This design comes from an exercise in tuning for small area, a short achievable clock period and few clock cycles on the open sky130 flow, not from production work.
The RTL was checked by simulation tests, not by an equivalence proof against the original design.
Some runs may be left out. An edit can pass the tests and still lose a function that they never use.

==> run_1/m1.png <==
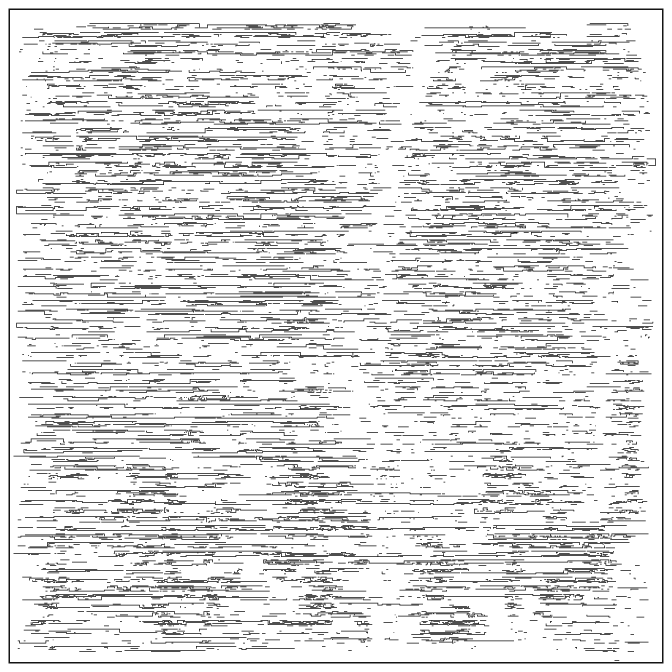
==> run_1/m2.png <==
Bar = 50 um. Cells faint in the background.
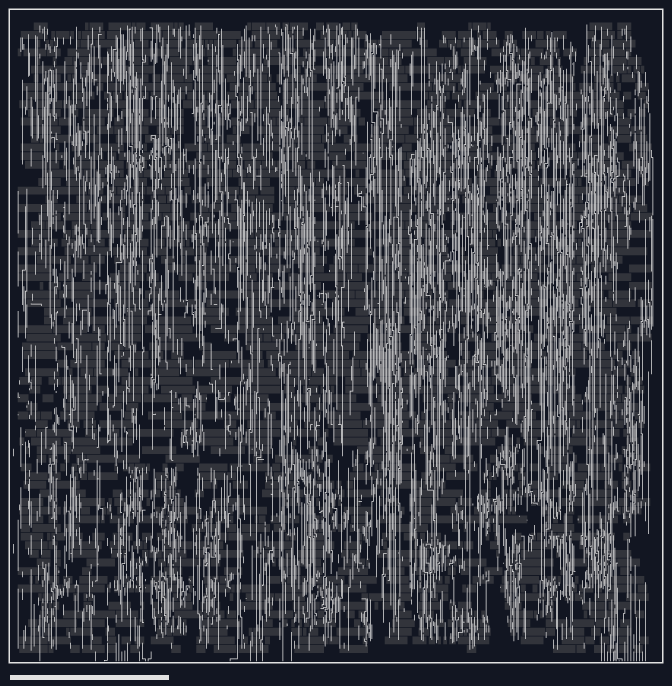
==> run_1/m3.png <==
Bar = 50 um. Cells faint in the background.
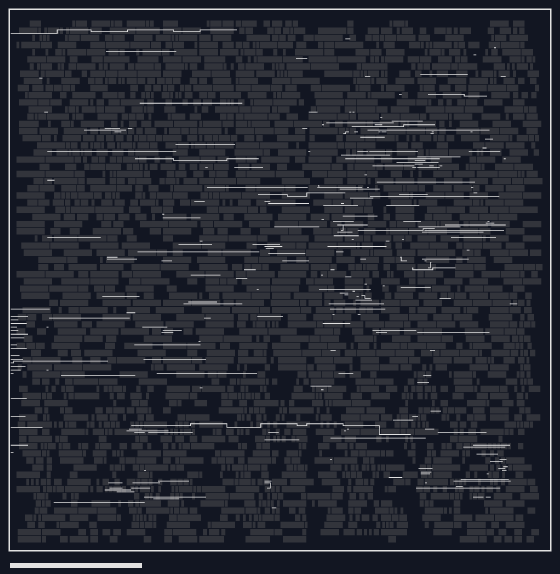
`flow/standard.sh`:
```
#!/bin/bash
# synth_recipe.tcl (not shown) runs the flow's synth.tcl, then flattens the netlist and writes it again
# the make line also repeats each setting of config.mk as NAME=value (left out here)
make -C /OpenROAD-flow-scripts/flow DESIGN_CONFIG=/design/flow/config.mk WORK_HOME=/design/flow/orfs CLKGATE_MAP_FILE= SYNTH_SCRIPT=/design/flow/synth_recipe.tcl "${@:-finish}"
```
`flow/config.mk`:
```
export PLATFORM = sky130hd
export DESIGN_NAME = Milestone1
export DESIGN_NICKNAME = Milestone1
export VERILOG_FILES = /design/flow/design.v
export SDC_FILE = /design/flow/constraint.sdc
export NUM_CORES = 4
export LEC_CHECK = 0
export CAP_MARGIN = 20
export CORE_MARGIN = 2
export CORE_UTILIZATION = 60
export SLEW_MARGIN = 20
export SYNTH_HIERARCHICAL = 1
export SYNTH_MINIMUM_KEEP_SIZE = 0
```
`flow/constraint.sdc`:
```
create_clock -name core_clock -period 11.5 [get_ports {CLOCK_50}]
set_input_delay 2.3000 -clock core_clock [delete_from_list [all_inputs] [get_ports {CLOCK_50}]]
set_output_delay 2.3000 -clock core_clock [all_outputs]
set_load 0.01 [all_outputs]
```
`flow/flow/run.sh`:
```
#!/bin/bash
# Standard layout (unchanged synthesis), with timing repair aiming for a
# setup slack margin so that the achieved period, not just 11.5 ns, is
# optimised.  Each run writes its full output to a log of its own.
set -euo pipefail
bash standard.sh SETUP_SLACK_MARGIN=8.0 finish > standard.log 2>&1
```
`flow/design.v`:
```
`timescale 1ns/100ps
`default_nettype none
module Milestone1(
		input  logic        CLOCK_50,
		input  logic        Resetn,
		input  logic        start,
		output logic        finish,
		input  logic [15:0] SRAM_read_data,
		output logic [17:0] SRAM_address,
		output logic [15:0] SRAM_write_data,
		output logic        SRAM_we_n
);
localparam logic [1:0] S_IDLE = 2'd0, S_PRO = 2'd1, S_RUN = 2'd2, S_DONE = 2'd3;
logic [1:0]  state;
logic [3:0]  ph;         
logic [6:0]  kcol;       
logic [15:0] ya;         
logic [16:0] rgb;        
logic [7:0]  wu [0:5];
logic [7:0]  wv [0:5];
logic [7:0]  pu, pv;     
logic [15:0] yw;         
logic [9:0]  vo;         
logic [7:0]  bbuf;       
wire run   = (state == S_RUN);
wire pro   = (state == S_PRO);
wire first = (kcol == 7'd0);
wire edge_dup = (kcol >= 7'd78);
logic        fsel_v;     
logic [7:0]  f0, f1, f2, f3, f4, f5;
logic [8:0]  fa, fb, fc;
logic [9:0]  fe1, fe2, fe3;
logic [11:0] fa5;
logic [8:0]  fbr;
always_comb begin
	if (fsel_v) begin
		f0 = wv[0]; f1 = wv[1]; f2 = wv[2]; f3 = wv[3]; f4 = wv[4]; f5 = wv[5];
	end else begin
		f0 = wu[0]; f1 = wu[1]; f2 = wu[2]; f3 = wu[3]; f4 = wu[4]; f5 = wu[5];
	end
	fa = {1'b0, f2} + {1'b0, f3};
	fb = {1'b0, f1} + {1'b0, f4};
	fc = {1'b0, f0} + {1'b0, f5};
end
always_ff @(posedge CLOCK_50) begin
	fe1 <= {1'b0, fc} - {1'b0, fa};
	fe2 <= {1'b0, fc} - {1'b0, fb};
	fe3 <= {1'b0, fb} + {1'b0, fc};
	fa5 <= {3'd0, fa} + {1'b0, fa, 2'b00};
	fbr <= fb;
end
logic [9:0]  ge1, ge2, ge1n, ge2n;
logic [8:0]  fbrn;
logic [17:0] fsum;
logic [9:0]  fout;
always_comb begin
	ge1 = {~fe1[9], fe1[8:0]}; ge1n = ~ge1;
	ge2 = {~fe2[9], fe2[8:0]}; ge2n = ~ge2;
	fbrn = ~fbr;
	fout = fsum[17:8];
end
logic f_1, f_2, f_3, f_4, f_5, f_6, f_7, f_8;
logic f_9, f_10, f_11, f_12, f_13, f_14, f_15, f_16;
logic f_17, f_18, f_19, f_20, f_21, f_22, f_23, f_24;
logic f_25, f_26, f_27, f_28, f_29, f_30, f_31, f_32;
logic f_33, f_34, f_35, f_36, f_37, f_38, f_39, f_40;
logic f_41, f_42, f_43, f_44, f_45, f_46, f_47, f_48;
logic f_49, f_50, f_51, f_52, f_53, f_54, f_55, f_56;
logic f_57, f_58, f_59, f_60, f_61, f_62, f_63, f_64;
logic f_65, f_66, f_67, f_68, f_69, f_70;
m1_fa u_f_1 (.a(ge1[6]), .b(ge2[4]), .c(fe3[2]), .s(f_1), .co(f_2));
m1_fa u_f_3 (.a(ge1[7]), .b(ge2[5]), .c(fe3[3]), .s(f_3), .co(f_4));
m1_ha u_f_5 (.a(fa5[2]), .b(fbrn[1]), .s(f_5), .co(f_6));
m1_fa u_f_7 (.a(ge1[8]), .b(ge2[6]), .c(fe3[4]), .s(f_7), .co(f_8));
m1_ha u_f_9 (.a(fa5[3]), .b(fbrn[2]), .s(f_9), .co(f_10));
m1_fa u_f_11 (.a(ge1[9]), .b(ge2[7]), .c(fe3[5]), .s(f_11), .co(f_12));
assign f_13 = ~(fa5[4] ^ fbrn[3]);
assign f_14 = fa5[4] | fbrn[3];
m1_fa u_f_15 (.a(ge2[8]), .b(fe3[6]), .c(fa5[5]), .s(f_15), .co(f_16));
assign f_17 = ~fbrn[4];
assign f_18 = fbrn[4];
m1_fa u_f_19 (.a(ge2[9]), .b(fe3[7]), .c(fa5[6]), .s(f_19), .co(f_20));
m1_ha u_f_21 (.a(fe3[8]), .b(fa5[7]), .s(f_21), .co(f_22));
m1_ha u_f_23 (.a(fe3[9]), .b(fa5[8]), .s(f_23), .co(f_24));
m1_ha u_f_25 (.a(ge1[5]), .b(ge2[3]), .s(f_25), .co(f_26));
m1_fa u_f_27 (.a(f_1), .b(fa5[1]), .c(fbrn[0]), .s(f_27), .co(f_28));
m1_fa u_f_29 (.a(f_2), .b(f_3), .c(f_5), .s(f_29), .co(f_30));
m1_fa u_f_31 (.a(f_4), .b(f_6), .c(f_7), .s(f_31), .co(f_32));
m1_fa u_f_33 (.a(f_8), .b(f_10), .c(f_11), .s(f_33), .co(f_34));
m1_fa u_f_35 (.a(f_12), .b(f_14), .c(f_15), .s(f_35), .co(f_36));
m1_fa u_f_37 (.a(f_16), .b(f_18), .c(f_19), .s(f_37), .co(f_38));
m1_fa u_f_39 (.a(f_20), .b(f_21), .c(fbrn[6]), .s(f_39), .co(f_40));
m1_fa u_f_41 (.a(f_22), .b(f_23), .c(fbrn[7]), .s(f_41), .co(f_42));
m1_fa u_f_43 (.a(f_24), .b(fa5[9]), .c(fbrn[8]), .s(f_43), .co(f_44));
m1_ha u_f_45 (.a(ge1[4]), .b(ge2[2]), .s(f_45), .co(f_46));
m1_fa u_f_47 (.a(f_25), .b(fe3[1]), .c(fa5[0]), .s(f_47), .co(f_48));
assign f_49 = ~(f_26 ^ f_27);
assign f_50 = f_26 | f_27;
assign f_51 = ~(f_28 ^ f_29);
assign f_52 = f_28 | f_29;
m1_fa u_f_53 (.a(f_30), .b(f_31), .c(f_9), .s(f_53), .co(f_54));
m1_fa u_f_55 (.a(f_32), .b(f_33), .c(f_13), .s(f_55), .co(f_56));
m1_fa u_f_57 (.a(f_34), .b(f_35), .c(f_17), .s(f_57), .co(f_58));
m1_fa u_f_59 (.a(f_36), .b(f_37), .c(fbrn[5]), .s(f_59), .co(f_60));
assign f_61 = ~(f_38 ^ f_39);
assign f_62 = f_38 | f_39;
assign f_63 = ~(f_40 ^ f_41);
assign f_64 = f_40 | f_41;
assign f_65 = ~(f_42 ^ f_43);
assign f_66 = f_42 | f_43;
m1_ha u_f_67 (.a(f_44), .b(fa5[10]), .s(f_67), .co(f_68));
assign f_69 = ~fa5[11];
assign f_70 = fa5[11];
assign fsum = {f_70, f_68, f_66, f_64, f_62, f_60, f_58, f_56, f_54, f_52, f_50, f_48, f_46, f_45, ge1[3], ge1[2], ge1[1], ge1[0]} + {1'b1, f_69, f_67, f_65, f_63, f_61, f_59, f_57, f_55, f_53, f_51, f_49, f_47, fe3[0], ge2[1], ge2[0], 1'b0, 1'b0};
logic [7:0]  py, pyn;
logic [9:0]  ur, vr;     
logic [9:0]  xu, xv, xun, xvn;
logic [11:0] sr_a, sr_b, sg_a, sg_b, sb_a, sb_b;
logic [15:0] sr_lo, sg_lo, sb_lo;
logic        sr_c, sg_c, sb_c;
logic [11:0] rr_a, rr_b, rg_a, rg_b, rb_a, rb_b;
logic        rr_c, rg_c, rb_c;
logic [11:0] hr, hg, hb;
logic [7:0]  cr, cg, cb;
function automatic logic [7:0] clip(input logic [11:0] s);
	clip = s[11] ? 8'd0 : ((|s[10:8]) ? 8'd255 : s[7:0]);
endfunction
always_ff @(posedge CLOCK_50) begin
	rr_a <= sr_a; rr_b <= sr_b; rr_c <= sr_c;
	rg_a <= sg_a; rg_b <= sg_b; rg_c <= sg_c;
	rb_a <= sb_a; rb_b <= sb_b; rb_c <= sb_c;
end
always_comb begin
	pyn = ~py;
	xu = {~ur[9], ur[8:0]}; xun = ~xu;
	xv = {~vr[9], vr[8:0]}; xvn = ~xv;
	hr = rr_a + rr_b + {11'd0, rr_c};
	hg = rg_a + rg_b + {11'd0, rg_c};
	hb = rb_a + rb_b + {11'd0, rb_c};
	cr = clip(hr);
	cg = clip(hg);
	cb = clip(hb);
end
logic csr_1, csr_2, csr_3, csr_4, csr_5, csr_6, csr_7, csr_8;
logic csr_9, csr_10, csr_11, csr_12, csr_13, csr_14, csr_15, csr_16;
logic csr_17, csr_18, csr_19, csr_20, csr_21, csr_22, csr_23, csr_24;
logic csr_25, csr_26, csr_27, csr_28, csr_29, csr_30, csr_31, csr_32;
logic csr_33, csr_34, csr_35, csr_36, csr_37, csr_38, csr_39, csr_40;
logic csr_41, csr_42, csr_43, csr_44, csr_45, csr_46, csr_47, csr_48;
logic csr_49, csr_50, csr_51, csr_52, csr_53, csr_54, csr_55, csr_56;
logic csr_57, csr_58, csr_59, csr_60, csr_61, csr_62, csr_63, csr_64;
logic csr_65, csr_66, csr_67, csr_68, csr_69, csr_70, csr_71, csr_72;
logic csr_73, csr_74, csr_75, csr_76, csr_77, csr_78, csr_79, csr_80;
logic csr_81, csr_82, csr_83, csr_84, csr_85, csr_86, csr_87, csr_88;
logic csr_89, csr_90, csr_91, csr_92, csr_93, csr_94, csr_95, csr_96;
logic csr_97, csr_98, csr_99, csr_100, csr_101, csr_102, csr_103, csr_104;
logic csr_105, csr_106, csr_107, csr_108, csr_109, csr_110, csr_111, csr_112;
logic csr_113, csr_114, csr_115, csr_116, csr_117, csr_118, csr_119, csr_120;
logic csr_121, csr_122, csr_123, csr_124, csr_125, csr_126, csr_127, csr_128;
logic csr_129, csr_130, csr_131, csr_132, csr_133, csr_134, csr_135, csr_136;
logic csr_137, csr_138, csr_139, csr_140, csr_141, csr_142, csr_143, csr_144;
logic csr_145, csr_146, csr_147, csr_148, csr_149, csr_150, csr_151, csr_152;
logic csr_153, csr_154, csr_155, csr_156, csr_157, csr_158, csr_159, csr_160;
logic csr_161, csr_162, csr_163, csr_164, csr_165, csr_166, csr_167, csr_168;
logic csr_169, csr_170, csr_171, csr_172, csr_173, csr_174, csr_175, csr_176;
logic csr_177, csr_178, csr_179, csr_180, csr_181, csr_182, csg_1, csg_2;
logic csg_3, csg_4, csg_5, csg_6, csg_7, csg_8, csg_9, csg_10;
logic csg_11, csg_12, csg_13, csg_14, csg_15, csg_16, csg_17, csg_18;
logic csg_19, csg_20, csg_21, csg_22, csg_23, csg_24, csg_25, csg_26;
logic csg_27, csg_28, csg_29, csg_30, csg_31, csg_32, csg_33, csg_34;
logic csg_35, csg_36, csg_37, csg_38, csg_39, csg_40, csg_41, csg_42;
logic csg_43, csg_44, csg_45, csg_46, csg_47, csg_48, csg_49, csg_50;
logic csg_51, csg_52, csg_53, csg_54, csg_55, csg_56, csg_57, csg_58;
logic csg_59, csg_60, csg_61, csg_62, csg_63, csg_64, csg_65, csg_66;
logic csg_67, csg_68, csg_69, csg_70, csg_71, csg_72, csg_73, csg_74;
logic csg_75, csg_76, csg_77, csg_78, csg_79, csg_80, csg_81, csg_82;
logic csg_83, csg_84, csg_85, csg_86, csg_87, csg_88, csg_89, csg_90;
logic csg_91, csg_92, csg_93, csg_94, csg_95, csg_96, csg_97, csg_98;
logic csg_99, csg_100, csg_101, csg_102, csg_103, csg_104, csg_105, csg_106;
logic csg_107, csg_108, csg_109, csg_110, csg_111, csg_112, csg_113, csg_114;
logic csg_115, csg_116, csg_117, csg_118, csg_119, csg_120, csg_121, csg_122;
logic csg_123, csg_124, csg_125, csg_126, csg_127, csg_128, csg_129, csg_130;
logic csg_131, csg_132, csg_133, csg_134, csg_135, csg_136, csg_137, csg_138;
logic csg_139, csg_140, csg_141, csg_142, csg_143, csg_144, csg_145, csg_146;
logic csg_147, csg_148, csg_149, csg_150, csg_151, csg_152, csg_153, csg_154;
logic csg_155, csg_156, csg_157, csg_158, csg_159, csg_160, csg_161, csg_162;
logic csg_163, csg_164, csg_165, csg_166, csg_167, csg_168, csg_169, csg_170;
logic csg_171, csg_172, csg_173, csg_174, csg_175, csg_176, csg_177, csg_178;
logic csg_179, csg_180, csg_181, csg_182, csg_183, csg_184, csg_185, csg_186;
logic csg_187, csg_188, csg_189, csg_190, csg_191, csg_192, csg_193, csg_194;
logic csg_195, csg_196, csg_197, csg_198, csg_199, csg_200, csg_201, csg_202;
logic csg_203, csg_204, csg_205, csg_206, csg_207, csg_208, csg_209, csg_210;
logic csg_211, csg_212, csg_213, csg_214, csg_215, csg_216, csg_217, csg_218;
logic csg_219, csg_220, csg_221, csg_222, csg_223, csg_224, csg_225, csg_226;
logic csb_1, csb_2, csb_3, csb_4, csb_5, csb_6, csb_7, csb_8;
logic csb_9, csb_10, csb_11, csb_12, csb_13, csb_14, csb_15, csb_16;
logic csb_17, csb_18, csb_19, csb_20, csb_21, csb_22, csb_23, csb_24;
logic csb_25, csb_26, csb_27, csb_28, csb_29, csb_30, csb_31, csb_32;
logic csb_33, csb_34, csb_35, csb_36, csb_37, csb_38, csb_39, csb_40;
logic csb_41, csb_42, csb_43, csb_44, csb_45, csb_46, csb_47, csb_48;
logic csb_49, csb_50, csb_51, csb_52, csb_53, csb_54, csb_55, csb_56;
logic csb_57, csb_58, csb_59, csb_60, csb_61, csb_62, csb_63, csb_64;
logic csb_65, csb_66, csb_67, csb_68, csb_69, csb_70, csb_71, csb_72;
logic csb_73, csb_74, csb_75, csb_76, csb_77, csb_78, csb_79, csb_80;
logic csb_81, csb_82, csb_83, csb_84, csb_85, csb_86, csb_87, csb_88;
logic csb_89, csb_90, csb_91, csb_92, csb_93, csb_94, csb_95, csb_96;
logic csb_97, csb_98, csb_99, csb_100, csb_101, csb_102, csb_103, csb_104;
logic csb_105, csb_106, csb_107, csb_108, csb_109, csb_110, csb_111, csb_112;
logic csb_113, csb_114, csb_115, csb_116, csb_117, csb_118, csb_119, csb_120;
logic csb_121, csb_122, csb_123, csb_124, csb_125, csb_126, csb_127, csb_128;
logic csb_129, csb_130, csb_131, csb_132, csb_133, csb_134, csb_135, csb_136;
logic csb_137, csb_138, csb_139, csb_140, csb_141, csb_142, csb_143, csb_144;
logic csb_145, csb_146, csb_147, csb_148;
m1_fa u_csr_1 (.a(py[4]), .b(py[2]), .c(py[0]), .s(csr_1), .co(csr_2));
m1_fa u_csr_3 (.a(py[5]), .b(py[3]), .c(py[1]), .s(csr_3), .co(csr_4));
m1_fa u_csr_5 (.a(py[6]), .b(py[4]), .c(py[2]), .s(csr_5), .co(csr_6));
m1_fa u_csr_7 (.a(py[7]), .b(py[5]), .c(py[3]), .s(csr_7), .co(csr_8));
m1_ha u_csr_9 (.a(py[0]), .b(xv[9]), .s(csr_9), .co(csr_10));
m1_fa u_csr_11 (.a(py[6]), .b(py[4]), .c(py[1]), .s(csr_11), .co(csr_12));
m1_ha u_csr_13 (.a(xvn[6]), .b(xv[4]), .s(csr_13), .co(csr_14));
m1_fa u_csr_15 (.a(py[7]), .b(py[5]), .c(py[2]), .s(csr_15), .co(csr_16));
m1_ha u_csr_17 (.a(xvn[7]), .b(xv[5]), .s(csr_17), .co(csr_18));
m1_fa u_csr_19 (.a(py[6]), .b(py[3]), .c(xvn[8]), .s(csr_19), .co(csr_20));
m1_fa u_csr_21 (.a(py[7]), .b(py[4]), .c(xvn[9]), .s(csr_21), .co(csr_22));
m1_ha u_csr_23 (.a(pyn[4]), .b(xvn[6]), .s(csr_23), .co(csr_24));
m1_fa u_csr_25 (.a(pyn[5]), .b(xvn[7]), .c(xv[5]), .s(csr_25), .co(csr_26));
m1_ha u_csr_27 (.a(xv[3]), .b(xv[0]), .s(csr_27), .co(csr_28));
m1_fa u_csr_29 (.a(pyn[6]), .b(xvn[8]), .c(xv[6]), .s(csr_29), .co(csr_30));
m1_ha u_csr_31 (.a(xv[4]), .b(xv[1]), .s(csr_31), .co(csr_32));
m1_fa u_csr_33 (.a(pyn[7]), .b(py[0]), .c(xvn[9]), .s(csr_33), .co(csr_34));
m1_fa u_csr_35 (.a(xv[7]), .b(xv[5]), .c(xv[2]), .s(csr_35), .co(csr_36));
m1_fa u_csr_37 (.a(py[1]), .b(xv[8]), .c(xv[6]), .s(csr_37), .co(csr_38));
m1_fa u_csr_39 (.a(py[2]), .b(py[0]), .c(xv[9]), .s(csr_39), .co(csr_40));
m1_ha u_csr_41 (.a(xv[7]), .b(xv[4]), .s(csr_41), .co(csr_42));
m1_fa u_csr_43 (.a(py[3]), .b(py[1]), .c(xv[8]), .s(csr_43), .co(csr_44));
assign csr_45 = ~(xv[5] ^ xvn[1]);
assign csr_46 = xv[5] | xvn[1];
m1_fa u_csr_47 (.a(csr_1), .b(xv[9]), .c(xv[6]), .s(csr_47), .co(csr_48));
assign csr_49 = ~(xvn[2] ^ xv[0]);
assign csr_50 = xvn[2] | xv[0];
m1_fa u_csr_51 (.a(csr_2), .b(csr_3), .c(xv[7]), .s(csr_51), .co(csr_52));
assign csr_53 = ~(xvn[3] ^ xv[1]);
assign csr_54 = xvn[3] | xv[1];
m1_fa u_csr_55 (.a(csr_4), .b(csr_5), .c(xv[8]), .s(csr_55), .co(csr_56));
m1_fa u_csr_57 (.a(xvn[4]), .b(xv[2]), .c(xvn[0]), .s(csr_57), .co(csr_58));
m1_fa u_csr_59 (.a(csr_6), .b(csr_7), .c(csr_9), .s(csr_59), .co(csr_60));
m1_fa u_csr_61 (.a(xvn[5]), .b(xv[3]), .c(xvn[1]), .s(csr_61), .co(csr_62));
m1_fa u_csr_63 (.a(csr_8), .b(csr_10), .c(csr_11), .s(csr_63), .co(csr_64));
m1_fa u_csr_65 (.a(csr_13), .b(xvn[2]), .c(xv[0]), .s(csr_65), .co(csr_66));
m1_fa u_csr_67 (.a(csr_12), .b(csr_14), .c(csr_15), .s(csr_67), .co(csr_68));
m1_fa u_csr_69 (.a(csr_17), .b(xvn[3]), .c(xv[1]), .s(csr_69), .co(csr_70));
m1_fa u_csr_71 (.a(csr_16), .b(csr_18), .c(csr_19), .s(csr_71), .co(csr_72));
m1_fa u_csr_73 (.a(xv[6]), .b(xvn[4]), .c(xv[2]), .s(csr_73), .co(csr_74));
m1_fa u_csr_75 (.a(csr_20), .b(csr_21), .c(xv[7]), .s(csr_75), .co(csr_76));
assign csr_77 = ~(xvn[5] ^ xv[3]);
assign csr_78 = xvn[5] | xv[3];
m1_fa u_csr_79 (.a(csr_22), .b(py[5]), .c(xv[8]), .s(csr_79), .co(csr_80));
m1_ha u_csr_81 (.a(xvn[6]), .b(xv[4]), .s(csr_81), .co(csr_82));
m1_fa u_csr_83 (.a(py[6]), .b(xv[9]), .c(xvn[7]), .s(csr_83), .co(csr_84));
assign csr_85 = ~xv[5];
assign csr_86 = xv[5];
m1_fa u_csr_87 (.a(py[7]), .b(xvn[8]), .c(xv[6]), .s(csr_87), .co(csr_88));
m1_ha u_csr_89 (.a(pyn[0]), .b(xvn[2]), .s(csr_89), .co(csr_90));
m1_ha u_csr_91 (.a(pyn[1]), .b(xvn[3]), .s(csr_91), .co(csr_92));
m1_fa u_csr_93 (.a(pyn[2]), .b(xvn[4]), .c(xv[2]), .s(csr_93), .co(csr_94));
m1_fa u_csr_95 (.a(pyn[3]), .b(xvn[5]), .c(xv[3]), .s(csr_95), .co(csr_96));
m1_fa u_csr_97 (.a(csr_23), .b(xv[4]), .c(xv[2]), .s(csr_97), .co(csr_98));
m1_fa u_csr_99 (.a(csr_24), .b(csr_25), .c(csr_27), .s(csr_99), .co(csr_100));
m1_fa u_csr_101 (.a(csr_26), .b(csr_28), .c(csr_29), .s(csr_101), .co(csr_102));
m1_fa u_csr_103 (.a(csr_30), .b(csr_32), .c(csr_33), .s(csr_103), .co(csr_104));
m1_fa u_csr_105 (.a(csr_34), .b(csr_36), .c(csr_37), .s(csr_105), .co(csr_106));
m1_fa u_csr_107 (.a(csr_38), .b(csr_39), .c(csr_41), .s(csr_107), .co(csr_108));
m1_fa u_csr_109 (.a(csr_40), .b(csr_42), .c(csr_43), .s(csr_109), .co(csr_110));
m1_fa u_csr_111 (.a(csr_44), .b(csr_46), .c(csr_47), .s(csr_111), .co(csr_112));
m1_fa u_csr_113 (.a(csr_48), .b(csr_50), .c(csr_51), .s(csr_113), .co(csr_114));
m1_fa u_csr_115 (.a(csr_52), .b(csr_54), .c(csr_55), .s(csr_115), .co(csr_116));
m1_fa u_csr_117 (.a(csr_56), .b(csr_58), .c(csr_59), .s(csr_117), .co(csr_118));
m1_fa u_csr_119 (.a(csr_60), .b(csr_62), .c(csr_63), .s(csr_119), .co(csr_120));
m1_fa u_csr_121 (.a(csr_64), .b(csr_66), .c(csr_67), .s(csr_121), .co(csr_122));
m1_fa u_csr_123 (.a(csr_68), .b(csr_70), .c(csr_71), .s(csr_123), .co(csr_124));
m1_fa u_csr_125 (.a(csr_72), .b(csr_74), .c(csr_75), .s(csr_125), .co(csr_126));
m1_fa u_csr_127 (.a(csr_76), .b(csr_78), .c(csr_79), .s(csr_127), .co(csr_128));
m1_fa u_csr_129 (.a(csr_80), .b(csr_82), .c(csr_83), .s(csr_129), .co(csr_130));
m1_fa u_csr_131 (.a(csr_84), .b(csr_86), .c(csr_87), .s(csr_131), .co(csr_132));
m1_fa u_csr_133 (.a(csr_88), .b(xvn[9]), .c(xv[7]), .s(csr_133), .co(csr_134));
m1_ha u_csr_135 (.a(csr_89), .b(xv[0]), .s(csr_135), .co(csr_136));
m1_fa u_csr_137 (.a(csr_90), .b(csr_91), .c(xv[1]), .s(csr_137), .co(csr_138));
m1_fa u_csr_139 (.a(csr_92), .b(csr_93), .c(xv[0]), .s(csr_139), .co(csr_140));
m1_fa u_csr_141 (.a(csr_94), .b(csr_95), .c(xv[1]), .s(csr_141), .co(csr_142));
assign csr_143 = ~(csr_96 ^ csr_97);
assign csr_144 = csr_96 | csr_97;
assign csr_145 = ~(csr_98 ^ csr_99);
assign csr_146 = csr_98 | csr_99;
m1_fa u_csr_147 (.a(csr_100), .b(csr_101), .c(csr_31), .s(csr_147), .co(csr_148));
m1_fa u_csr_149 (.a(csr_102), .b(csr_103), .c(csr_35), .s(csr_149), .co(csr_150));
m1_fa u_csr_151 (.a(csr_104), .b(csr_105), .c(xv[3]), .s(csr_151), .co(csr_152));
m1_fa u_csr_153 (.a(csr_106), .b(csr_107), .c(xvn[0]), .s(csr_153), .co(csr_154));
m1_fa u_csr_155 (.a(csr_108), .b(csr_109), .c(csr_45), .s(csr_155), .co(csr_156));
m1_fa u_csr_157 (.a(csr_110), .b(csr_111), .c(csr_49), .s(csr_157), .co(csr_158));
m1_fa u_csr_159 (.a(csr_112), .b(csr_113), .c(csr_53), .s(csr_159), .co(csr_160));
m1_fa u_csr_161 (.a(csr_114), .b(csr_115), .c(csr_57), .s(csr_161), .co(csr_162));
m1_fa u_csr_163 (.a(csr_116), .b(csr_117), .c(csr_61), .s(csr_163), .co(csr_164));
m1_fa u_csr_165 (.a(csr_118), .b(csr_119), .c(csr_65), .s(csr_165), .co(csr_166));
m1_fa u_csr_167 (.a(csr_120), .b(csr_121), .c(csr_69), .s(csr_167), .co(csr_168));
m1_fa u_csr_169 (.a(csr_122), .b(csr_123), .c(csr_73), .s(csr_169), .co(csr_170));
m1_fa u_csr_171 (.a(csr_124), .b(csr_125), .c(csr_77), .s(csr_171), .co(csr_172));
m1_fa u_csr_173 (.a(csr_126), .b(csr_127), .c(csr_81), .s(csr_173), .co(csr_174));
m1_fa u_csr_175 (.a(csr_128), .b(csr_129), .c(csr_85), .s(csr_175), .co(csr_176));
assign csr_177 = ~(csr_130 ^ csr_131);
assign csr_178 = csr_130 | csr_131;
assign csr_179 = ~(csr_132 ^ csr_133);
assign csr_180 = csr_132 | csr_133;
m1_ha u_csr_181 (.a(csr_134), .b(xv[8]), .s(csr_181), .co(csr_182));
assign {sr_c, sr_lo} = {1'b0, csr_160, csr_158, csr_156, csr_154, csr_152, csr_150, csr_148, csr_146, csr_144, csr_142, csr_140, csr_138, csr_136, csr_135, xvn[1], xvn[0]} + {1'b0, csr_161, csr_159, csr_157, csr_155, csr_153, csr_151, csr_149, csr_147, csr_145, csr_143, csr_141, csr_139, csr_137, 1'b1, 1'b0, 1'b1};
assign sr_a = {1'b1, csr_182, csr_180, csr_178, csr_176, csr_174, csr_172, csr_170, csr_168, csr_166, csr_164, csr_162};
assign sr_b = {1'b0, xv[9], csr_181, csr_179, csr_177, csr_175, csr_173, csr_171, csr_169, csr_167, csr_165, csr_163};
m1_ha u_csg_1 (.a(py[5]), .b(py[3]), .s(csg_1), .co(csg_2));
m1_ha u_csg_3 (.a(py[7]), .b(py[5]), .s(csg_3), .co(csg_4));
m1_ha u_csg_5 (.a(py[6]), .b(py[4]), .s(csg_5), .co(csg_6));
m1_ha u_csg_7 (.a(py[7]), .b(py[5]), .s(csg_7), .co(csg_8));
m1_ha u_csg_9 (.a(pyn[7]), .b(py[0]), .s(csg_9), .co(csg_10));
m1_ha u_csg_11 (.a(py[2]), .b(py[0]), .s(csg_11), .co(csg_12));
m1_fa u_csg_13 (.a(py[3]), .b(py[1]), .c(xu[9]), .s(csg_13), .co(csg_14));
m1_ha u_csg_15 (.a(xun[7]), .b(xun[2]), .s(csg_15), .co(csg_16));
m1_fa u_csg_17 (.a(py[4]), .b(py[2]), .c(py[0]), .s(csg_17), .co(csg_18));
m1_fa u_csg_19 (.a(xun[8]), .b(xun[3]), .c(xu[0]), .s(csg_19), .co(csg_20));
m1_ha u_csg_21 (.a(xvn[8]), .b(xvn[1]), .s(csg_21), .co(csg_22));
m1_fa u_csg_23 (.a(csg_1), .b(py[1]), .c(xun[9]), .s(csg_23), .co(csg_24));
m1_fa u_csg_25 (.a(xun[4]), .b(xu[1]), .c(xvn[9]), .s(csg_25), .co(csg_26));
assign csg_27 = ~(xvn[2] ^ xv[0]);
assign csg_28 = xvn[2] | xv[0];
m1_fa u_csg_29 (.a(csg_2), .b(py[6]), .c(py[4]), .s(csg_29), .co(csg_30));
m1_fa u_csg_31 (.a(py[2]), .b(xun[5]), .c(xu[2]), .s(csg_31), .co(csg_32));
m1_fa u_csg_33 (.a(xun[0]), .b(xvn[3]), .c(xv[1]), .s(csg_33), .co(csg_34));
m1_fa u_csg_35 (.a(csg_3), .b(py[3]), .c(py[0]), .s(csg_35), .co(csg_36));
m1_fa u_csg_37 (.a(xun[6]), .b(xu[3]), .c(xun[1]), .s(csg_37), .co(csg_38));
m1_fa u_csg_39 (.a(xvn[4]), .b(xv[2]), .c(xvn[0]), .s(csg_39), .co(csg_40));
m1_fa u_csg_41 (.a(csg_4), .b(csg_5), .c(py[1]), .s(csg_41), .co(csg_42));
m1_fa u_csg_43 (.a(xun[7]), .b(xu[4]), .c(xun[2]), .s(csg_43), .co(csg_44));
m1_fa u_csg_45 (.a(xvn[5]), .b(xv[3]), .c(xvn[1]), .s(csg_45), .co(csg_46));
m1_fa u_csg_47 (.a(csg_6), .b(csg_7), .c(py[2]), .s(csg_47), .co(csg_48));
m1_fa u_csg_49 (.a(xun[8]), .b(xu[5]), .c(xun[3]), .s(csg_49), .co(csg_50));
m1_fa u_csg_51 (.a(xvn[6]), .b(xv[4]), .c(xvn[2]), .s(csg_51), .co(csg_52));
m1_fa u_csg_53 (.a(csg_8), .b(py[6]), .c(py[3]), .s(csg_53), .co(csg_54));
m1_fa u_csg_55 (.a(xun[9]), .b(xu[6]), .c(xun[4]), .s(csg_55), .co(csg_56));
m1_fa u_csg_57 (.a(xvn[7]), .b(xv[5]), .c(xvn[3]), .s(csg_57), .co(csg_58));
m1_fa u_csg_59 (.a(py[7]), .b(py[4]), .c(xu[7]), .s(csg_59), .co(csg_60));
m1_fa u_csg_61 (.a(xun[5]), .b(xvn[8]), .c(xv[6]), .s(csg_61), .co(csg_62));
m1_fa u_csg_63 (.a(py[5]), .b(xu[8]), .c(xun[6]), .s(csg_63), .co(csg_64));
m1_ha u_csg_65 (.a(xvn[9]), .b(xv[7]), .s(csg_65), .co(csg_66));
m1_ha u_csg_67 (.a(py[6]), .b(xu[9]), .s(csg_67), .co(csg_68));
m1_ha u_csg_69 (.a(pyn[3]), .b(xu[2]), .s(csg_69), .co(csg_70));
m1_fa u_csg_71 (.a(pyn[4]), .b(xu[3]), .c(xun[1]), .s(csg_71), .co(csg_72));
m1_fa u_csg_73 (.a(pyn[5]), .b(xu[4]), .c(xun[2]), .s(csg_73), .co(csg_74));
m1_fa u_csg_75 (.a(pyn[6]), .b(xu[5]), .c(xun[3]), .s(csg_75), .co(csg_76));
m1_ha u_csg_77 (.a(xvn[8]), .b(xvn[3]), .s(csg_77), .co(csg_78));
m1_fa u_csg_79 (.a(csg_9), .b(xu[6]), .c(xun[4]), .s(csg_79), .co(csg_80));
assign csg_81 = ~(xvn[9] ^ xvn[4]);
assign csg_82 = xvn[9] | xvn[4];
m1_fa u_csg_83 (.a(csg_10), .b(py[1]), .c(xu[7]), .s(csg_83), .co(csg_84));
m1_fa u_csg_85 (.a(xun[5]), .b(xun[0]), .c(xvn[5]), .s(csg_85), .co(csg_86));
m1_fa u_csg_87 (.a(csg_11), .b(xu[8]), .c(xun[6]), .s(csg_87), .co(csg_88));
assign csg_89 = ~(xun[1] ^ xvn[6]);
assign csg_90 = xun[1] | xvn[6];
m1_fa u_csg_91 (.a(csg_12), .b(csg_13), .c(csg_15), .s(csg_91), .co(csg_92));
assign csg_93 = ~(xvn[7] ^ xvn[0]);
assign csg_94 = xvn[7] | xvn[0];
m1_fa u_csg_95 (.a(csg_14), .b(csg_16), .c(csg_17), .s(csg_95), .co(csg_96));
assign csg_97 = ~(csg_19 ^ csg_21);
assign csg_98 = csg_19 | csg_21;
m1_fa u_csg_99 (.a(csg_18), .b(csg_20), .c(csg_22), .s(csg_99), .co(csg_100));
m1_fa u_csg_101 (.a(csg_23), .b(csg_25), .c(csg_27), .s(csg_101), .co(csg_102));
m1_fa u_csg_103 (.a(csg_24), .b(csg_26), .c(csg_28), .s(csg_103), .co(csg_104));
m1_fa u_csg_105 (.a(csg_29), .b(csg_31), .c(csg_33), .s(csg_105), .co(csg_106));
m1_fa u_csg_107 (.a(csg_30), .b(csg_32), .c(csg_34), .s(csg_107), .co(csg_108));
m1_fa u_csg_109 (.a(csg_35), .b(csg_37), .c(csg_39), .s(csg_109), .co(csg_110));
m1_fa u_csg_111 (.a(csg_36), .b(csg_38), .c(csg_40), .s(csg_111), .co(csg_112));
m1_fa u_csg_113 (.a(csg_41), .b(csg_43), .c(csg_45), .s(csg_113), .co(csg_114));
m1_fa u_csg_115 (.a(csg_42), .b(csg_44), .c(csg_46), .s(csg_115), .co(csg_116));
m1_fa u_csg_117 (.a(csg_47), .b(csg_49), .c(csg_51), .s(csg_117), .co(csg_118));
m1_fa u_csg_119 (.a(csg_48), .b(csg_50), .c(csg_52), .s(csg_119), .co(csg_120));
m1_fa u_csg_121 (.a(csg_53), .b(csg_55), .c(csg_57), .s(csg_121), .co(csg_122));
m1_fa u_csg_123 (.a(csg_54), .b(csg_56), .c(csg_58), .s(csg_123), .co(csg_124));
m1_fa u_csg_125 (.a(csg_59), .b(csg_61), .c(xvn[4]), .s(csg_125), .co(csg_126));
m1_fa u_csg_127 (.a(csg_60), .b(csg_62), .c(csg_63), .s(csg_127), .co(csg_128));
assign csg_129 = ~(csg_65 ^ xvn[5]);
assign csg_130 = csg_65 | xvn[5];
m1_fa u_csg_131 (.a(csg_64), .b(csg_66), .c(csg_67), .s(csg_131), .co(csg_132));
m1_fa u_csg_133 (.a(xun[7]), .b(xv[8]), .c(xvn[6]), .s(csg_133), .co(csg_134));
m1_fa u_csg_135 (.a(csg_68), .b(py[7]), .c(xun[8]), .s(csg_135), .co(csg_136));
assign csg_137 = ~(xv[9] ^ xvn[7]);
assign csg_138 = xv[9] | xvn[7];
m1_ha u_csg_139 (.a(csg_69), .b(xun[0]), .s(csg_139), .co(csg_140));
m1_fa u_csg_141 (.a(csg_70), .b(csg_71), .c(xvn[6]), .s(csg_141), .co(csg_142));
m1_fa u_csg_143 (.a(csg_72), .b(csg_73), .c(xvn[7]), .s(csg_143), .co(csg_144));
m1_fa u_csg_145 (.a(csg_74), .b(csg_75), .c(csg_77), .s(csg_145), .co(csg_146));
m1_fa u_csg_147 (.a(csg_76), .b(csg_78), .c(csg_79), .s(csg_147), .co(csg_148));
m1_fa u_csg_149 (.a(csg_80), .b(csg_82), .c(csg_83), .s(csg_149), .co(csg_150));
m1_fa u_csg_151 (.a(csg_84), .b(csg_86), .c(csg_87), .s(csg_151), .co(csg_152));
m1_fa u_csg_153 (.a(csg_88), .b(csg_90), .c(csg_91), .s(csg_153), .co(csg_154));
m1_fa u_csg_155 (.a(csg_92), .b(csg_94), .c(csg_95), .s(csg_155), .co(csg_156));
m1_fa u_csg_157 (.a(csg_96), .b(csg_98), .c(csg_99), .s(csg_157), .co(csg_158));
m1_fa u_csg_159 (.a(csg_100), .b(csg_102), .c(csg_103), .s(csg_159), .co(csg_160));
m1_fa u_csg_161 (.a(csg_104), .b(csg_106), .c(csg_107), .s(csg_161), .co(csg_162));
m1_fa u_csg_163 (.a(csg_108), .b(csg_110), .c(csg_111), .s(csg_163), .co(csg_164));
m1_fa u_csg_165 (.a(csg_112), .b(csg_114), .c(csg_115), .s(csg_165), .co(csg_166));
m1_fa u_csg_167 (.a(csg_116), .b(csg_118), .c(csg_119), .s(csg_167), .co(csg_168));
m1_fa u_csg_169 (.a(csg_120), .b(csg_122), .c(csg_123), .s(csg_169), .co(csg_170));
m1_fa u_csg_171 (.a(csg_124), .b(csg_126), .c(csg_127), .s(csg_171), .co(csg_172));
m1_fa u_csg_173 (.a(csg_128), .b(csg_130), .c(csg_131), .s(csg_173), .co(csg_174));
m1_fa u_csg_175 (.a(csg_132), .b(csg_134), .c(csg_135), .s(csg_175), .co(csg_176));
m1_fa u_csg_177 (.a(csg_136), .b(csg_138), .c(xun[9]), .s(csg_177), .co(csg_178));
m1_ha u_csg_179 (.a(pyn[0]), .b(xvn[2]), .s(csg_179), .co(csg_180));
m1_fa u_csg_181 (.a(pyn[1]), .b(xu[0]), .c(xvn[3]), .s(csg_181), .co(csg_182));
m1_fa u_csg_183 (.a(pyn[2]), .b(xu[1]), .c(xvn[4]), .s(csg_183), .co(csg_184));
m1_fa u_csg_185 (.a(csg_139), .b(xvn[5]), .c(xvn[0]), .s(csg_185), .co(csg_186));
m1_fa u_csg_187 (.a(csg_140), .b(csg_141), .c(xvn[1]), .s(csg_187), .co(csg_188));
m1_fa u_csg_189 (.a(csg_142), .b(csg_143), .c(xvn[2]), .s(csg_189), .co(csg_190));
assign csg_191 = ~(csg_144 ^ csg_145);
assign csg_192 = csg_144 | csg_145;
m1_fa u_csg_193 (.a(csg_146), .b(csg_147), .c(csg_81), .s(csg_193), .co(csg_194));
m1_fa u_csg_195 (.a(csg_148), .b(csg_149), .c(csg_85), .s(csg_195), .co(csg_196));
m1_fa u_csg_197 (.a(csg_150), .b(csg_151), .c(csg_89), .s(csg_197), .co(csg_198));
m1_fa u_csg_199 (.a(csg_152), .b(csg_153), .c(csg_93), .s(csg_199), .co(csg_200));
m1_fa u_csg_201 (.a(csg_154), .b(csg_155), .c(csg_97), .s(csg_201), .co(csg_202));
m1_fa u_csg_203 (.a(csg_156), .b(csg_157), .c(csg_101), .s(csg_203), .co(csg_204));
m1_fa u_csg_205 (.a(csg_158), .b(csg_159), .c(csg_105), .s(csg_205), .co(csg_206));
m1_fa u_csg_207 (.a(csg_160), .b(csg_161), .c(csg_109), .s(csg_207), .co(csg_208));
m1_fa u_csg_209 (.a(csg_162), .b(csg_163), .c(csg_113), .s(csg_209), .co(csg_210));
m1_fa u_csg_211 (.a(csg_164), .b(csg_165), .c(csg_117), .s(csg_211), .co(csg_212));
m1_fa u_csg_213 (.a(csg_166), .b(csg_167), .c(csg_121), .s(csg_213), .co(csg_214));
m1_fa u_csg_215 (.a(csg_168), .b(csg_169), .c(csg_125), .s(csg_215), .co(csg_216));
m1_fa u_csg_217 (.a(csg_170), .b(csg_171), .c(csg_129), .s(csg_217), .co(csg_218));
m1_fa u_csg_219 (.a(csg_172), .b(csg_173), .c(csg_133), .s(csg_219), .co(csg_220));
m1_fa u_csg_221 (.a(csg_174), .b(csg_175), .c(csg_137), .s(csg_221), .co(csg_222));
m1_fa u_csg_223 (.a(csg_176), .b(csg_177), .c(xvn[8]), .s(csg_223), .co(csg_224));
m1_ha u_csg_225 (.a(csg_178), .b(xvn[9]), .s(csg_225), .co(csg_226));
assign {sg_c, sg_lo} = {1'b0, csg_204, csg_202, csg_200, csg_198, csg_196, csg_194, csg_192, csg_190, csg_188, csg_186, csg_184, csg_182, csg_180, csg_179, xvn[1], xvn[0]} + {1'b0, csg_205, csg_203, csg_201, csg_199, csg_197, csg_195, csg_193, csg_191, csg_189, csg_187, csg_185, csg_183, csg_181, 1'b1, 1'b0, 1'b1};
assign sg_a = {1'b1, csg_226, csg_224, csg_222, csg_220, csg_218, csg_216, csg_214, csg_212, csg_210, csg_208, csg_206};
assign sg_b = {1'b0, 1'b1, csg_225, csg_223, csg_221, csg_219, csg_217, csg_215, csg_213, csg_211, csg_209, csg_207};
m1_ha u_csb_1 (.a(py[5]), .b(py[3]), .s(csb_1), .co(csb_2));
m1_ha u_csb_3 (.a(py[6]), .b(py[4]), .s(csb_3), .co(csb_4));
m1_fa u_csb_5 (.a(py[7]), .b(py[5]), .c(py[3]), .s(csb_5), .co(csb_6));
m1_ha u_csb_7 (.a(pyn[4]), .b(xun[6]), .s(csb_7), .co(csb_8));
m1_fa u_csb_9 (.a(pyn[5]), .b(xun[7]), .c(xun[5]), .s(csb_9), .co(csb_10));
m1_ha u_csb_11 (.a(xu[2]), .b(xu[0]), .s(csb_11), .co(csb_12));
m1_fa u_csb_13 (.a(pyn[6]), .b(xun[8]), .c(xun[6]), .s(csb_13), .co(csb_14));
m1_ha u_csb_15 (.a(xu[3]), .b(xu[1]), .s(csb_15), .co(csb_16));
m1_fa u_csb_17 (.a(pyn[7]), .b(py[0]), .c(xun[9]), .s(csb_17), .co(csb_18));
m1_fa u_csb_19 (.a(xun[7]), .b(xu[4]), .c(xu[2]), .s(csb_19), .co(csb_20));
m1_fa u_csb_21 (.a(py[1]), .b(xun[8]), .c(xu[5]), .s(csb_21), .co(csb_22));
assign csb_23 = ~(xu[3] ^ xu[0]);
assign csb_24 = xu[3] | xu[0];
m1_fa u_csb_25 (.a(py[2]), .b(py[0]), .c(xun[9]), .s(csb_25), .co(csb_26));
m1_fa u_csb_27 (.a(xu[6]), .b(xu[4]), .c(xu[1]), .s(csb_27), .co(csb_28));
m1_fa u_csb_29 (.a(py[3]), .b(py[1]), .c(xu[7]), .s(csb_29), .co(csb_30));
m1_ha u_csb_31 (.a(xu[5]), .b(xu[2]), .s(csb_31), .co(csb_32));
m1_fa u_csb_33 (.a(py[4]), .b(py[2]), .c(py[0]), .s(csb_33), .co(csb_34));
m1_fa u_csb_35 (.a(xu[8]), .b(xu[6]), .c(xu[3]), .s(csb_35), .co(csb_36));
m1_fa u_csb_37 (.a(csb_1), .b(py[1]), .c(xu[9]), .s(csb_37), .co(csb_38));
assign csb_39 = ~(xu[7] ^ xu[4]);
assign csb_40 = xu[7] | xu[4];
m1_fa u_csb_41 (.a(csb_2), .b(csb_3), .c(py[2]), .s(csb_41), .co(csb_42));
assign csb_43 = ~(xu[8] ^ xu[5]);
assign csb_44 = xu[8] | xu[5];
m1_fa u_csb_45 (.a(csb_4), .b(csb_5), .c(py[0]), .s(csb_45), .co(csb_46));
assign csb_47 = ~(xu[9] ^ xu[6]);
assign csb_48 = xu[9] | xu[6];
m1_fa u_csb_49 (.a(csb_6), .b(py[6]), .c(py[4]), .s(csb_49), .co(csb_50));
m1_fa u_csb_51 (.a(py[1]), .b(xu[7]), .c(xu[0]), .s(csb_51), .co(csb_52));
m1_fa u_csb_53 (.a(py[7]), .b(py[5]), .c(py[2]), .s(csb_53), .co(csb_54));
m1_ha u_csb_55 (.a(xu[8]), .b(xu[1]), .s(csb_55), .co(csb_56));
m1_fa u_csb_57 (.a(py[6]), .b(py[3]), .c(xu[9]), .s(csb_57), .co(csb_58));
m1_ha u_csb_59 (.a(pyn[1]), .b(xun[3]), .s(csb_59), .co(csb_60));
m1_ha u_csb_61 (.a(pyn[2]), .b(xun[4]), .s(csb_61), .co(csb_62));
m1_fa u_csb_63 (.a(pyn[3]), .b(xun[5]), .c(xun[3]), .s(csb_63), .co(csb_64));
m1_fa u_csb_65 (.a(csb_7), .b(xun[4]), .c(xu[1]), .s(csb_65), .co(csb_66));
m1_fa u_csb_67 (.a(csb_8), .b(csb_9), .c(csb_11), .s(csb_67), .co(csb_68));
m1_fa u_csb_69 (.a(csb_10), .b(csb_12), .c(csb_13), .s(csb_69), .co(csb_70));
m1_fa u_csb_71 (.a(csb_14), .b(csb_16), .c(csb_17), .s(csb_71), .co(csb_72));
m1_fa u_csb_73 (.a(csb_18), .b(csb_20), .c(csb_21), .s(csb_73), .co(csb_74));
m1_fa u_csb_75 (.a(csb_22), .b(csb_24), .c(csb_25), .s(csb_75), .co(csb_76));
m1_fa u_csb_77 (.a(csb_26), .b(csb_28), .c(csb_29), .s(csb_77), .co(csb_78));
m1_fa u_csb_79 (.a(csb_30), .b(csb_32), .c(csb_33), .s(csb_79), .co(csb_80));
m1_fa u_csb_81 (.a(csb_34), .b(csb_36), .c(csb_37), .s(csb_81), .co(csb_82));
m1_fa u_csb_83 (.a(csb_38), .b(csb_40), .c(csb_41), .s(csb_83), .co(csb_84));
m1_fa u_csb_85 (.a(csb_42), .b(csb_44), .c(csb_45), .s(csb_85), .co(csb_86));
m1_fa u_csb_87 (.a(csb_46), .b(csb_48), .c(csb_49), .s(csb_87), .co(csb_88));
m1_fa u_csb_89 (.a(csb_50), .b(csb_52), .c(csb_53), .s(csb_89), .co(csb_90));
m1_fa u_csb_91 (.a(csb_54), .b(csb_56), .c(csb_57), .s(csb_91), .co(csb_92));
m1_fa u_csb_93 (.a(csb_58), .b(py[7]), .c(py[4]), .s(csb_93), .co(csb_94));
m1_ha u_csb_95 (.a(py[5]), .b(xu[4]), .s(csb_95), .co(csb_96));
m1_ha u_csb_97 (.a(py[6]), .b(xu[5]), .s(csb_97), .co(csb_98));
m1_ha u_csb_99 (.a(py[7]), .b(xu[6]), .s(csb_99), .co(csb_100));
m1_ha u_csb_101 (.a(pyn[0]), .b(xun[2]), .s(csb_101), .co(csb_102));
assign csb_103 = ~(csb_59 ^ xun[1]);
assign csb_104 = csb_59 | xun[1];
m1_fa u_csb_105 (.a(csb_60), .b(csb_61), .c(xun[2]), .s(csb_105), .co(csb_106));
m1_fa u_csb_107 (.a(csb_62), .b(csb_63), .c(xu[0]), .s(csb_107), .co(csb_108));
assign csb_109 = ~(csb_64 ^ csb_65);
assign csb_110 = csb_64 | csb_65;
assign csb_111 = ~(csb_66 ^ csb_67);
assign csb_112 = csb_66 | csb_67;
m1_fa u_csb_113 (.a(csb_68), .b(csb_69), .c(csb_15), .s(csb_113), .co(csb_114));
m1_fa u_csb_115 (.a(csb_70), .b(csb_71), .c(csb_19), .s(csb_115), .co(csb_116));
m1_fa u_csb_117 (.a(csb_72), .b(csb_73), .c(csb_23), .s(csb_117), .co(csb_118));
m1_fa u_csb_119 (.a(csb_74), .b(csb_75), .c(csb_27), .s(csb_119), .co(csb_120));
m1_fa u_csb_121 (.a(csb_76), .b(csb_77), .c(csb_31), .s(csb_121), .co(csb_122));
m1_fa u_csb_123 (.a(csb_78), .b(csb_79), .c(csb_35), .s(csb_123), .co(csb_124));
m1_fa u_csb_125 (.a(csb_80), .b(csb_81), .c(csb_39), .s(csb_125), .co(csb_126));
m1_fa u_csb_127 (.a(csb_82), .b(csb_83), .c(csb_43), .s(csb_127), .co(csb_128));
m1_fa u_csb_129 (.a(csb_84), .b(csb_85), .c(csb_47), .s(csb_129), .co(csb_130));
m1_fa u_csb_131 (.a(csb_86), .b(csb_87), .c(csb_51), .s(csb_131), .co(csb_132));
m1_fa u_csb_133 (.a(csb_88), .b(csb_89), .c(csb_55), .s(csb_133), .co(csb_134));
m1_fa u_csb_135 (.a(csb_90), .b(csb_91), .c(xu[2]), .s(csb_135), .co(csb_136));
m1_fa u_csb_137 (.a(csb_92), .b(csb_93), .c(xu[3]), .s(csb_137), .co(csb_138));
assign csb_139 = ~(csb_94 ^ csb_95);
assign csb_140 = csb_94 | csb_95;
assign csb_141 = ~(csb_96 ^ csb_97);
assign csb_142 = csb_96 | csb_97;
assign csb_143 = ~(csb_98 ^ csb_99);
assign csb_144 = csb_98 | csb_99;
m1_ha u_csb_145 (.a(csb_100), .b(xu[7]), .s(csb_145), .co(csb_146));
assign csb_147 = ~xu[8];
assign csb_148 = xu[8];
assign {sb_c, sb_lo} = {1'b0, csb_126, csb_124, csb_122, csb_120, csb_118, csb_116, csb_114, csb_112, csb_110, csb_108, csb_106, csb_104, csb_102, csb_101, xun[1], xun[0]} + {1'b0, csb_127, csb_125, csb_123, csb_121, csb_119, csb_117, csb_115, csb_113, csb_111, csb_109, csb_107, csb_105, csb_103, xun[0], 1'b0, 1'b1};
assign sb_a = {1'b1, csb_148, csb_146, csb_144, csb_142, csb_140, csb_138, csb_136, csb_134, csb_132, csb_130, csb_128};
assign sb_b = {1'b0, xu[9], csb_147, csb_145, csb_143, csb_141, csb_139, csb_137, csb_135, csb_133, csb_131, csb_129};
always_ff @(posedge CLOCK_50 or negedge Resetn) begin
	if (!Resetn) begin
		state     <= S_IDLE;
		ph        <= 4'd0;
		kcol      <= 7'd0;
		ya        <= 16'd0;
		rgb       <= 17'h03E00;
		finish    <= 1'b0;
		SRAM_we_n <= 1'b1;
		fsel_v    <= 1'b0;
	end else begin
		fsel_v <= (run && (ph == 4'd9 || ph == 4'd2)) || (pro && ph == 4'd7);
		case (state)
		S_IDLE: begin
			if (start) begin
				state <= S_PRO;
				ph    <= 4'd0;
			end
		end
		S_PRO: begin
			ph <= ph + 4'd1;
			if (ph == 4'd1) ya <= ya + 16'd1;
			if (ph == 4'd7) begin
				state <= S_RUN;
				ph    <= 4'd0;
			end
		end
		S_RUN: begin
			ph <= (ph == 4'd9) ? 4'd0 : ph + 4'd1;
			if (ph == 4'd1 || (ph == 4'd2 && kcol != 7'd79)) ya <= ya + 16'd1;
			if (ph >= 4'd3 && ph <= 4'd8) begin
				SRAM_we_n <= 1'b0;
				rgb <= rgb + 17'd1;
			end else
				SRAM_we_n <= 1'b1;
			if (ph == 4'd9) begin
				if (kcol == 7'd79) begin
					kcol <= 7'd0;
					if (ya == 16'd38400) begin
						state  <= S_DONE;
						finish <= 1'b1;
					end else begin
						state <= S_PRO;
						ph    <= 4'd0;
					end
				end else
					kcol <= kcol + 7'd1;
			end
		end
		default: begin
			SRAM_we_n <= 1'b1;
		end
		endcase
	end
end
logic sel_v, sel_ya, sel_rgb;
logic [1:0]  uv_off;
logic [16:0] uv_addr;
always_comb begin
	sel_v   = (state == S_IDLE) || (pro && (ph == 4'd3 || ph == 4'd7)) ||
	          (run && ph == 4'd9);
	sel_ya  = (pro && ph == 4'd1) || (run && (ph == 4'd1 || ph == 4'd2));
	sel_rgb = run && ph >= 4'd3 && ph <= 4'd8;
	if (state == S_IDLE || (pro && ph == 4'd0) || (run && kcol == 7'd79))
		uv_off = 2'd0;
	else if (pro && ph <= 4'd4)
		uv_off = 2'd1;
	else
		uv_off = 2'd2;
	uv_addr = {2'b00, ya[15:1]} + (sel_v ? 17'd57600 : 17'd38400) + {15'd0, uv_off};
end
always_ff @(posedge CLOCK_50) begin
	if (sel_rgb)     SRAM_address <= {1'b1, rgb};
	else if (sel_ya) SRAM_address <= {2'b00, ya};
	else             SRAM_address <= {1'b0, uv_addr};
end
logic u_load, u_dup, u_pend, v_load, v_dup, v_pend;
always_comb begin
	v_load = (pro && (ph == 4'd2 || ph == 4'd6)) || (run && ph == 4'd2 && !edge_dup);
	v_dup  = (pro && (ph == 4'd3 || ph == 4'd4)) || (run && edge_dup && (ph == 4'd2 || ph == 4'd5));
	v_pend = (pro && (ph == 4'd5 || ph == 4'd7)) || (run && ph == 4'd5 && !edge_dup);
	u_load = (pro && (ph == 4'd3 || ph == 4'd7)) || (run && ph == 4'd3 && !edge_dup);
	u_dup  = (pro && (ph == 4'd4 || ph == 4'd5)) || (run && edge_dup && (ph == 4'd3 || ph == 4'd5));
	u_pend = (pro && ph == 4'd6) || (run && ((first && ph == 4'd0) || (ph == 4'd5 && !edge_dup)));
end
always_ff @(posedge CLOCK_50) begin
	if (u_load || u_dup || u_pend) begin
		wu[0] <= wu[1]; wu[1] <= wu[2]; wu[2] <= wu[3]; wu[3] <= wu[4]; wu[4] <= wu[5];
		if (u_load) wu[5] <= SRAM_read_data[15:8];
		else if (u_pend) wu[5] <= pu;
	end
	if (u_load) pu <= SRAM_read_data[7:0];
	if (v_load || v_dup || v_pend) begin
		wv[0] <= wv[1]; wv[1] <= wv[2]; wv[2] <= wv[3]; wv[3] <= wv[4]; wv[4] <= wv[5];
		if (v_load) wv[5] <= SRAM_read_data[15:8];
		else if (v_pend) wv[5] <= pv;
	end
	if (v_load) pv <= SRAM_read_data[7:0];
end
always_ff @(posedge CLOCK_50) begin
	if ((pro && ph == 4'd4) || (run && ph == 4'd5)) yw <= SRAM_read_data;
	else if (run && ph == 4'd4) yw[7:0] <= SRAM_read_data[7:0];
	if (ph == 4'd1 || ph == 4'd4) vo <= fout;
	case (ph)
		4'd1: begin
			py <= yw[15:8];
			ur <= {2'b00, wu[2]};
			vr <= {2'b00, wv[2]};
		end
		4'd4: begin
			py <= SRAM_read_data[15:8];
			ur <= {2'b00, wu[2]};
			vr <= {2'b00, wv[2]};
		end
		4'd2, 4'd5: begin
			py <= yw[7:0];
			ur <= fout;
			vr <= vo;
		end
		default: ;
	endcase
	bbuf <= cb;
	case (ph)
		4'd3, 4'd6: SRAM_write_data <= {cr, cg};
		4'd4, 4'd7: SRAM_write_data <= {bbuf, cr};
		default:    SRAM_write_data <= {cg, cb};
	endcase
end
endmodule
module m1_fa(input logic a, input logic b, input logic c, output logic s, output logic co);
	assign {co, s} = {1'b0, a} + {1'b0, b} + {1'b0, c};
endmodule
module m1_ha(input logic a, input logic b, output logic s, output logic co);
	assign {co, s} = {1'b0, a} + {1'b0, b};
endmodule
```
==> flow_metrics.py, run 1 <==
metrics = {
    "outcome": {
        "status": "timing/DRC/antenna clean",
    },
    "die": {
        "die_width_um": 205,
        "dieHeight_um": 205,
        "initial_core_util_pct": 60.9,
        "dieArea_um2": 42100,
        "num_io_pins": 55,
        "taps": 525,
    },
    "clocking": {
        "ctsHoldBuffers": 0,
        "clock_latency_ps": 570,
        "ctsResizeCount": 148,
        "cts_setup_buffers": 63,
        "numCtsBuffers": 40,
        "cts.clk_slew.worst_paths_ps": 60,
        "htree_levels": 2,
    },
    "routing": {
        "vias": 15700,
        "drc": 0,
        "drt-pass1-iter-count": 5,
        "routed_wl_mm": 57.7,
        "met3_length_mm": 2.44,
        "routed_via_density": 5.70,
        "final_antenna_net_count": 0,
    },
    "cells_and_area": {
        "buffers": 180,
        "nNetsFinal": 2699,
        "clk_share_pct": 4.50,
        "nClkBuffers": 60,
        "final_common_cell": "fa_1",
        "utilization_pct": 72.2,
        "multi_input_area_share_pct": 51.9,
        "instances_no_fill": 2752,
        "multiInputGateArea_um2": 14900,
        "seq_share_pct": 32.7,
        "buffer_area_share_pct": 5.48,
        "largest_class": "multi-input gates",
    },
    "synth": {
        "synthSimpleGateAreaFrac_pct": 6.73,
        "syn_avg_cell_area_um2": 12.1,
        "synth_edf_count": 166,
        "synth_top_family_by_area": "adder cells",
        "synthXorXnorAreaFrac_pct": 3.94,
        "synth_fa_ha_area_share_pct": 32.5,
        "synth_compound_area_share_pct": 10.1,
        "ys_ff_latch": 373,
        "synth_cell_types": 89,
        "synth-seq-area-share_pct": 38.7,
        "ys_top_cells_by_area": "edfxtp_1 (21%), fa_1 (20%), dfxtp_1 (13%), ha_1 (12%), dfrtp_1 (4.4%)",
        "yosysTopAreaCell": "edfxtp_1",
        "synthArstFlopShare_pct": 13.1,
        "yosys-top-cells-count": "fa_1 (242), ha_1 (242), inv_1 (227)",
    },
    "global_routing": {
        "grt_pass1_wl_mm": 89.6,
        "grt_overflow": 0,
        "antenna_found_initial": 1,
        "first_global_vias": 16300,
        "grt_max_degree": 50,
    },
    "setup_path": {
        "critPathSlowestCell": "fa_2",
        "r2r-end": "ur[7]$_DFFE_PP_",
        "worstReg2RegStart": "fe1[9]$_DFF_P_",
        "crit_end": "ur[7]$_DFFE_PP_",
        "cp.depth": 12,
        "critPathMaxStageDelay_ps": 540,
        "endpoint_kind": "register",
        "cp_max_fo": 3,
        "start_kind": "register",
    },
    "sta": {
        "period_share_pct": 32.5,
        "fmax_mhz": 267,
        "worst_pin_slew_ps": 976,
        "slew_headroom_pct": 34.7,
    },
    "hold_path": {
        "holdPathStages": 0,
    },
    "run": {
        "maxCapViolations": 0,
    },
    "placement": {
        "dp_slack_ps": 7300,
        "io_buffers": 54,
        "place_congestion": 0.898,
    },
}
Testbench counts for the RTL of run 1, summed over its fixed seeds: cycles 775,684.
About m1.png:
nets with wire on the layer = 2,541
wire length on this layer = 23.9 mm
main direction = horizontal
longest straight run = 47.4 um

About m2.png:
longest straight run = 85.2 um
wire length on this layer = 29.1 mm
main direction = vertical
share of all routed wire = 50%

About m3.png:
wire length on this layer = 2,440 um
share of all routed wire = 4.2%

==> run_1/m4.png <==
Bar = 50 um.
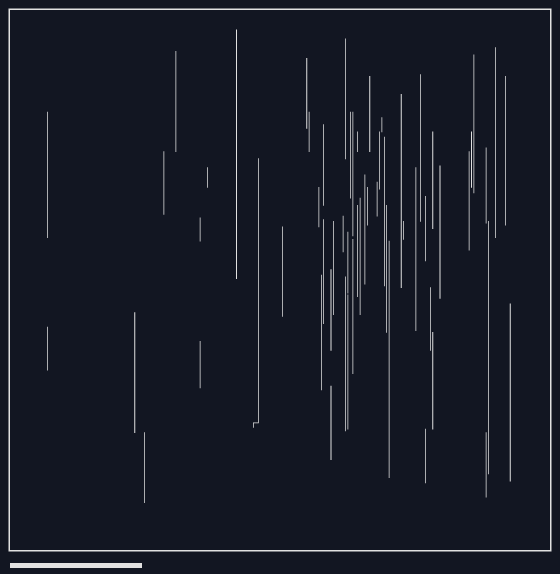

==> inputs of run 2 (changes only) <==
--- a/flow/design.v
+++ b/flow/design.v
@@ -115,15 +115,15 @@
 logic [7:0]  py, pyn;
 logic [9:0]  ur, vr;     
 logic [9:0]  xu, xv, xun, xvn;
-logic [11:0] sr_a, sr_b, sg_a, sg_b, sb_a, sb_b;
-logic [15:0] sr_lo, sg_lo, sb_lo;
+logic [15:0] sr_a, sr_b, sg_a, sg_b, sb_a, sb_b;
+logic [11:0] sr_lo, sg_lo, sb_lo;
 logic        sr_c, sg_c, sb_c;
-logic [11:0] rr_a, rr_b, rg_a, rg_b, rb_a, rb_b;
+logic [15:0] rr_a, rr_b, rg_a, rg_b, rb_a, rb_b;
 logic        rr_c, rg_c, rb_c;
-logic [11:0] hr, hg, hb;
+logic [15:0] hr, hg, hb;
 logic [7:0]  cr, cg, cb;
-function automatic logic [7:0] clip(input logic [11:0] s);
-	clip = s[11] ? 8'd0 : ((|s[10:8]) ? 8'd255 : s[7:0]);
+function automatic logic [7:0] clip(input logic [15:0] h);
+	clip = h[15] ? 8'd0 : ((|h[14:12]) ? 8'd255 : h[11:4]);
 endfunction
 always_ff @(posedge CLOCK_50) begin
 	rr_a <= sr_a; rr_b <= sr_b; rr_c <= sr_c;
@@ -134,9 +134,9 @@
 	pyn = ~py;
 	xu = {~ur[9], ur[8:0]}; xun = ~xu;
 	xv = {~vr[9], vr[8:0]}; xvn = ~xv;
-	hr = rr_a + rr_b + {11'd0, rr_c};
-	hg = rg_a + rg_b + {11'd0, rg_c};
-	hb = rb_a + rb_b + {11'd0, rb_c};
+	hr = rr_a + rr_b + {15'd0, rr_c};
+	hg = rg_a + rg_b + {15'd0, rg_c};
+	hb = rb_a + rb_b + {15'd0, rb_c};
 	cr = clip(hr);
 	cg = clip(hg);
 	cb = clip(hb);
@@ -311,9 +311,9 @@
 assign csr_179 = ~(csr_132 ^ csr_133);
 assign csr_180 = csr_132 | csr_133;
 m1_ha u_csr_181 (.a(csr_134), .b(xv[8]), .s(csr_181), .co(csr_182));
-assign {sr_c, sr_lo} = {1'b0, csr_160, csr_158, csr_156, csr_154, csr_152, csr_150, csr_148, csr_146, csr_144, csr_142, csr_140, csr_138, csr_136, csr_135, xvn[1], xvn[0]} + {1'b0, csr_161, csr_159, csr_157, csr_155, csr_153, csr_151, csr_149, csr_147, csr_145, csr_143, csr_141, csr_139, csr_137, 1'b1, 1'b0, 1'b1};
-assign sr_a = {1'b1, csr_182, csr_180, csr_178, csr_176, csr_174, csr_172, csr_170, csr_168, csr_166, csr_164, csr_162};
-assign sr_b = {1'b0, xv[9], csr_181, csr_179, csr_177, csr_175, csr_173, csr_171, csr_169, csr_167, csr_165, csr_163};
+assign {sr_c, sr_lo} = {1'b0, csr_152, csr_150, csr_148, csr_146, csr_144, csr_142, csr_140, csr_138, csr_136, csr_135, xvn[1], xvn[0]} + {1'b0, csr_153, csr_151, csr_149, csr_147, csr_145, csr_143, csr_141, csr_139, csr_137, 1'b1, 1'b0, 1'b1};
+assign sr_a = {1'b1, csr_182, csr_180, csr_178, csr_176, csr_174, csr_172, csr_170, csr_168, csr_166, csr_164, csr_162, csr_160, csr_158, csr_156, csr_154};
+assign sr_b = {1'b0, xv[9], csr_181, csr_179, csr_177, csr_175, csr_173, csr_171, csr_169, csr_167, csr_165, csr_163, csr_161, csr_159, csr_157, csr_155};
 m1_ha u_csg_1 (.a(py[5]), .b(py[3]), .s(csg_1), .co(csg_2));
 m1_ha u_csg_3 (.a(py[7]), .b(py[5]), .s(csg_3), .co(csg_4));
 m1_ha u_csg_5 (.a(py[6]), .b(py[4]), .s(csg_5), .co(csg_6));
@@ -435,9 +435,9 @@
 m1_fa u_csg_221 (.a(csg_174), .b(csg_175), .c(csg_137), .s(csg_221), .co(csg_222));
 m1_fa u_csg_223 (.a(csg_176), .b(csg_177), .c(xvn[8]), .s(csg_223), .co(csg_224));
 m1_ha u_csg_225 (.a(csg_178), .b(xvn[9]), .s(csg_225), .co(csg_226));
-assign {sg_c, sg_lo} = {1'b0, csg_204, csg_202, csg_200, csg_198, csg_196, csg_194, csg_192, csg_190, csg_188, csg_186, csg_184, csg_182, csg_180, csg_179, xvn[1], xvn[0]} + {1'b0, csg_205, csg_203, csg_201, csg_199, csg_197, csg_195, csg_193, csg_191, csg_189, csg_187, csg_185, csg_183, csg_181, 1'b1, 1'b0, 1'b1};
-assign sg_a = {1'b1, csg_226, csg_224, csg_222, csg_220, csg_218, csg_216, csg_214, csg_212, csg_210, csg_208, csg_206};
-assign sg_b = {1'b0, 1'b1, csg_225, csg_223, csg_221, csg_219, csg_217, csg_215, csg_213, csg_211, csg_209, csg_207};
+assign {sg_c, sg_lo} = {1'b0, csg_196, csg_194, csg_192, csg_190, csg_188, csg_186, csg_184, csg_182, csg_180, csg_179, xvn[1], xvn[0]} + {1'b0, csg_197, csg_195, csg_193, csg_191, csg_189, csg_187, csg_185, csg_183, csg_181, 1'b1, 1'b0, 1'b1};
+assign sg_a = {1'b1, csg_226, csg_224, csg_222, csg_220, csg_218, csg_216, csg_214, csg_212, csg_210, csg_208, csg_206, csg_204, csg_202, csg_200, csg_198};
+assign sg_b = {1'b0, 1'b1, csg_225, csg_223, csg_221, csg_219, csg_217, csg_215, csg_213, csg_211, csg_209, csg_207, csg_205, csg_203, csg_201, csg_199};
 m1_ha u_csb_1 (.a(py[5]), .b(py[3]), .s(csb_1), .co(csb_2));
 m1_ha u_csb_3 (.a(py[6]), .b(py[4]), .s(csb_3), .co(csb_4));
 m1_fa u_csb_5 (.a(py[7]), .b(py[5]), .c(py[3]), .s(csb_5), .co(csb_6));
@@ -523,9 +523,9 @@
 m1_ha u_csb_145 (.a(csb_100), .b(xu[7]), .s(csb_145), .co(csb_146));
 assign csb_147 = ~xu[8];
 assign csb_148 = xu[8];
-assign {sb_c, sb_lo} = {1'b0, csb_126, csb_124, csb_122, csb_120, csb_118, csb_116, csb_114, csb_112, csb_110, csb_108, csb_106, csb_104, csb_102, csb_101, xun[1], xun[0]} + {1'b0, csb_127, csb_125, csb_123, csb_121, csb_119, csb_117, csb_115, csb_113, csb_111, csb_109, csb_107, csb_105, csb_103, xun[0], 1'b0, 1'b1};
-assign sb_a = {1'b1, csb_148, csb_146, csb_144, csb_142, csb_140, csb_138, csb_136, csb_134, csb_132, csb_130, csb_128};
-assign sb_b = {1'b0, xu[9], csb_147, csb_145, csb_143, csb_141, csb_139, csb_137, csb_135, csb_133, csb_131, csb_129};
+assign {sb_c, sb_lo} = {1'b0, csb_118, csb_116, csb_114, csb_112, csb_110, csb_108, csb_106, csb_104, csb_102, csb_101, xun[1], xun[0]} + {1'b0, csb_119, csb_117, csb_115, csb_113, csb_111, csb_109, csb_107, csb_105, csb_103, xun[0], 1'b0, 1'b1};
+assign sb_a = {1'b1, csb_148, csb_146, csb_144, csb_142, csb_140, csb_138, csb_136, csb_134, csb_132, csb_130, csb_128, csb_126, csb_124, csb_122, csb_120};
+assign sb_b = {1'b0, xu[9], csb_147, csb_145, csb_143, csb_141, csb_139, csb_137, csb_135, csb_133, csb_131, csb_129, csb_127, csb_125, csb_123, csb_121};
 always_ff @(posedge CLOCK_50 or negedge Resetn) begin
 	if (!Resetn) begin
 		state     <= S_IDLE;
==> flow/flow/run.sh (replaced) <==
#!/bin/bash
# Standard layout (unchanged synthesis), with timing repair aiming for a
# setup slack margin so that the achieved period, not just 11.5 ns, is
# optimised.  Each run writes its full output to a log of its own.
set -euo pipefail
bash standard.sh SETUP_SLACK_MARGIN=7.8 finish > standard.log 2>&1
--- a/flow/config.mk
+++ b/flow/config.mk
@@ -7,7 +7,7 @@
 export LEC_CHECK = 0
 export CAP_MARGIN = 20
 export CORE_MARGIN = 2
-export CORE_UTILIZATION = 60
+export CORE_UTILIZATION = 40
 export SLEW_MARGIN = 20
 export SYNTH_HIERARCHICAL = 1
 export SYNTH_MINIMUM_KEEP_SIZE = 0
==> run_2/m4.png <==
Bar = 100 um.
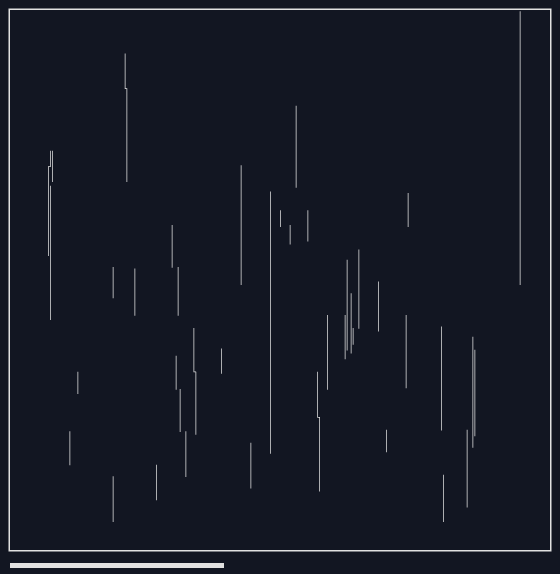
main direction = vertical
wire length on this layer = 1,350 um
share of all routed wire = 2.4%
nets with wire on the layer = 24

==> run_2/congestion_map.png <==
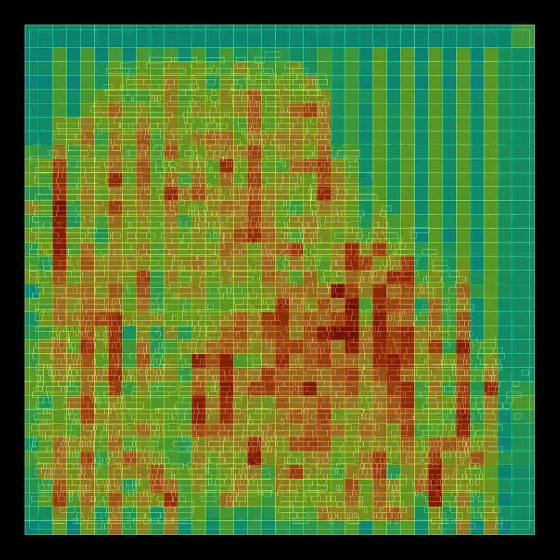
GRT busiest layer: met2
final core utilization: 46.0%
GR Util met3: 2.51%
All-Layer GR Usage: 17.9%

==> flow_metrics.py, run 2 <==
metrics = {
    "outcome": {
        "status": "timing/DRC/antenna clean",
    },
    "synth": {
        "synth_top_family_by_area": "adder cells",
        "synth_cells": 2044,
        "synthFlopType": "dfxtp_1",
        "yosys.area.top_type_share_pct": 20.1,
        "yosysWarnings": 9,
        "muxShareOfSynthArea_pct": 3.91,
        "synthesis.area_um2": 24700,
        "synth-seq-area-share_pct": 39.9,
        "yosys-top-cells-count": "ha_1 (245), fa_1 (236), inv_1 (223)",
        "synth_edf_count": 166,
        "synthXorXnorAreaFrac_pct": 4.00,
        "ys_top_cells_by_area": "edfxtp_1 (20%), fa_1 (19%), dfxtp_1 (15%), ha_1 (12%), dfrtp_1 (4.3%)",
        "synth_compound_area_share_pct": 9.92,
        "synth_fa_ha_area_share_pct": 31.5,
        "syn_avg_cell_area_um2": 12.1,
        "ys_ff_latch": 397,
        "yosysTopAreaCell": "edfxtp_1",
        "synth_nets": 2544,
        "synth_cell_types": 87,
        "synthArstFlopShare_pct": 12.3,
        "synthSimpleGateAreaFrac_pct": 6.57,
        "synth.most_common_cell": "ha_1",
    },
    "cells_and_area": {
        "nClkBuffers": 64,
        "flops_and_latches": 397,
        "finalInstanceArea_um2": 28200,
        "seq_share_pct": 35.0,
        "num-fill-cells": 5505,
        "buffers": 91,
        "multi_input_area_share_pct": 50.1,
        "diodes": 0,
        "buffer_area_share_pct": 2.91,
        "instances_no_fill": 2969,
        "final_common_cell": "ha_1",
        "final_layout_size_suffix_gt1_share_pct": 13.4,
        "num-nonclk-inverters": 223,
        "final_cell_mix": "ha_1 (237), fa_1 (232), inv_1 (220), dfxtp_1 (180), edfxtp_1 (166)",
        "largest_class": "multi-input gates",
        "clk_share_pct": 5.50,
        "seq_area_um2": 9870,
        "reg_top3": "wu: 48 flops, wv: 48 flops, SRAM_address: 18 flops",
        "nNetsFinal": 2642,
        "multiInputGateArea_um2": 14100,
        "comb.multi_input.count": 1383,
    },
    "routing": {
        "highest_layer": "met4",
        "drt-pass1-iter-count": 5,
        "drtIter0Drc": 692,
        "dr_wl_met2_mm": 27.0,
        "final_antenna_net_count": 0,
        "wl_per_cell_um": 19.1,
        "routed_via_density": 5.22,
        "routed_wl_mm": 56.6,
        "met3_length_mm": 2.27,
        "wl_met1_mm": 26.0,
        "vias": 15500,
        "drc": 0,
    },
    "hold_path": {
        "holdPathStages": 2,
        "min_path_type": "register to register",
        "hold_start": "bbuf[7]$_DFF_P_",
        "hold_end": "SRAM_write_data[15]$_DFF_P_",
    },
    "setup_path": {
        "critPathTopFamily": "adder cells",
        "endpoint_kind": "register",
        "cp_max_fo": 3,
        "cp.depth": 11,
        "crit_end": "vo[9]$_DFFE_PP_",
        "startpoint": "fe1[8]$_DFF_P_",
        "worstReg2RegStart": "fe1[8]$_DFF_P_",
        "critPathMaxStageDelay_ps": 580,
        "cp.required_ps": 11830,
        "critPathSlowestCell": "fa_2",
        "r2r-end": "vo[9]$_DFFE_PP_",
        "cp_num_buf_inv": 0,
        "r2r_slack_ps": 7750,
        "start_kind": "register",
        "reg2reg_depth": 11,
    },
    "sta": {
        "fin_tns_setup_ps": 0,
        "finalClockSkew_ps": 21.1,
        "worst_pin_slew_ps": 979,
        "setup_viol": 0,
        "slew_headroom_pct": 34.6,
        "hold_ws_ps": 436,
        "fin_ws_ps": 7750,
        "fmax_mhz": 267,
        "period_share_pct": 32.6,
        "slew_viol_final": 0,
        "period_needed_ps": 3750,
        "rsz0062_at_grt": "yes",
    },
    "global_routing": {
        "grt_pass1_wl_mm": 89.0,
        "grt_max_degree": 50,
        "first_global_vias": 16200,
        "antenna_found_initial": 2,
        "grtUsageMet2_pct": 29.3,
        "grt_overflow": 0,
    },
    "die": {
        "taps": 790,
        "die_width_um": 253,
        "num_rows": 91,
        "dieHeight_um": 253,
        "initial_core_util_pct": 40.3,
        "dieArea_um2": 63900,
        "num_io_pins": 55,
    },
    "clocking": {
        "ctsHoldBuffers": 0,
        "cts_setup_buffers": 5,
        "cts.clk_slew.worst_paths_ps": 60,
        "cts_tree": "built",
        "htree_levels": 2,
        "numCtsBuffers": 46,
        "clock_latency_ps": 590,
        "ctsResizeCount": 65,
        "clock_path_buffers": 3,
    },
    "placement": {
        "placed_cell_area_um2": 26200,
        "place_congestion": 0.864,
        "dpl.cell_count": 2862,
        "dp_slack_ps": 7430,
        "dp.final_hpwl_mm": 42.1,
        "io_buffers": 54,
    },
    "run": {
        "maxCapViolations": 0,
    },
}
Testbench counts for the RTL of run 2, summed over its fixed seeds: cycles 775,684.
==> run_2/cts.png <==
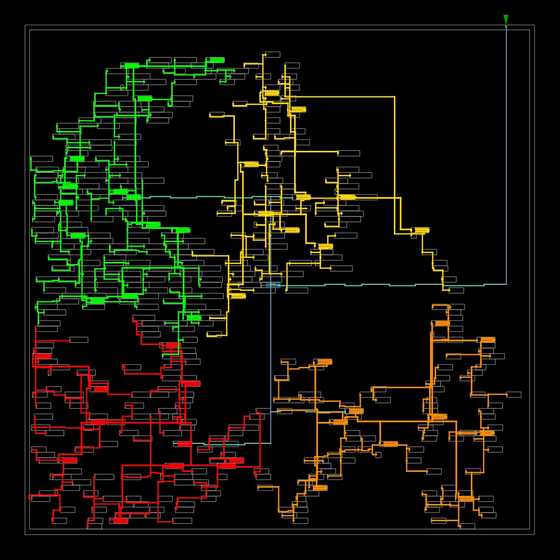
CTS sink cnt: 397
CTS root buffer: clkbuf_16

==> run_2/m1.png <==
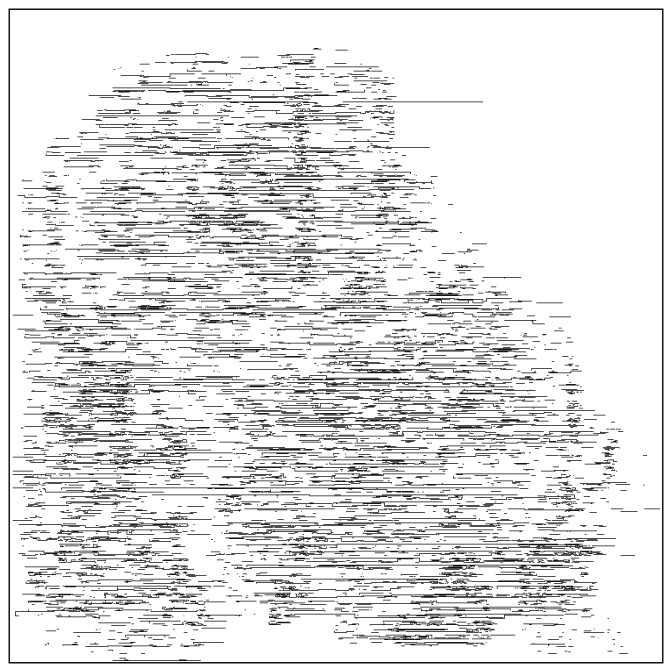
nets with wire on the layer = 2,498
share of all routed wire = 46%
longest straight run = 156 um
main direction = horizontal

==> run_2/m2.png <==
Bar = 100 um. Cells faint in the background.
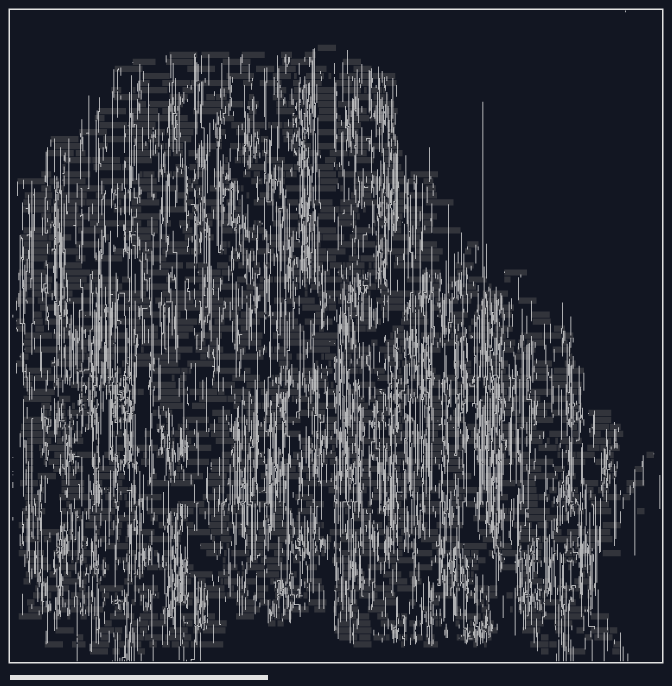

==> inputs of run 3 (changes only) <==
--- a/flow/design.v
+++ b/flow/design.v
@@ -22,6 +22,8 @@
 logic [15:0] yw;         
 logic [9:0]  vo;         
 logic [7:0]  bbuf;       
+logic        we;         
+assign SRAM_we_n = ~we;
 wire run   = (state == S_RUN);
 wire pro   = (state == S_PRO);
 wire first = (kcol == 7'd0);
@@ -31,7 +33,6 @@
 logic [8:0]  fa, fb, fc;
 logic [9:0]  fe1, fe2, fe3;
 logic [11:0] fa5;
-logic [8:0]  fbr;
 always_comb begin
 	if (fsel_v) begin
 		f0 = wv[0]; f1 = wv[1]; f2 = wv[2]; f3 = wv[3]; f4 = wv[4]; f5 = wv[5];
@@ -47,16 +48,14 @@
 	fe2 <= {1'b0, fc} - {1'b0, fb};
 	fe3 <= {1'b0, fb} + {1'b0, fc};
 	fa5 <= {3'd0, fa} + {1'b0, fa, 2'b00};
-	fbr <= fb;
 end
-logic [9:0]  ge1, ge2, ge1n, ge2n;
-logic [8:0]  fbrn;
+logic [9:0]  ge1, ge2, ge1n, ge2n, fe3n;
 logic [17:0] fsum;
 logic [9:0]  fout;
 always_comb begin
 	ge1 = {~fe1[9], fe1[8:0]}; ge1n = ~ge1;
 	ge2 = {~fe2[9], fe2[8:0]}; ge2n = ~ge2;
-	fbrn = ~fbr;
+	fe3n = ~fe3;
 	fout = fsum[17:8];
 end
 logic f_1, f_2, f_3, f_4, f_5, f_6, f_7, f_8;
@@ -67,63 +66,65 @@
 logic f_41, f_42, f_43, f_44, f_45, f_46, f_47, f_48;
 logic f_49, f_50, f_51, f_52, f_53, f_54, f_55, f_56;
 logic f_57, f_58, f_59, f_60, f_61, f_62, f_63, f_64;
-logic f_65, f_66, f_67, f_68, f_69, f_70;
-m1_fa u_f_1 (.a(ge1[6]), .b(ge2[4]), .c(fe3[2]), .s(f_1), .co(f_2));
-m1_fa u_f_3 (.a(ge1[7]), .b(ge2[5]), .c(fe3[3]), .s(f_3), .co(f_4));
-m1_ha u_f_5 (.a(fa5[2]), .b(fbrn[1]), .s(f_5), .co(f_6));
-m1_fa u_f_7 (.a(ge1[8]), .b(ge2[6]), .c(fe3[4]), .s(f_7), .co(f_8));
-m1_ha u_f_9 (.a(fa5[3]), .b(fbrn[2]), .s(f_9), .co(f_10));
-m1_fa u_f_11 (.a(ge1[9]), .b(ge2[7]), .c(fe3[5]), .s(f_11), .co(f_12));
-assign f_13 = ~(fa5[4] ^ fbrn[3]);
-assign f_14 = fa5[4] | fbrn[3];
-m1_fa u_f_15 (.a(ge2[8]), .b(fe3[6]), .c(fa5[5]), .s(f_15), .co(f_16));
-assign f_17 = ~fbrn[4];
-assign f_18 = fbrn[4];
-m1_fa u_f_19 (.a(ge2[9]), .b(fe3[7]), .c(fa5[6]), .s(f_19), .co(f_20));
-m1_ha u_f_21 (.a(fe3[8]), .b(fa5[7]), .s(f_21), .co(f_22));
-m1_ha u_f_23 (.a(fe3[9]), .b(fa5[8]), .s(f_23), .co(f_24));
-m1_ha u_f_25 (.a(ge1[5]), .b(ge2[3]), .s(f_25), .co(f_26));
-m1_fa u_f_27 (.a(f_1), .b(fa5[1]), .c(fbrn[0]), .s(f_27), .co(f_28));
-m1_fa u_f_29 (.a(f_2), .b(f_3), .c(f_5), .s(f_29), .co(f_30));
-m1_fa u_f_31 (.a(f_4), .b(f_6), .c(f_7), .s(f_31), .co(f_32));
-m1_fa u_f_33 (.a(f_8), .b(f_10), .c(f_11), .s(f_33), .co(f_34));
-m1_fa u_f_35 (.a(f_12), .b(f_14), .c(f_15), .s(f_35), .co(f_36));
-m1_fa u_f_37 (.a(f_16), .b(f_18), .c(f_19), .s(f_37), .co(f_38));
-m1_fa u_f_39 (.a(f_20), .b(f_21), .c(fbrn[6]), .s(f_39), .co(f_40));
-m1_fa u_f_41 (.a(f_22), .b(f_23), .c(fbrn[7]), .s(f_41), .co(f_42));
-m1_fa u_f_43 (.a(f_24), .b(fa5[9]), .c(fbrn[8]), .s(f_43), .co(f_44));
-m1_ha u_f_45 (.a(ge1[4]), .b(ge2[2]), .s(f_45), .co(f_46));
-m1_fa u_f_47 (.a(f_25), .b(fe3[1]), .c(fa5[0]), .s(f_47), .co(f_48));
-assign f_49 = ~(f_26 ^ f_27);
-assign f_50 = f_26 | f_27;
-assign f_51 = ~(f_28 ^ f_29);
-assign f_52 = f_28 | f_29;
-m1_fa u_f_53 (.a(f_30), .b(f_31), .c(f_9), .s(f_53), .co(f_54));
-m1_fa u_f_55 (.a(f_32), .b(f_33), .c(f_13), .s(f_55), .co(f_56));
-m1_fa u_f_57 (.a(f_34), .b(f_35), .c(f_17), .s(f_57), .co(f_58));
-m1_fa u_f_59 (.a(f_36), .b(f_37), .c(fbrn[5]), .s(f_59), .co(f_60));
-assign f_61 = ~(f_38 ^ f_39);
-assign f_62 = f_38 | f_39;
-assign f_63 = ~(f_40 ^ f_41);
-assign f_64 = f_40 | f_41;
+logic f_65, f_66, f_67, f_68, f_69, f_70, f_71, f_72;
+logic f_73, f_74;
+m1_ha u_f_1 (.a(ge1[5]), .b(ge2[3]), .s(f_1), .co(f_2));
+m1_fa u_f_3 (.a(ge1[6]), .b(ge2[4]), .c(ge2[1]), .s(f_3), .co(f_4));
+m1_fa u_f_5 (.a(ge1[7]), .b(ge2[5]), .c(ge2[2]), .s(f_5), .co(f_6));
+m1_ha u_f_7 (.a(fe3n[3]), .b(fa5[2]), .s(f_7), .co(f_8));
+m1_fa u_f_9 (.a(ge1[8]), .b(ge2[6]), .c(ge2[3]), .s(f_9), .co(f_10));
+m1_ha u_f_11 (.a(fe3n[4]), .b(fa5[3]), .s(f_11), .co(f_12));
+m1_fa u_f_13 (.a(ge1[9]), .b(ge2[7]), .c(ge2[4]), .s(f_13), .co(f_14));
+assign f_15 = ~(fe3n[5] ^ fa5[4]);
+assign f_16 = fe3n[5] | fa5[4];
+m1_fa u_f_17 (.a(ge2[8]), .b(ge2[5]), .c(fe3n[6]), .s(f_17), .co(f_18));
+assign f_19 = ~fa5[5];
+assign f_20 = fa5[5];
+m1_fa u_f_21 (.a(ge2[9]), .b(ge2[6]), .c(fe3n[7]), .s(f_21), .co(f_22));
+m1_ha u_f_23 (.a(ge2[7]), .b(fe3n[8]), .s(f_23), .co(f_24));
+m1_ha u_f_25 (.a(ge2[8]), .b(fe3n[9]), .s(f_25), .co(f_26));
+m1_ha u_f_27 (.a(ge1[4]), .b(ge2[2]), .s(f_27), .co(f_28));
+m1_fa u_f_29 (.a(f_1), .b(ge2[0]), .c(fe3n[1]), .s(f_29), .co(f_30));
+m1_fa u_f_31 (.a(f_2), .b(f_3), .c(fe3n[2]), .s(f_31), .co(f_32));
+m1_fa u_f_33 (.a(f_4), .b(f_5), .c(f_7), .s(f_33), .co(f_34));
+m1_fa u_f_35 (.a(f_6), .b(f_8), .c(f_9), .s(f_35), .co(f_36));
+m1_fa u_f_37 (.a(f_10), .b(f_12), .c(f_13), .s(f_37), .co(f_38));
+m1_fa u_f_39 (.a(f_14), .b(f_16), .c(f_17), .s(f_39), .co(f_40));
+m1_fa u_f_41 (.a(f_18), .b(f_20), .c(f_21), .s(f_41), .co(f_42));
+m1_fa u_f_43 (.a(f_22), .b(f_23), .c(fa5[7]), .s(f_43), .co(f_44));
+m1_fa u_f_45 (.a(f_24), .b(f_25), .c(fa5[8]), .s(f_45), .co(f_46));
+m1_fa u_f_47 (.a(f_26), .b(ge2[9]), .c(fa5[9]), .s(f_47), .co(f_48));
+m1_ha u_f_49 (.a(f_27), .b(fe3n[0]), .s(f_49), .co(f_50));
+m1_fa u_f_51 (.a(f_28), .b(f_29), .c(fa5[0]), .s(f_51), .co(f_52));
+m1_fa u_f_53 (.a(f_30), .b(f_31), .c(fa5[1]), .s(f_53), .co(f_54));
+assign f_55 = ~(f_32 ^ f_33);
+assign f_56 = f_32 | f_33;
+m1_fa u_f_57 (.a(f_34), .b(f_35), .c(f_11), .s(f_57), .co(f_58));
+m1_fa u_f_59 (.a(f_36), .b(f_37), .c(f_15), .s(f_59), .co(f_60));
+m1_fa u_f_61 (.a(f_38), .b(f_39), .c(f_19), .s(f_61), .co(f_62));
+m1_fa u_f_63 (.a(f_40), .b(f_41), .c(fa5[6]), .s(f_63), .co(f_64));
 assign f_65 = ~(f_42 ^ f_43);
 assign f_66 = f_42 | f_43;
-m1_ha u_f_67 (.a(f_44), .b(fa5[10]), .s(f_67), .co(f_68));
-assign f_69 = ~fa5[11];
-assign f_70 = fa5[11];
-assign fsum = {f_70, f_68, f_66, f_64, f_62, f_60, f_58, f_56, f_54, f_52, f_50, f_48, f_46, f_45, ge1[3], ge1[2], ge1[1], ge1[0]} + {1'b1, f_69, f_67, f_65, f_63, f_61, f_59, f_57, f_55, f_53, f_51, f_49, f_47, fe3[0], ge2[1], ge2[0], 1'b0, 1'b0};
+assign f_67 = ~(f_44 ^ f_45);
+assign f_68 = f_44 | f_45;
+assign f_69 = ~(f_46 ^ f_47);
+assign f_70 = f_46 | f_47;
+m1_ha u_f_71 (.a(f_48), .b(fa5[10]), .s(f_71), .co(f_72));
+assign f_73 = ~fa5[11];
+assign f_74 = fa5[11];
+assign fsum = {f_74, f_72, f_70, f_68, f_66, f_64, f_62, f_60, f_58, f_56, f_54, f_52, f_50, f_49, ge1[3], ge1[2], ge1[1], ge1[0]} + {1'b1, f_73, f_71, f_69, f_67, f_65, f_63, f_61, f_59, f_57, f_55, f_53, f_51, 1'b1, ge2[1], ge2[0], 1'b0, 1'b0};
 logic [7:0]  py, pyn;
 logic [9:0]  ur, vr;     
 logic [9:0]  xu, xv, xun, xvn;
-logic [15:0] sr_a, sr_b, sg_a, sg_b, sb_a, sb_b;
-logic [11:0] sr_lo, sg_lo, sb_lo;
+logic [11:0] sr_a, sr_b, sg_a, sg_b, sb_a, sb_b;
+logic [15:0] sr_lo, sg_lo, sb_lo;
 logic        sr_c, sg_c, sb_c;
-logic [15:0] rr_a, rr_b, rg_a, rg_b, rb_a, rb_b;
+logic [11:0] rr_a, rr_b, rg_a, rg_b, rb_a, rb_b;
 logic        rr_c, rg_c, rb_c;
-logic [15:0] hr, hg, hb;
+logic [11:0] hr, hg, hb;
 logic [7:0]  cr, cg, cb;
-function automatic logic [7:0] clip(input logic [15:0] h);
-	clip = h[15] ? 8'd0 : ((|h[14:12]) ? 8'd255 : h[11:4]);
+function automatic logic [7:0] clip(input logic [11:0] s);
+	clip = s[11] ? 8'd0 : ((|s[10:8]) ? 8'd255 : s[7:0]);
 endfunction
 always_ff @(posedge CLOCK_50) begin
 	rr_a <= sr_a; rr_b <= sr_b; rr_c <= sr_c;
@@ -134,9 +135,9 @@
 	pyn = ~py;
 	xu = {~ur[9], ur[8:0]}; xun = ~xu;
 	xv = {~vr[9], vr[8:0]}; xvn = ~xv;
-	hr = rr_a + rr_b + {15'd0, rr_c};
-	hg = rg_a + rg_b + {15'd0, rg_c};
-	hb = rb_a + rb_b + {15'd0, rb_c};
+	hr = rr_a + rr_b + {11'd0, rr_c};
+	hg = rg_a + rg_b + {11'd0, rg_c};
+	hb = rb_a + rb_b + {11'd0, rb_c};
 	cr = clip(hr);
 	cg = clip(hg);
 	cb = clip(hb);
@@ -311,9 +312,9 @@
 assign csr_179 = ~(csr_132 ^ csr_133);
 assign csr_180 = csr_132 | csr_133;
 m1_ha u_csr_181 (.a(csr_134), .b(xv[8]), .s(csr_181), .co(csr_182));
-assign {sr_c, sr_lo} = {1'b0, csr_152, csr_150, csr_148, csr_146, csr_144, csr_142, csr_140, csr_138, csr_136, csr_135, xvn[1], xvn[0]} + {1'b0, csr_153, csr_151, csr_149, csr_147, csr_145, csr_143, csr_141, csr_139, csr_137, 1'b1, 1'b0, 1'b1};
-assign sr_a = {1'b1, csr_182, csr_180, csr_178, csr_176, csr_174, csr_172, csr_170, csr_168, csr_166, csr_164, csr_162, csr_160, csr_158, csr_156, csr_154};
-assign sr_b = {1'b0, xv[9], csr_181, csr_179, csr_177, csr_175, csr_173, csr_171, csr_169, csr_167, csr_165, csr_163, csr_161, csr_159, csr_157, csr_155};
+assign {sr_c, sr_lo} = {1'b0, csr_160, csr_158, csr_156, csr_154, csr_152, csr_150, csr_148, csr_146, csr_144, csr_142, csr_140, csr_138, csr_136, csr_135, xvn[1], xvn[0]} + {1'b0, csr_161, csr_159, csr_157, csr_155, csr_153, csr_151, csr_149, csr_147, csr_145, csr_143, csr_141, csr_139, csr_137, 1'b1, 1'b0, 1'b1};
+assign sr_a = {1'b1, csr_182, csr_180, csr_178, csr_176, csr_174, csr_172, csr_170, csr_168, csr_166, csr_164, csr_162};
+assign sr_b = {1'b0, xv[9], csr_181, csr_179, csr_177, csr_175, csr_173, csr_171, csr_169, csr_167, csr_165, csr_163};
 m1_ha u_csg_1 (.a(py[5]), .b(py[3]), .s(csg_1), .co(csg_2));
 m1_ha u_csg_3 (.a(py[7]), .b(py[5]), .s(csg_3), .co(csg_4));
 m1_ha u_csg_5 (.a(py[6]), .b(py[4]), .s(csg_5), .co(csg_6));
@@ -435,9 +436,9 @@
 m1_fa u_csg_221 (.a(csg_174), .b(csg_175), .c(csg_137), .s(csg_221), .co(csg_222));
 m1_fa u_csg_223 (.a(csg_176), .b(csg_177), .c(xvn[8]), .s(csg_223), .co(csg_224));
 m1_ha u_csg_225 (.a(csg_178), .b(xvn[9]), .s(csg_225), .co(csg_226));
-assign {sg_c, sg_lo} = {1'b0, csg_196, csg_194, csg_192, csg_190, csg_188, csg_186, csg_184, csg_182, csg_180, csg_179, xvn[1], xvn[0]} + {1'b0, csg_197, csg_195, csg_193, csg_191, csg_189, csg_187, csg_185, csg_183, csg_181, 1'b1, 1'b0, 1'b1};
-assign sg_a = {1'b1, csg_226, csg_224, csg_222, csg_220, csg_218, csg_216, csg_214, csg_212, csg_210, csg_208, csg_206, csg_204, csg_202, csg_200, csg_198};
-assign sg_b = {1'b0, 1'b1, csg_225, csg_223, csg_221, csg_219, csg_217, csg_215, csg_213, csg_211, csg_209, csg_207, csg_205, csg_203, csg_201, csg_199};
+assign {sg_c, sg_lo} = {1'b0, csg_204, csg_202, csg_200, csg_198, csg_196, csg_194, csg_192, csg_190, csg_188, csg_186, csg_184, csg_182, csg_180, csg_179, xvn[1], xvn[0]} + {1'b0, csg_205, csg_203, csg_201, csg_199, csg_197, csg_195, csg_193, csg_191, csg_189, csg_187, csg_185, csg_183, csg_181, 1'b1, 1'b0, 1'b1};
+assign sg_a = {1'b1, csg_226, csg_224, csg_222, csg_220, csg_218, csg_216, csg_214, csg_212, csg_210, csg_208, csg_206};
+assign sg_b = {1'b0, 1'b1, csg_225, csg_223, csg_221, csg_219, csg_217, csg_215, csg_213, csg_211, csg_209, csg_207};
 m1_ha u_csb_1 (.a(py[5]), .b(py[3]), .s(csb_1), .co(csb_2));
 m1_ha u_csb_3 (.a(py[6]), .b(py[4]), .s(csb_3), .co(csb_4));
 m1_fa u_csb_5 (.a(py[7]), .b(py[5]), .c(py[3]), .s(csb_5), .co(csb_6));
@@ -523,9 +524,9 @@
 m1_ha u_csb_145 (.a(csb_100), .b(xu[7]), .s(csb_145), .co(csb_146));
 assign csb_147 = ~xu[8];
 assign csb_148 = xu[8];
-assign {sb_c, sb_lo} = {1'b0, csb_118, csb_116, csb_114, csb_112, csb_110, csb_108, csb_106, csb_104, csb_102, csb_101, xun[1], xun[0]} + {1'b0, csb_119, csb_117, csb_115, csb_113, csb_111, csb_109, csb_107, csb_105, csb_103, xun[0], 1'b0, 1'b1};
-assign sb_a = {1'b1, csb_148, csb_146, csb_144, csb_142, csb_140, csb_138, csb_136, csb_134, csb_132, csb_130, csb_128, csb_126, csb_124, csb_122, csb_120};
-assign sb_b = {1'b0, xu[9], csb_147, csb_145, csb_143, csb_141, csb_139, csb_137, csb_135, csb_133, csb_131, csb_129, csb_127, csb_125, csb_123, csb_121};
+assign {sb_c, sb_lo} = {1'b0, csb_126, csb_124, csb_122, csb_120, csb_118, csb_116, csb_114, csb_112, csb_110, csb_108, csb_106, csb_104, csb_102, csb_101, xun[1], xun[0]} + {1'b0, csb_127, csb_125, csb_123, csb_121, csb_119, csb_117, csb_115, csb_113, csb_111, csb_109, csb_107, csb_105, csb_103, xun[0], 1'b0, 1'b1};
+assign sb_a = {1'b1, csb_148, csb_146, csb_144, csb_142, csb_140, csb_138, csb_136, csb_134, csb_132, csb_130, csb_128};
+assign sb_b = {1'b0, xu[9], csb_147, csb_145, csb_143, csb_141, csb_139, csb_137, csb_135, csb_133, csb_131, csb_129};
 always_ff @(posedge CLOCK_50 or negedge Resetn) begin
 	if (!Resetn) begin
 		state     <= S_IDLE;
@@ -534,7 +535,7 @@
 		ya        <= 16'd0;
 		rgb       <= 17'h03E00;
 		finish    <= 1'b0;
-		SRAM_we_n <= 1'b1;
+		we        <= 1'b0;
 		fsel_v    <= 1'b0;
 	end else begin
 		fsel_v <= (run && (ph == 4'd9 || ph == 4'd2)) || (pro && ph == 4'd7);
@@ -557,10 +558,10 @@
 			ph <= (ph == 4'd9) ? 4'd0 : ph + 4'd1;
 			if (ph == 4'd1 || (ph == 4'd2 && kcol != 7'd79)) ya <= ya + 16'd1;
 			if (ph >= 4'd3 && ph <= 4'd8) begin
-				SRAM_we_n <= 1'b0;
+				we  <= 1'b1;
 				rgb <= rgb + 17'd1;
 			end else
-				SRAM_we_n <= 1'b1;
+				we  <= 1'b0;
 			if (ph == 4'd9) begin
 				if (kcol == 7'd79) begin
 					kcol <= 7'd0;
@@ -576,7 +577,7 @@
 			end
 		end
 		default: begin
-			SRAM_we_n <= 1'b1;
+			we <= 1'b0;
 		end
 		endcase
 	end
@@ -645,7 +646,10 @@
 			ur <= fout;
 			vr <= vo;
 		end
-		default: ;
+		default: begin
+			ur <= fout;
+			vr <= vo;
+		end
 	endcase
 	bbuf <= cb;
 	case (ph)
==> run_3/m2.png <==
Bar = 50 um. Cells faint in the background.
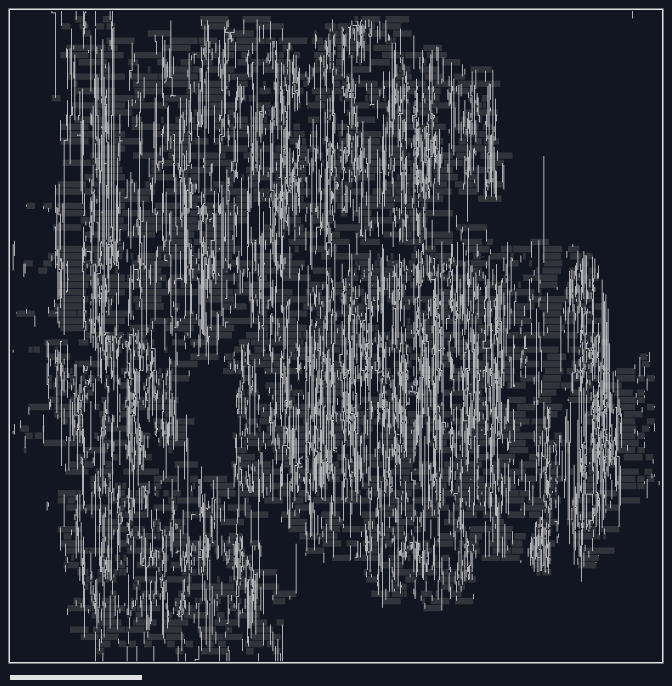
wire length on this layer = 26.4 mm
main direction = vertical
longest straight run = 96.9 um
share of all routed wire = 48%

==> run_3/m3.png <==
Bar = 50 um. Cells faint in the background.
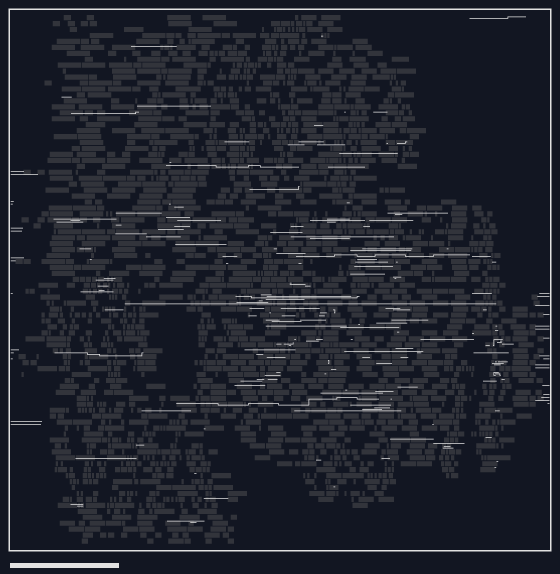
longest straight run = 170 um
nets with wire on the layer = 125
wire length on this layer = 2,220 um
main direction = horizontal
share of all routed wire = 4.0%

==> flow_metrics.py, run 3 <==
metrics = {
    "placement": {
        "dp_slack_ps": 7350,
        "dp.final_hpwl_mm": 42.2,
        "dpl.cell_count": 2753,
        "io_buffers": 54,
    },
    "cells_and_area": {
        "multi_input_area_share_pct": 51.4,
        "seq_area_um2": 9030,
        "final_cell_mix": "fa_1 (235), ha_1 (229), inv_1 (211), dfxtp_1 (149), edfxtp_1 (146)",
        "multiInputGateArea_um2": 14000,
        "largest_class": "multi-input gates",
        "buffer_area_share_pct": 3.61,
        "reg_top3": "wu: 48 flops, wv: 48 flops, SRAM_address: 18 flops",
        "nNetsFinal": 2571,
        "num-fill-cells": 5241,
        "final_layout_size_suffix_gt1_share_pct": 15.3,
    },
    "global_routing": {
        "busiest_layer": "met2",
        "first_global_vias": 15600,
    },
    "sta": {
        "period_needed_ps": 3660,
        "finalClockSkew_ps": 27.3,
        "slew_headroom_pct": 44.5,
        "fin_ws_ps": 7840,
        "fmax_mhz": 273,
        "setup_viol": 0,
    },
    "routing": {
        "drt-pass1-iter-count": 6,
        "highest_layer": "met4",
        "vias": 14900,
        "drtIter0Drc": 907,
        "dr_wl_met2_mm": 26.4,
        "met3_length_mm": 2.22,
        "drc": 0,
    },
    "die": {
        "dieArea_um2": 61000,
        "taps": 773,
        "die_width_um": 247,
    },
    "setup_path": {
        "start_kind": "register",
        "critPathMaxStageDelay_ps": 560,
        "worstReg2RegStart": "fe1[8]$_DFF_P_",
        "cp.required_ps": 11980,
        "endpoint_kind": "register",
        "crit_end": "ur[6]$_DFF_P_",
    },
    "clocking": {
        "ctsResizeCount": 69,
        "ctsHoldBuffers": 0,
        "htree_levels": 2,
        "cts_setup_buffers": 17,
        "root_buffer": "clkbuf_16",
    },
    "synth": {
        "synth_fa_ha_area_share_pct": 33.5,
        "synthesis.area_um2": 23600,
        "syn_avg_cell_area_um2": 12.1,
        "synth_nets": 2455,
        "synth.most_common_cell": "fa_1",
        "synth-seq-area-share_pct": 38.1,
        "synthSimpleGateAreaFrac_pct": 6.45,
        "synth_cells": 1951,
        "ys_ff_latch": 364,
        "yosys-top-cells-count": "fa_1 (244), ha_1 (241), inv_1 (217)",
        "synth_top_family_by_area": "adder cells",
        "synthArstFlopShare_pct": 13.5,
        "synth_compound_area_share_pct": 9.49,
        "muxShareOfSynthArea_pct": 4.07,
    },
    "outcome": {
        "status": "timing/DRC/antenna clean",
    },
}
Testbench counts for the RTL of run 3, summed over its fixed seeds: cycles 775,684.
==> run_3/cts.png <==
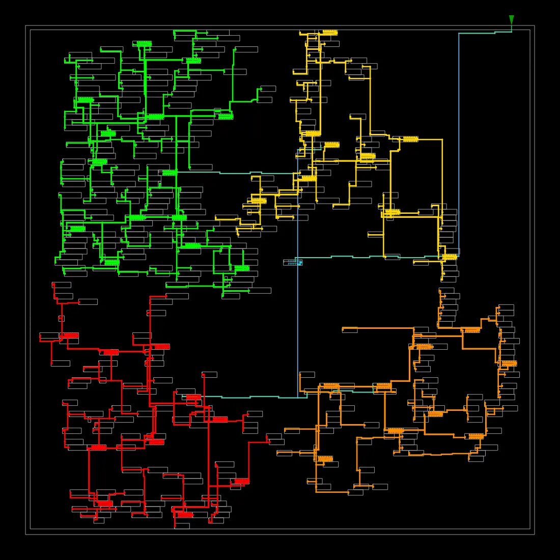
CTS sink cnt: 364
TritonCTS buffer count: 43
final sequential cell count: 364

==> run_3/m4.png <==
Bar = 50 um.
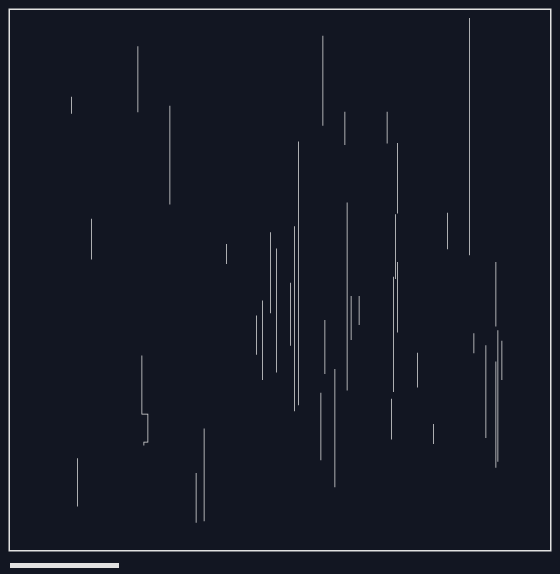
wire length on this layer = 1,440 um
longest straight run = 120 um

==> run_3/m1.png <==
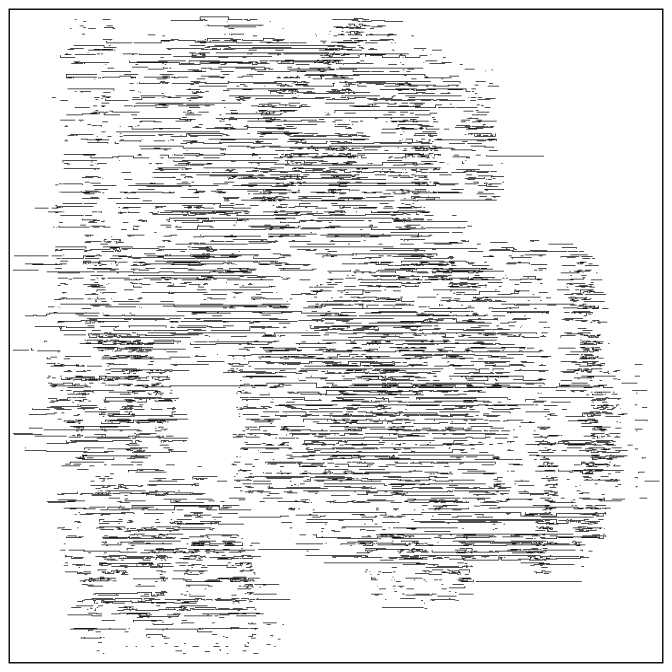

==> inputs of run 4 (changes only) <==
--- a/flow/config.mk
+++ b/flow/config.mk
@@ -8,6 +8,7 @@
 export CAP_MARGIN = 20
 export CORE_MARGIN = 2
 export CORE_UTILIZATION = 40
+export CTS_BUF_LIST = sky130_fd_sc_hd__clkbuf_4 sky130_fd_sc_hd__clkbuf_8
 export SLEW_MARGIN = 20
 export SYNTH_HIERARCHICAL = 1
 export SYNTH_MINIMUM_KEEP_SIZE = 0
==> run_4/m1.png <==
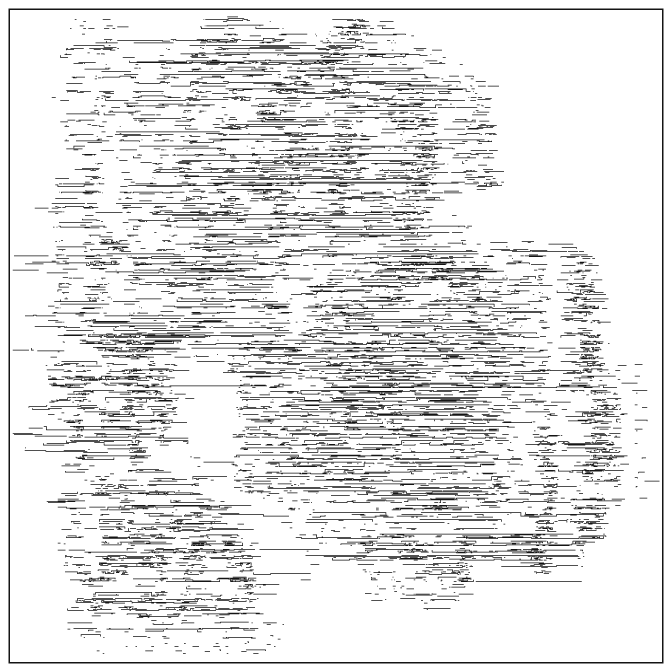
main direction = horizontal
share of all routed wire = 44%
nets with wire on the layer = 2,438
wire length on this layer = 24.4 mm
longest straight run = 73.1 um

==> run_4/m2.png <==
Bar = 50 um. Cells faint in the background.
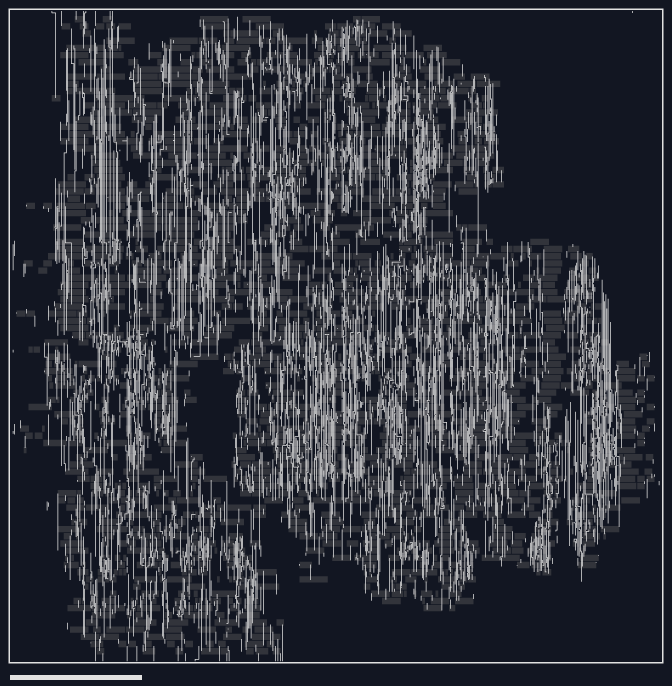
wire length on this layer = 26.3 mm
main direction = vertical
share of all routed wire = 47%
nets with wire on the layer = 2,196

==> run_4/m3.png <==
Bar = 50 um. Cells faint in the background.
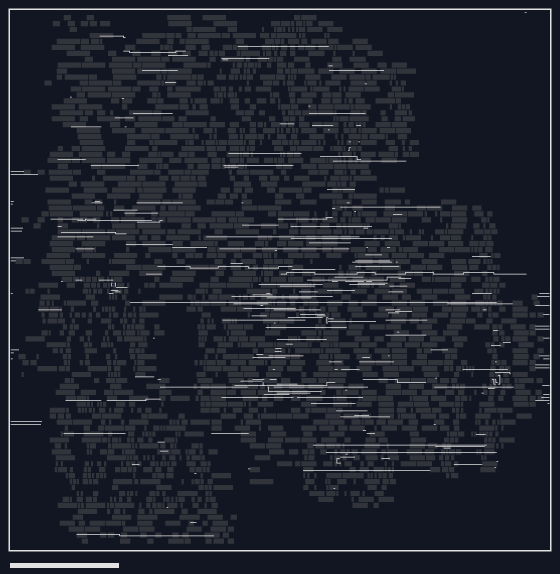
nets with wire on the layer = 141
wire length on this layer = 3,160 um
main direction = horizontal
share of all routed wire = 5.7%

==> run_4/cts.png <==
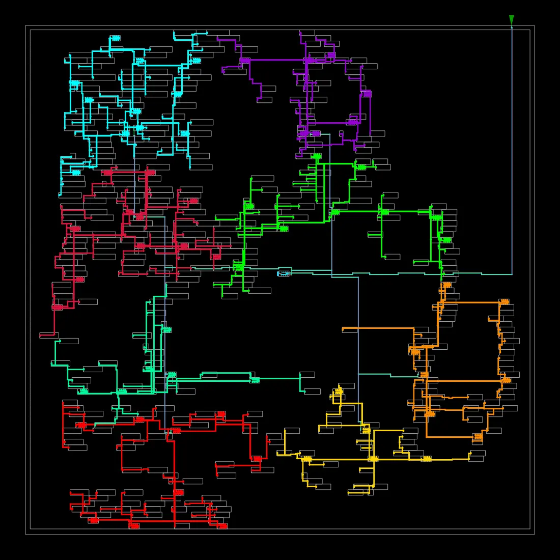
htree depth: 3
TritonCTS buffer count: 66
CTS root buffer: clkbuf_8

==> flow_metrics.py, run 4 <==
metrics = {
    "outcome": {
        "status": "timing/DRC/antenna clean",
    },
    "hold_path": {
        "hold_end": "wu[3][4]$_DFFE_PP_",
        "min_path_type": "register to register",
        "holdPathStages": 0,
        "hold_start": "wu[4][4]$_DFFE_PP_",
    },
    "synth": {
        "yosys.area.top_type_share_pct": 20.7,
        "synth_cells": 1951,
        "synthesis.area_um2": 23600,
        "synthFlopType": "dfxtp_1",
        "ys_ff_latch": 364,
        "muxShareOfSynthArea_pct": 4.07,
        "synth_edf_count": 146,
        "ys_top_cells_by_area": "fa_1 (21%), edfxtp_1 (19%), dfxtp_1 (14%), ha_1 (13%), dfrtp_1 (4.7%)",
        "synth_compound_area_share_pct": 9.49,
        "synth_cell_types": 80,
        "synthArstFlopShare_pct": 13.5,
        "synthSimpleGateAreaFrac_pct": 6.45,
        "synth-seq-area-share_pct": 38.1,
        "synth_top_family_by_area": "adder cells",
        "synth_nets": 2455,
        "yosys-top-cells-count": "fa_1 (244), ha_1 (241), inv_1 (217)",
        "syn_avg_cell_area_um2": 12.1,
        "yosysTopAreaCell": "fa_1",
        "yosysWarnings": 9,
        "synth_fa_ha_area_share_pct": 33.5,
        "synthXorXnorAreaFrac_pct": 4.23,
        "synth.most_common_cell": "fa_1",
    },
    "clocking": {
        "cts.sinks": 364,
        "ctsResizeCount": 64,
        "ctsHoldBuffers": 0,
        "cts_tree": "built",
        "clock_latency_ps": 650,
        "cts.clk_slew.worst_paths_ps": 70,
        "clock_path_buffers": 3,
    },
    "die": {
        "initial_core_util_pct": 40.2,
        "die_width_um": 247,
        "num_io_pins": 55,
        "dieArea_um2": 61000,
        "taps": 773,
    },
    "setup_path": {
        "critPathMaxStageDelay_ps": 560,
        "r2r_slack_ps": 7830,
        "cp_num_buf_inv": 1,
        "cp_max_fo": 13,
        "startpoint": "py[5]$_DFFE_PP_",
        "critPathTopFamily": "adder cells",
        "start_kind": "register",
        "reg2reg_depth": 11,
    },
    "routing": {
        "drc": 0,
        "drt-pass1-iter-count": 8,
        "routed_via_density": 5.13,
        "highest_layer": "met4",
        "wl_met1_mm": 24.4,
        "wl_per_cell_um": 19.1,
        "drtIter0Drc": 1055,
        "vias": 14900,
        "met3_length_mm": 3.16,
        "routed_wl_mm": 55.5,
    },
    "cells_and_area": {
        "buffer_area_share_pct": 3.44,
        "buffers": 102,
        "flops_and_latches": 364,
        "final_cell_mix": "fa_1 (239), ha_1 (230), inv_1 (212), dfxtp_1 (150), edfxtp_1 (146)",
        "seq_area_um2": 9020,
        "seq_share_pct": 33.2,
        "nNetsFinal": 2591,
        "finalInstanceArea_um2": 27200,
        "nClkBuffers": 96,
        "multiInputGateArea_um2": 14000,
        "comb.multi_input.count": 1335,
        "clk_share_pct": 5.22,
        "final_layout_size_suffix_gt1_share_pct": 17.0,
        "diodes": 1,
        "largest_class": "multi-input gates",
        "utilization_pct": 46.3,
        "multi_input_area_share_pct": 51.5,
        "reg_top3": "wu: 48 flops, wv: 48 flops, SRAM_address: 18 flops",
    },
    "global_routing": {
        "grtUsageMet2_pct": 30.4,
        "antenna_found_initial": 1,
        "grt_pass1_wl_mm": 86.7,
        "grt_usage_pct": 18.6,
        "grtUsageMet3_pct": 3.98,
        "grt_max_degree": 50,
        "busiest_layer": "met2",
    },
    "placement": {
        "dp.final_hpwl_mm": 42.2,
        "dp_slack_ps": 7350,
        "dpl.cell_count": 2753,
        "placed_cell_area_um2": 25100,
    },
    "sta": {
        "setup_viol": 0,
        "fin_ws_ps": 7830,
        "fin_tns_setup_ps": 0,
        "finalClockSkew_ps": 37.9,
        "slew_headroom_pct": 44.7,
        "worst_pin_slew_ps": 827,
        "hold_ws_ps": 440,
        "slew_viol_final": 0,
        "period_needed_ps": 3670,
        "rsz0062_at_grt": "yes",
    },
}
==> run_4/congestion_map.png <==
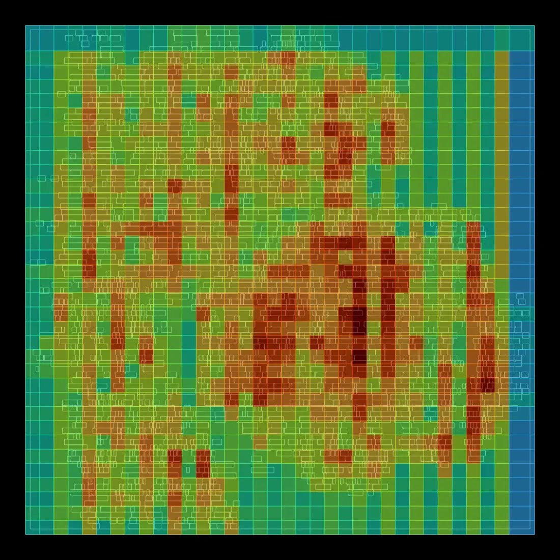

==> inputs of run 5 (changes only) <==
==> flow/flow/run.sh (replaced) <==
#!/bin/bash
# Standard layout (unchanged synthesis), with timing repair aiming for a
# setup slack margin so that the achieved period, not just 11.5 ns, is
# optimised.  Each run writes its full output to a log of its own.
set -euo pipefail
bash standard.sh SETUP_SLACK_MARGIN=7.8 "BUFFER_PORTS_ARGS=-buffer_cell sky130_fd_sc_hd__buf_2" finish > standard.log 2>&1
--- a/flow/config.mk
+++ b/flow/config.mk
@@ -8,7 +8,6 @@
 export CAP_MARGIN = 20
 export CORE_MARGIN = 2
 export CORE_UTILIZATION = 40
-export CTS_BUF_LIST = sky130_fd_sc_hd__clkbuf_4 sky130_fd_sc_hd__clkbuf_8
 export SLEW_MARGIN = 20
 export SYNTH_HIERARCHICAL = 1
 export SYNTH_MINIMUM_KEEP_SIZE = 0
==> run_5/congestion_map.png <==
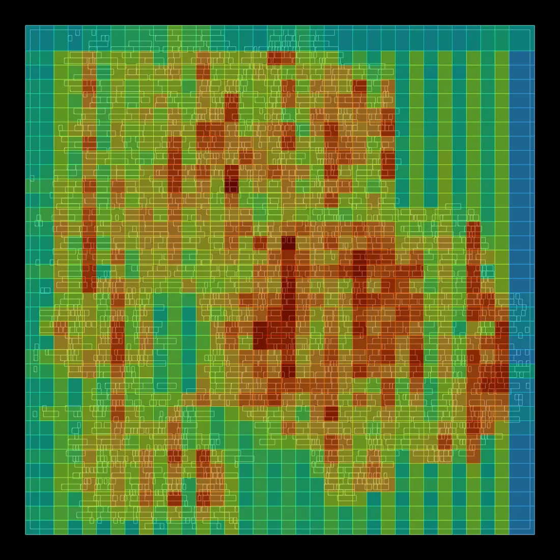
GR Util met3: 3.44%
All-Layer GR Usage: 18.3%
final core utilization: 46.2%

==> run_5/m2.png <==
Bar = 50 um. Cells faint in the background.
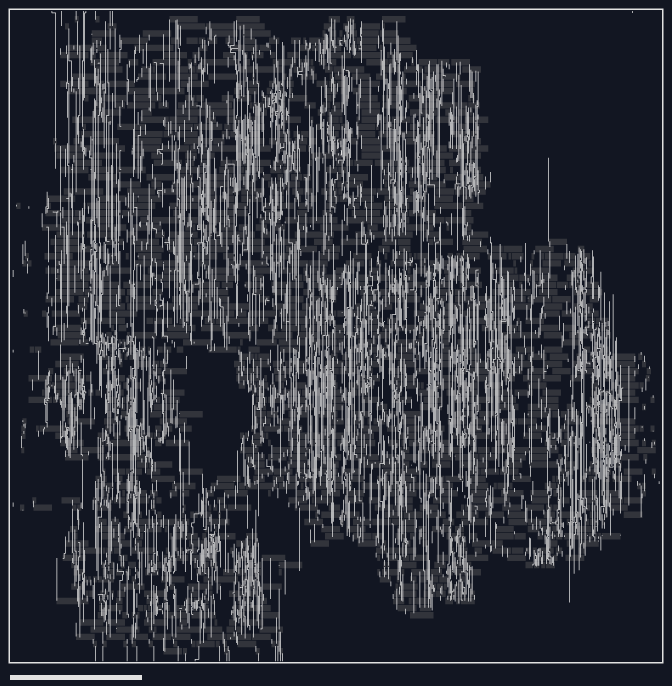
share of all routed wire = 48%
longest straight run = 81.3 um
nets with wire on the layer = 2,216
main direction = vertical

==> flow_metrics.py, run 5 <==
metrics = {
    "cells_and_area": {
        "multiInputGateArea_um2": 14000,
        "reg_top3": "wu: 48 flops, wv: 48 flops, SRAM_address: 18 flops",
        "seq_area_um2": 9020,
        "final_cell_mix": "fa_1 (238), ha_1 (233), inv_1 (212), dfxtp_1 (153), edfxtp_1 (146)",
        "buffers": 100,
        "num-nonclk-inverters": 218,
        "instances_no_fill": 2870,
        "seq_share_pct": 33.3,
        "nNetsFinal": 2566,
        "nClkBuffers": 51,
        "largest_class": "multi-input gates",
        "comb.multi_input.count": 1335,
        "finalInstanceArea_um2": 27100,
        "num-fill-cells": 5229,
        "flops_and_latches": 364,
        "final_common_cell": "fa_1",
        "buffer_area_share_pct": 2.63,
        "clk_share_pct": 5.66,
    },
    "sta": {
        "period_share_pct": 32.1,
        "period_needed_ps": 3690,
        "worst_pin_slew_ps": 864,
        "fmax_mhz": 271,
        "finalClockSkew_ps": 24.2,
        "fin_tns_setup_ps": 0,
        "hold_ws_ps": 441,
        "rsz0062_at_grt": "yes",
        "fin_ws_ps": 7810,
        "slew_viol_final": 0,
        "slew_headroom_pct": 42.2,
    },
    "setup_path": {
        "endpoint_kind": "register",
        "start_kind": "register",
        "critPathSlowestCell": "fa_1",
        "cp.depth": 13,
        "critPathMaxStageDelay_ps": 570,
        "cp_num_buf_inv": 1,
        "cp_max_fo": 4,
        "reg2reg_depth": 13,
        "cp.required_ps": 11970,
        "r2r_slack_ps": 7810,
        "worstReg2RegStart": "fe2[6]$_DFF_P_",
        "crit_end": "ur[6]$_DFF_P_",
    },
    "synth": {
        "synth.most_common_cell": "fa_1",
        "synth-seq-area-share_pct": 38.1,
        "yosys.area.top_type_share_pct": 20.7,
        "synth_edf_count": 146,
        "yosysTopAreaCell": "fa_1",
        "synthArstFlopShare_pct": 13.5,
        "synth_top_family_by_area": "adder cells",
        "synthXorXnorAreaFrac_pct": 4.23,
        "synthFlopType": "dfxtp_1",
        "ys_ff_latch": 364,
        "synth_nets": 2455,
        "synthesis.area_um2": 23600,
        "synth_cells": 1951,
        "synth_compound_area_share_pct": 9.49,
        "synth_fa_ha_area_share_pct": 33.5,
        "muxShareOfSynthArea_pct": 4.07,
        "yosys-top-cells-count": "fa_1 (244), ha_1 (241), inv_1 (217)",
        "yosysWarnings": 9,
        "synth_cell_types": 80,
        "ys_top_cells_by_area": "fa_1 (21%), edfxtp_1 (19%), dfxtp_1 (14%), ha_1 (13%), dfrtp_1 (4.7%)",
    },
    "placement": {
        "io_buffers": 54,
        "dp_slack_ps": 7400,
        "placed_cell_area_um2": 24800,
        "dp.final_hpwl_mm": 41.5,
        "place_congestion": 0.898,
        "dpl.cell_count": 2751,
    },
    "routing": {
        "wl_per_cell_um": 19.1,
        "routed_via_density": 5.18,
        "routed_wl_mm": 54.9,
        "final_antenna_net_count": 0,
        "vias": 14900,
        "drc": 0,
        "dr_wl_met2_mm": 26.6,
        "highest_layer": "met4",
        "drtIter0Drc": 856,
    },
    "clocking": {
        "cts.sinks": 364,
        "clock_latency_ps": 590,
        "clock_path_buffers": 3,
        "cts_tree": "built",
        "cts.clk_slew.worst_paths_ps": 60,
        "ctsResizeCount": 44,
        "ctsHoldBuffers": 0,
    },
    "hold_path": {
        "holdPathStages": 0,
        "min_path_type": "register to register",
        "hold_start": "wv[1][4]$_DFFE_PP_",
    },
    "global_routing": {
        "first_global_vias": 15400,
        "grt_pass1_wl_mm": 86.0,
        "grt_overflow": 0,
        "busiest_layer": "met2",
        "antenna_found_initial": 0,
        "grt_max_degree": 50,
    },
    "die": {
        "taps": 773,
        "dieHeight_um": 247,
        "dieArea_um2": 61000,
        "num_io_pins": 55,
        "num_rows": 89,
        "die_width_um": 247,
    },
    "run": {
        "maxCapViolations": 0,
    },
    "outcome": {
        "status": "timing/DRC/antenna clean",
    },
}
==> run_5/m4.png <==
Bar = 50 um.
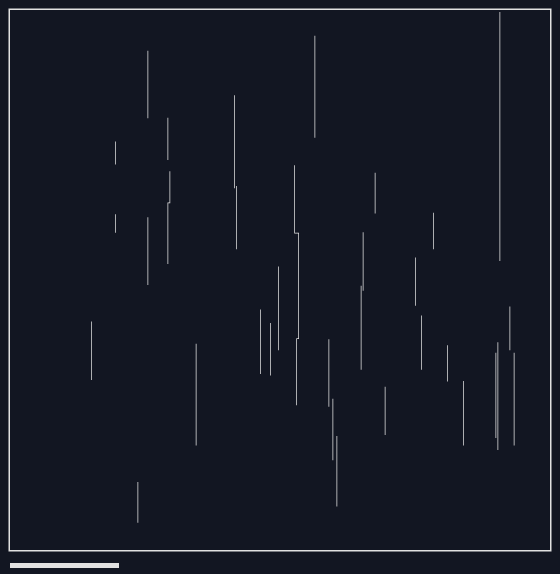
share of all routed wire = 2.0%
longest straight run = 114 um
nets with wire on the layer = 20
main direction = vertical
wire length on this layer = 1,120 um

==> run_5/cts.png <==
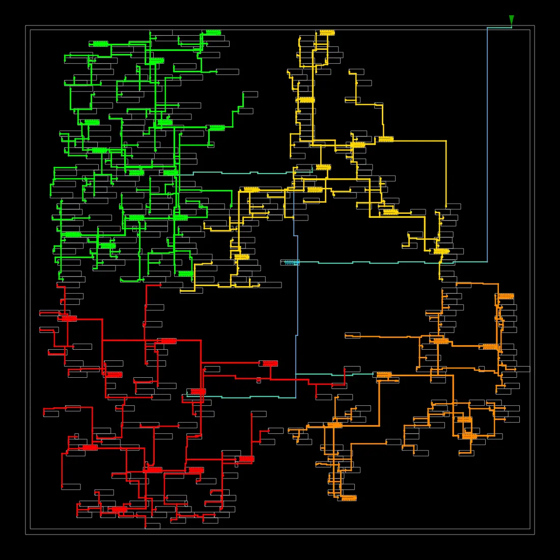
TritonCTS buffer count: 43
htree depth: 2
CTS root buffer: clkbuf_16

==> inputs of run 6 (changes only) <==
--- a/flow/config.mk
+++ b/flow/config.mk
@@ -5,6 +5,7 @@
 export SDC_FILE = /design/flow/constraint.sdc
 export NUM_CORES = 4
 export LEC_CHECK = 0
+export ABC_CLOCK_PERIOD_IN_PS = 3000
 export CAP_MARGIN = 20
 export CORE_MARGIN = 2
 export CORE_UTILIZATION = 40
==> run_6/m3.png <==
Bar = 50 um. Cells faint in the background.
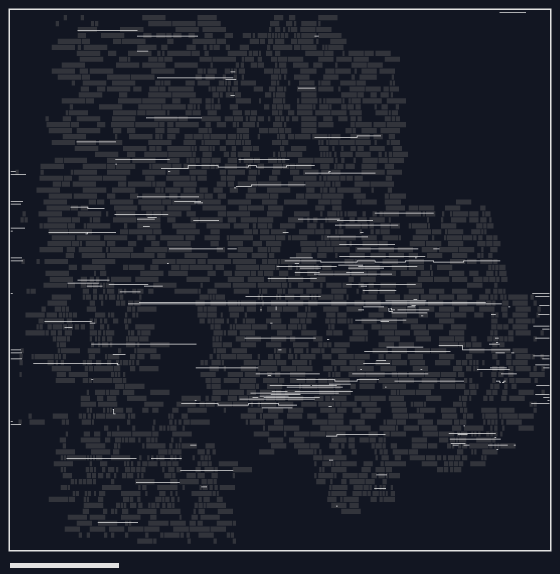
nets with wire on the layer = 124
longest straight run = 171 um
wire length on this layer = 2,760 um
main direction = horizontal
share of all routed wire = 5.0%

==> flow_metrics.py, run 6 <==
metrics = {
    "setup_path": {
        "startpoint": "fe2[6]$_DFF_P_",
        "crit_end": "ur[6]$_DFF_P_",
        "endpoint_kind": "register",
        "reg2reg_depth": 13,
        "start_kind": "register",
        "r2r-end": "ur[6]$_DFF_P_",
        "worstReg2RegStart": "fe2[6]$_DFF_P_",
        "cp.required_ps": 11970,
        "critPathSlowestCell": "fa_1",
    },
    "synth": {
        "ys_ff_latch": 364,
        "synth_compound_area_share_pct": 9.49,
        "synthSimpleGateAreaFrac_pct": 6.45,
        "synthesis.area_um2": 23600,
        "synthFlopType": "dfxtp_1",
        "synth_cells": 1951,
        "synth-seq-area-share_pct": 38.1,
        "synth.most_common_cell": "fa_1",
        "yosys.area.top_type_share_pct": 20.7,
        "synth_fa_ha_area_share_pct": 33.5,
        "yosysTopAreaCell": "fa_1",
        "ys_top_cells_by_area": "fa_1 (21%), edfxtp_1 (19%), dfxtp_1 (14%), ha_1 (13%), dfrtp_1 (4.7%)",
        "synthArstFlopShare_pct": 13.5,
        "syn_avg_cell_area_um2": 12.1,
        "muxShareOfSynthArea_pct": 4.07,
        "yosys-top-cells-count": "fa_1 (244), ha_1 (241), inv_1 (217)",
        "synth_top_family_by_area": "adder cells",
        "synth_nets": 2455,
    },
    "sta": {
        "setup_viol": 0,
        "period_needed_ps": 3690,
        "fin_tns_setup_ps": 0,
        "rsz0062_at_grt": "yes",
        "hold_ws_ps": 441,
        "slew_viol_final": 0,
        "worst_pin_slew_ps": 864,
        "fmax_mhz": 271,
        "fin_ws_ps": 7810,
    },
    "global_routing": {
        "antenna_found_initial": 0,
        "busiest_layer": "met2",
        "grt_overflow": 0,
        "grtUsageMet2_pct": 30.7,
        "grt_max_degree": 50,
        "grtUsageMet3_pct": 3.44,
        "first_global_vias": 15400,
        "grt_usage_pct": 18.3,
    },
    "cells_and_area": {
        "comb.multi_input.count": 1335,
        "buffers": 100,
        "final_layout_size_suffix_gt1_share_pct": 17.9,
        "flops_and_latches": 364,
        "finalInstanceArea_um2": 27100,
        "final_cell_mix": "fa_1 (238), ha_1 (233), inv_1 (212), dfxtp_1 (153), edfxtp_1 (146)",
        "seq_area_um2": 9020,
        "num-fill-cells": 5229,
        "reg_top3": "wu: 48 flops, wv: 48 flops, SRAM_address: 18 flops",
        "final_common_cell": "fa_1",
        "diodes": 0,
        "utilization_pct": 46.2,
        "clk_share_pct": 5.66,
        "seq_share_pct": 33.3,
        "num-nonclk-inverters": 218,
        "instances_no_fill": 2870,
        "multi_input_area_share_pct": 51.8,
    },
    "die": {
        "dieHeight_um": 247,
        "dieArea_um2": 61000,
        "initial_core_util_pct": 40.2,
        "num_io_pins": 55,
    },
    "placement": {
        "place_congestion": 0.898,
        "io_buffers": 54,
        "placed_cell_area_um2": 24800,
    },
    "clocking": {
        "clock_latency_ps": 590,
        "htree_levels": 2,
        "numCtsBuffers": 43,
        "clock_path_buffers": 3,
        "root_buffer": "clkbuf_16",
    },
    "outcome": {
        "status": "timing/DRC/antenna clean",
    },
    "routing": {
        "drt-pass1-iter-count": 6,
        "routed_via_density": 5.18,
        "drc": 0,
        "wl_per_cell_um": 19.1,
        "met3_length_mm": 2.76,
        "wl_met1_mm": 24.5,
    },
    "hold_path": {
        "hold_start": "wv[1][4]$_DFFE_PP_",
        "hold_end": "wv[0][4]$_DFFE_PP_",
    },
    "run": {
        "maxCapViolations": 0,
    },
}
==> run_6/m1.png <==
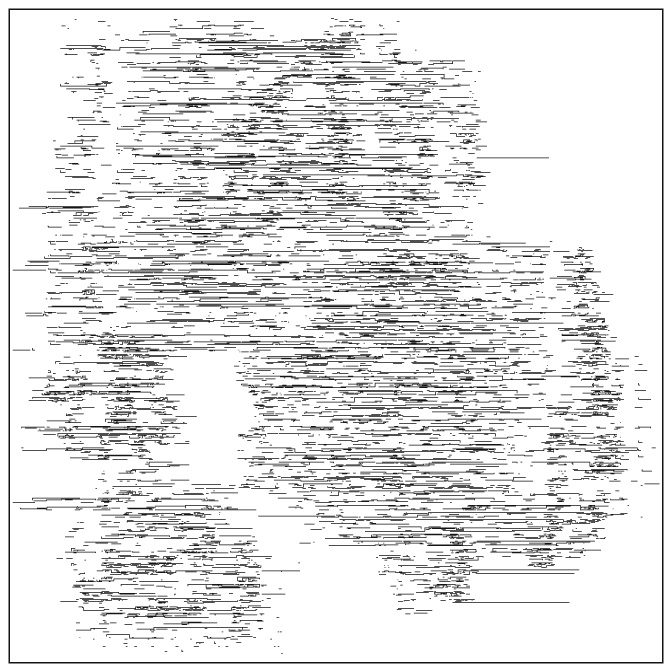
longest straight run = 58.9 um
share of all routed wire = 45%
main direction = horizontal

==> inputs of run 7 (changes only) <==
--- a/flow/config.mk
+++ b/flow/config.mk
@@ -5,10 +5,10 @@
 export SDC_FILE = /design/flow/constraint.sdc
 export NUM_CORES = 4
 export LEC_CHECK = 0
-export ABC_CLOCK_PERIOD_IN_PS = 3000
 export CAP_MARGIN = 20
 export CORE_MARGIN = 2
 export CORE_UTILIZATION = 40
+export GPL_TIMING_DRIVEN = 1
 export SLEW_MARGIN = 20
 export SYNTH_HIERARCHICAL = 1
 export SYNTH_MINIMUM_KEEP_SIZE = 0
==> flow_metrics.py, run 7 <==
metrics = {
    "outcome": {
        "status": "timing/DRC/antenna clean",
    },
    "sta": {
        "fin_tns_setup_ps": 0,
        "setup_viol": 0,
        "worst_pin_slew_ps": 864,
        "fin_ws_ps": 7810,
        "period_share_pct": 32.1,
        "fmax_mhz": 271,
        "rsz0062_at_grt": "yes",
        "period_needed_ps": 3690,
        "hold_ws_ps": 441,
    },
    "cells_and_area": {
        "nClkBuffers": 51,
        "comb.multi_input.count": 1335,
        "final_layout_size_suffix_gt1_share_pct": 17.9,
        "buffer_area_share_pct": 2.63,
        "diodes": 0,
        "multiInputGateArea_um2": 14000,
        "buffers": 100,
        "seq_share_pct": 33.3,
        "num-fill-cells": 5229,
        "flops_and_latches": 364,
        "seq_area_um2": 9020,
        "largest_class": "multi-input gates",
        "final_common_cell": "fa_1",
        "clk_share_pct": 5.66,
        "multi_input_area_share_pct": 51.8,
        "reg_top3": "wu: 48 flops, wv: 48 flops, SRAM_address: 18 flops",
        "utilization_pct": 46.2,
    },
    "placement": {
        "placed_cell_area_um2": 24800,
        "place_congestion": 0.898,
        "dp_slack_ps": 7400,
        "io_buffers": 54,
        "dp.final_hpwl_mm": 41.5,
        "dpl.cell_count": 2751,
    },
    "synth": {
        "synthFlopType": "dfxtp_1",
        "synth_compound_area_share_pct": 9.49,
        "synth-seq-area-share_pct": 38.1,
        "yosys-top-cells-count": "fa_1 (244), ha_1 (241), inv_1 (217)",
        "yosysTopAreaCell": "fa_1",
        "ys_ff_latch": 364,
        "synth.most_common_cell": "fa_1",
        "synth_nets": 2455,
        "synthArstFlopShare_pct": 13.5,
        "yosysWarnings": 9,
        "muxShareOfSynthArea_pct": 4.07,
        "synth_top_family_by_area": "adder cells",
        "synth_cells": 1951,
        "syn_avg_cell_area_um2": 12.1,
    },
    "routing": {
        "drt-pass1-iter-count": 6,
        "routed_via_density": 5.18,
        "final_antenna_net_count": 0,
        "dr_wl_met2_mm": 26.6,
        "vias": 14900,
        "wl_met1_mm": 24.5,
        "drc": 0,
        "drtIter0Drc": 856,
    },
    "clocking": {
        "htree_levels": 2,
        "root_buffer": "clkbuf_16",
        "numCtsBuffers": 43,
        "ctsResizeCount": 44,
        "cts.sinks": 364,
        "clock_path_buffers": 3,
        "cts_tree": "built",
        "clock_latency_ps": 590,
    },
    "hold_path": {
        "hold_start": "wv[1][4]$_DFFE_PP_",
        "min_path_type": "register to register",
        "holdPathStages": 0,
    },
    "setup_path": {
        "critPathSlowestCell": "fa_1",
        "r2r_slack_ps": 7810,
        "worstReg2RegStart": "fe2[6]$_DFF_P_",
        "critPathTopFamily": "adder cells",
        "startpoint": "fe2[6]$_DFF_P_",
        "reg2reg_depth": 13,
        "cp_num_buf_inv": 1,
        "cp_max_fo": 4,
        "r2r-end": "ur[6]$_DFF_P_",
        "cp.required_ps": 11970,
        "crit_end": "ur[6]$_DFF_P_",
        "critPathMaxStageDelay_ps": 570,
    },
    "global_routing": {
        "grt_pass1_wl_mm": 86.0,
        "antenna_found_initial": 0,
        "grt_overflow": 0,
        "first_global_vias": 15400,
        "grtUsageMet2_pct": 30.7,
    },
    "die": {
        "taps": 773,
        "dieArea_um2": 61000,
        "num_rows": 89,
        "num_io_pins": 55,
        "die_width_um": 247,
    },
    "run": {
        "maxCapViolations": 0,
    },
}
==> inputs of run 8 (changes only) <==
--- a/flow/config.mk
+++ b/flow/config.mk
@@ -8,7 +8,7 @@
 export CAP_MARGIN = 20
 export CORE_MARGIN = 2
 export CORE_UTILIZATION = 40
-export GPL_TIMING_DRIVEN = 1
+export PLACE_DENSITY = 0.75
 export SLEW_MARGIN = 20
 export SYNTH_HIERARCHICAL = 1
 export SYNTH_MINIMUM_KEEP_SIZE = 0
==> run_8/m3.png <==
Bar = 50 um. Cells faint in the background.
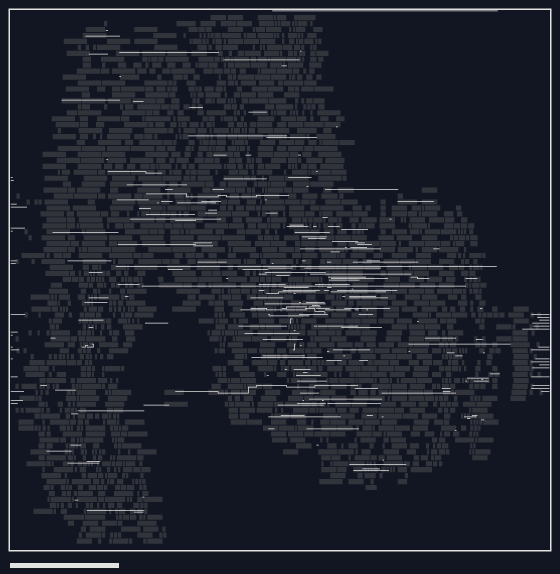
longest straight run = 174 um
nets with wire on the layer = 151

==> run_8/m2.png <==
Bar = 50 um. Cells faint in the background.
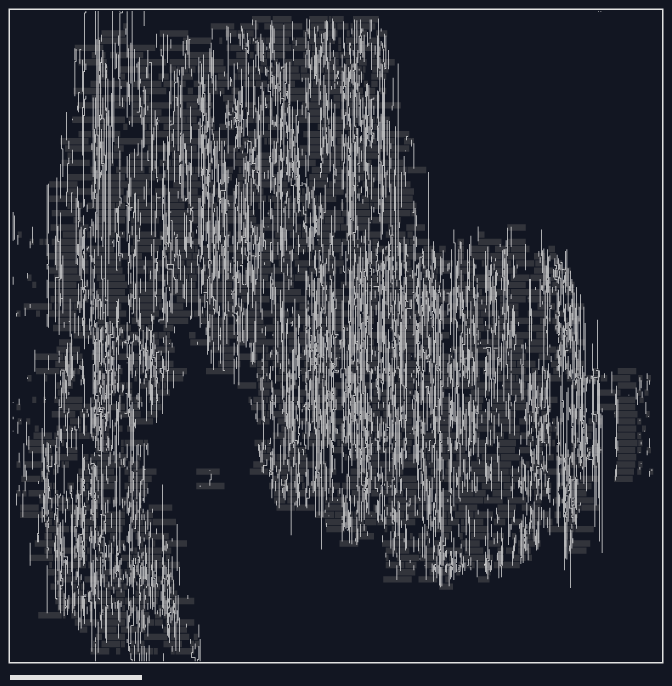
wire length on this layer = 26.4 mm
longest straight run = 78.5 um

==> flow_metrics.py, run 8 <==
metrics = {
    "clocking": {
        "clock_path_buffers": 3,
        "cts.clk_slew.worst_paths_ps": 60,
        "clock_latency_ps": 590,
        "ctsHoldBuffers": 0,
        "ctsResizeCount": 40,
        "cts_tree": "built",
        "root_buffer": "clkbuf_16",
        "cts.sinks": 364,
    },
    "die": {
        "num_rows": 89,
        "initial_core_util_pct": 40.2,
        "die_width_um": 247,
        "dieArea_um2": 61000,
        "taps": 773,
        "dieHeight_um": 247,
    },
    "synth": {
        "synthXorXnorAreaFrac_pct": 4.23,
        "synthFlopType": "dfxtp_1",
        "synth_fa_ha_area_share_pct": 33.5,
        "muxShareOfSynthArea_pct": 4.07,
        "syn_avg_cell_area_um2": 12.1,
        "ys_ff_latch": 364,
        "synth_nets": 2455,
        "synth.most_common_cell": "fa_1",
        "synth_edf_count": 146,
        "yosysTopAreaCell": "fa_1",
        "synth_cell_types": 80,
        "ys_top_cells_by_area": "fa_1 (21%), edfxtp_1 (19%), dfxtp_1 (14%), ha_1 (13%), dfrtp_1 (4.7%)",
        "synthesis.area_um2": 23600,
        "yosys.area.top_type_share_pct": 20.7,
        "synth_compound_area_share_pct": 9.49,
        "synth-seq-area-share_pct": 38.1,
        "yosys-top-cells-count": "fa_1 (244), ha_1 (241), inv_1 (217)",
        "synthArstFlopShare_pct": 13.5,
        "synth_top_family_by_area": "adder cells",
        "yosysWarnings": 9,
    },
    "hold_path": {
        "min_path_type": "register to register",
        "hold_start": "wv[5][6]$_DFFE_PP_",
        "hold_end": "wv[4][6]$_DFFE_PP_",
    },
    "sta": {
        "fin_tns_setup_ps": 0,
        "setup_viol": 0,
        "rsz0062_at_grt": "yes",
        "fmax_mhz": 267,
        "slew_headroom_pct": 42.6,
        "period_needed_ps": 3750,
        "fin_ws_ps": 7750,
        "slew_viol_final": 0,
        "finalClockSkew_ps": 26.7,
        "period_share_pct": 32.6,
        "worst_pin_slew_ps": 859,
    },
    "cells_and_area": {
        "instances_no_fill": 2876,
        "nClkBuffers": 59,
        "num-fill-cells": 5138,
        "clk_share_pct": 5.17,
        "final_layout_size_suffix_gt1_share_pct": 17.4,
        "reg_top3": "wu: 48 flops, wv: 48 flops, SRAM_address: 18 flops",
        "largest_class": "multi-input gates",
        "final_cell_mix": "fa_1 (239), ha_1 (233), inv_1 (209), dfxtp_1 (154), edfxtp_1 (146)",
        "seq_area_um2": 9020,
        "multi_input_area_share_pct": 51.7,
        "diodes": 0,
        "num-nonclk-inverters": 218,
        "nNetsFinal": 2575,
        "final_common_cell": "fa_1",
        "finalInstanceArea_um2": 26900,
        "buffers": 112,
        "syn2layout_area_growth_pct": 14.2,
    },
    "placement": {
        "io_buffers": 54,
        "dp.final_hpwl_mm": 40.5,
        "placed_cell_area_um2": 24800,
        "place_congestion": 0.929,
    },
    "routing": {
        "final_antenna_net_count": 0,
        "highest_layer": "met4",
        "dr_wl_met2_mm": 26.4,
        "met3_length_mm": 2.93,
        "drc": 0,
        "routed_via_density": 5.20,
        "vias": 15000,
        "wl_per_cell_um": 18.7,
        "routed_wl_mm": 53.9,
        "wl_met1_mm": 22.9,
        "drtIter0Drc": 943,
    },
    "setup_path": {
        "cp.required_ps": 11930,
        "crit_end": "rg_c$_DFF_P_",
        "r2r_slack_ps": 7750,
        "startpoint": "ur[9]$_SDFF_PN0_",
        "start_kind": "register",
        "worstReg2RegStart": "ur[9]$_SDFF_PN0_",
        "r2r-end": "rg_c$_DFF_P_",
        "reg2reg_depth": 10,
        "cp.depth": 10,
        "endpoint_kind": "register",
        "cp_num_buf_inv": 1,
        "critPathMaxStageDelay_ps": 600,
    },
    "global_routing": {
        "grtUsageMet2_pct": 30.6,
        "grt_max_degree": 50,
        "grt_usage_pct": 18.0,
        "grt_overflow": 0,
        "grt_pass1_wl_mm": 86.0,
        "busiest_layer": "met2",
        "first_global_vias": 15900,
        "grtUsageMet3_pct": 3.60,
        "antenna_found_initial": 0,
    },
    "outcome": {
        "status": "timing/DRC/antenna clean",
    },
    "run": {
        "maxCapViolations": 0,
    },
}
==> run_8/cts.png <==
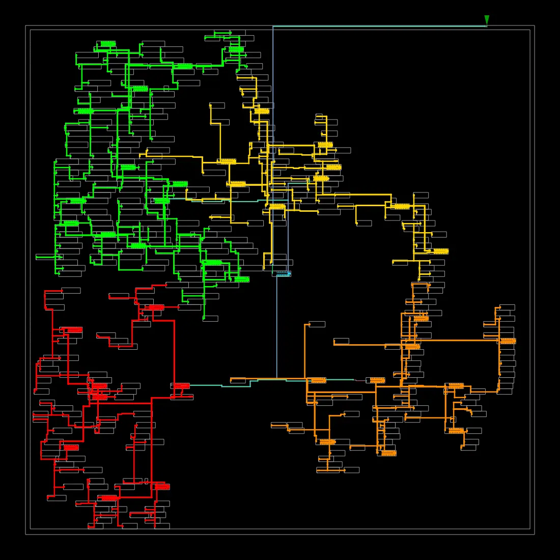
TritonCTS buffer count: 41

==> run_8/m4.png <==
Bar = 50 um.
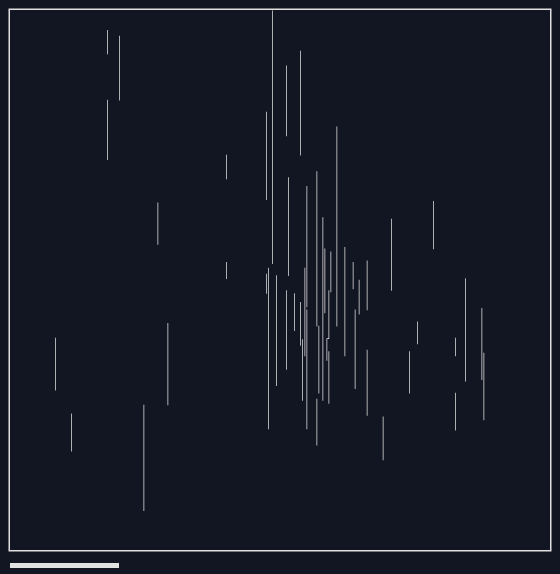
longest straight run = 116 um
wire length on this layer = 1,700 um
nets with wire on the layer = 35
main direction = vertical

==> run_8/m1.png <==
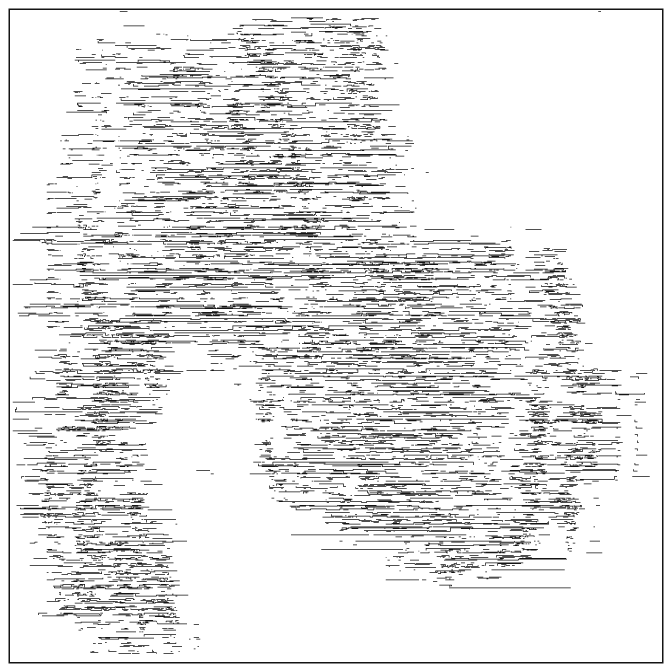

==> inputs of run 9 (changes only) <==
==> flow/flow/run.sh (replaced) <==
#!/bin/bash
# Standard layout (unchanged synthesis), with timing repair aiming for a
# setup slack margin so that the achieved period, not just 11.5 ns, is
# optimised.  Each run writes its full output to a log of its own.
set -euo pipefail
bash standard.sh SETUP_SLACK_MARGIN=7.6 "BUFFER_PORTS_ARGS=-buffer_cell sky130_fd_sc_hd__buf_2" finish > standard.log 2>&1
--- a/flow/config.mk
+++ b/flow/config.mk
@@ -8,7 +8,6 @@
 export CAP_MARGIN = 20
 export CORE_MARGIN = 2
 export CORE_UTILIZATION = 40
-export PLACE_DENSITY = 0.75
 export SLEW_MARGIN = 20
 export SYNTH_HIERARCHICAL = 1
 export SYNTH_MINIMUM_KEEP_SIZE = 0
==> run_9/m1.png <==
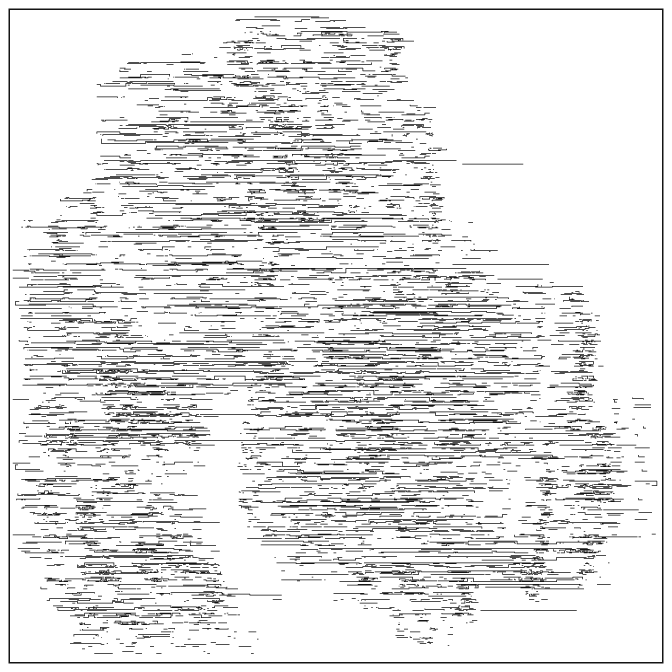
wire length on this layer = 24.5 mm
nets with wire on the layer = 2,392
longest straight run = 95.7 um
share of all routed wire = 46%

==> run_9/m3.png <==
Bar = 50 um. Cells faint in the background.
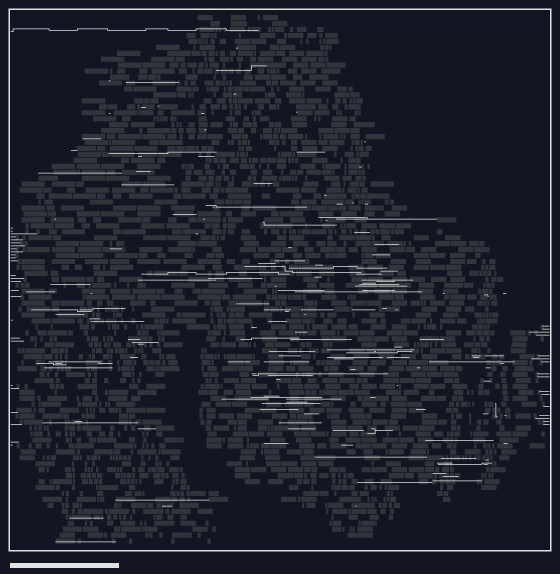
wire length on this layer = 2,430 um
share of all routed wire = 4.6%
nets with wire on the layer = 128
main direction = horizontal
longest straight run = 59.1 um

==> flow_metrics.py, run 9 <==
metrics = {
    "synth": {
        "synth.most_common_cell": "fa_1",
        "synth_fa_ha_area_share_pct": 33.5,
        "ys_ff_latch": 364,
        "synth_cells": 1951,
        "synthesis.area_um2": 23600,
        "yosys.area.top_type_share_pct": 20.7,
        "synth_cell_types": 80,
        "synth-seq-area-share_pct": 38.1,
        "muxShareOfSynthArea_pct": 4.07,
        "synthSimpleGateAreaFrac_pct": 6.45,
        "synthArstFlopShare_pct": 13.5,
        "synthFlopType": "dfxtp_1",
        "synth_nets": 2455,
        "synthXorXnorAreaFrac_pct": 4.23,
        "syn_avg_cell_area_um2": 12.1,
    },
    "cells_and_area": {
        "final_layout_size_suffix_gt1_share_pct": 14.5,
        "final_cell_mix": "fa_1 (243), ha_1 (237), inv_1 (215), dfxtp_1 (159), edfxtp_1 (146)",
        "flops_and_latches": 364,
        "buffers": 86,
        "finalInstanceArea_um2": 26500,
        "largest_class": "multi-input gates",
        "reg_top3": "wu: 48 flops, wv: 48 flops, SRAM_address: 18 flops",
        "syn2layout_area_growth_pct": 12.4,
        "num-nonclk-inverters": 218,
        "clk_share_pct": 5.14,
        "seq_share_pct": 34.0,
        "num-fill-cells": 5399,
        "diodes": 0,
        "nNetsFinal": 2550,
        "final_common_cell": "fa_1",
        "multiInputGateArea_um2": 13800,
        "multi_input_area_share_pct": 52.1,
        "nClkBuffers": 60,
        "buffer_area_share_pct": 2.04,
        "comb.multi_input.count": 1333,
    },
    "global_routing": {
        "grt_overflow": 0,
        "grtUsageMet3_pct": 2.91,
        "busiest_layer": "met2",
        "grtUsageMet2_pct": 29.2,
        "antenna_found_initial": 1,
    },
    "outcome": {
        "status": "timing/DRC/antenna clean",
    },
    "routing": {
        "drt-pass1-iter-count": 6,
        "highest_layer": "met5",
        "routed_wl_mm": 53.0,
        "wl_per_cell_um": 18.6,
        "routed_via_density": 5.12,
        "drc": 0,
        "met3_length_mm": 2.43,
        "final_antenna_net_count": 0,
    },
    "setup_path": {
        "start_kind": "register",
        "reg2reg_depth": 10,
        "critPathTopFamily": "adder cells",
        "r2r_slack_ps": 7760,
        "cp_max_fo": 6,
        "cp.depth": 10,
        "critPathSlowestCell": "fa_1",
        "crit_end": "rg_c$_DFF_P_",
    },
    "hold_path": {
        "min_path_type": "register to register",
        "hold_end": "wv[2][5]$_DFFE_PP_",
        "holdPathStages": 0,
    },
    "clocking": {
        "root_buffer": "clkbuf_16",
        "cts.clk_slew.worst_paths_ps": 60,
        "cts_tree": "built",
        "clock_path_buffers": 3,
        "cts.sinks": 364,
        "cts_setup_buffers": 12,
    },
    "run": {
        "maxCapViolations": 0,
    },
    "placement": {
        "dpl.cell_count": 2752,
        "dp.final_hpwl_mm": 40.5,
        "io_buffers": 54,
        "place_congestion": 0.900,
        "dp_slack_ps": 7190,
    },
    "sta": {
        "fmax_mhz": 267,
        "worst_pin_slew_ps": 984,
        "period_needed_ps": 3740,
        "setup_viol": 0,
        "fin_ws_ps": 7760,
    },
    "die": {
        "taps": 773,
        "dieArea_um2": 61000,
        "dieHeight_um": 247,
        "num_rows": 89,
        "die_width_um": 247,
    },
}
==> run_9/cts.png <==
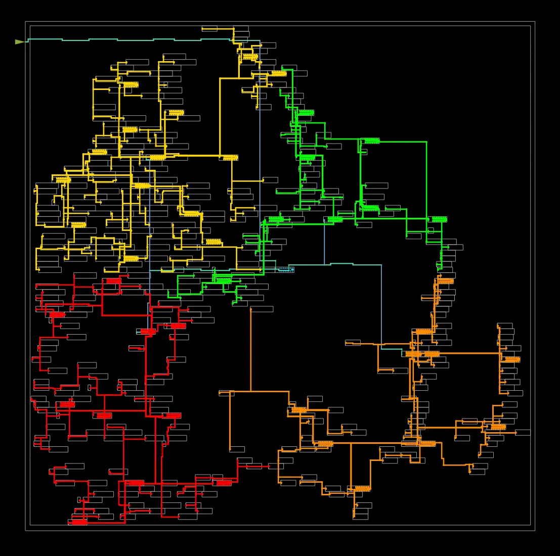
TritonCTS buffer count: 43

==> run_9/m4.png <==
Bar = 50 um.
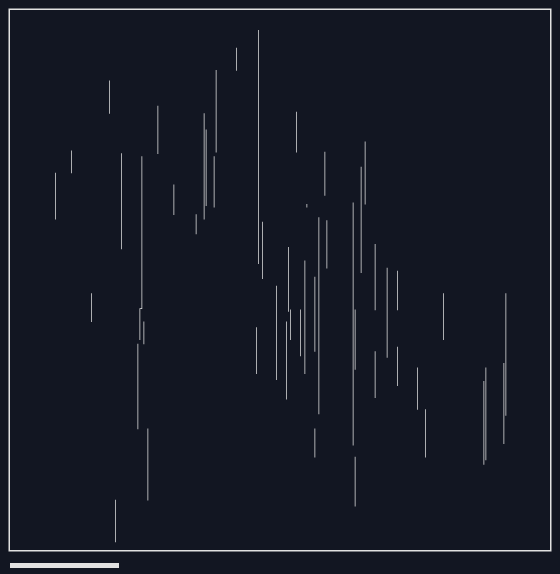
main direction = vertical
nets with wire on the layer = 27
longest straight run = 111 um
wire length on this layer = 1,630 um

==> run_9/congestion_map.png <==
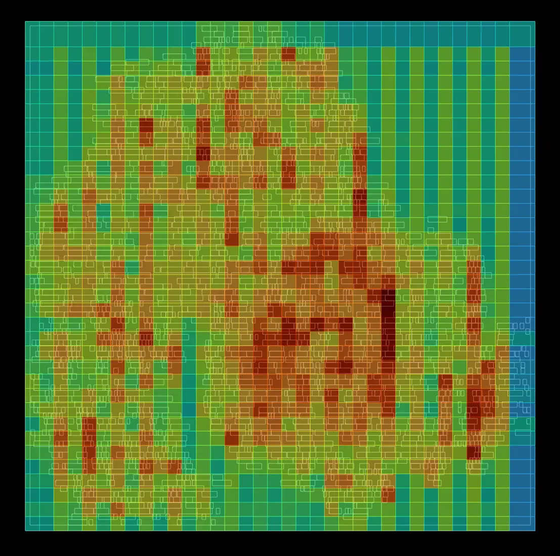

==> inputs of run 10 (changes only) <==
==> flow/flow/run.sh (replaced) <==
#!/bin/bash
# Standard layout (unchanged synthesis), with timing repair aiming for a
# setup slack margin so that the achieved period, not just 11.5 ns, is
# optimised.  Each run writes its full output to a log of its own.
set -euo pipefail
bash standard.sh SETUP_SLACK_MARGIN=7.9 "BUFFER_PORTS_ARGS=-buffer_cell sky130_fd_sc_hd__buf_2" finish > standard.log 2>&1
==> run_10/congestion_map.png <==
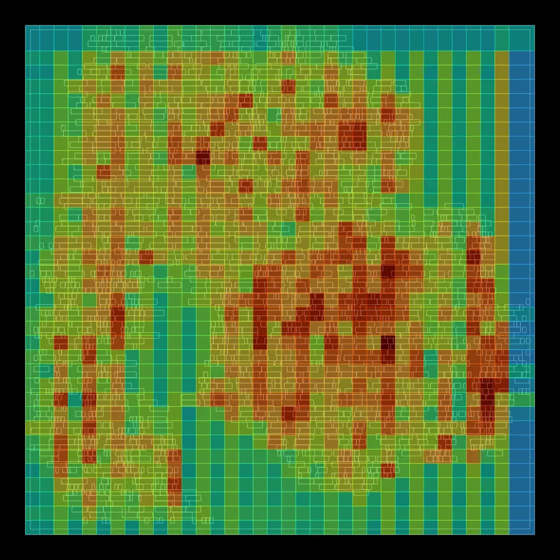
final core utilization: 47.0%
All-Layer GR Usage: 18.3%
M2 GR Usage: 29.3%
M1 GR Usage: 25.2%
WL per Instance: 19.0 um

==> run_10/cts.png <==
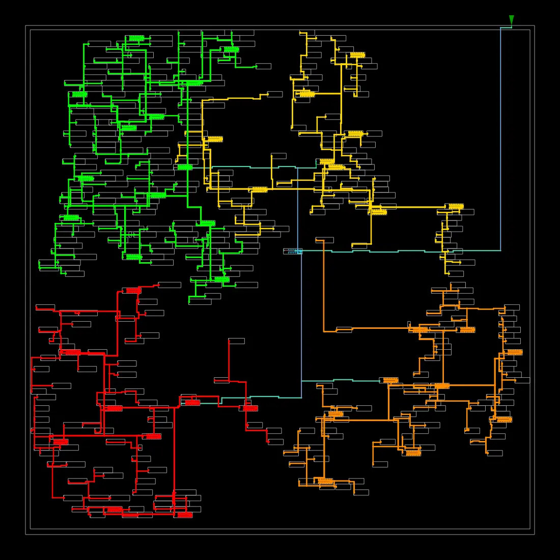
TritonCTS buffer count: 41

==> flow_metrics.py, run 10 <==
metrics = {
    "sta": {
        "fin_ws_ps": 7820,
        "slew_viol_final": 0,
        "period_share_pct": 32.0,
        "slew_headroom_pct": 17.9,
        "hold_ws_ps": 437,
        "fin_tns_setup_ps": 0,
        "finalClockSkew_ps": 23.4,
        "setup_viol": 0,
        "period_needed_ps": 3680,
        "fmax_mhz": 272,
        "worst_pin_slew_ps": 1230,
    },
    "die": {
        "taps": 773,
        "num_rows": 89,
        "dieHeight_um": 247,
        "num_io_pins": 55,
        "die_width_um": 247,
        "initial_core_util_pct": 40.2,
        "dieArea_um2": 61000,
    },
    "clocking": {
        "cts.clk_slew.worst_paths_ps": 60,
        "htree_levels": 2,
        "cts_setup_buffers": 21,
        "clock_latency_ps": 590,
        "cts_tree": "built",
        "ctsResizeCount": 63,
        "root_buffer": "clkbuf_16",
        "ctsHoldBuffers": 0,
        "cts.sinks": 364,
        "clock_path_buffers": 3,
    },
    "cells_and_area": {
        "final_cell_mix": "fa_1 (236), ha_1 (218), inv_1 (208), dfxtp_1 (149), edfxtp_1 (146)",
        "syn2layout_area_growth_pct": 16.8,
        "multi_input_area_share_pct": 51.8,
        "nClkBuffers": 60,
        "buffer_area_share_pct": 3.94,
        "buffers": 139,
        "flops_and_latches": 364,
        "nNetsFinal": 2603,
        "seq_share_pct": 32.8,
        "reg_top3": "wu: 48 flops, wv: 48 flops, SRAM_address: 18 flops",
        "final_layout_size_suffix_gt1_share_pct": 20.9,
        "comb.multi_input.count": 1335,
        "seq_area_um2": 9030,
        "num-nonclk-inverters": 218,
        "multiInputGateArea_um2": 14300,
        "clk_share_pct": 4.88,
        "diodes": 1,
        "instances_no_fill": 2905,
        "num-fill-cells": 5214,
        "finalInstanceArea_um2": 27600,
        "largest_class": "multi-input gates",
        "final_common_cell": "fa_1",
    },
    "setup_path": {
        "cp_num_buf_inv": 3,
        "cp.required_ps": 11830,
        "worstReg2RegStart": "fe1[9]$_DFF_P_",
        "critPathTopFamily": "adder cells",
        "cp.depth": 14,
        "r2r-end": "vo[9]$_DFFE_PN_",
        "endpoint_kind": "register",
        "r2r_slack_ps": 7820,
        "critPathMaxStageDelay_ps": 550,
        "cp_max_fo": 3,
        "crit_end": "vo[9]$_DFFE_PN_",
        "startpoint": "fe1[9]$_DFF_P_",
        "critPathSlowestCell": "fa_1",
        "reg2reg_depth": 14,
    },
    "routing": {
        "vias": 15000,
        "drtIter0Drc": 910,
        "routed_wl_mm": 55.1,
        "met3_length_mm": 2.82,
        "final_antenna_net_count": 0,
        "drt-pass1-iter-count": 5,
        "dr_wl_met2_mm": 25.7,
        "drc": 0,
        "highest_layer": "met4",
        "routed_via_density": 5.15,
    },
    "synth": {
        "synthXorXnorAreaFrac_pct": 4.23,
        "muxShareOfSynthArea_pct": 4.07,
        "yosysWarnings": 9,
        "synth_compound_area_share_pct": 9.49,
        "synth_top_family_by_area": "adder cells",
        "synthArstFlopShare_pct": 13.5,
        "synth_nets": 2455,
        "synth_fa_ha_area_share_pct": 33.5,
        "yosys.area.top_type_share_pct": 20.7,
        "synth-seq-area-share_pct": 38.1,
        "ys_ff_latch": 364,
        "synthSimpleGateAreaFrac_pct": 6.45,
        "synth_edf_count": 146,
        "synth_cell_types": 80,
        "synth_cells": 1951,
        "yosysTopAreaCell": "fa_1",
        "yosys-top-cells-count": "fa_1 (244), ha_1 (241), inv_1 (217)",
        "synthFlopType": "dfxtp_1",
        "synth.most_common_cell": "fa_1",
        "ys_top_cells_by_area": "fa_1 (21%), edfxtp_1 (19%), dfxtp_1 (14%), ha_1 (13%), dfrtp_1 (4.7%)",
        "syn_avg_cell_area_um2": 12.1,
    },
    "hold_path": {
        "hold_start": "wu[5][5]$_DFFE_PP_",
        "min_path_type": "register to register",
        "hold_end": "wu[4][5]$_DFFE_PP_",
    },
    "placement": {
        "io_buffers": 54,
        "dp.final_hpwl_mm": 41.3,
        "dp_slack_ps": 7420,
        "placed_cell_area_um2": 24800,
        "dpl.cell_count": 2755,
    },
    "global_routing": {
        "grtUsageMet3_pct": 3.22,
        "grt_overflow": 0,
        "busiest_layer": "met2",
        "first_global_vias": 15700,
        "antenna_found_initial": 1,
        "grt_max_degree": 50,
        "grt_pass1_wl_mm": 86.2,
    },
    "outcome": {
        "status": "timing/DRC/antenna clean",
    },
    "run": {
        "maxCapViolations": 0,
    },
}
==> run_10/m3.png <==
Bar = 50 um. Cells faint in the background.
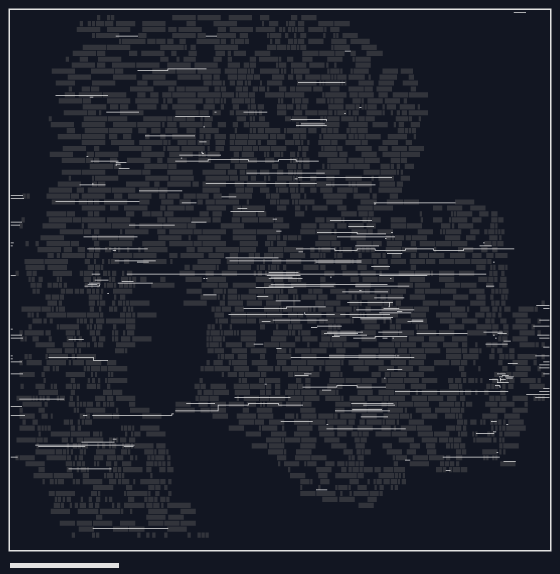
main direction = horizontal
share of all routed wire = 5.1%
wire length on this layer = 2,820 um
longest straight run = 164 um
nets with wire on the layer = 146

==> run_10/m4.png <==
Bar = 50 um.
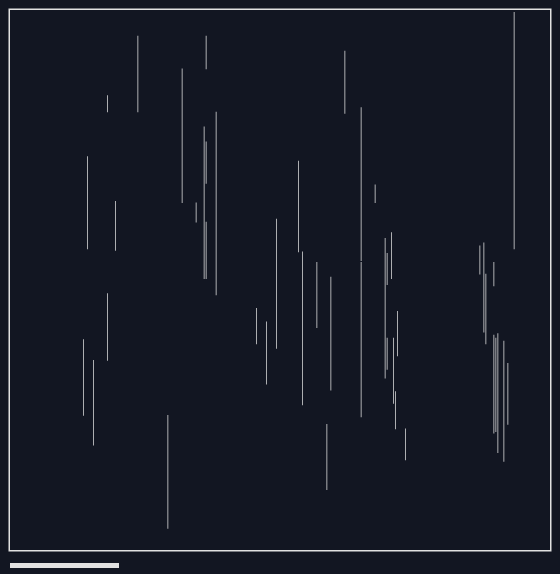
wire length on this layer = 1,670 um
main direction = vertical

==> run_10/m2.png <==
Bar = 50 um. Cells faint in the background.
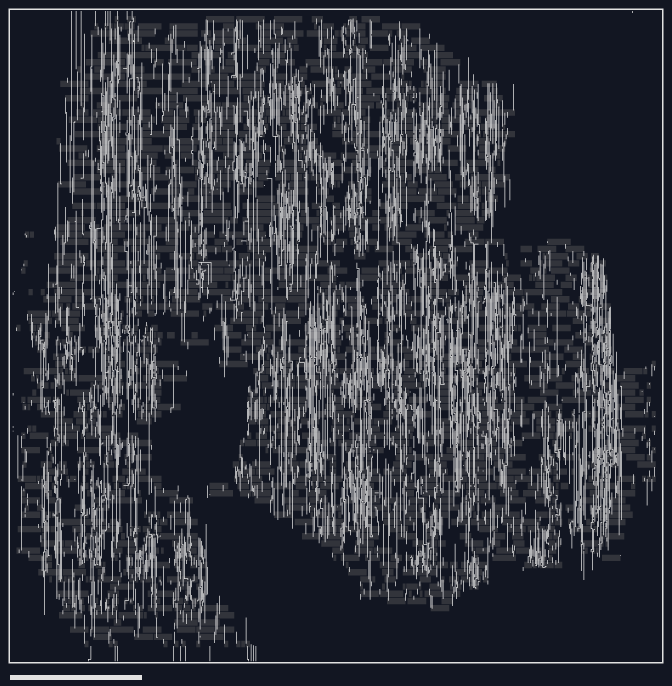

==> inputs of run 11 (changes only) <==
==> flow/flow/run.sh (replaced) <==
#!/bin/bash
# Standard layout (unchanged synthesis), with timing repair aiming for a
# setup slack margin so that the achieved period, not just 11.5 ns, is
# optimised.  Each run writes its full output to a log of its own.
set -euo pipefail
bash standard.sh SETUP_SLACK_MARGIN=7.4 "BUFFER_PORTS_ARGS=-buffer_cell sky130_fd_sc_hd__buf_2" finish > standard.log 2>&1
==> run_11/m2.png <==
Bar = 50 um. Cells faint in the background.
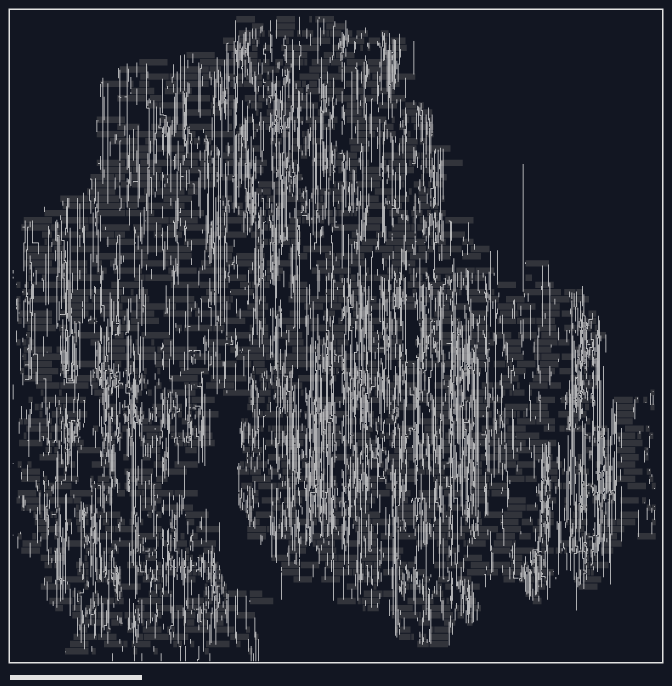
main direction = vertical
nets with wire on the layer = 2,156
share of all routed wire = 46%
wire length on this layer = 24.4 mm

==> run_11/m3.png <==
Bar = 50 um. Cells faint in the background.
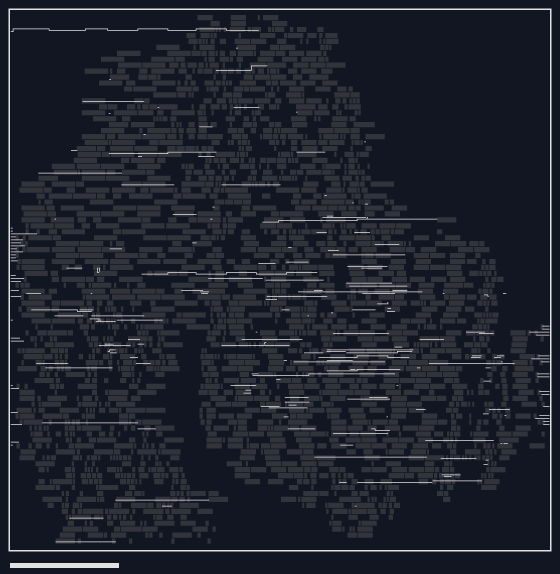
main direction = horizontal
longest straight run = 56.6 um

==> run_11/m1.png <==
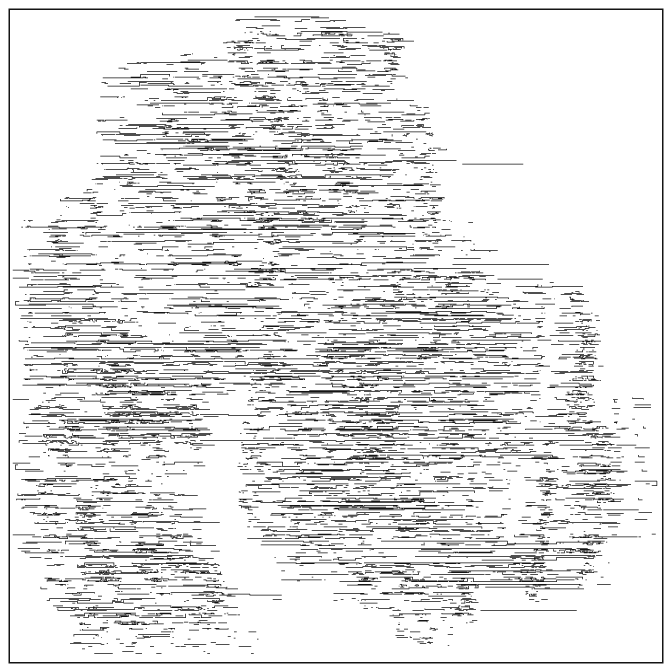
main direction = horizontal
share of all routed wire = 47%
longest straight run = 95.7 um
nets with wire on the layer = 2,388

==> run_11/congestion_map.png <==
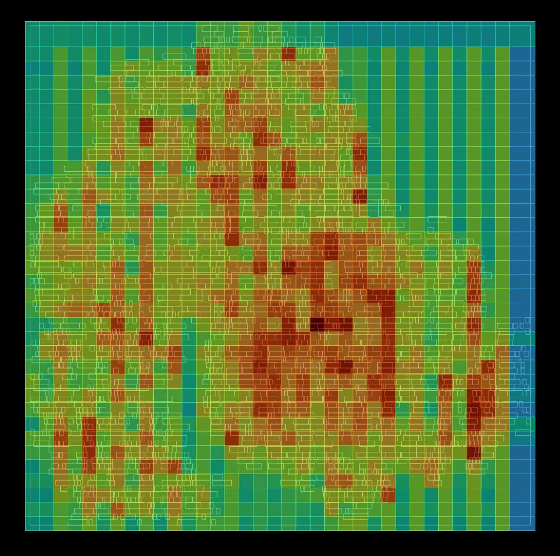
WL per Instance: 18.5 um
final core utilization: 44.9%

==> flow_metrics.py, run 11 <==
metrics = {
    "synth": {
        "yosysTopAreaCell": "fa_1",
        "synth_cells": 1951,
        "synthesis.area_um2": 23600,
        "yosys-top-cells-count": "fa_1 (244), ha_1 (241), inv_1 (217)",
        "synth_top_family_by_area": "adder cells",
        "muxShareOfSynthArea_pct": 4.07,
        "synth_fa_ha_area_share_pct": 33.5,
        "synth-seq-area-share_pct": 38.1,
        "synthSimpleGateAreaFrac_pct": 6.45,
        "ys_ff_latch": 364,
        "synth.most_common_cell": "fa_1",
    },
    "setup_path": {
        "endpoint_kind": "register",
        "r2r_slack_ps": 7550,
        "critPathSlowestCell": "dfxtp_1",
        "critPathTopFamily": "adder cells",
        "r2r-end": "rg_c$_DFF_P_",
    },
    "sta": {
        "period_needed_ps": 3950,
        "finalClockSkew_ps": 39.5,
        "rsz0062_at_grt": "no",
        "period_share_pct": 34.3,
        "slew_headroom_pct": 34.1,
        "fin_tns_setup_ps": 0,
    },
    "hold_path": {
        "holdPathStages": 0,
        "hold_start": "wv[3][7]$_DFFE_PP_",
    },
    "cells_and_area": {
        "instances_no_fill": 2848,
        "buffers": 81,
        "nClkBuffers": 60,
        "diodes": 0,
        "clk_share_pct": 5.18,
        "final_common_cell": "fa_1",
        "buffer_area_share_pct": 1.82,
        "comb.multi_input.count": 1333,
        "num-fill-cells": 5420,
        "multiInputGateArea_um2": 13700,
        "seq_share_pct": 34.2,
        "final_cell_mix": "fa_1 (244), ha_1 (238), inv_1 (217), dfxtp_1 (164), edfxtp_1 (146)",
        "seq_area_um2": 9010,
    },
    "die": {
        "die_width_um": 247,
        "num_io_pins": 55,
        "initial_core_util_pct": 40.2,
        "dieHeight_um": 247,
    },
    "routing": {
        "final_antenna_net_count": 0,
        "drc": 0,
        "routed_via_density": 5.14,
        "vias": 14600,
        "highest_layer": "met4",
        "dr_wl_met2_mm": 24.4,
        "drtIter0Drc": 844,
    },
    "placement": {
        "io_buffers": 54,
        "placed_cell_area_um2": 24800,
        "dp.final_hpwl_mm": 40.5,
        "place_congestion": 0.900,
        "dpl.cell_count": 2752,
    },
    "global_routing": {
        "grt_max_degree": 50,
        "first_global_vias": 15400,
        "antenna_found_initial": 0,
        "grt_usage_pct": 17.8,
        "grtUsageMet3_pct": 2.69,
        "use_met1_pct": 24.3,
    },
    "clocking": {
        "ctsHoldBuffers": 0,
        "clock_path_buffers": 3,
        "numCtsBuffers": 43,
        "cts_setup_buffers": 7,
        "cts.clk_slew.worst_paths_ps": 60,
        "htree_levels": 2,
        "cts_tree": "built",
    },
    "outcome": {
        "status": "timing/DRC/antenna clean",
    },
}
==> run_11/cts.png <==
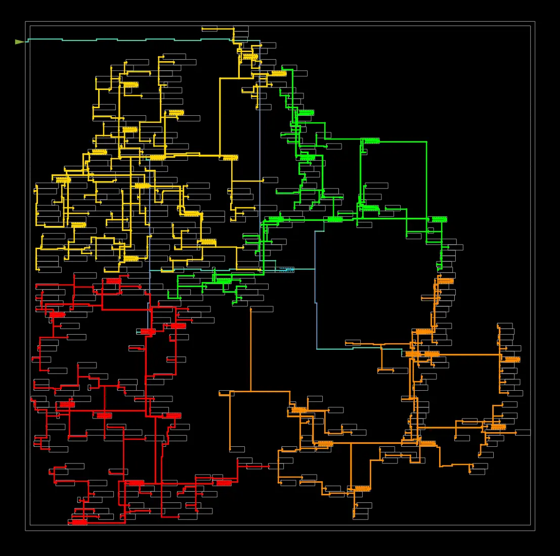

==> inputs of run 12 (changes only) <==
==> flow/flow/run.sh (replaced) <==
#!/bin/bash
# Standard layout (unchanged synthesis), with timing repair aiming for a
# setup slack margin so that the achieved period, not just 11.5 ns, is
# optimised.  Each run writes its full output to a log of its own.
set -euo pipefail
bash standard.sh SETUP_SLACK_MARGIN=7.2 "BUFFER_PORTS_ARGS=-buffer_cell sky130_fd_sc_hd__buf_2" finish > standard.log 2>&1
==> run_12/cts.png <==
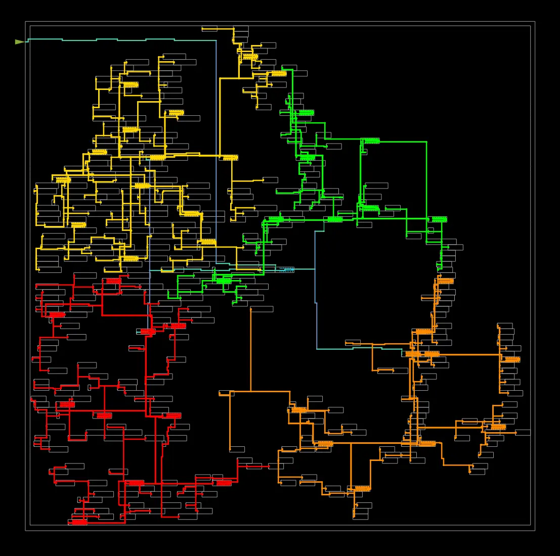
TritonCTS buffer count: 43

==> run_12/m3.png <==
Bar = 50 um. Cells faint in the background.
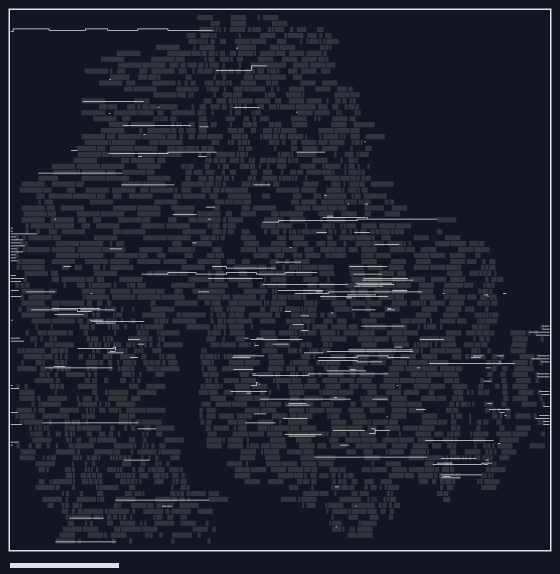
share of all routed wire = 4.3%
nets with wire on the layer = 128

==> run_12/m1.png <==
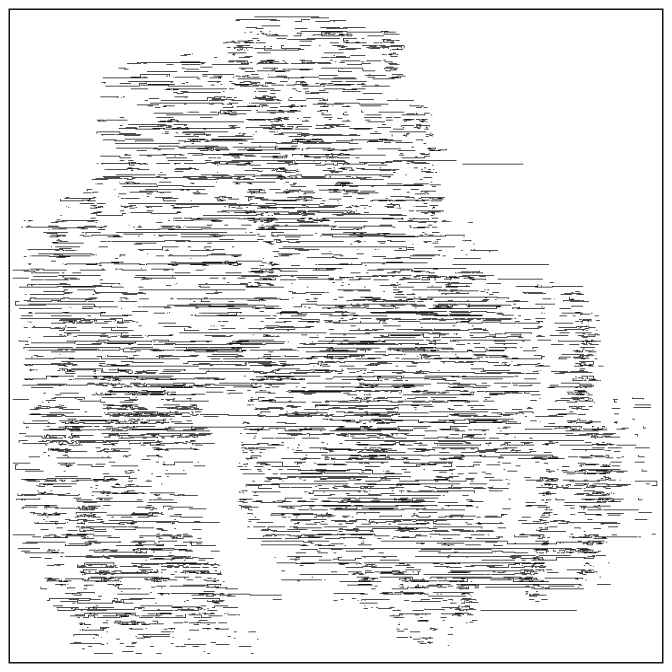
longest straight run = 95.7 um
main direction = horizontal
wire length on this layer = 24.5 mm
nets with wire on the layer = 2,382
share of all routed wire = 47%

==> run_12/m2.png <==
Bar = 50 um. Cells faint in the background.
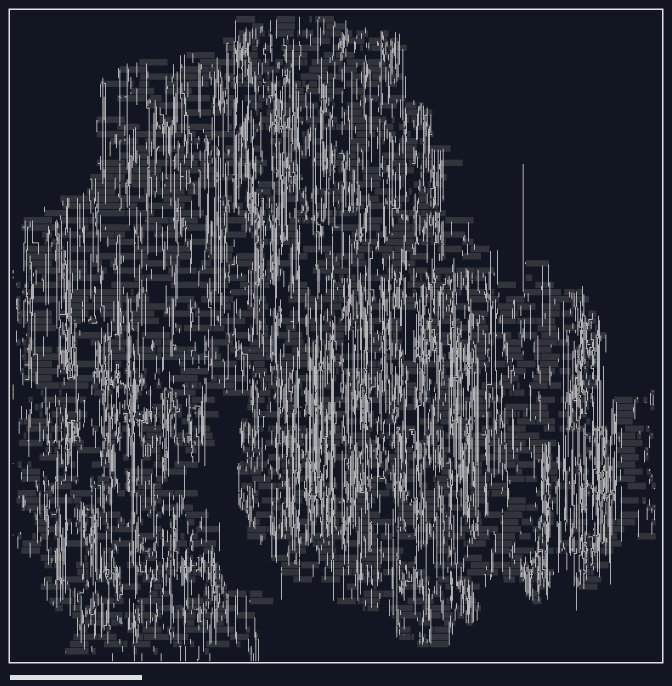
main direction = vertical
nets with wire on the layer = 2,157

==> flow_metrics.py, run 12 <==
metrics = {
    "routing": {
        "wl_met1_mm": 24.5,
        "met3_length_mm": 2.25,
        "drtIter0Drc": 831,
        "dr_wl_met2_mm": 24.2,
        "final_antenna_net_count": 0,
        "routed_wl_mm": 52.5,
        "drc": 0,
    },
    "placement": {
        "dpl.cell_count": 2752,
        "dp.final_hpwl_mm": 40.5,
    },
    "die": {
        "dieArea_um2": 61000,
        "num_rows": 89,
        "num_io_pins": 55,
        "die_width_um": 247,
        "dieHeight_um": 247,
    },
    "cells_and_area": {
        "instances_no_fill": 2850,
        "comb.multi_input.count": 1333,
        "final_layout_size_suffix_gt1_share_pct": 12.8,
        "flops_and_latches": 364,
        "multi_input_area_share_pct": 51.9,
        "final_cell_mix": "fa_1 (244), ha_1 (241), inv_1 (217), dfxtp_1 (169), edfxtp_1 (146)",
        "diodes": 0,
        "seq_area_um2": 9000,
        "buffer_area_share_pct": 1.90,
        "utilization_pct": 44.8,
        "seq_share_pct": 34.2,
        "multiInputGateArea_um2": 13700,
        "clk_share_pct": 5.18,
    },
    "setup_path": {
        "reg2reg_depth": 13,
        "cp_max_fo": 5,
        "crit_end": "ur[9]$_SDFF_PN0_",
        "critPathMaxStageDelay_ps": 520,
        "critPathSlowestCell": "fa_1",
        "cp.required_ps": 11980,
        "r2r_slack_ps": 7430,
    },
    "sta": {
        "period_share_pct": 35.4,
        "period_needed_ps": 4070,
        "rsz0062_at_grt": "yes",
        "finalClockSkew_ps": 39.5,
        "worst_pin_slew_ps": 1020,
        "fin_tns_setup_ps": 0,
    },
    "clocking": {
        "cts_tree": "built",
        "clock_path_buffers": 3,
        "cts_setup_buffers": 0,
        "clock_latency_ps": 590,
        "cts.clk_slew.worst_paths_ps": 70,
        "ctsResizeCount": 1,
    },
    "global_routing": {
        "grtUsageMet3_pct": 2.60,
        "grt_usage_pct": 17.7,
        "grt_max_degree": 50,
        "first_global_vias": 15300,
        "antenna_found_initial": 0,
    },
    "hold_path": {
        "min_path_type": "register to register",
        "hold_end": "wv[2][7]$_DFFE_PP_",
    },
    "synth": {
        "ys_top_cells_by_area": "fa_1 (21%), edfxtp_1 (19%), dfxtp_1 (14%), ha_1 (13%), dfrtp_1 (4.7%)",
        "synth_cell_types": 80,
        "synthSimpleGateAreaFrac_pct": 6.45,
        "synth_nets": 2455,
        "synthXorXnorAreaFrac_pct": 4.23,
        "syn_avg_cell_area_um2": 12.1,
        "synth_fa_ha_area_share_pct": 33.5,
        "muxShareOfSynthArea_pct": 4.07,
    },
    "outcome": {
        "status": "timing/DRC/antenna clean",
    },
    "run": {
        "maxCapViolations": 0,
    },
}
==> run_12/congestion_map.png <==
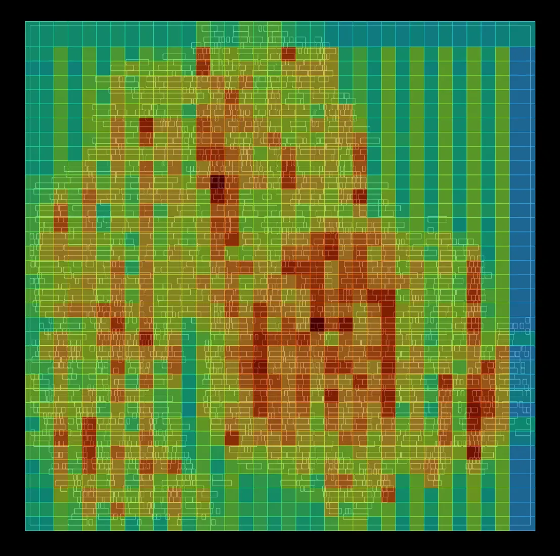

==> inputs of run 13 (changes only) <==
==> flow/flow/run.sh (replaced) <==
#!/bin/bash
# Standard layout (unchanged synthesis), with timing repair aiming for a
# setup slack margin so that the achieved period, not just 11.5 ns, is
# optimised, and plain buffers on the ports.  Each run writes its full
# output to a log of its own.
set -euo pipefail
bash standard.sh SETUP_SLACK_MARGIN=8.0 "BUFFER_PORTS_ARGS=-buffer_cell sky130_fd_sc_hd__buf_2" finish > standard.log 2>&1
==> run_13/congestion_map.png <==
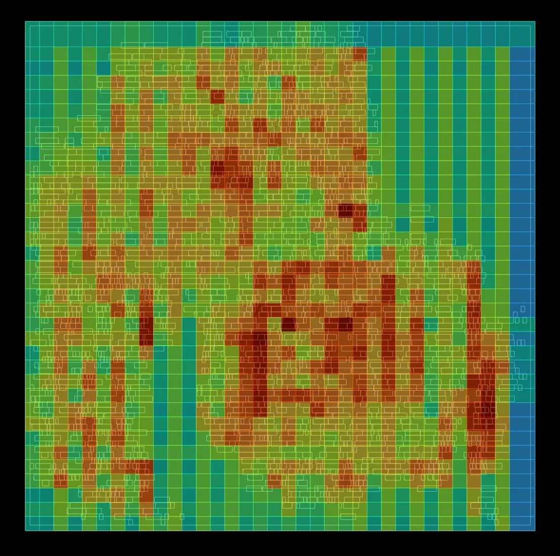
M1 GR Usage: 24.2%
M2 GR Usage: 30.8%
WL per Instance: 19.1 um
All-Layer GR Usage: 18.4%

==> run_13/cts.png <==
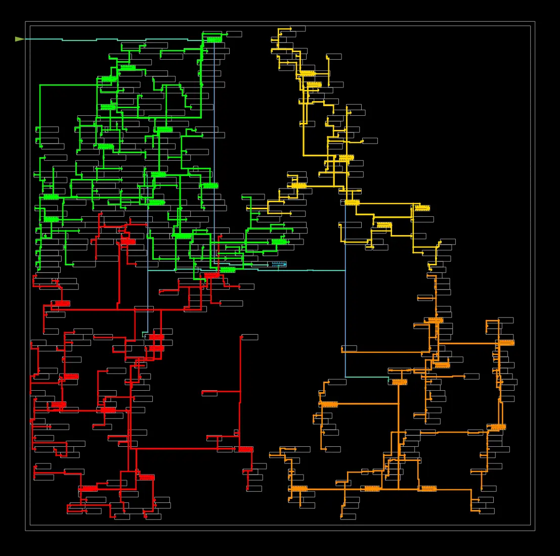
TritonCTS buffer count: 42

==> flow_metrics.py, run 13 <==
metrics = {
    "outcome": {
        "status": "timing/DRC/antenna clean",
    },
    "global_routing": {
        "grtUsageMet3_pct": 3.40,
        "grt_max_degree": 50,
        "grt_pass1_wl_mm": 86.7,
        "busiest_layer": "met2",
        "first_global_vias": 15600,
        "grt_overflow": 0,
        "antenna_found_initial": 0,
    },
    "sta": {
        "hold_ws_ps": 444,
        "period_needed_ps": 3650,
        "fin_ws_ps": 7850,
        "slew_viol_final": 0,
        "period_share_pct": 31.8,
        "rsz0062_at_grt": "yes",
        "setup_viol": 0,
        "worst_pin_slew_ps": 835,
        "fin_tns_setup_ps": 0,
        "slew_headroom_pct": 44.2,
        "hold_violations": 0,
        "fmax_mhz": 274,
        "finalClockSkew_ps": 57.1,
    },
    "synth": {
        "yosysWarnings": 9,
        "ys_top_cells_by_area": "fa_1 (21%), edfxtp_1 (19%), dfxtp_1 (14%), ha_1 (13%), dfrtp_1 (4.7%)",
        "synth_compound_area_share_pct": 9.49,
        "ys_ff_latch": 364,
        "synth.most_common_cell": "fa_1",
        "synth_nets": 2455,
        "syn_avg_cell_area_um2": 12.1,
        "synthFlopType": "dfxtp_1",
        "synth_top_family_by_area": "adder cells",
        "synthesis.area_um2": 23600,
        "synth_edf_count": 146,
        "synth_cell_types": 80,
        "muxShareOfSynthArea_pct": 4.07,
        "synthXorXnorAreaFrac_pct": 4.23,
        "yosys.area.top_type_share_pct": 20.7,
        "synthArstFlopShare_pct": 13.5,
        "yosysTopAreaCell": "fa_1",
        "yosys-top-cells-count": "fa_1 (244), ha_1 (241), inv_1 (217)",
        "synth_cells": 1951,
        "synthSimpleGateAreaFrac_pct": 6.45,
        "synth-seq-area-share_pct": 38.1,
        "synth_fa_ha_area_share_pct": 33.5,
    },
    "die": {
        "num_io_pins": 55,
        "core-area_um2": 58700,
        "num_rows": 89,
        "dieHeight_um": 247,
        "taps": 773,
        "initial_core_util_pct": 40.2,
        "dieArea_um2": 61000,
        "die_width_um": 247,
    },
    "setup_path": {
        "cp.required_ps": 11980,
        "cp_data_arrival_time_ps": 4130,
        "startpoint": "fe1[8]$_DFF_P_",
        "start_kind": "register",
        "path_cells": "fa_1 -> fa_1 -> fa_1 -> ha_4 -> a41oi_2 -> o21ai_1 -> a41oi_2 -> buf_6 -> o21ai_4 -> o41ai_4 -> buf_4 -> xnor2_2 -> mux2_4",
        "cp_num_buf_inv": 2,
        "r2r_slack_ps": 7850,
        "critPathTopFamily": "adder cells",
        "reg2reg_depth": 13,
        "crit_end": "ur[7]$_DFF_P_",
        "r2r-end": "ur[7]$_DFF_P_",
        "cp.depth": 13,
        "critPathMaxStageDelay_ps": 570,
        "critPathKind": "register to register",
        "cp_max_fo": 3,
        "endpoint_kind": "register",
        "worstReg2RegStart": "fe1[8]$_DFF_P_",
        "critPathSlowestCell": "fa_1",
        "crit_top_cell": "fa_1",
    },
    "clocking": {
        "root_buffer": "clkbuf_16",
        "htree_levels": 2,
        "ctsResizeCount": 87,
        "cts_tree": "built",
        "cts_setup_buffers": 38,
        "cts.clk_slew.worst_paths_ps": 60,
        "cts.sinks": 364,
        "clock_path_buffers": 3,
        "clock_latency_ps": 590,
        "ctsHoldBuffers": 0,
    },
    "cells_and_area": {
        "num-fill-cells": 5111,
        "largest_class": "multi-input gates",
        "nNetsFinal": 2607,
        "clk_share_pct": 5.20,
        "seq_area_um2": 9030,
        "nClkBuffers": 59,
        "buffers": 143,
        "multi_input_area_share_pct": 52.1,
        "final_layout_size_suffix_gt1_share_pct": 22.6,
        "final_cell_mix": "fa_1 (235), ha_1 (207), inv_1 (201), dfxtp_1 (150), edfxtp_1 (146)",
        "reg_top3": "wu: 48 flops, wv: 48 flops, SRAM_address: 18 flops",
        "utilization_pct": 47.7,
        "instances_no_fill": 2910,
        "syn2layout_area_growth_pct": 18.6,
        "diodes": 0,
        "num-nonclk-inverters": 218,
        "buffer_area_share_pct": 3.98,
        "finalInstanceArea_um2": 28000,
        "final_common_cell": "fa_1",
        "flops_and_latches": 364,
        "comb.multi_input.count": 1334,
        "multiInputGateArea_um2": 14600,
        "seq_share_pct": 32.3,
    },
    "routing": {
        "drc": 0,
        "routed_via_density": 5.22,
        "routed_wl_mm": 55.7,
        "highest_layer": "met4",
        "drtIter0Drc": 988,
        "drt-pass1-iter-count": 9,
        "dr_wl_met2_mm": 26.9,
        "wl_met1_mm": 24.3,
        "vias": 15200,
        "final_antenna_net_count": 0,
        "met3_length_mm": 2.90,
    },
    "placement": {
        "place_congestion": 0.871,
        "io_buffers": 54,
        "placed_cell_area_um2": 24900,
        "dp_slack_ps": 7450,
        "dpl.cell_count": 2752,
        "dp.final_hpwl_mm": 41.3,
    },
    "hold_path": {
        "hold_end": "wu[2][3]$_DFFE_PP_",
        "holdPathStages": 0,
        "hold_start": "wu[3][3]$_DFFE_PP_",
        "min_path_type": "register to register",
    },
    "run": {
        "maxCapViolations": 0,
    },
}
==> run_13/m2.png <==
Bar = 50 um. Cells faint in the background.
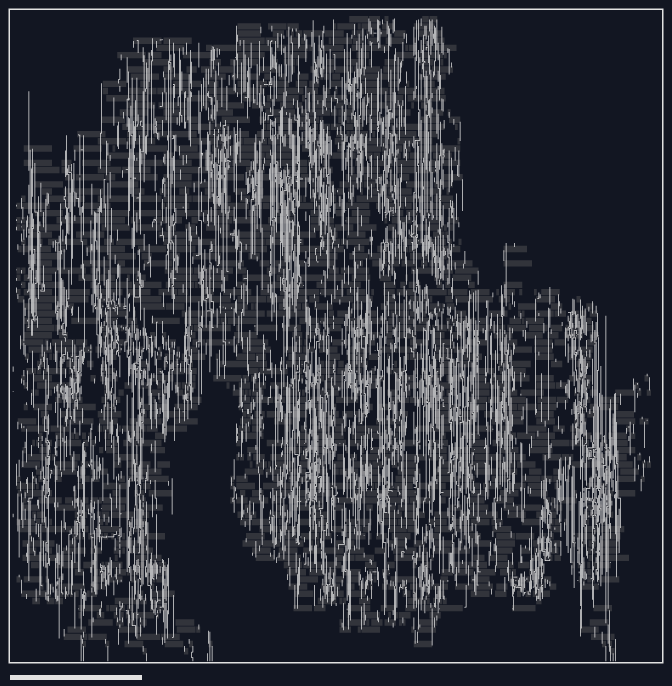
share of all routed wire = 48%
nets with wire on the layer = 2,269
wire length on this layer = 26.9 mm
main direction = vertical
longest straight run = 87.4 um

==> run_13/m3.png <==
Bar = 50 um. Cells faint in the background.
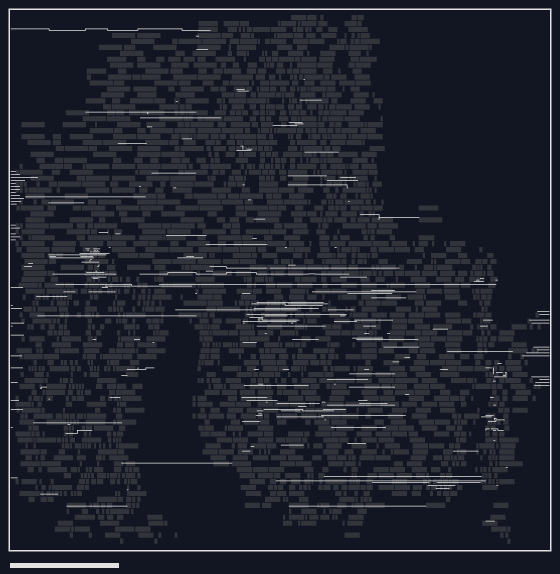
wire length on this layer = 2,900 um
longest straight run = 154 um
share of all routed wire = 5.2%
nets with wire on the layer = 168
main direction = horizontal

==> run_13/m4.png <==
Bar = 50 um.
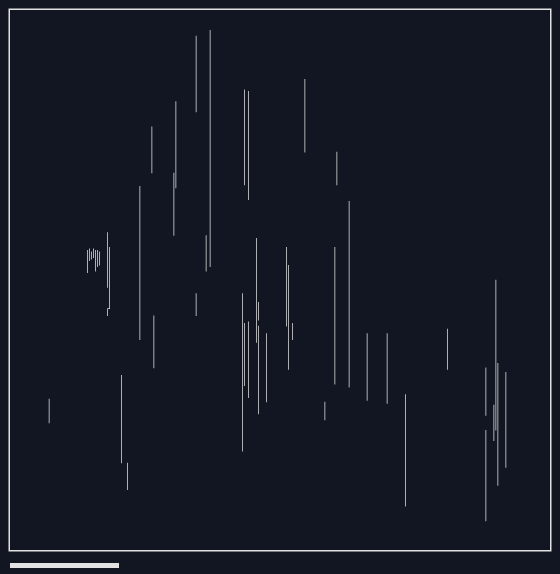

==> inputs of run 14 (changes only) <==
==> flow/run.sh (new file) <==
#!/bin/bash
# synth_recipe.tcl (not shown) runs the flow's synth.tcl, then flattens the netlist and writes it again
# the make line also repeats each setting of config.mk as NAME=value (left out here)
make -C /OpenROAD-flow-scripts/flow DESIGN_CONFIG=/design/flow/config.mk WORK_HOME=/design/flow/orfs CLKGATE_MAP_FILE= SYNTH_SCRIPT=/design/flow/synth_recipe.tcl finish
--- a/flow/config.mk
+++ b/flow/config.mk
@@ -8,6 +8,7 @@
 export CAP_MARGIN = 20
 export CORE_MARGIN = 2
 export CORE_UTILIZATION = 40
+export SETUP_SLACK_MARGIN = 5
 export SLEW_MARGIN = 20
 export SYNTH_HIERARCHICAL = 1
 export SYNTH_MINIMUM_KEEP_SIZE = 0
removed: flow/flow/run.sh
removed: flow/standard.sh
==> run_14/m4.png <==
Bar = 50 um.
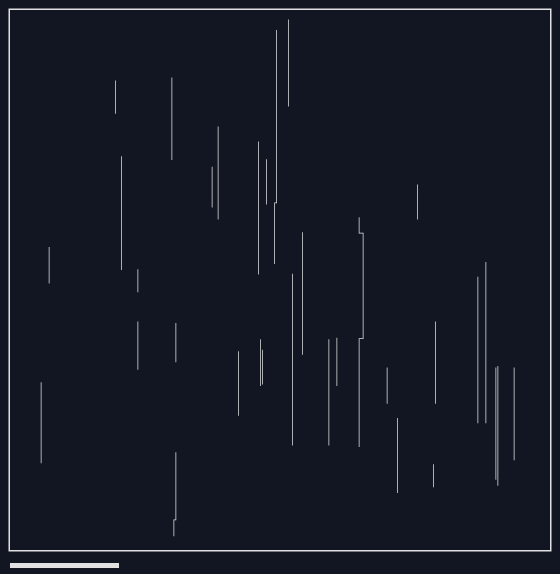
wire length on this layer = 1,310 um
main direction = vertical
nets with wire on the layer = 22

==> run_14/cts.png <==
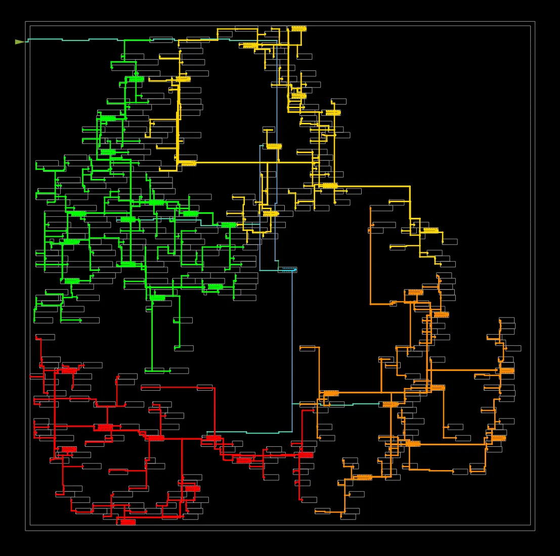

==> flow_metrics.py, run 14 <==
metrics = {
    "outcome": {
        "status": "timing/DRC/antenna clean",
    },
    "cells_and_area": {
        "seq_share_pct": 34.1,
        "num-nonclk-inverters": 218,
        "nClkBuffers": 57,
        "flops_and_latches": 364,
        "multiInputGateArea_um2": 13600,
        "syn2layout_area_growth_pct": 11.9,
        "largest_class": "multi-input gates",
        "diodes": 0,
        "buffers": 62,
        "clk_share_pct": 5.30,
        "final_layout_size_suffix_gt1_share_pct": 9.20,
        "finalInstanceArea_um2": 26400,
        "comb.multi_input.count": 1333,
    },
    "global_routing": {
        "grtUsageMet3_pct": 3.47,
        "grt_pass1_wl_mm": 84.2,
        "grtUsageMet2_pct": 28.5,
        "grt_max_degree": 50,
        "use_met1_pct": 24.5,
        "antenna_found_initial": 0,
        "grt_usage_pct": 17.8,
        "busiest_layer": "met2",
    },
    "sta": {
        "fin_tns_setup_ps": 0,
        "hold_ws_ps": 440,
        "fin_ws_ps": 7210,
        "slew_viol_final": 0,
        "rsz0062_at_grt": "no",
        "slew_headroom_pct": 34.5,
        "period_needed_ps": 4290,
        "period_share_pct": 37.3,
    },
    "routing": {
        "routed_via_density": 5.10,
        "vias": 14400,
        "drtIter0Drc": 969,
        "routed_wl_mm": 52.6,
        "drc": 0,
        "highest_layer": "met4",
        "final_antenna_net_count": 0,
        "drt-pass1-iter-count": 7,
    },
    "clocking": {
        "numCtsBuffers": 42,
        "clock_latency_ps": 580,
        "htree_levels": 2,
        "cts_tree": "built",
        "ctsResizeCount": 0,
        "clock_path_buffers": 3,
        "cts.sinks": 364,
        "cts.clk_slew.worst_paths_ps": 60,
        "root_buffer": "clkbuf_16",
    },
    "setup_path": {
        "critPathKind": "register to register",
        "critPathTopFamily": "adder cells",
        "start_kind": "register",
        "critPathMaxStageDelay_ps": 520,
        "endpoint_kind": "register",
        "worstReg2RegStart": "fe2[6]$_DFF_P_",
        "cp.depth": 12,
        "critPathSlowestCell": "fa_1",
        "cp.required_ps": 11930,
        "r2r-end": "ur[9]$_SDFF_PN0_",
        "crit_top_cell": "fa_1",
        "cp_data_arrival_time_ps": 4730,
    },
    "synth": {
        "synth-seq-area-share_pct": 38.1,
        "yosysWarnings": 9,
        "ys_top_cells_by_area": "fa_1 (21%), edfxtp_1 (19%), dfxtp_1 (14%), ha_1 (13%), dfrtp_1 (4.7%)",
        "yosys-top-cells-count": "fa_1 (244), ha_1 (241), inv_1 (217)",
        "synth_top_family_by_area": "adder cells",
        "muxShareOfSynthArea_pct": 4.07,
        "synth_compound_area_share_pct": 9.49,
        "synthSimpleGateAreaFrac_pct": 6.45,
        "synthesis.area_um2": 23600,
        "syn_avg_cell_area_um2": 12.1,
    },
    "placement": {
        "dp.final_hpwl_mm": 41.0,
        "dpl.cell_count": 2750,
        "place_congestion": 0.884,
    },
    "hold_path": {
        "hold_end": "wv[2][6]$_DFFE_PP_",
        "holdPathStages": 0,
        "min_path_type": "register to register",
    },
    "die": {
        "dieHeight_um": 247,
        "core-area_um2": 58700,
        "num_io_pins": 55,
        "taps": 773,
        "dieArea_um2": 61000,
    },
}
==> run_14/m2.png <==
Bar = 50 um. Cells faint in the background.
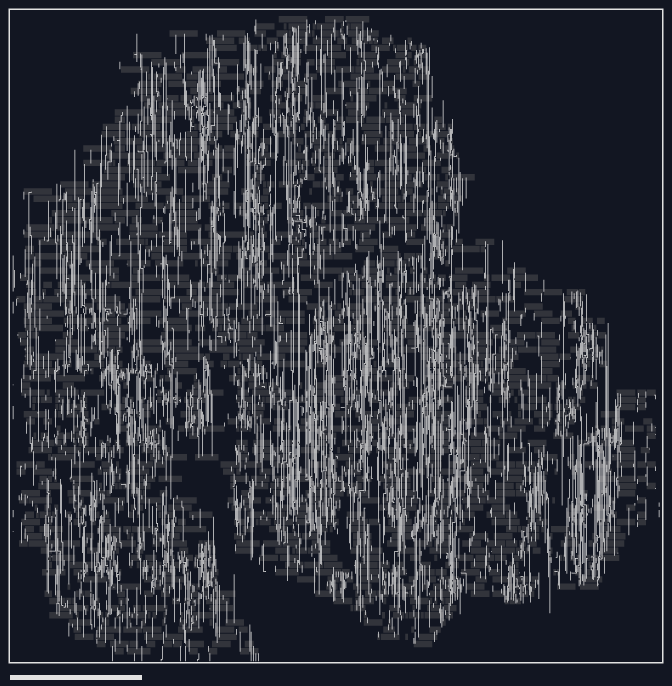
nets with wire on the layer = 2,123
wire length on this layer = 24.4 mm
share of all routed wire = 46%
main direction = vertical

==> run_14/m1.png <==
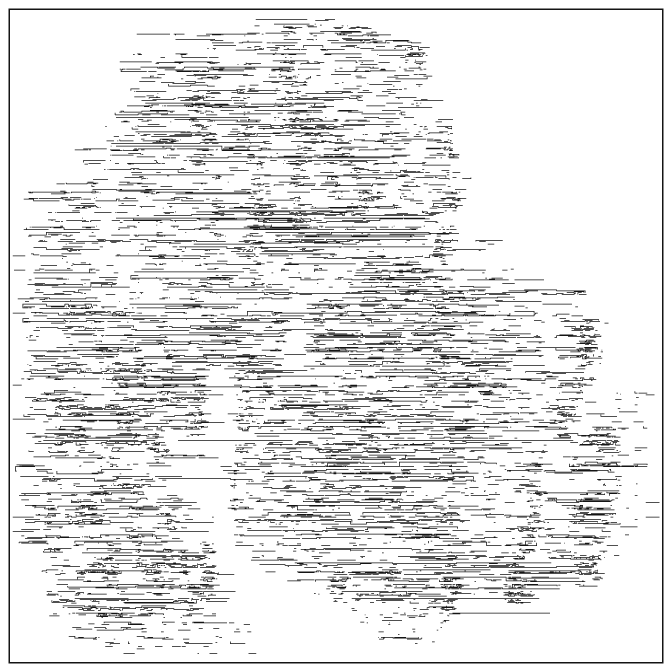
wire length on this layer = 24.1 mm
nets with wire on the layer = 2,370
share of all routed wire = 46%
longest straight run = 81.0 um
main direction = horizontal

==> run_14/congestion_map.png <==
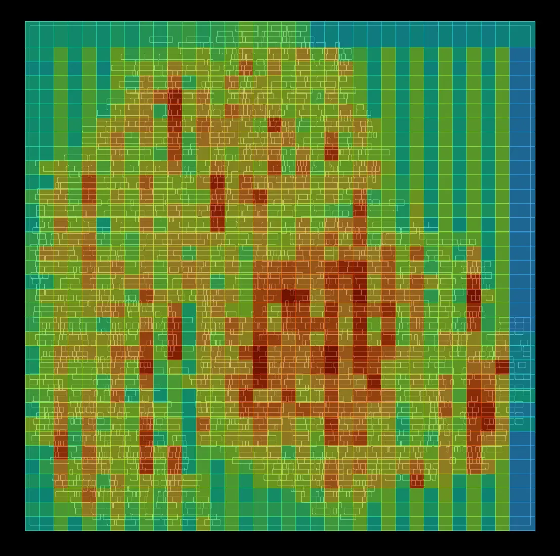

==> inputs of run 15 (changes only) <==
--- a/flow/design.v
+++ b/flow/design.v
@@ -116,15 +116,15 @@
 logic [7:0]  py, pyn;
 logic [9:0]  ur, vr;     
 logic [9:0]  xu, xv, xun, xvn;
-logic [11:0] sr_a, sr_b, sg_a, sg_b, sb_a, sb_b;
+logic [10:0] sr_a, sr_b, sg_a, sg_b, sb_a, sb_b;
 logic [15:0] sr_lo, sg_lo, sb_lo;
 logic        sr_c, sg_c, sb_c;
-logic [11:0] rr_a, rr_b, rg_a, rg_b, rb_a, rb_b;
+logic [10:0] rr_a, rr_b, rg_a, rg_b, rb_a, rb_b;
 logic        rr_c, rg_c, rb_c;
-logic [11:0] hr, hg, hb;
+logic [10:0] hr, hg, hb;
 logic [7:0]  cr, cg, cb;
-function automatic logic [7:0] clip(input logic [11:0] s);
-	clip = s[11] ? 8'd0 : ((|s[10:8]) ? 8'd255 : s[7:0]);
+function automatic logic [7:0] clip(input logic [10:0] s);
+	clip = s[10] ? 8'd0 : ((|s[9:8]) ? 8'd255 : s[7:0]);
 endfunction
 always_ff @(posedge CLOCK_50) begin
 	rr_a <= sr_a; rr_b <= sr_b; rr_c <= sr_c;
@@ -135,9 +135,9 @@
 	pyn = ~py;
 	xu = {~ur[9], ur[8:0]}; xun = ~xu;
 	xv = {~vr[9], vr[8:0]}; xvn = ~xv;
-	hr = rr_a + rr_b + {11'd0, rr_c};
-	hg = rg_a + rg_b + {11'd0, rg_c};
-	hb = rb_a + rb_b + {11'd0, rb_c};
+	hr = rr_a + rr_b + {10'd0, rr_c};
+	hg = rg_a + rg_b + {10'd0, rg_c};
+	hb = rb_a + rb_b + {10'd0, rb_c};
 	cr = clip(hr);
 	cg = clip(hg);
 	cb = clip(hb);
@@ -313,8 +313,8 @@
 assign csr_180 = csr_132 | csr_133;
 m1_ha u_csr_181 (.a(csr_134), .b(xv[8]), .s(csr_181), .co(csr_182));
 assign {sr_c, sr_lo} = {1'b0, csr_160, csr_158, csr_156, csr_154, csr_152, csr_150, csr_148, csr_146, csr_144, csr_142, csr_140, csr_138, csr_136, csr_135, xvn[1], xvn[0]} + {1'b0, csr_161, csr_159, csr_157, csr_155, csr_153, csr_151, csr_149, csr_147, csr_145, csr_143, csr_141, csr_139, csr_137, 1'b1, 1'b0, 1'b1};
-assign sr_a = {1'b1, csr_182, csr_180, csr_178, csr_176, csr_174, csr_172, csr_170, csr_168, csr_166, csr_164, csr_162};
-assign sr_b = {1'b0, xv[9], csr_181, csr_179, csr_177, csr_175, csr_173, csr_171, csr_169, csr_167, csr_165, csr_163};
+assign sr_a = {csr_182, csr_180, csr_178, csr_176, csr_174, csr_172, csr_170, csr_168, csr_166, csr_164, csr_162};
+assign sr_b = {xv[9], csr_181, csr_179, csr_177, csr_175, csr_173, csr_171, csr_169, csr_167, csr_165, csr_163};
 m1_ha u_csg_1 (.a(py[5]), .b(py[3]), .s(csg_1), .co(csg_2));
 m1_ha u_csg_3 (.a(py[7]), .b(py[5]), .s(csg_3), .co(csg_4));
 m1_ha u_csg_5 (.a(py[6]), .b(py[4]), .s(csg_5), .co(csg_6));
@@ -437,8 +437,8 @@
 m1_fa u_csg_223 (.a(csg_176), .b(csg_177), .c(xvn[8]), .s(csg_223), .co(csg_224));
 m1_ha u_csg_225 (.a(csg_178), .b(xvn[9]), .s(csg_225), .co(csg_226));
 assign {sg_c, sg_lo} = {1'b0, csg_204, csg_202, csg_200, csg_198, csg_196, csg_194, csg_192, csg_190, csg_188, csg_186, csg_184, csg_182, csg_180, csg_179, xvn[1], xvn[0]} + {1'b0, csg_205, csg_203, csg_201, csg_199, csg_197, csg_195, csg_193, csg_191, csg_189, csg_187, csg_185, csg_183, csg_181, 1'b1, 1'b0, 1'b1};
-assign sg_a = {1'b1, csg_226, csg_224, csg_222, csg_220, csg_218, csg_216, csg_214, csg_212, csg_210, csg_208, csg_206};
-assign sg_b = {1'b0, 1'b1, csg_225, csg_223, csg_221, csg_219, csg_217, csg_215, csg_213, csg_211, csg_209, csg_207};
+assign sg_a = {csg_226, csg_224, csg_222, csg_220, csg_218, csg_216, csg_214, csg_212, csg_210, csg_208, csg_206};
+assign sg_b = {1'b1, csg_225, csg_223, csg_221, csg_219, csg_217, csg_215, csg_213, csg_211, csg_209, csg_207};
 m1_ha u_csb_1 (.a(py[5]), .b(py[3]), .s(csb_1), .co(csb_2));
 m1_ha u_csb_3 (.a(py[6]), .b(py[4]), .s(csb_3), .co(csb_4));
 m1_fa u_csb_5 (.a(py[7]), .b(py[5]), .c(py[3]), .s(csb_5), .co(csb_6));
@@ -525,8 +525,8 @@
 assign csb_147 = ~xu[8];
 assign csb_148 = xu[8];
 assign {sb_c, sb_lo} = {1'b0, csb_126, csb_124, csb_122, csb_120, csb_118, csb_116, csb_114, csb_112, csb_110, csb_108, csb_106, csb_104, csb_102, csb_101, xun[1], xun[0]} + {1'b0, csb_127, csb_125, csb_123, csb_121, csb_119, csb_117, csb_115, csb_113, csb_111, csb_109, csb_107, csb_105, csb_103, xun[0], 1'b0, 1'b1};
-assign sb_a = {1'b1, csb_148, csb_146, csb_144, csb_142, csb_140, csb_138, csb_136, csb_134, csb_132, csb_130, csb_128};
-assign sb_b = {1'b0, xu[9], csb_147, csb_145, csb_143, csb_141, csb_139, csb_137, csb_135, csb_133, csb_131, csb_129};
+assign sb_a = {csb_148, csb_146, csb_144, csb_142, csb_140, csb_138, csb_136, csb_134, csb_132, csb_130, csb_128};
+assign sb_b = {xu[9], csb_147, csb_145, csb_143, csb_141, csb_139, csb_137, csb_135, csb_133, csb_131, csb_129};
 always_ff @(posedge CLOCK_50 or negedge Resetn) begin
 	if (!Resetn) begin
 		state     <= S_IDLE;
==> flow/flow/run.sh (new file) <==
#!/bin/bash
# Standard layout (unchanged synthesis), with timing repair aiming for a
# setup slack margin so that the achieved period, not just 11.5 ns, is
# optimised.  Each run writes its full output to a log of its own.
set -euo pipefail
bash standard.sh SETUP_SLACK_MARGIN=7.8 finish > standard.log 2>&1
==> flow/standard.sh (new file) <==
#!/bin/bash
# synth_recipe.tcl (not shown) runs the flow's synth.tcl, then flattens the netlist and writes it again
# the make line also repeats each setting of config.mk as NAME=value (left out here)
make -C /OpenROAD-flow-scripts/flow DESIGN_CONFIG=/design/flow/config.mk WORK_HOME=/design/flow/orfs CLKGATE_MAP_FILE= SYNTH_SCRIPT=/design/flow/synth_recipe.tcl "${@:-finish}"
--- a/flow/config.mk
+++ b/flow/config.mk
@@ -8,7 +8,6 @@
 export CAP_MARGIN = 20
 export CORE_MARGIN = 2
 export CORE_UTILIZATION = 40
-export SETUP_SLACK_MARGIN = 5
 export SLEW_MARGIN = 20
 export SYNTH_HIERARCHICAL = 1
 export SYNTH_MINIMUM_KEEP_SIZE = 0
removed: flow/run.sh
==> run_15/congestion_map.png <==
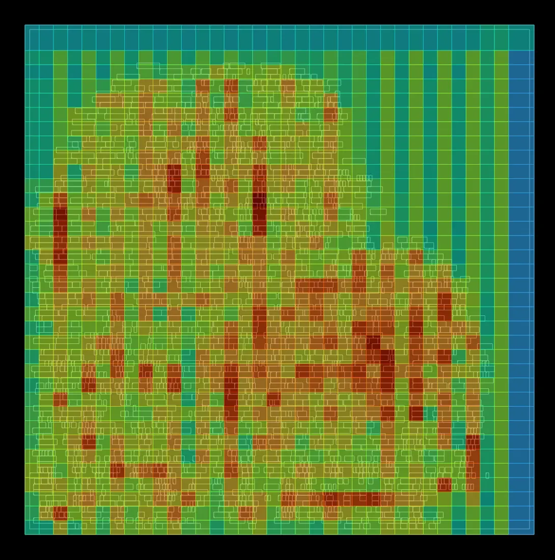
WL per Instance: 18.0 um
M2 GR Usage: 28.5%

==> run_15/cts.png <==
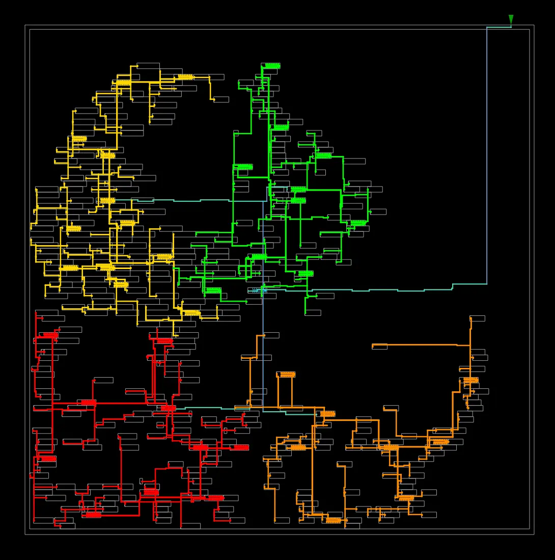
TritonCTS buffer count: 41

==> run_15/m4.png <==
Bar = 50 um.
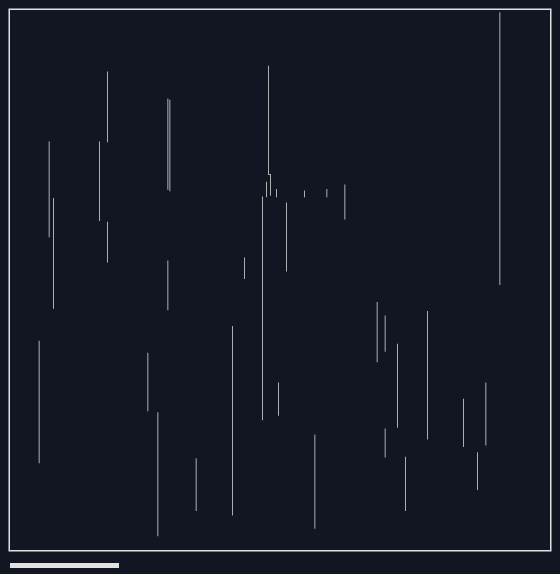
longest straight run = 124 um
share of all routed wire = 2.3%
main direction = vertical

==> run_15/m2.png <==
Bar = 50 um. Cells faint in the background.
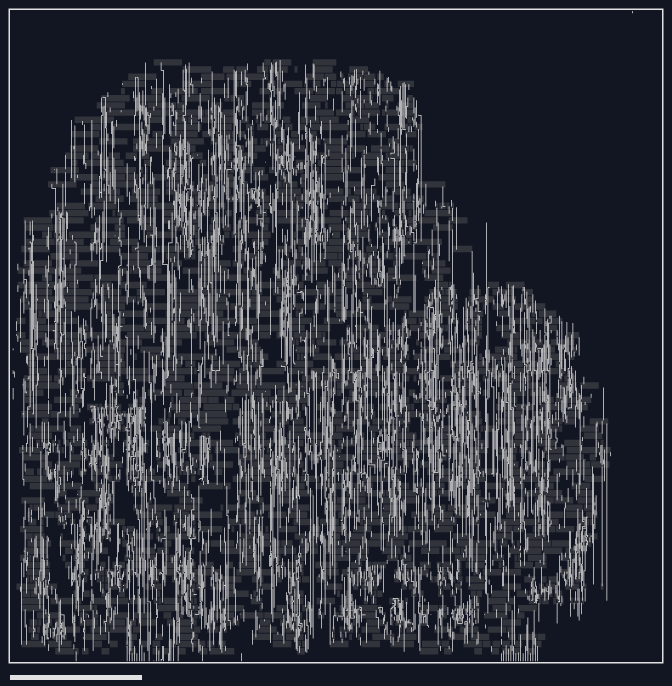
wire length on this layer = 25.1 mm
nets with wire on the layer = 2,252

==> flow_metrics.py, run 15 <==
metrics = {
    "outcome": {
        "status": "timing/DRC/antenna clean",
    },
    "setup_path": {
        "crit_top_cell": "fa_1",
        "endpoint_kind": "register",
        "critPathKind": "register to register",
        "start_kind": "register",
        "r2r_slack_ps": 7740,
        "crit_end": "vo[8]$_DFFE_PN_",
        "cp_max_fo": 3,
        "cp_data_arrival_time_ps": 4060,
        "critPathMaxStageDelay_ps": 550,
        "cp.required_ps": 11800,
        "worstReg2RegStart": "fe2[1]$_DFF_P_",
        "critPathSlowestCell": "fa_1",
        "cp.depth": 11,
        "reg2reg_depth": 11,
        "r2r-end": "vo[8]$_DFFE_PN_",
        "startpoint": "fe2[1]$_DFF_P_",
        "path_cells": "fa_1 -> fa_1 -> fa_1 -> ha_2 -> or4_4 -> o221ai_4 -> a211o_4 -> o211ai_4 -> o41a_4 -> a21oi_4 -> xnor2_2",
        "cp_num_buf_inv": 0,
    },
    "cells_and_area": {
        "comb.multi_input.count": 1381,
        "multi_input_area_share_pct": 51.4,
        "instances_no_fill": 2925,
        "buffer_area_share_pct": 3.87,
        "clk_share_pct": 4.94,
        "buffers": 110,
        "multiInputGateArea_um2": 14000,
        "utilization_pct": 46.4,
        "reg_top3": "wu: 48 flops, wv: 48 flops, SRAM_address: 18 flops",
        "finalInstanceArea_um2": 27300,
        "largest_class": "multi-input gates",
        "final_layout_size_suffix_gt1_share_pct": 14.1,
        "diodes": 0,
        "seq_share_pct": 33.1,
        "num-fill-cells": 5280,
        "num-nonclk-inverters": 222,
        "nNetsFinal": 2621,
        "syn2layout_area_growth_pct": 15.4,
        "final_cell_mix": "fa_1 (238), ha_1 (224), inv_1 (213), dfxtp_1 (153), edfxtp_1 (146)",
        "flops_and_latches": 364,
        "final_common_cell": "fa_1",
    },
    "sta": {
        "fin_ws_ps": 7740,
        "worst_pin_slew_ps": 1040,
        "period_share_pct": 32.7,
        "hold_violations": 0,
        "period_needed_ps": 3760,
        "rsz0062_at_grt": "yes",
        "hold_ws_ps": 435,
        "setup_viol": 0,
        "fin_tns_setup_ps": 0,
        "slew_headroom_pct": 30.9,
        "slew_viol_final": 0,
    },
    "clocking": {
        "cts.sinks": 364,
        "htree_levels": 2,
        "ctsResizeCount": 64,
        "clock_latency_ps": 560,
        "root_buffer": "clkbuf_16",
        "ctsHoldBuffers": 0,
        "cts_tree": "built",
    },
    "routing": {
        "drc": 0,
        "highest_layer": "met5",
        "wl_met1_mm": 23.9,
        "vias": 14900,
        "drtIter0Drc": 844,
        "routed_via_density": 5.08,
        "routed_wl_mm": 52.5,
        "final_antenna_net_count": 0,
        "dr_wl_met2_mm": 25.1,
    },
    "synth": {
        "synthFlopType": "dfxtp_1",
        "synth_edf_count": 146,
        "synth.most_common_cell": "fa_1",
        "yosys.area.top_type_share_pct": 20.7,
        "ys_ff_latch": 364,
        "synthSimpleGateAreaFrac_pct": 8.01,
        "synth_cell_types": 73,
        "muxShareOfSynthArea_pct": 3.54,
        "synth_cells": 2007,
        "ys_top_cells_by_area": "fa_1 (21%), edfxtp_1 (19%), dfxtp_1 (14%), ha_1 (13%), dfrtp_1 (4.7%)",
        "synthXorXnorAreaFrac_pct": 4.08,
        "yosysWarnings": 9,
        "yosysTopAreaCell": "fa_1",
        "synth_compound_area_share_pct": 8.73,
        "synth-seq-area-share_pct": 38.1,
        "synthesis.area_um2": 23600,
        "synth_nets": 2508,
        "synthArstFlopShare_pct": 13.5,
    },
    "placement": {
        "dp.final_hpwl_mm": 40.2,
        "placed_cell_area_um2": 25100,
        "dpl.cell_count": 2809,
        "io_buffers": 54,
        "dp_slack_ps": 7310,
    },
    "global_routing": {
        "antenna_found_initial": 2,
        "grt_pass1_wl_mm": 83.0,
        "first_global_vias": 15400,
        "grtUsageMet3_pct": 3.42,
        "use_met1_pct": 23.9,
        "busiest_layer": "met2",
        "grt_overflow": 0,
        "grt_usage_pct": 17.5,
    },
    "hold_path": {
        "holdPathStages": 2,
        "hold_end": "vr[2]$_DFF_P_",
        "hold_start": "vo[2]$_DFFE_PN_",
    },
    "die": {
        "num_io_pins": 55,
        "taps": 773,
        "core-area_um2": 58700,
        "dieHeight_um": 247,
        "die_width_um": 247,
        "dieArea_um2": 61000,
    },
    "run": {
        "maxCapViolations": 0,
    },
}
Testbench counts for the RTL of run 15, summed over its fixed seeds: cycles 775,684.
==> run_15/m1.png <==
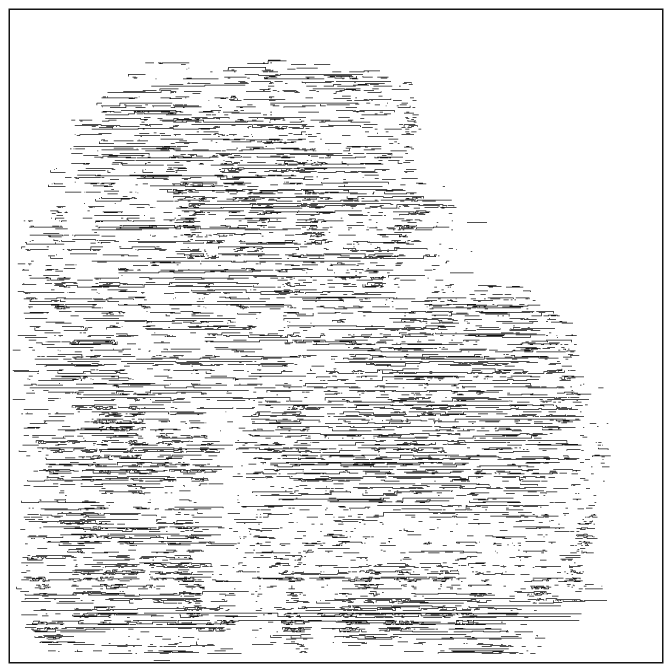

==> inputs of run 16 (changes only) <==
--- a/flow/config.mk
+++ b/flow/config.mk
@@ -5,6 +5,7 @@
 export SDC_FILE = /design/flow/constraint.sdc
 export NUM_CORES = 4
 export LEC_CHECK = 0
+export ABC_AREA = 1
 export CAP_MARGIN = 20
 export CORE_MARGIN = 2
 export CORE_UTILIZATION = 40
==> run_16/m1.png <==
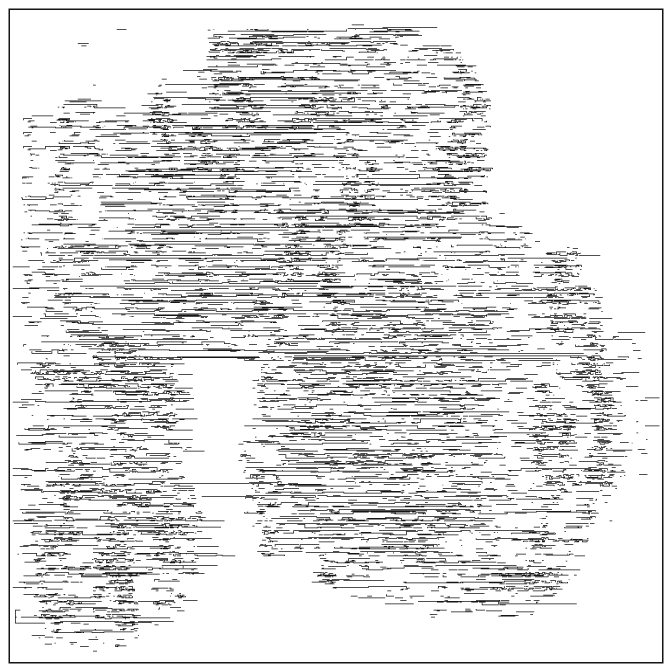
nets with wire on the layer = 2,938
wire length on this layer = 28.6 mm

==> run_16/congestion_map.png <==
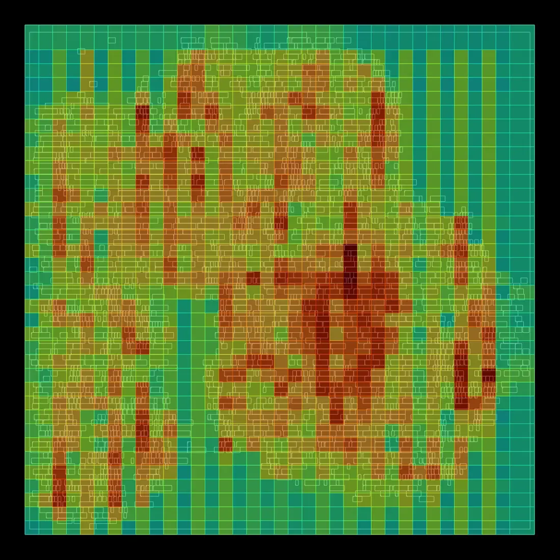
WL per Instance: 17.6 um
final core utilization: 46.5%
M2 GR Usage: 32.6%
M1 GR Usage: 27.0%

==> run_16/cts.png <==
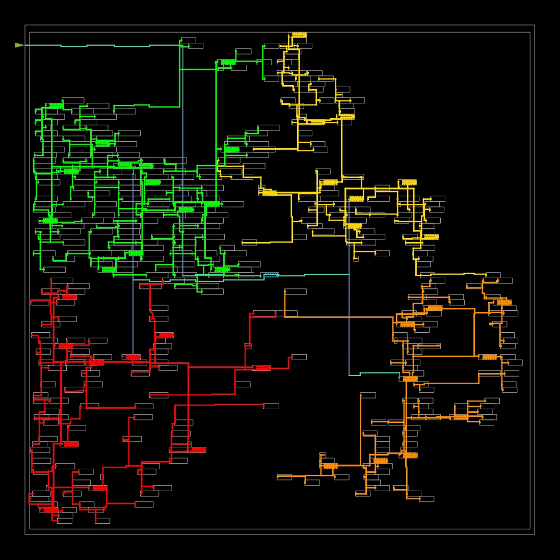
TritonCTS buffer count: 43

==> run_16/m2.png <==
Bar = 100 um. Cells faint in the background.
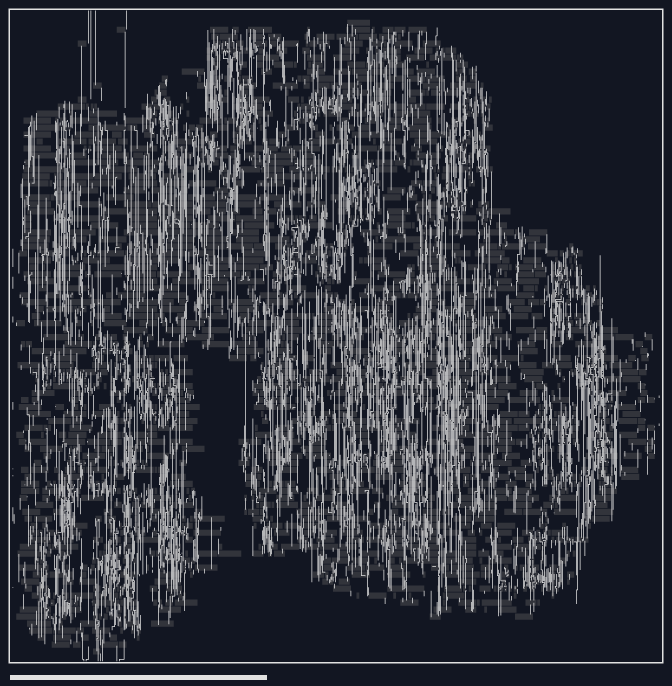
main direction = vertical
nets with wire on the layer = 2,581
share of all routed wire = 47%
longest straight run = 110 um
wire length on this layer = 28.7 mm

==> flow_metrics.py, run 16 <==
metrics = {
    "outcome": {
        "status": "timing/DRC/antenna clean",
    },
    "routing": {
        "dr_wl_met2_mm": 28.7,
        "highest_layer": "met4",
        "final_antenna_net_count": 0,
        "drt-pass1-iter-count": 6,
        "wl_met1_mm": 28.6,
        "routed_wl_mm": 61.5,
        "vias": 17600,
        "drc": 0,
        "routed_via_density": 5.04,
        "drtIter0Drc": 985,
    },
    "clocking": {
        "htree_levels": 2,
        "clock_latency_ps": 600,
        "cts.sinks": 364,
        "cts_tree": "built",
        "root_buffer": "clkbuf_16",
    },
    "die": {
        "initial_core_util_pct": 40.5,
        "dieArea_um2": 64400,
        "num_io_pins": 55,
        "taps": 837,
        "num_rows": 91,
        "core-area_um2": 61700,
        "dieHeight_um": 254,
    },
    "sta": {
        "slew_headroom_pct": 35.6,
        "worst_pin_slew_ps": 966,
        "period_needed_ps": 3590,
        "setup_viol": 0,
        "fin_tns_setup_ps": 0,
        "finalClockSkew_ps": 30.1,
        "hold_ws_ps": 439,
    },
    "synth": {
        "synth_nets": 2997,
        "synthSimpleGateAreaFrac_pct": 14.0,
        "synth_fa_ha_area_share_pct": 31.5,
        "ys_top_cells_by_area": "fa_1 (20%), edfxtp_1 (18%), dfxtp_1 (14%), ha_1 (12%), nand2_1 (6.5%)",
        "yosysTopAreaCell": "fa_1",
        "muxShareOfSynthArea_pct": 1.85,
        "syn_avg_cell_area_um2": 10.0,
        "synth.most_common_cell": "nand2_1",
        "synth_compound_area_share_pct": 6.66,
        "synthXorXnorAreaFrac_pct": 3.26,
        "synth_cell_types": 52,
        "yosys.area.top_type_share_pct": 19.6,
        "ys_ff_latch": 364,
        "synthesis.area_um2": 25000,
        "synth-seq-area-share_pct": 36.0,
        "yosysWarnings": 9,
    },
    "setup_path": {
        "critPathKind": "register to register",
        "cp.required_ps": 11990,
        "cp_data_arrival_time_ps": 4080,
        "path_cells": "inv_1 -> ha_1 -> fa_1 -> fa_1 -> fa_1 -> ha_1 -> a21oi_1 -> o21ai_0 -> o21bai_1",
        "r2r-end": "rg_c$_DFF_P_",
        "critPathSlowestCell": "dfxtp_1",
        "crit_end": "rg_c$_DFF_P_",
        "crit_top_cell": "fa_1",
        "worstReg2RegStart": "vr[1]$_DFF_P_",
        "critPathTopFamily": "adder cells",
        "critPathMaxStageDelay_ps": 690,
    },
    "cells_and_area": {
        "diodes": 0,
        "final_cell_mix": "nand2_1 (433), inv_1 (372), fa_1 (242), ha_1 (225), nand3_1 (170)",
        "finalInstanceArea_um2": 28700,
        "multi_input_area_share_pct": 50.8,
        "buffers": 114,
        "nClkBuffers": 55,
        "seq_share_pct": 31.5,
        "buffer_area_share_pct": 3.69,
        "multiInputGateArea_um2": 14600,
        "seq_area_um2": 9020,
        "final_layout_size_suffix_gt1_share_pct": 10.7,
        "nNetsFinal": 3121,
        "syn2layout_area_growth_pct": 14.9,
        "reg_top3": "wu: 48 flops, wv: 48 flops, SRAM_address: 18 flops",
    },
    "global_routing": {
        "grt_max_degree": 50,
        "grtUsageMet3_pct": 2.31,
        "grt_overflow": 0,
        "antenna_found_initial": 0,
    },
    "hold_path": {
        "hold_start": "vo[4]$_DFFE_PN_",
        "min_path_type": "register to register",
        "hold_end": "vr[4]$_DFF_P_",
        "holdPathStages": 2,
    },
    "placement": {
        "dp_slack_ps": 7320,
        "placed_cell_area_um2": 26400,
        "dp.final_hpwl_mm": 47.2,
        "place_congestion": 0.905,
    },
    "run": {
        "maxCapViolations": 0,
    },
}
==> run_16/m3.png <==
Bar = 100 um. Cells faint in the background.
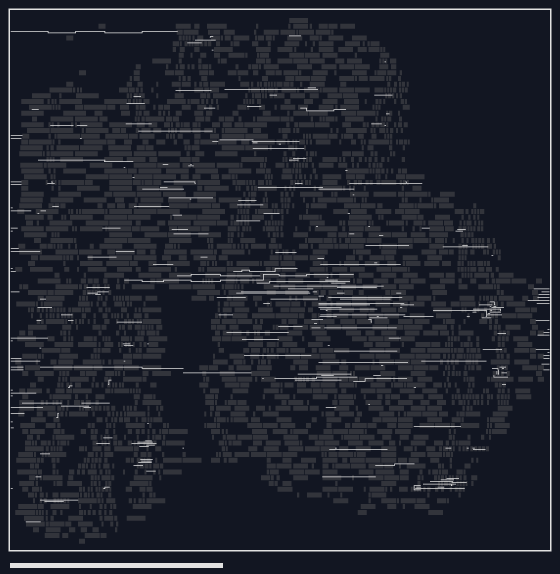

--- run 17: outline of the changes from run 16 ---
flow/design.v: 667 -> 644 lines; modules unchanged: 2
  Milestone1: edited, 659 -> 636 lines
--- a/flow/flow/run.sh
+++ b/flow/flow/run.sh
@@ -4,3 +4,3 @@
 # optimised.  Each run writes its full output to a log of its own.
 set -euo pipefail
-bash standard.sh SETUP_SLACK_MARGIN=7.8 finish > standard.log 2>&1
+bash standard.sh SETUP_SLACK_MARGIN=7.8 "BUFFER_PORTS_ARGS=-buffer_cell sky130_fd_sc_hd__buf_2" finish > standard.log 2>&1
--- a/flow/config.mk
+++ b/flow/config.mk
@@ -6,5 +6,4 @@
 export NUM_CORES = 4
 export LEC_CHECK = 0
-export ABC_AREA = 1
 export CAP_MARGIN = 20
 export CORE_MARGIN = 2
==> run_17/m3.png <==
Bar = 50 um. Cells faint in the background.
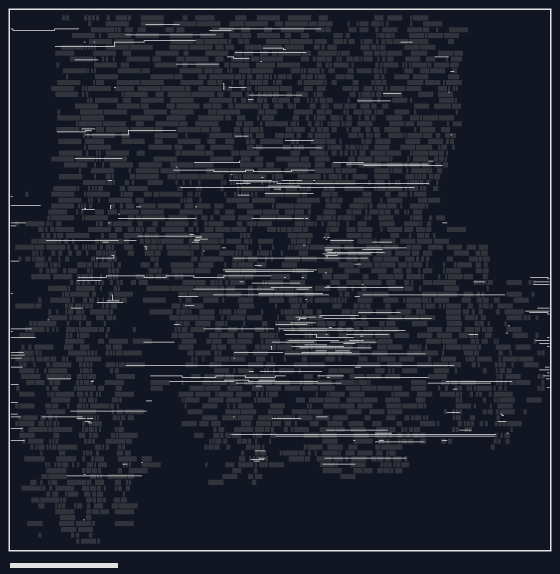
nets with wire on the layer = 169
longest straight run = 152 um
main direction = horizontal
wire length on this layer = 3,610 um

==> run_17/m4.png <==
Bar = 50 um.
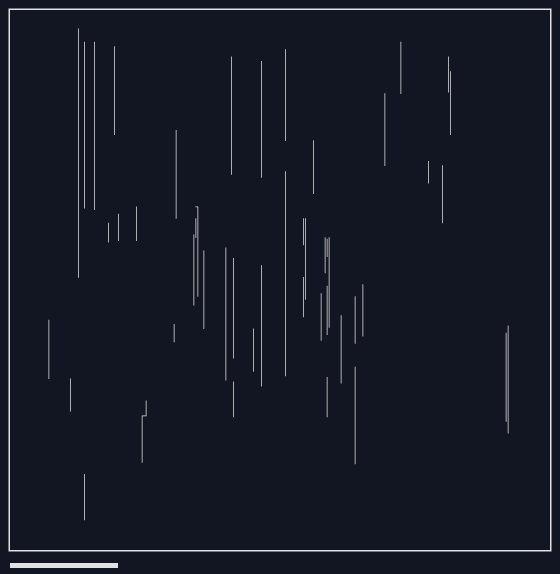
share of all routed wire = 2.8%
longest straight run = 115 um
main direction = vertical
wire length on this layer = 1,630 um

==> flow_metrics.py, run 17 <==
metrics = {
    "die": {
        "initial_core_util_pct": 40.3,
        "core-area_um2": 60000,
        "die_width_um": 250,
        "dieHeight_um": 250,
        "num_rows": 90,
        "dieArea_um2": 62400,
        "num_io_pins": 55,
        "taps": 782,
    },
    "sta": {
        "fin_ws_ps": 7700,
        "slew_viol_final": 0,
        "hold_ws_ps": 441,
        "period_share_pct": 33.0,
        "worst_pin_slew_ps": 1070,
        "fmax_mhz": 263,
        "hold_violations": 0,
        "finalClockSkew_ps": 28.4,
        "slew_headroom_pct": 28.8,
        "rsz0062_at_grt": "yes",
        "setup_viol": 0,
        "fin_tns_setup_ps": 0,
        "period_needed_ps": 3800,
    },
    "synth": {
        "synth_cell_types": 82,
        "synth_nets": 2629,
        "yosys.area.top_type_share_pct": 19.3,
        "yosysWarnings": 9,
        "synthXorXnorAreaFrac_pct": 4.57,
        "synth_compound_area_share_pct": 9.56,
        "muxShareOfSynthArea_pct": 2.77,
        "synthFlopType": "dfxtp_1",
        "synth_cells": 2144,
        "syn_avg_cell_area_um2": 11.3,
        "synth_top_family_by_area": "adder cells",
        "synth_fa_ha_area_share_pct": 30.6,
        "synth-seq-area-share_pct": 39.2,
        "synth.most_common_cell": "inv_1",
        "synthArstFlopShare_pct": 12.8,
        "yosysTopAreaCell": "edfxtp_1",
        "synthesis.area_um2": 24200,
        "ys_ff_latch": 383,
        "synth_edf_count": 155,
        "yosys-top-cells-count": "inv_1 (267), ha_1 (260), fa_1 (206)",
        "ys_top_cells_by_area": "edfxtp_1 (19%), fa_1 (17%), dfxtp_1 (15%), ha_1 (13%), dfrtp_1 (4.6%)",
        "synthSimpleGateAreaFrac_pct": 8.46,
    },
    "clocking": {
        "cts.clk_slew.worst_paths_ps": 60,
        "cts_tree": "built",
        "clock_latency_ps": 580,
        "root_buffer": "clkbuf_16",
        "ctsResizeCount": 46,
        "htree_levels": 2,
        "cts_setup_buffers": 24,
        "clock_path_buffers": 3,
        "ctsHoldBuffers": 0,
    },
    "routing": {
        "final_antenna_net_count": 0,
        "routed_via_density": 5.10,
        "routed_wl_mm": 59.2,
        "highest_layer": "met4",
        "met3_length_mm": 3.61,
        "drtIter0Drc": 964,
        "drt-pass1-iter-count": 5,
        "drc": 0,
        "dr_wl_met2_mm": 26.9,
        "wl_met1_mm": 27.0,
        "wl_per_cell_um": 19.1,
        "vias": 15800,
    },
    "hold_path": {
        "min_path_type": "register to register",
        "holdPathStages": 0,
        "hold_start": "wv[4][2]$_DFFE_PP_",
        "hold_end": "wv[3][2]$_DFFE_PP_",
    },
    "cells_and_area": {
        "syn2layout_area_growth_pct": 15.8,
        "final_common_cell": "inv_1",
        "largest_class": "multi-input gates",
        "nClkBuffers": 61,
        "multi_input_area_share_pct": 50.3,
        "buffer_area_share_pct": 3.29,
        "diodes": 1,
        "nNetsFinal": 2767,
        "comb.multi_input.count": 1453,
        "buffers": 130,
        "multiInputGateArea_um2": 14100,
        "finalInstanceArea_um2": 28000,
        "instances_no_fill": 3100,
        "num-nonclk-inverters": 270,
        "utilization_pct": 46.6,
        "seq_area_um2": 9490,
        "seq_share_pct": 33.9,
        "reg_top3": "wu: 48 flops, wv: 48 flops, SRAM_address: 18 flops",
        "final_layout_size_suffix_gt1_share_pct": 16.7,
        "clk_share_pct": 5.24,
        "final_cell_mix": "inv_1 (251), ha_1 (246), fa_1 (202), nand2_1 (186), dfxtp_1 (167)",
        "num-fill-cells": 5412,
    },
    "setup_path": {
        "cp.required_ps": 11970,
        "critPathKind": "register to register",
        "start_kind": "register",
        "critPathTopFamily": "adder cells",
        "cp_max_fo": 3,
        "crit_end": "ur[9]$_SDFF_PP0_",
        "cp.depth": 14,
        "path_cells": "fa_1 -> fa_1 -> fa_1 -> ha_4 -> nor4_4 -> a221oi_2 -> buf_4 -> o211ai_1 -> buf_4 -> a31oi_4 -> a21o_1 -> a21oi_2 -> xnor2_2 -> and2_1",
        "worstReg2RegStart": "fe1[6]$_DFF_P_",
        "critPathSlowestCell": "fa_1",
        "cp_num_buf_inv": 2,
        "startpoint": "fe1[6]$_DFF_P_",
        "crit_top_cell": "fa_1",
        "r2r-end": "ur[9]$_SDFF_PP0_",
        "r2r_slack_ps": 7700,
        "endpoint_kind": "register",
        "reg2reg_depth": 14,
        "critPathMaxStageDelay_ps": 560,
        "cp_data_arrival_time_ps": 4270,
    },
    "placement": {
        "placed_cell_area_um2": 25400,
        "place_congestion": 0.936,
        "dpl.cell_count": 2950,
        "dp.final_hpwl_mm": 45.4,
        "dp_slack_ps": 7110,
        "io_buffers": 54,
    },
    "global_routing": {
        "grt_max_degree": 50,
        "use_met1_pct": 26.4,
        "grtUsageMet2_pct": 29.8,
        "grt_usage_pct": 18.9,
        "busiest_layer": "met2",
        "first_global_vias": 16100,
        "grt_overflow": 0,
        "antenna_found_initial": 0,
        "grtUsageMet3_pct": 4.21,
        "grt_pass1_wl_mm": 91.5,
    },
    "run": {
        "maxCapViolations": 0,
    },
    "outcome": {
        "status": "timing/DRC/antenna clean",
    },
}
Testbench counts for the RTL of run 17, summed over its fixed seeds: cycles 775,684.
==> run_17/cts.png <==
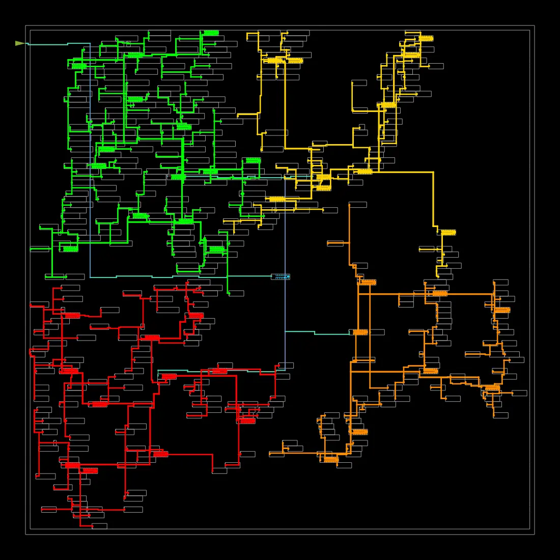
TritonCTS buffer count: 44
CTS sink cnt: 383
final sequential cell count: 383

==> run_17/m2.png <==
Bar = 50 um. Cells faint in the background.
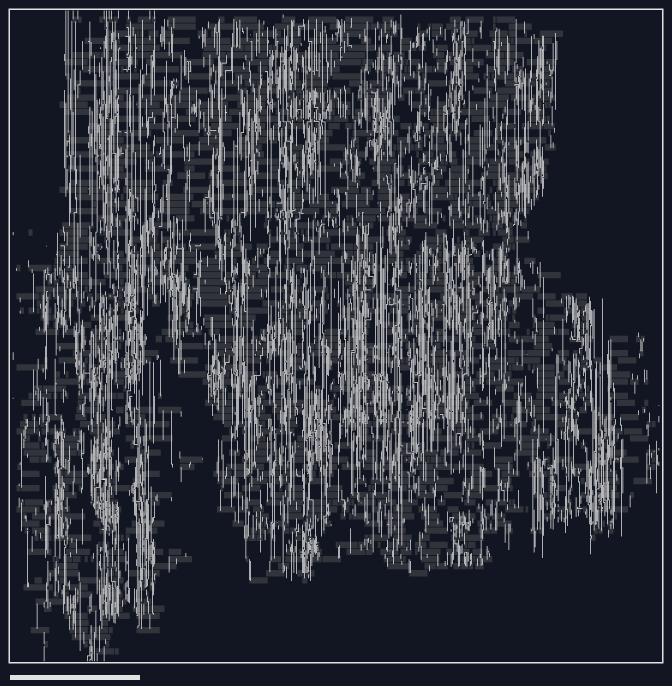
main direction = vertical
nets with wire on the layer = 2,327

[separate check: timing with driven ports]
How much do the figures lean on ideal ports? The routed layouts below were timed once more, with nothing changed but the port constraints. Step 1: set_driving_cell puts a clkbuf_16 on CLOCK_50 and a buf_2 on each other input, an assumption about the parent block. Step 2 also shifts input and output timing later by t, the mid clock arrival at the registers, as if the neighbouring blocks saw the same clock. Slacks: ideal ports / drivers / drivers and shift; pairs: ideal ports / drivers.
| run | t (ns) | setup WS [ns] | worst data-port slew with drivers (ns) |
|---|---|---|---|
| run 1 | 0.615 | 7.760 / 7.760 / 7.551 | 0.08 |
| run 2 | 0.642 | 7.752 / 7.752 / 7.620 | 0.04 |
| run 3 | 0.635 | 7.840 / 7.840 / 7.586 | 0.04 |
| run 4 | 0.681 | 7.827 / 7.827 / 7.570 | 0.04 |
| run 5 | 0.635 | 7.812 / 7.812 / 7.812 | 0.05 |
| run 6 | 0.635 | 7.812 / 7.812 / 7.812 | 0.05 |
| run 7 | 0.635 | 7.812 / 7.812 / 7.812 | 0.05 |
| run 8 | 0.629 | 7.749 / 7.749 / 7.749 | 0.06 |
| run 9 | 0.631 | 7.758 / 7.758 / 7.758 | 0.03 |
| run 10 | 0.633 | 7.819 / 7.819 / 7.819 | 0.05 |
| run 11 | 0.632 | 7.551 / 7.551 / 7.551 | 0.03 |
| run 12 | 0.633 | 7.433 / 7.433 / 7.433 | 0.03 |
| run 13 | 0.621 | 7.847 / 7.847 / 7.847 | 0.04 |
| run 14 | 0.629 | 7.207 / 7.207 / 7.207 | 0.04 |
| run 15 | 0.615 | 7.737 / 7.737 / 7.737 | 0.04 |
| run 16 | 0.647 | 7.911 / 7.866 / 7.725 | 0.04 |
| run 17 | 0.637 | 7.701 / 7.701 / 7.225 | 0.05 |
After both steps setup and hold are still met in every run listed. The setup slack of run 17, which loses most, moves by 0.000 ns with the drivers and by -0.476 ns with both steps.
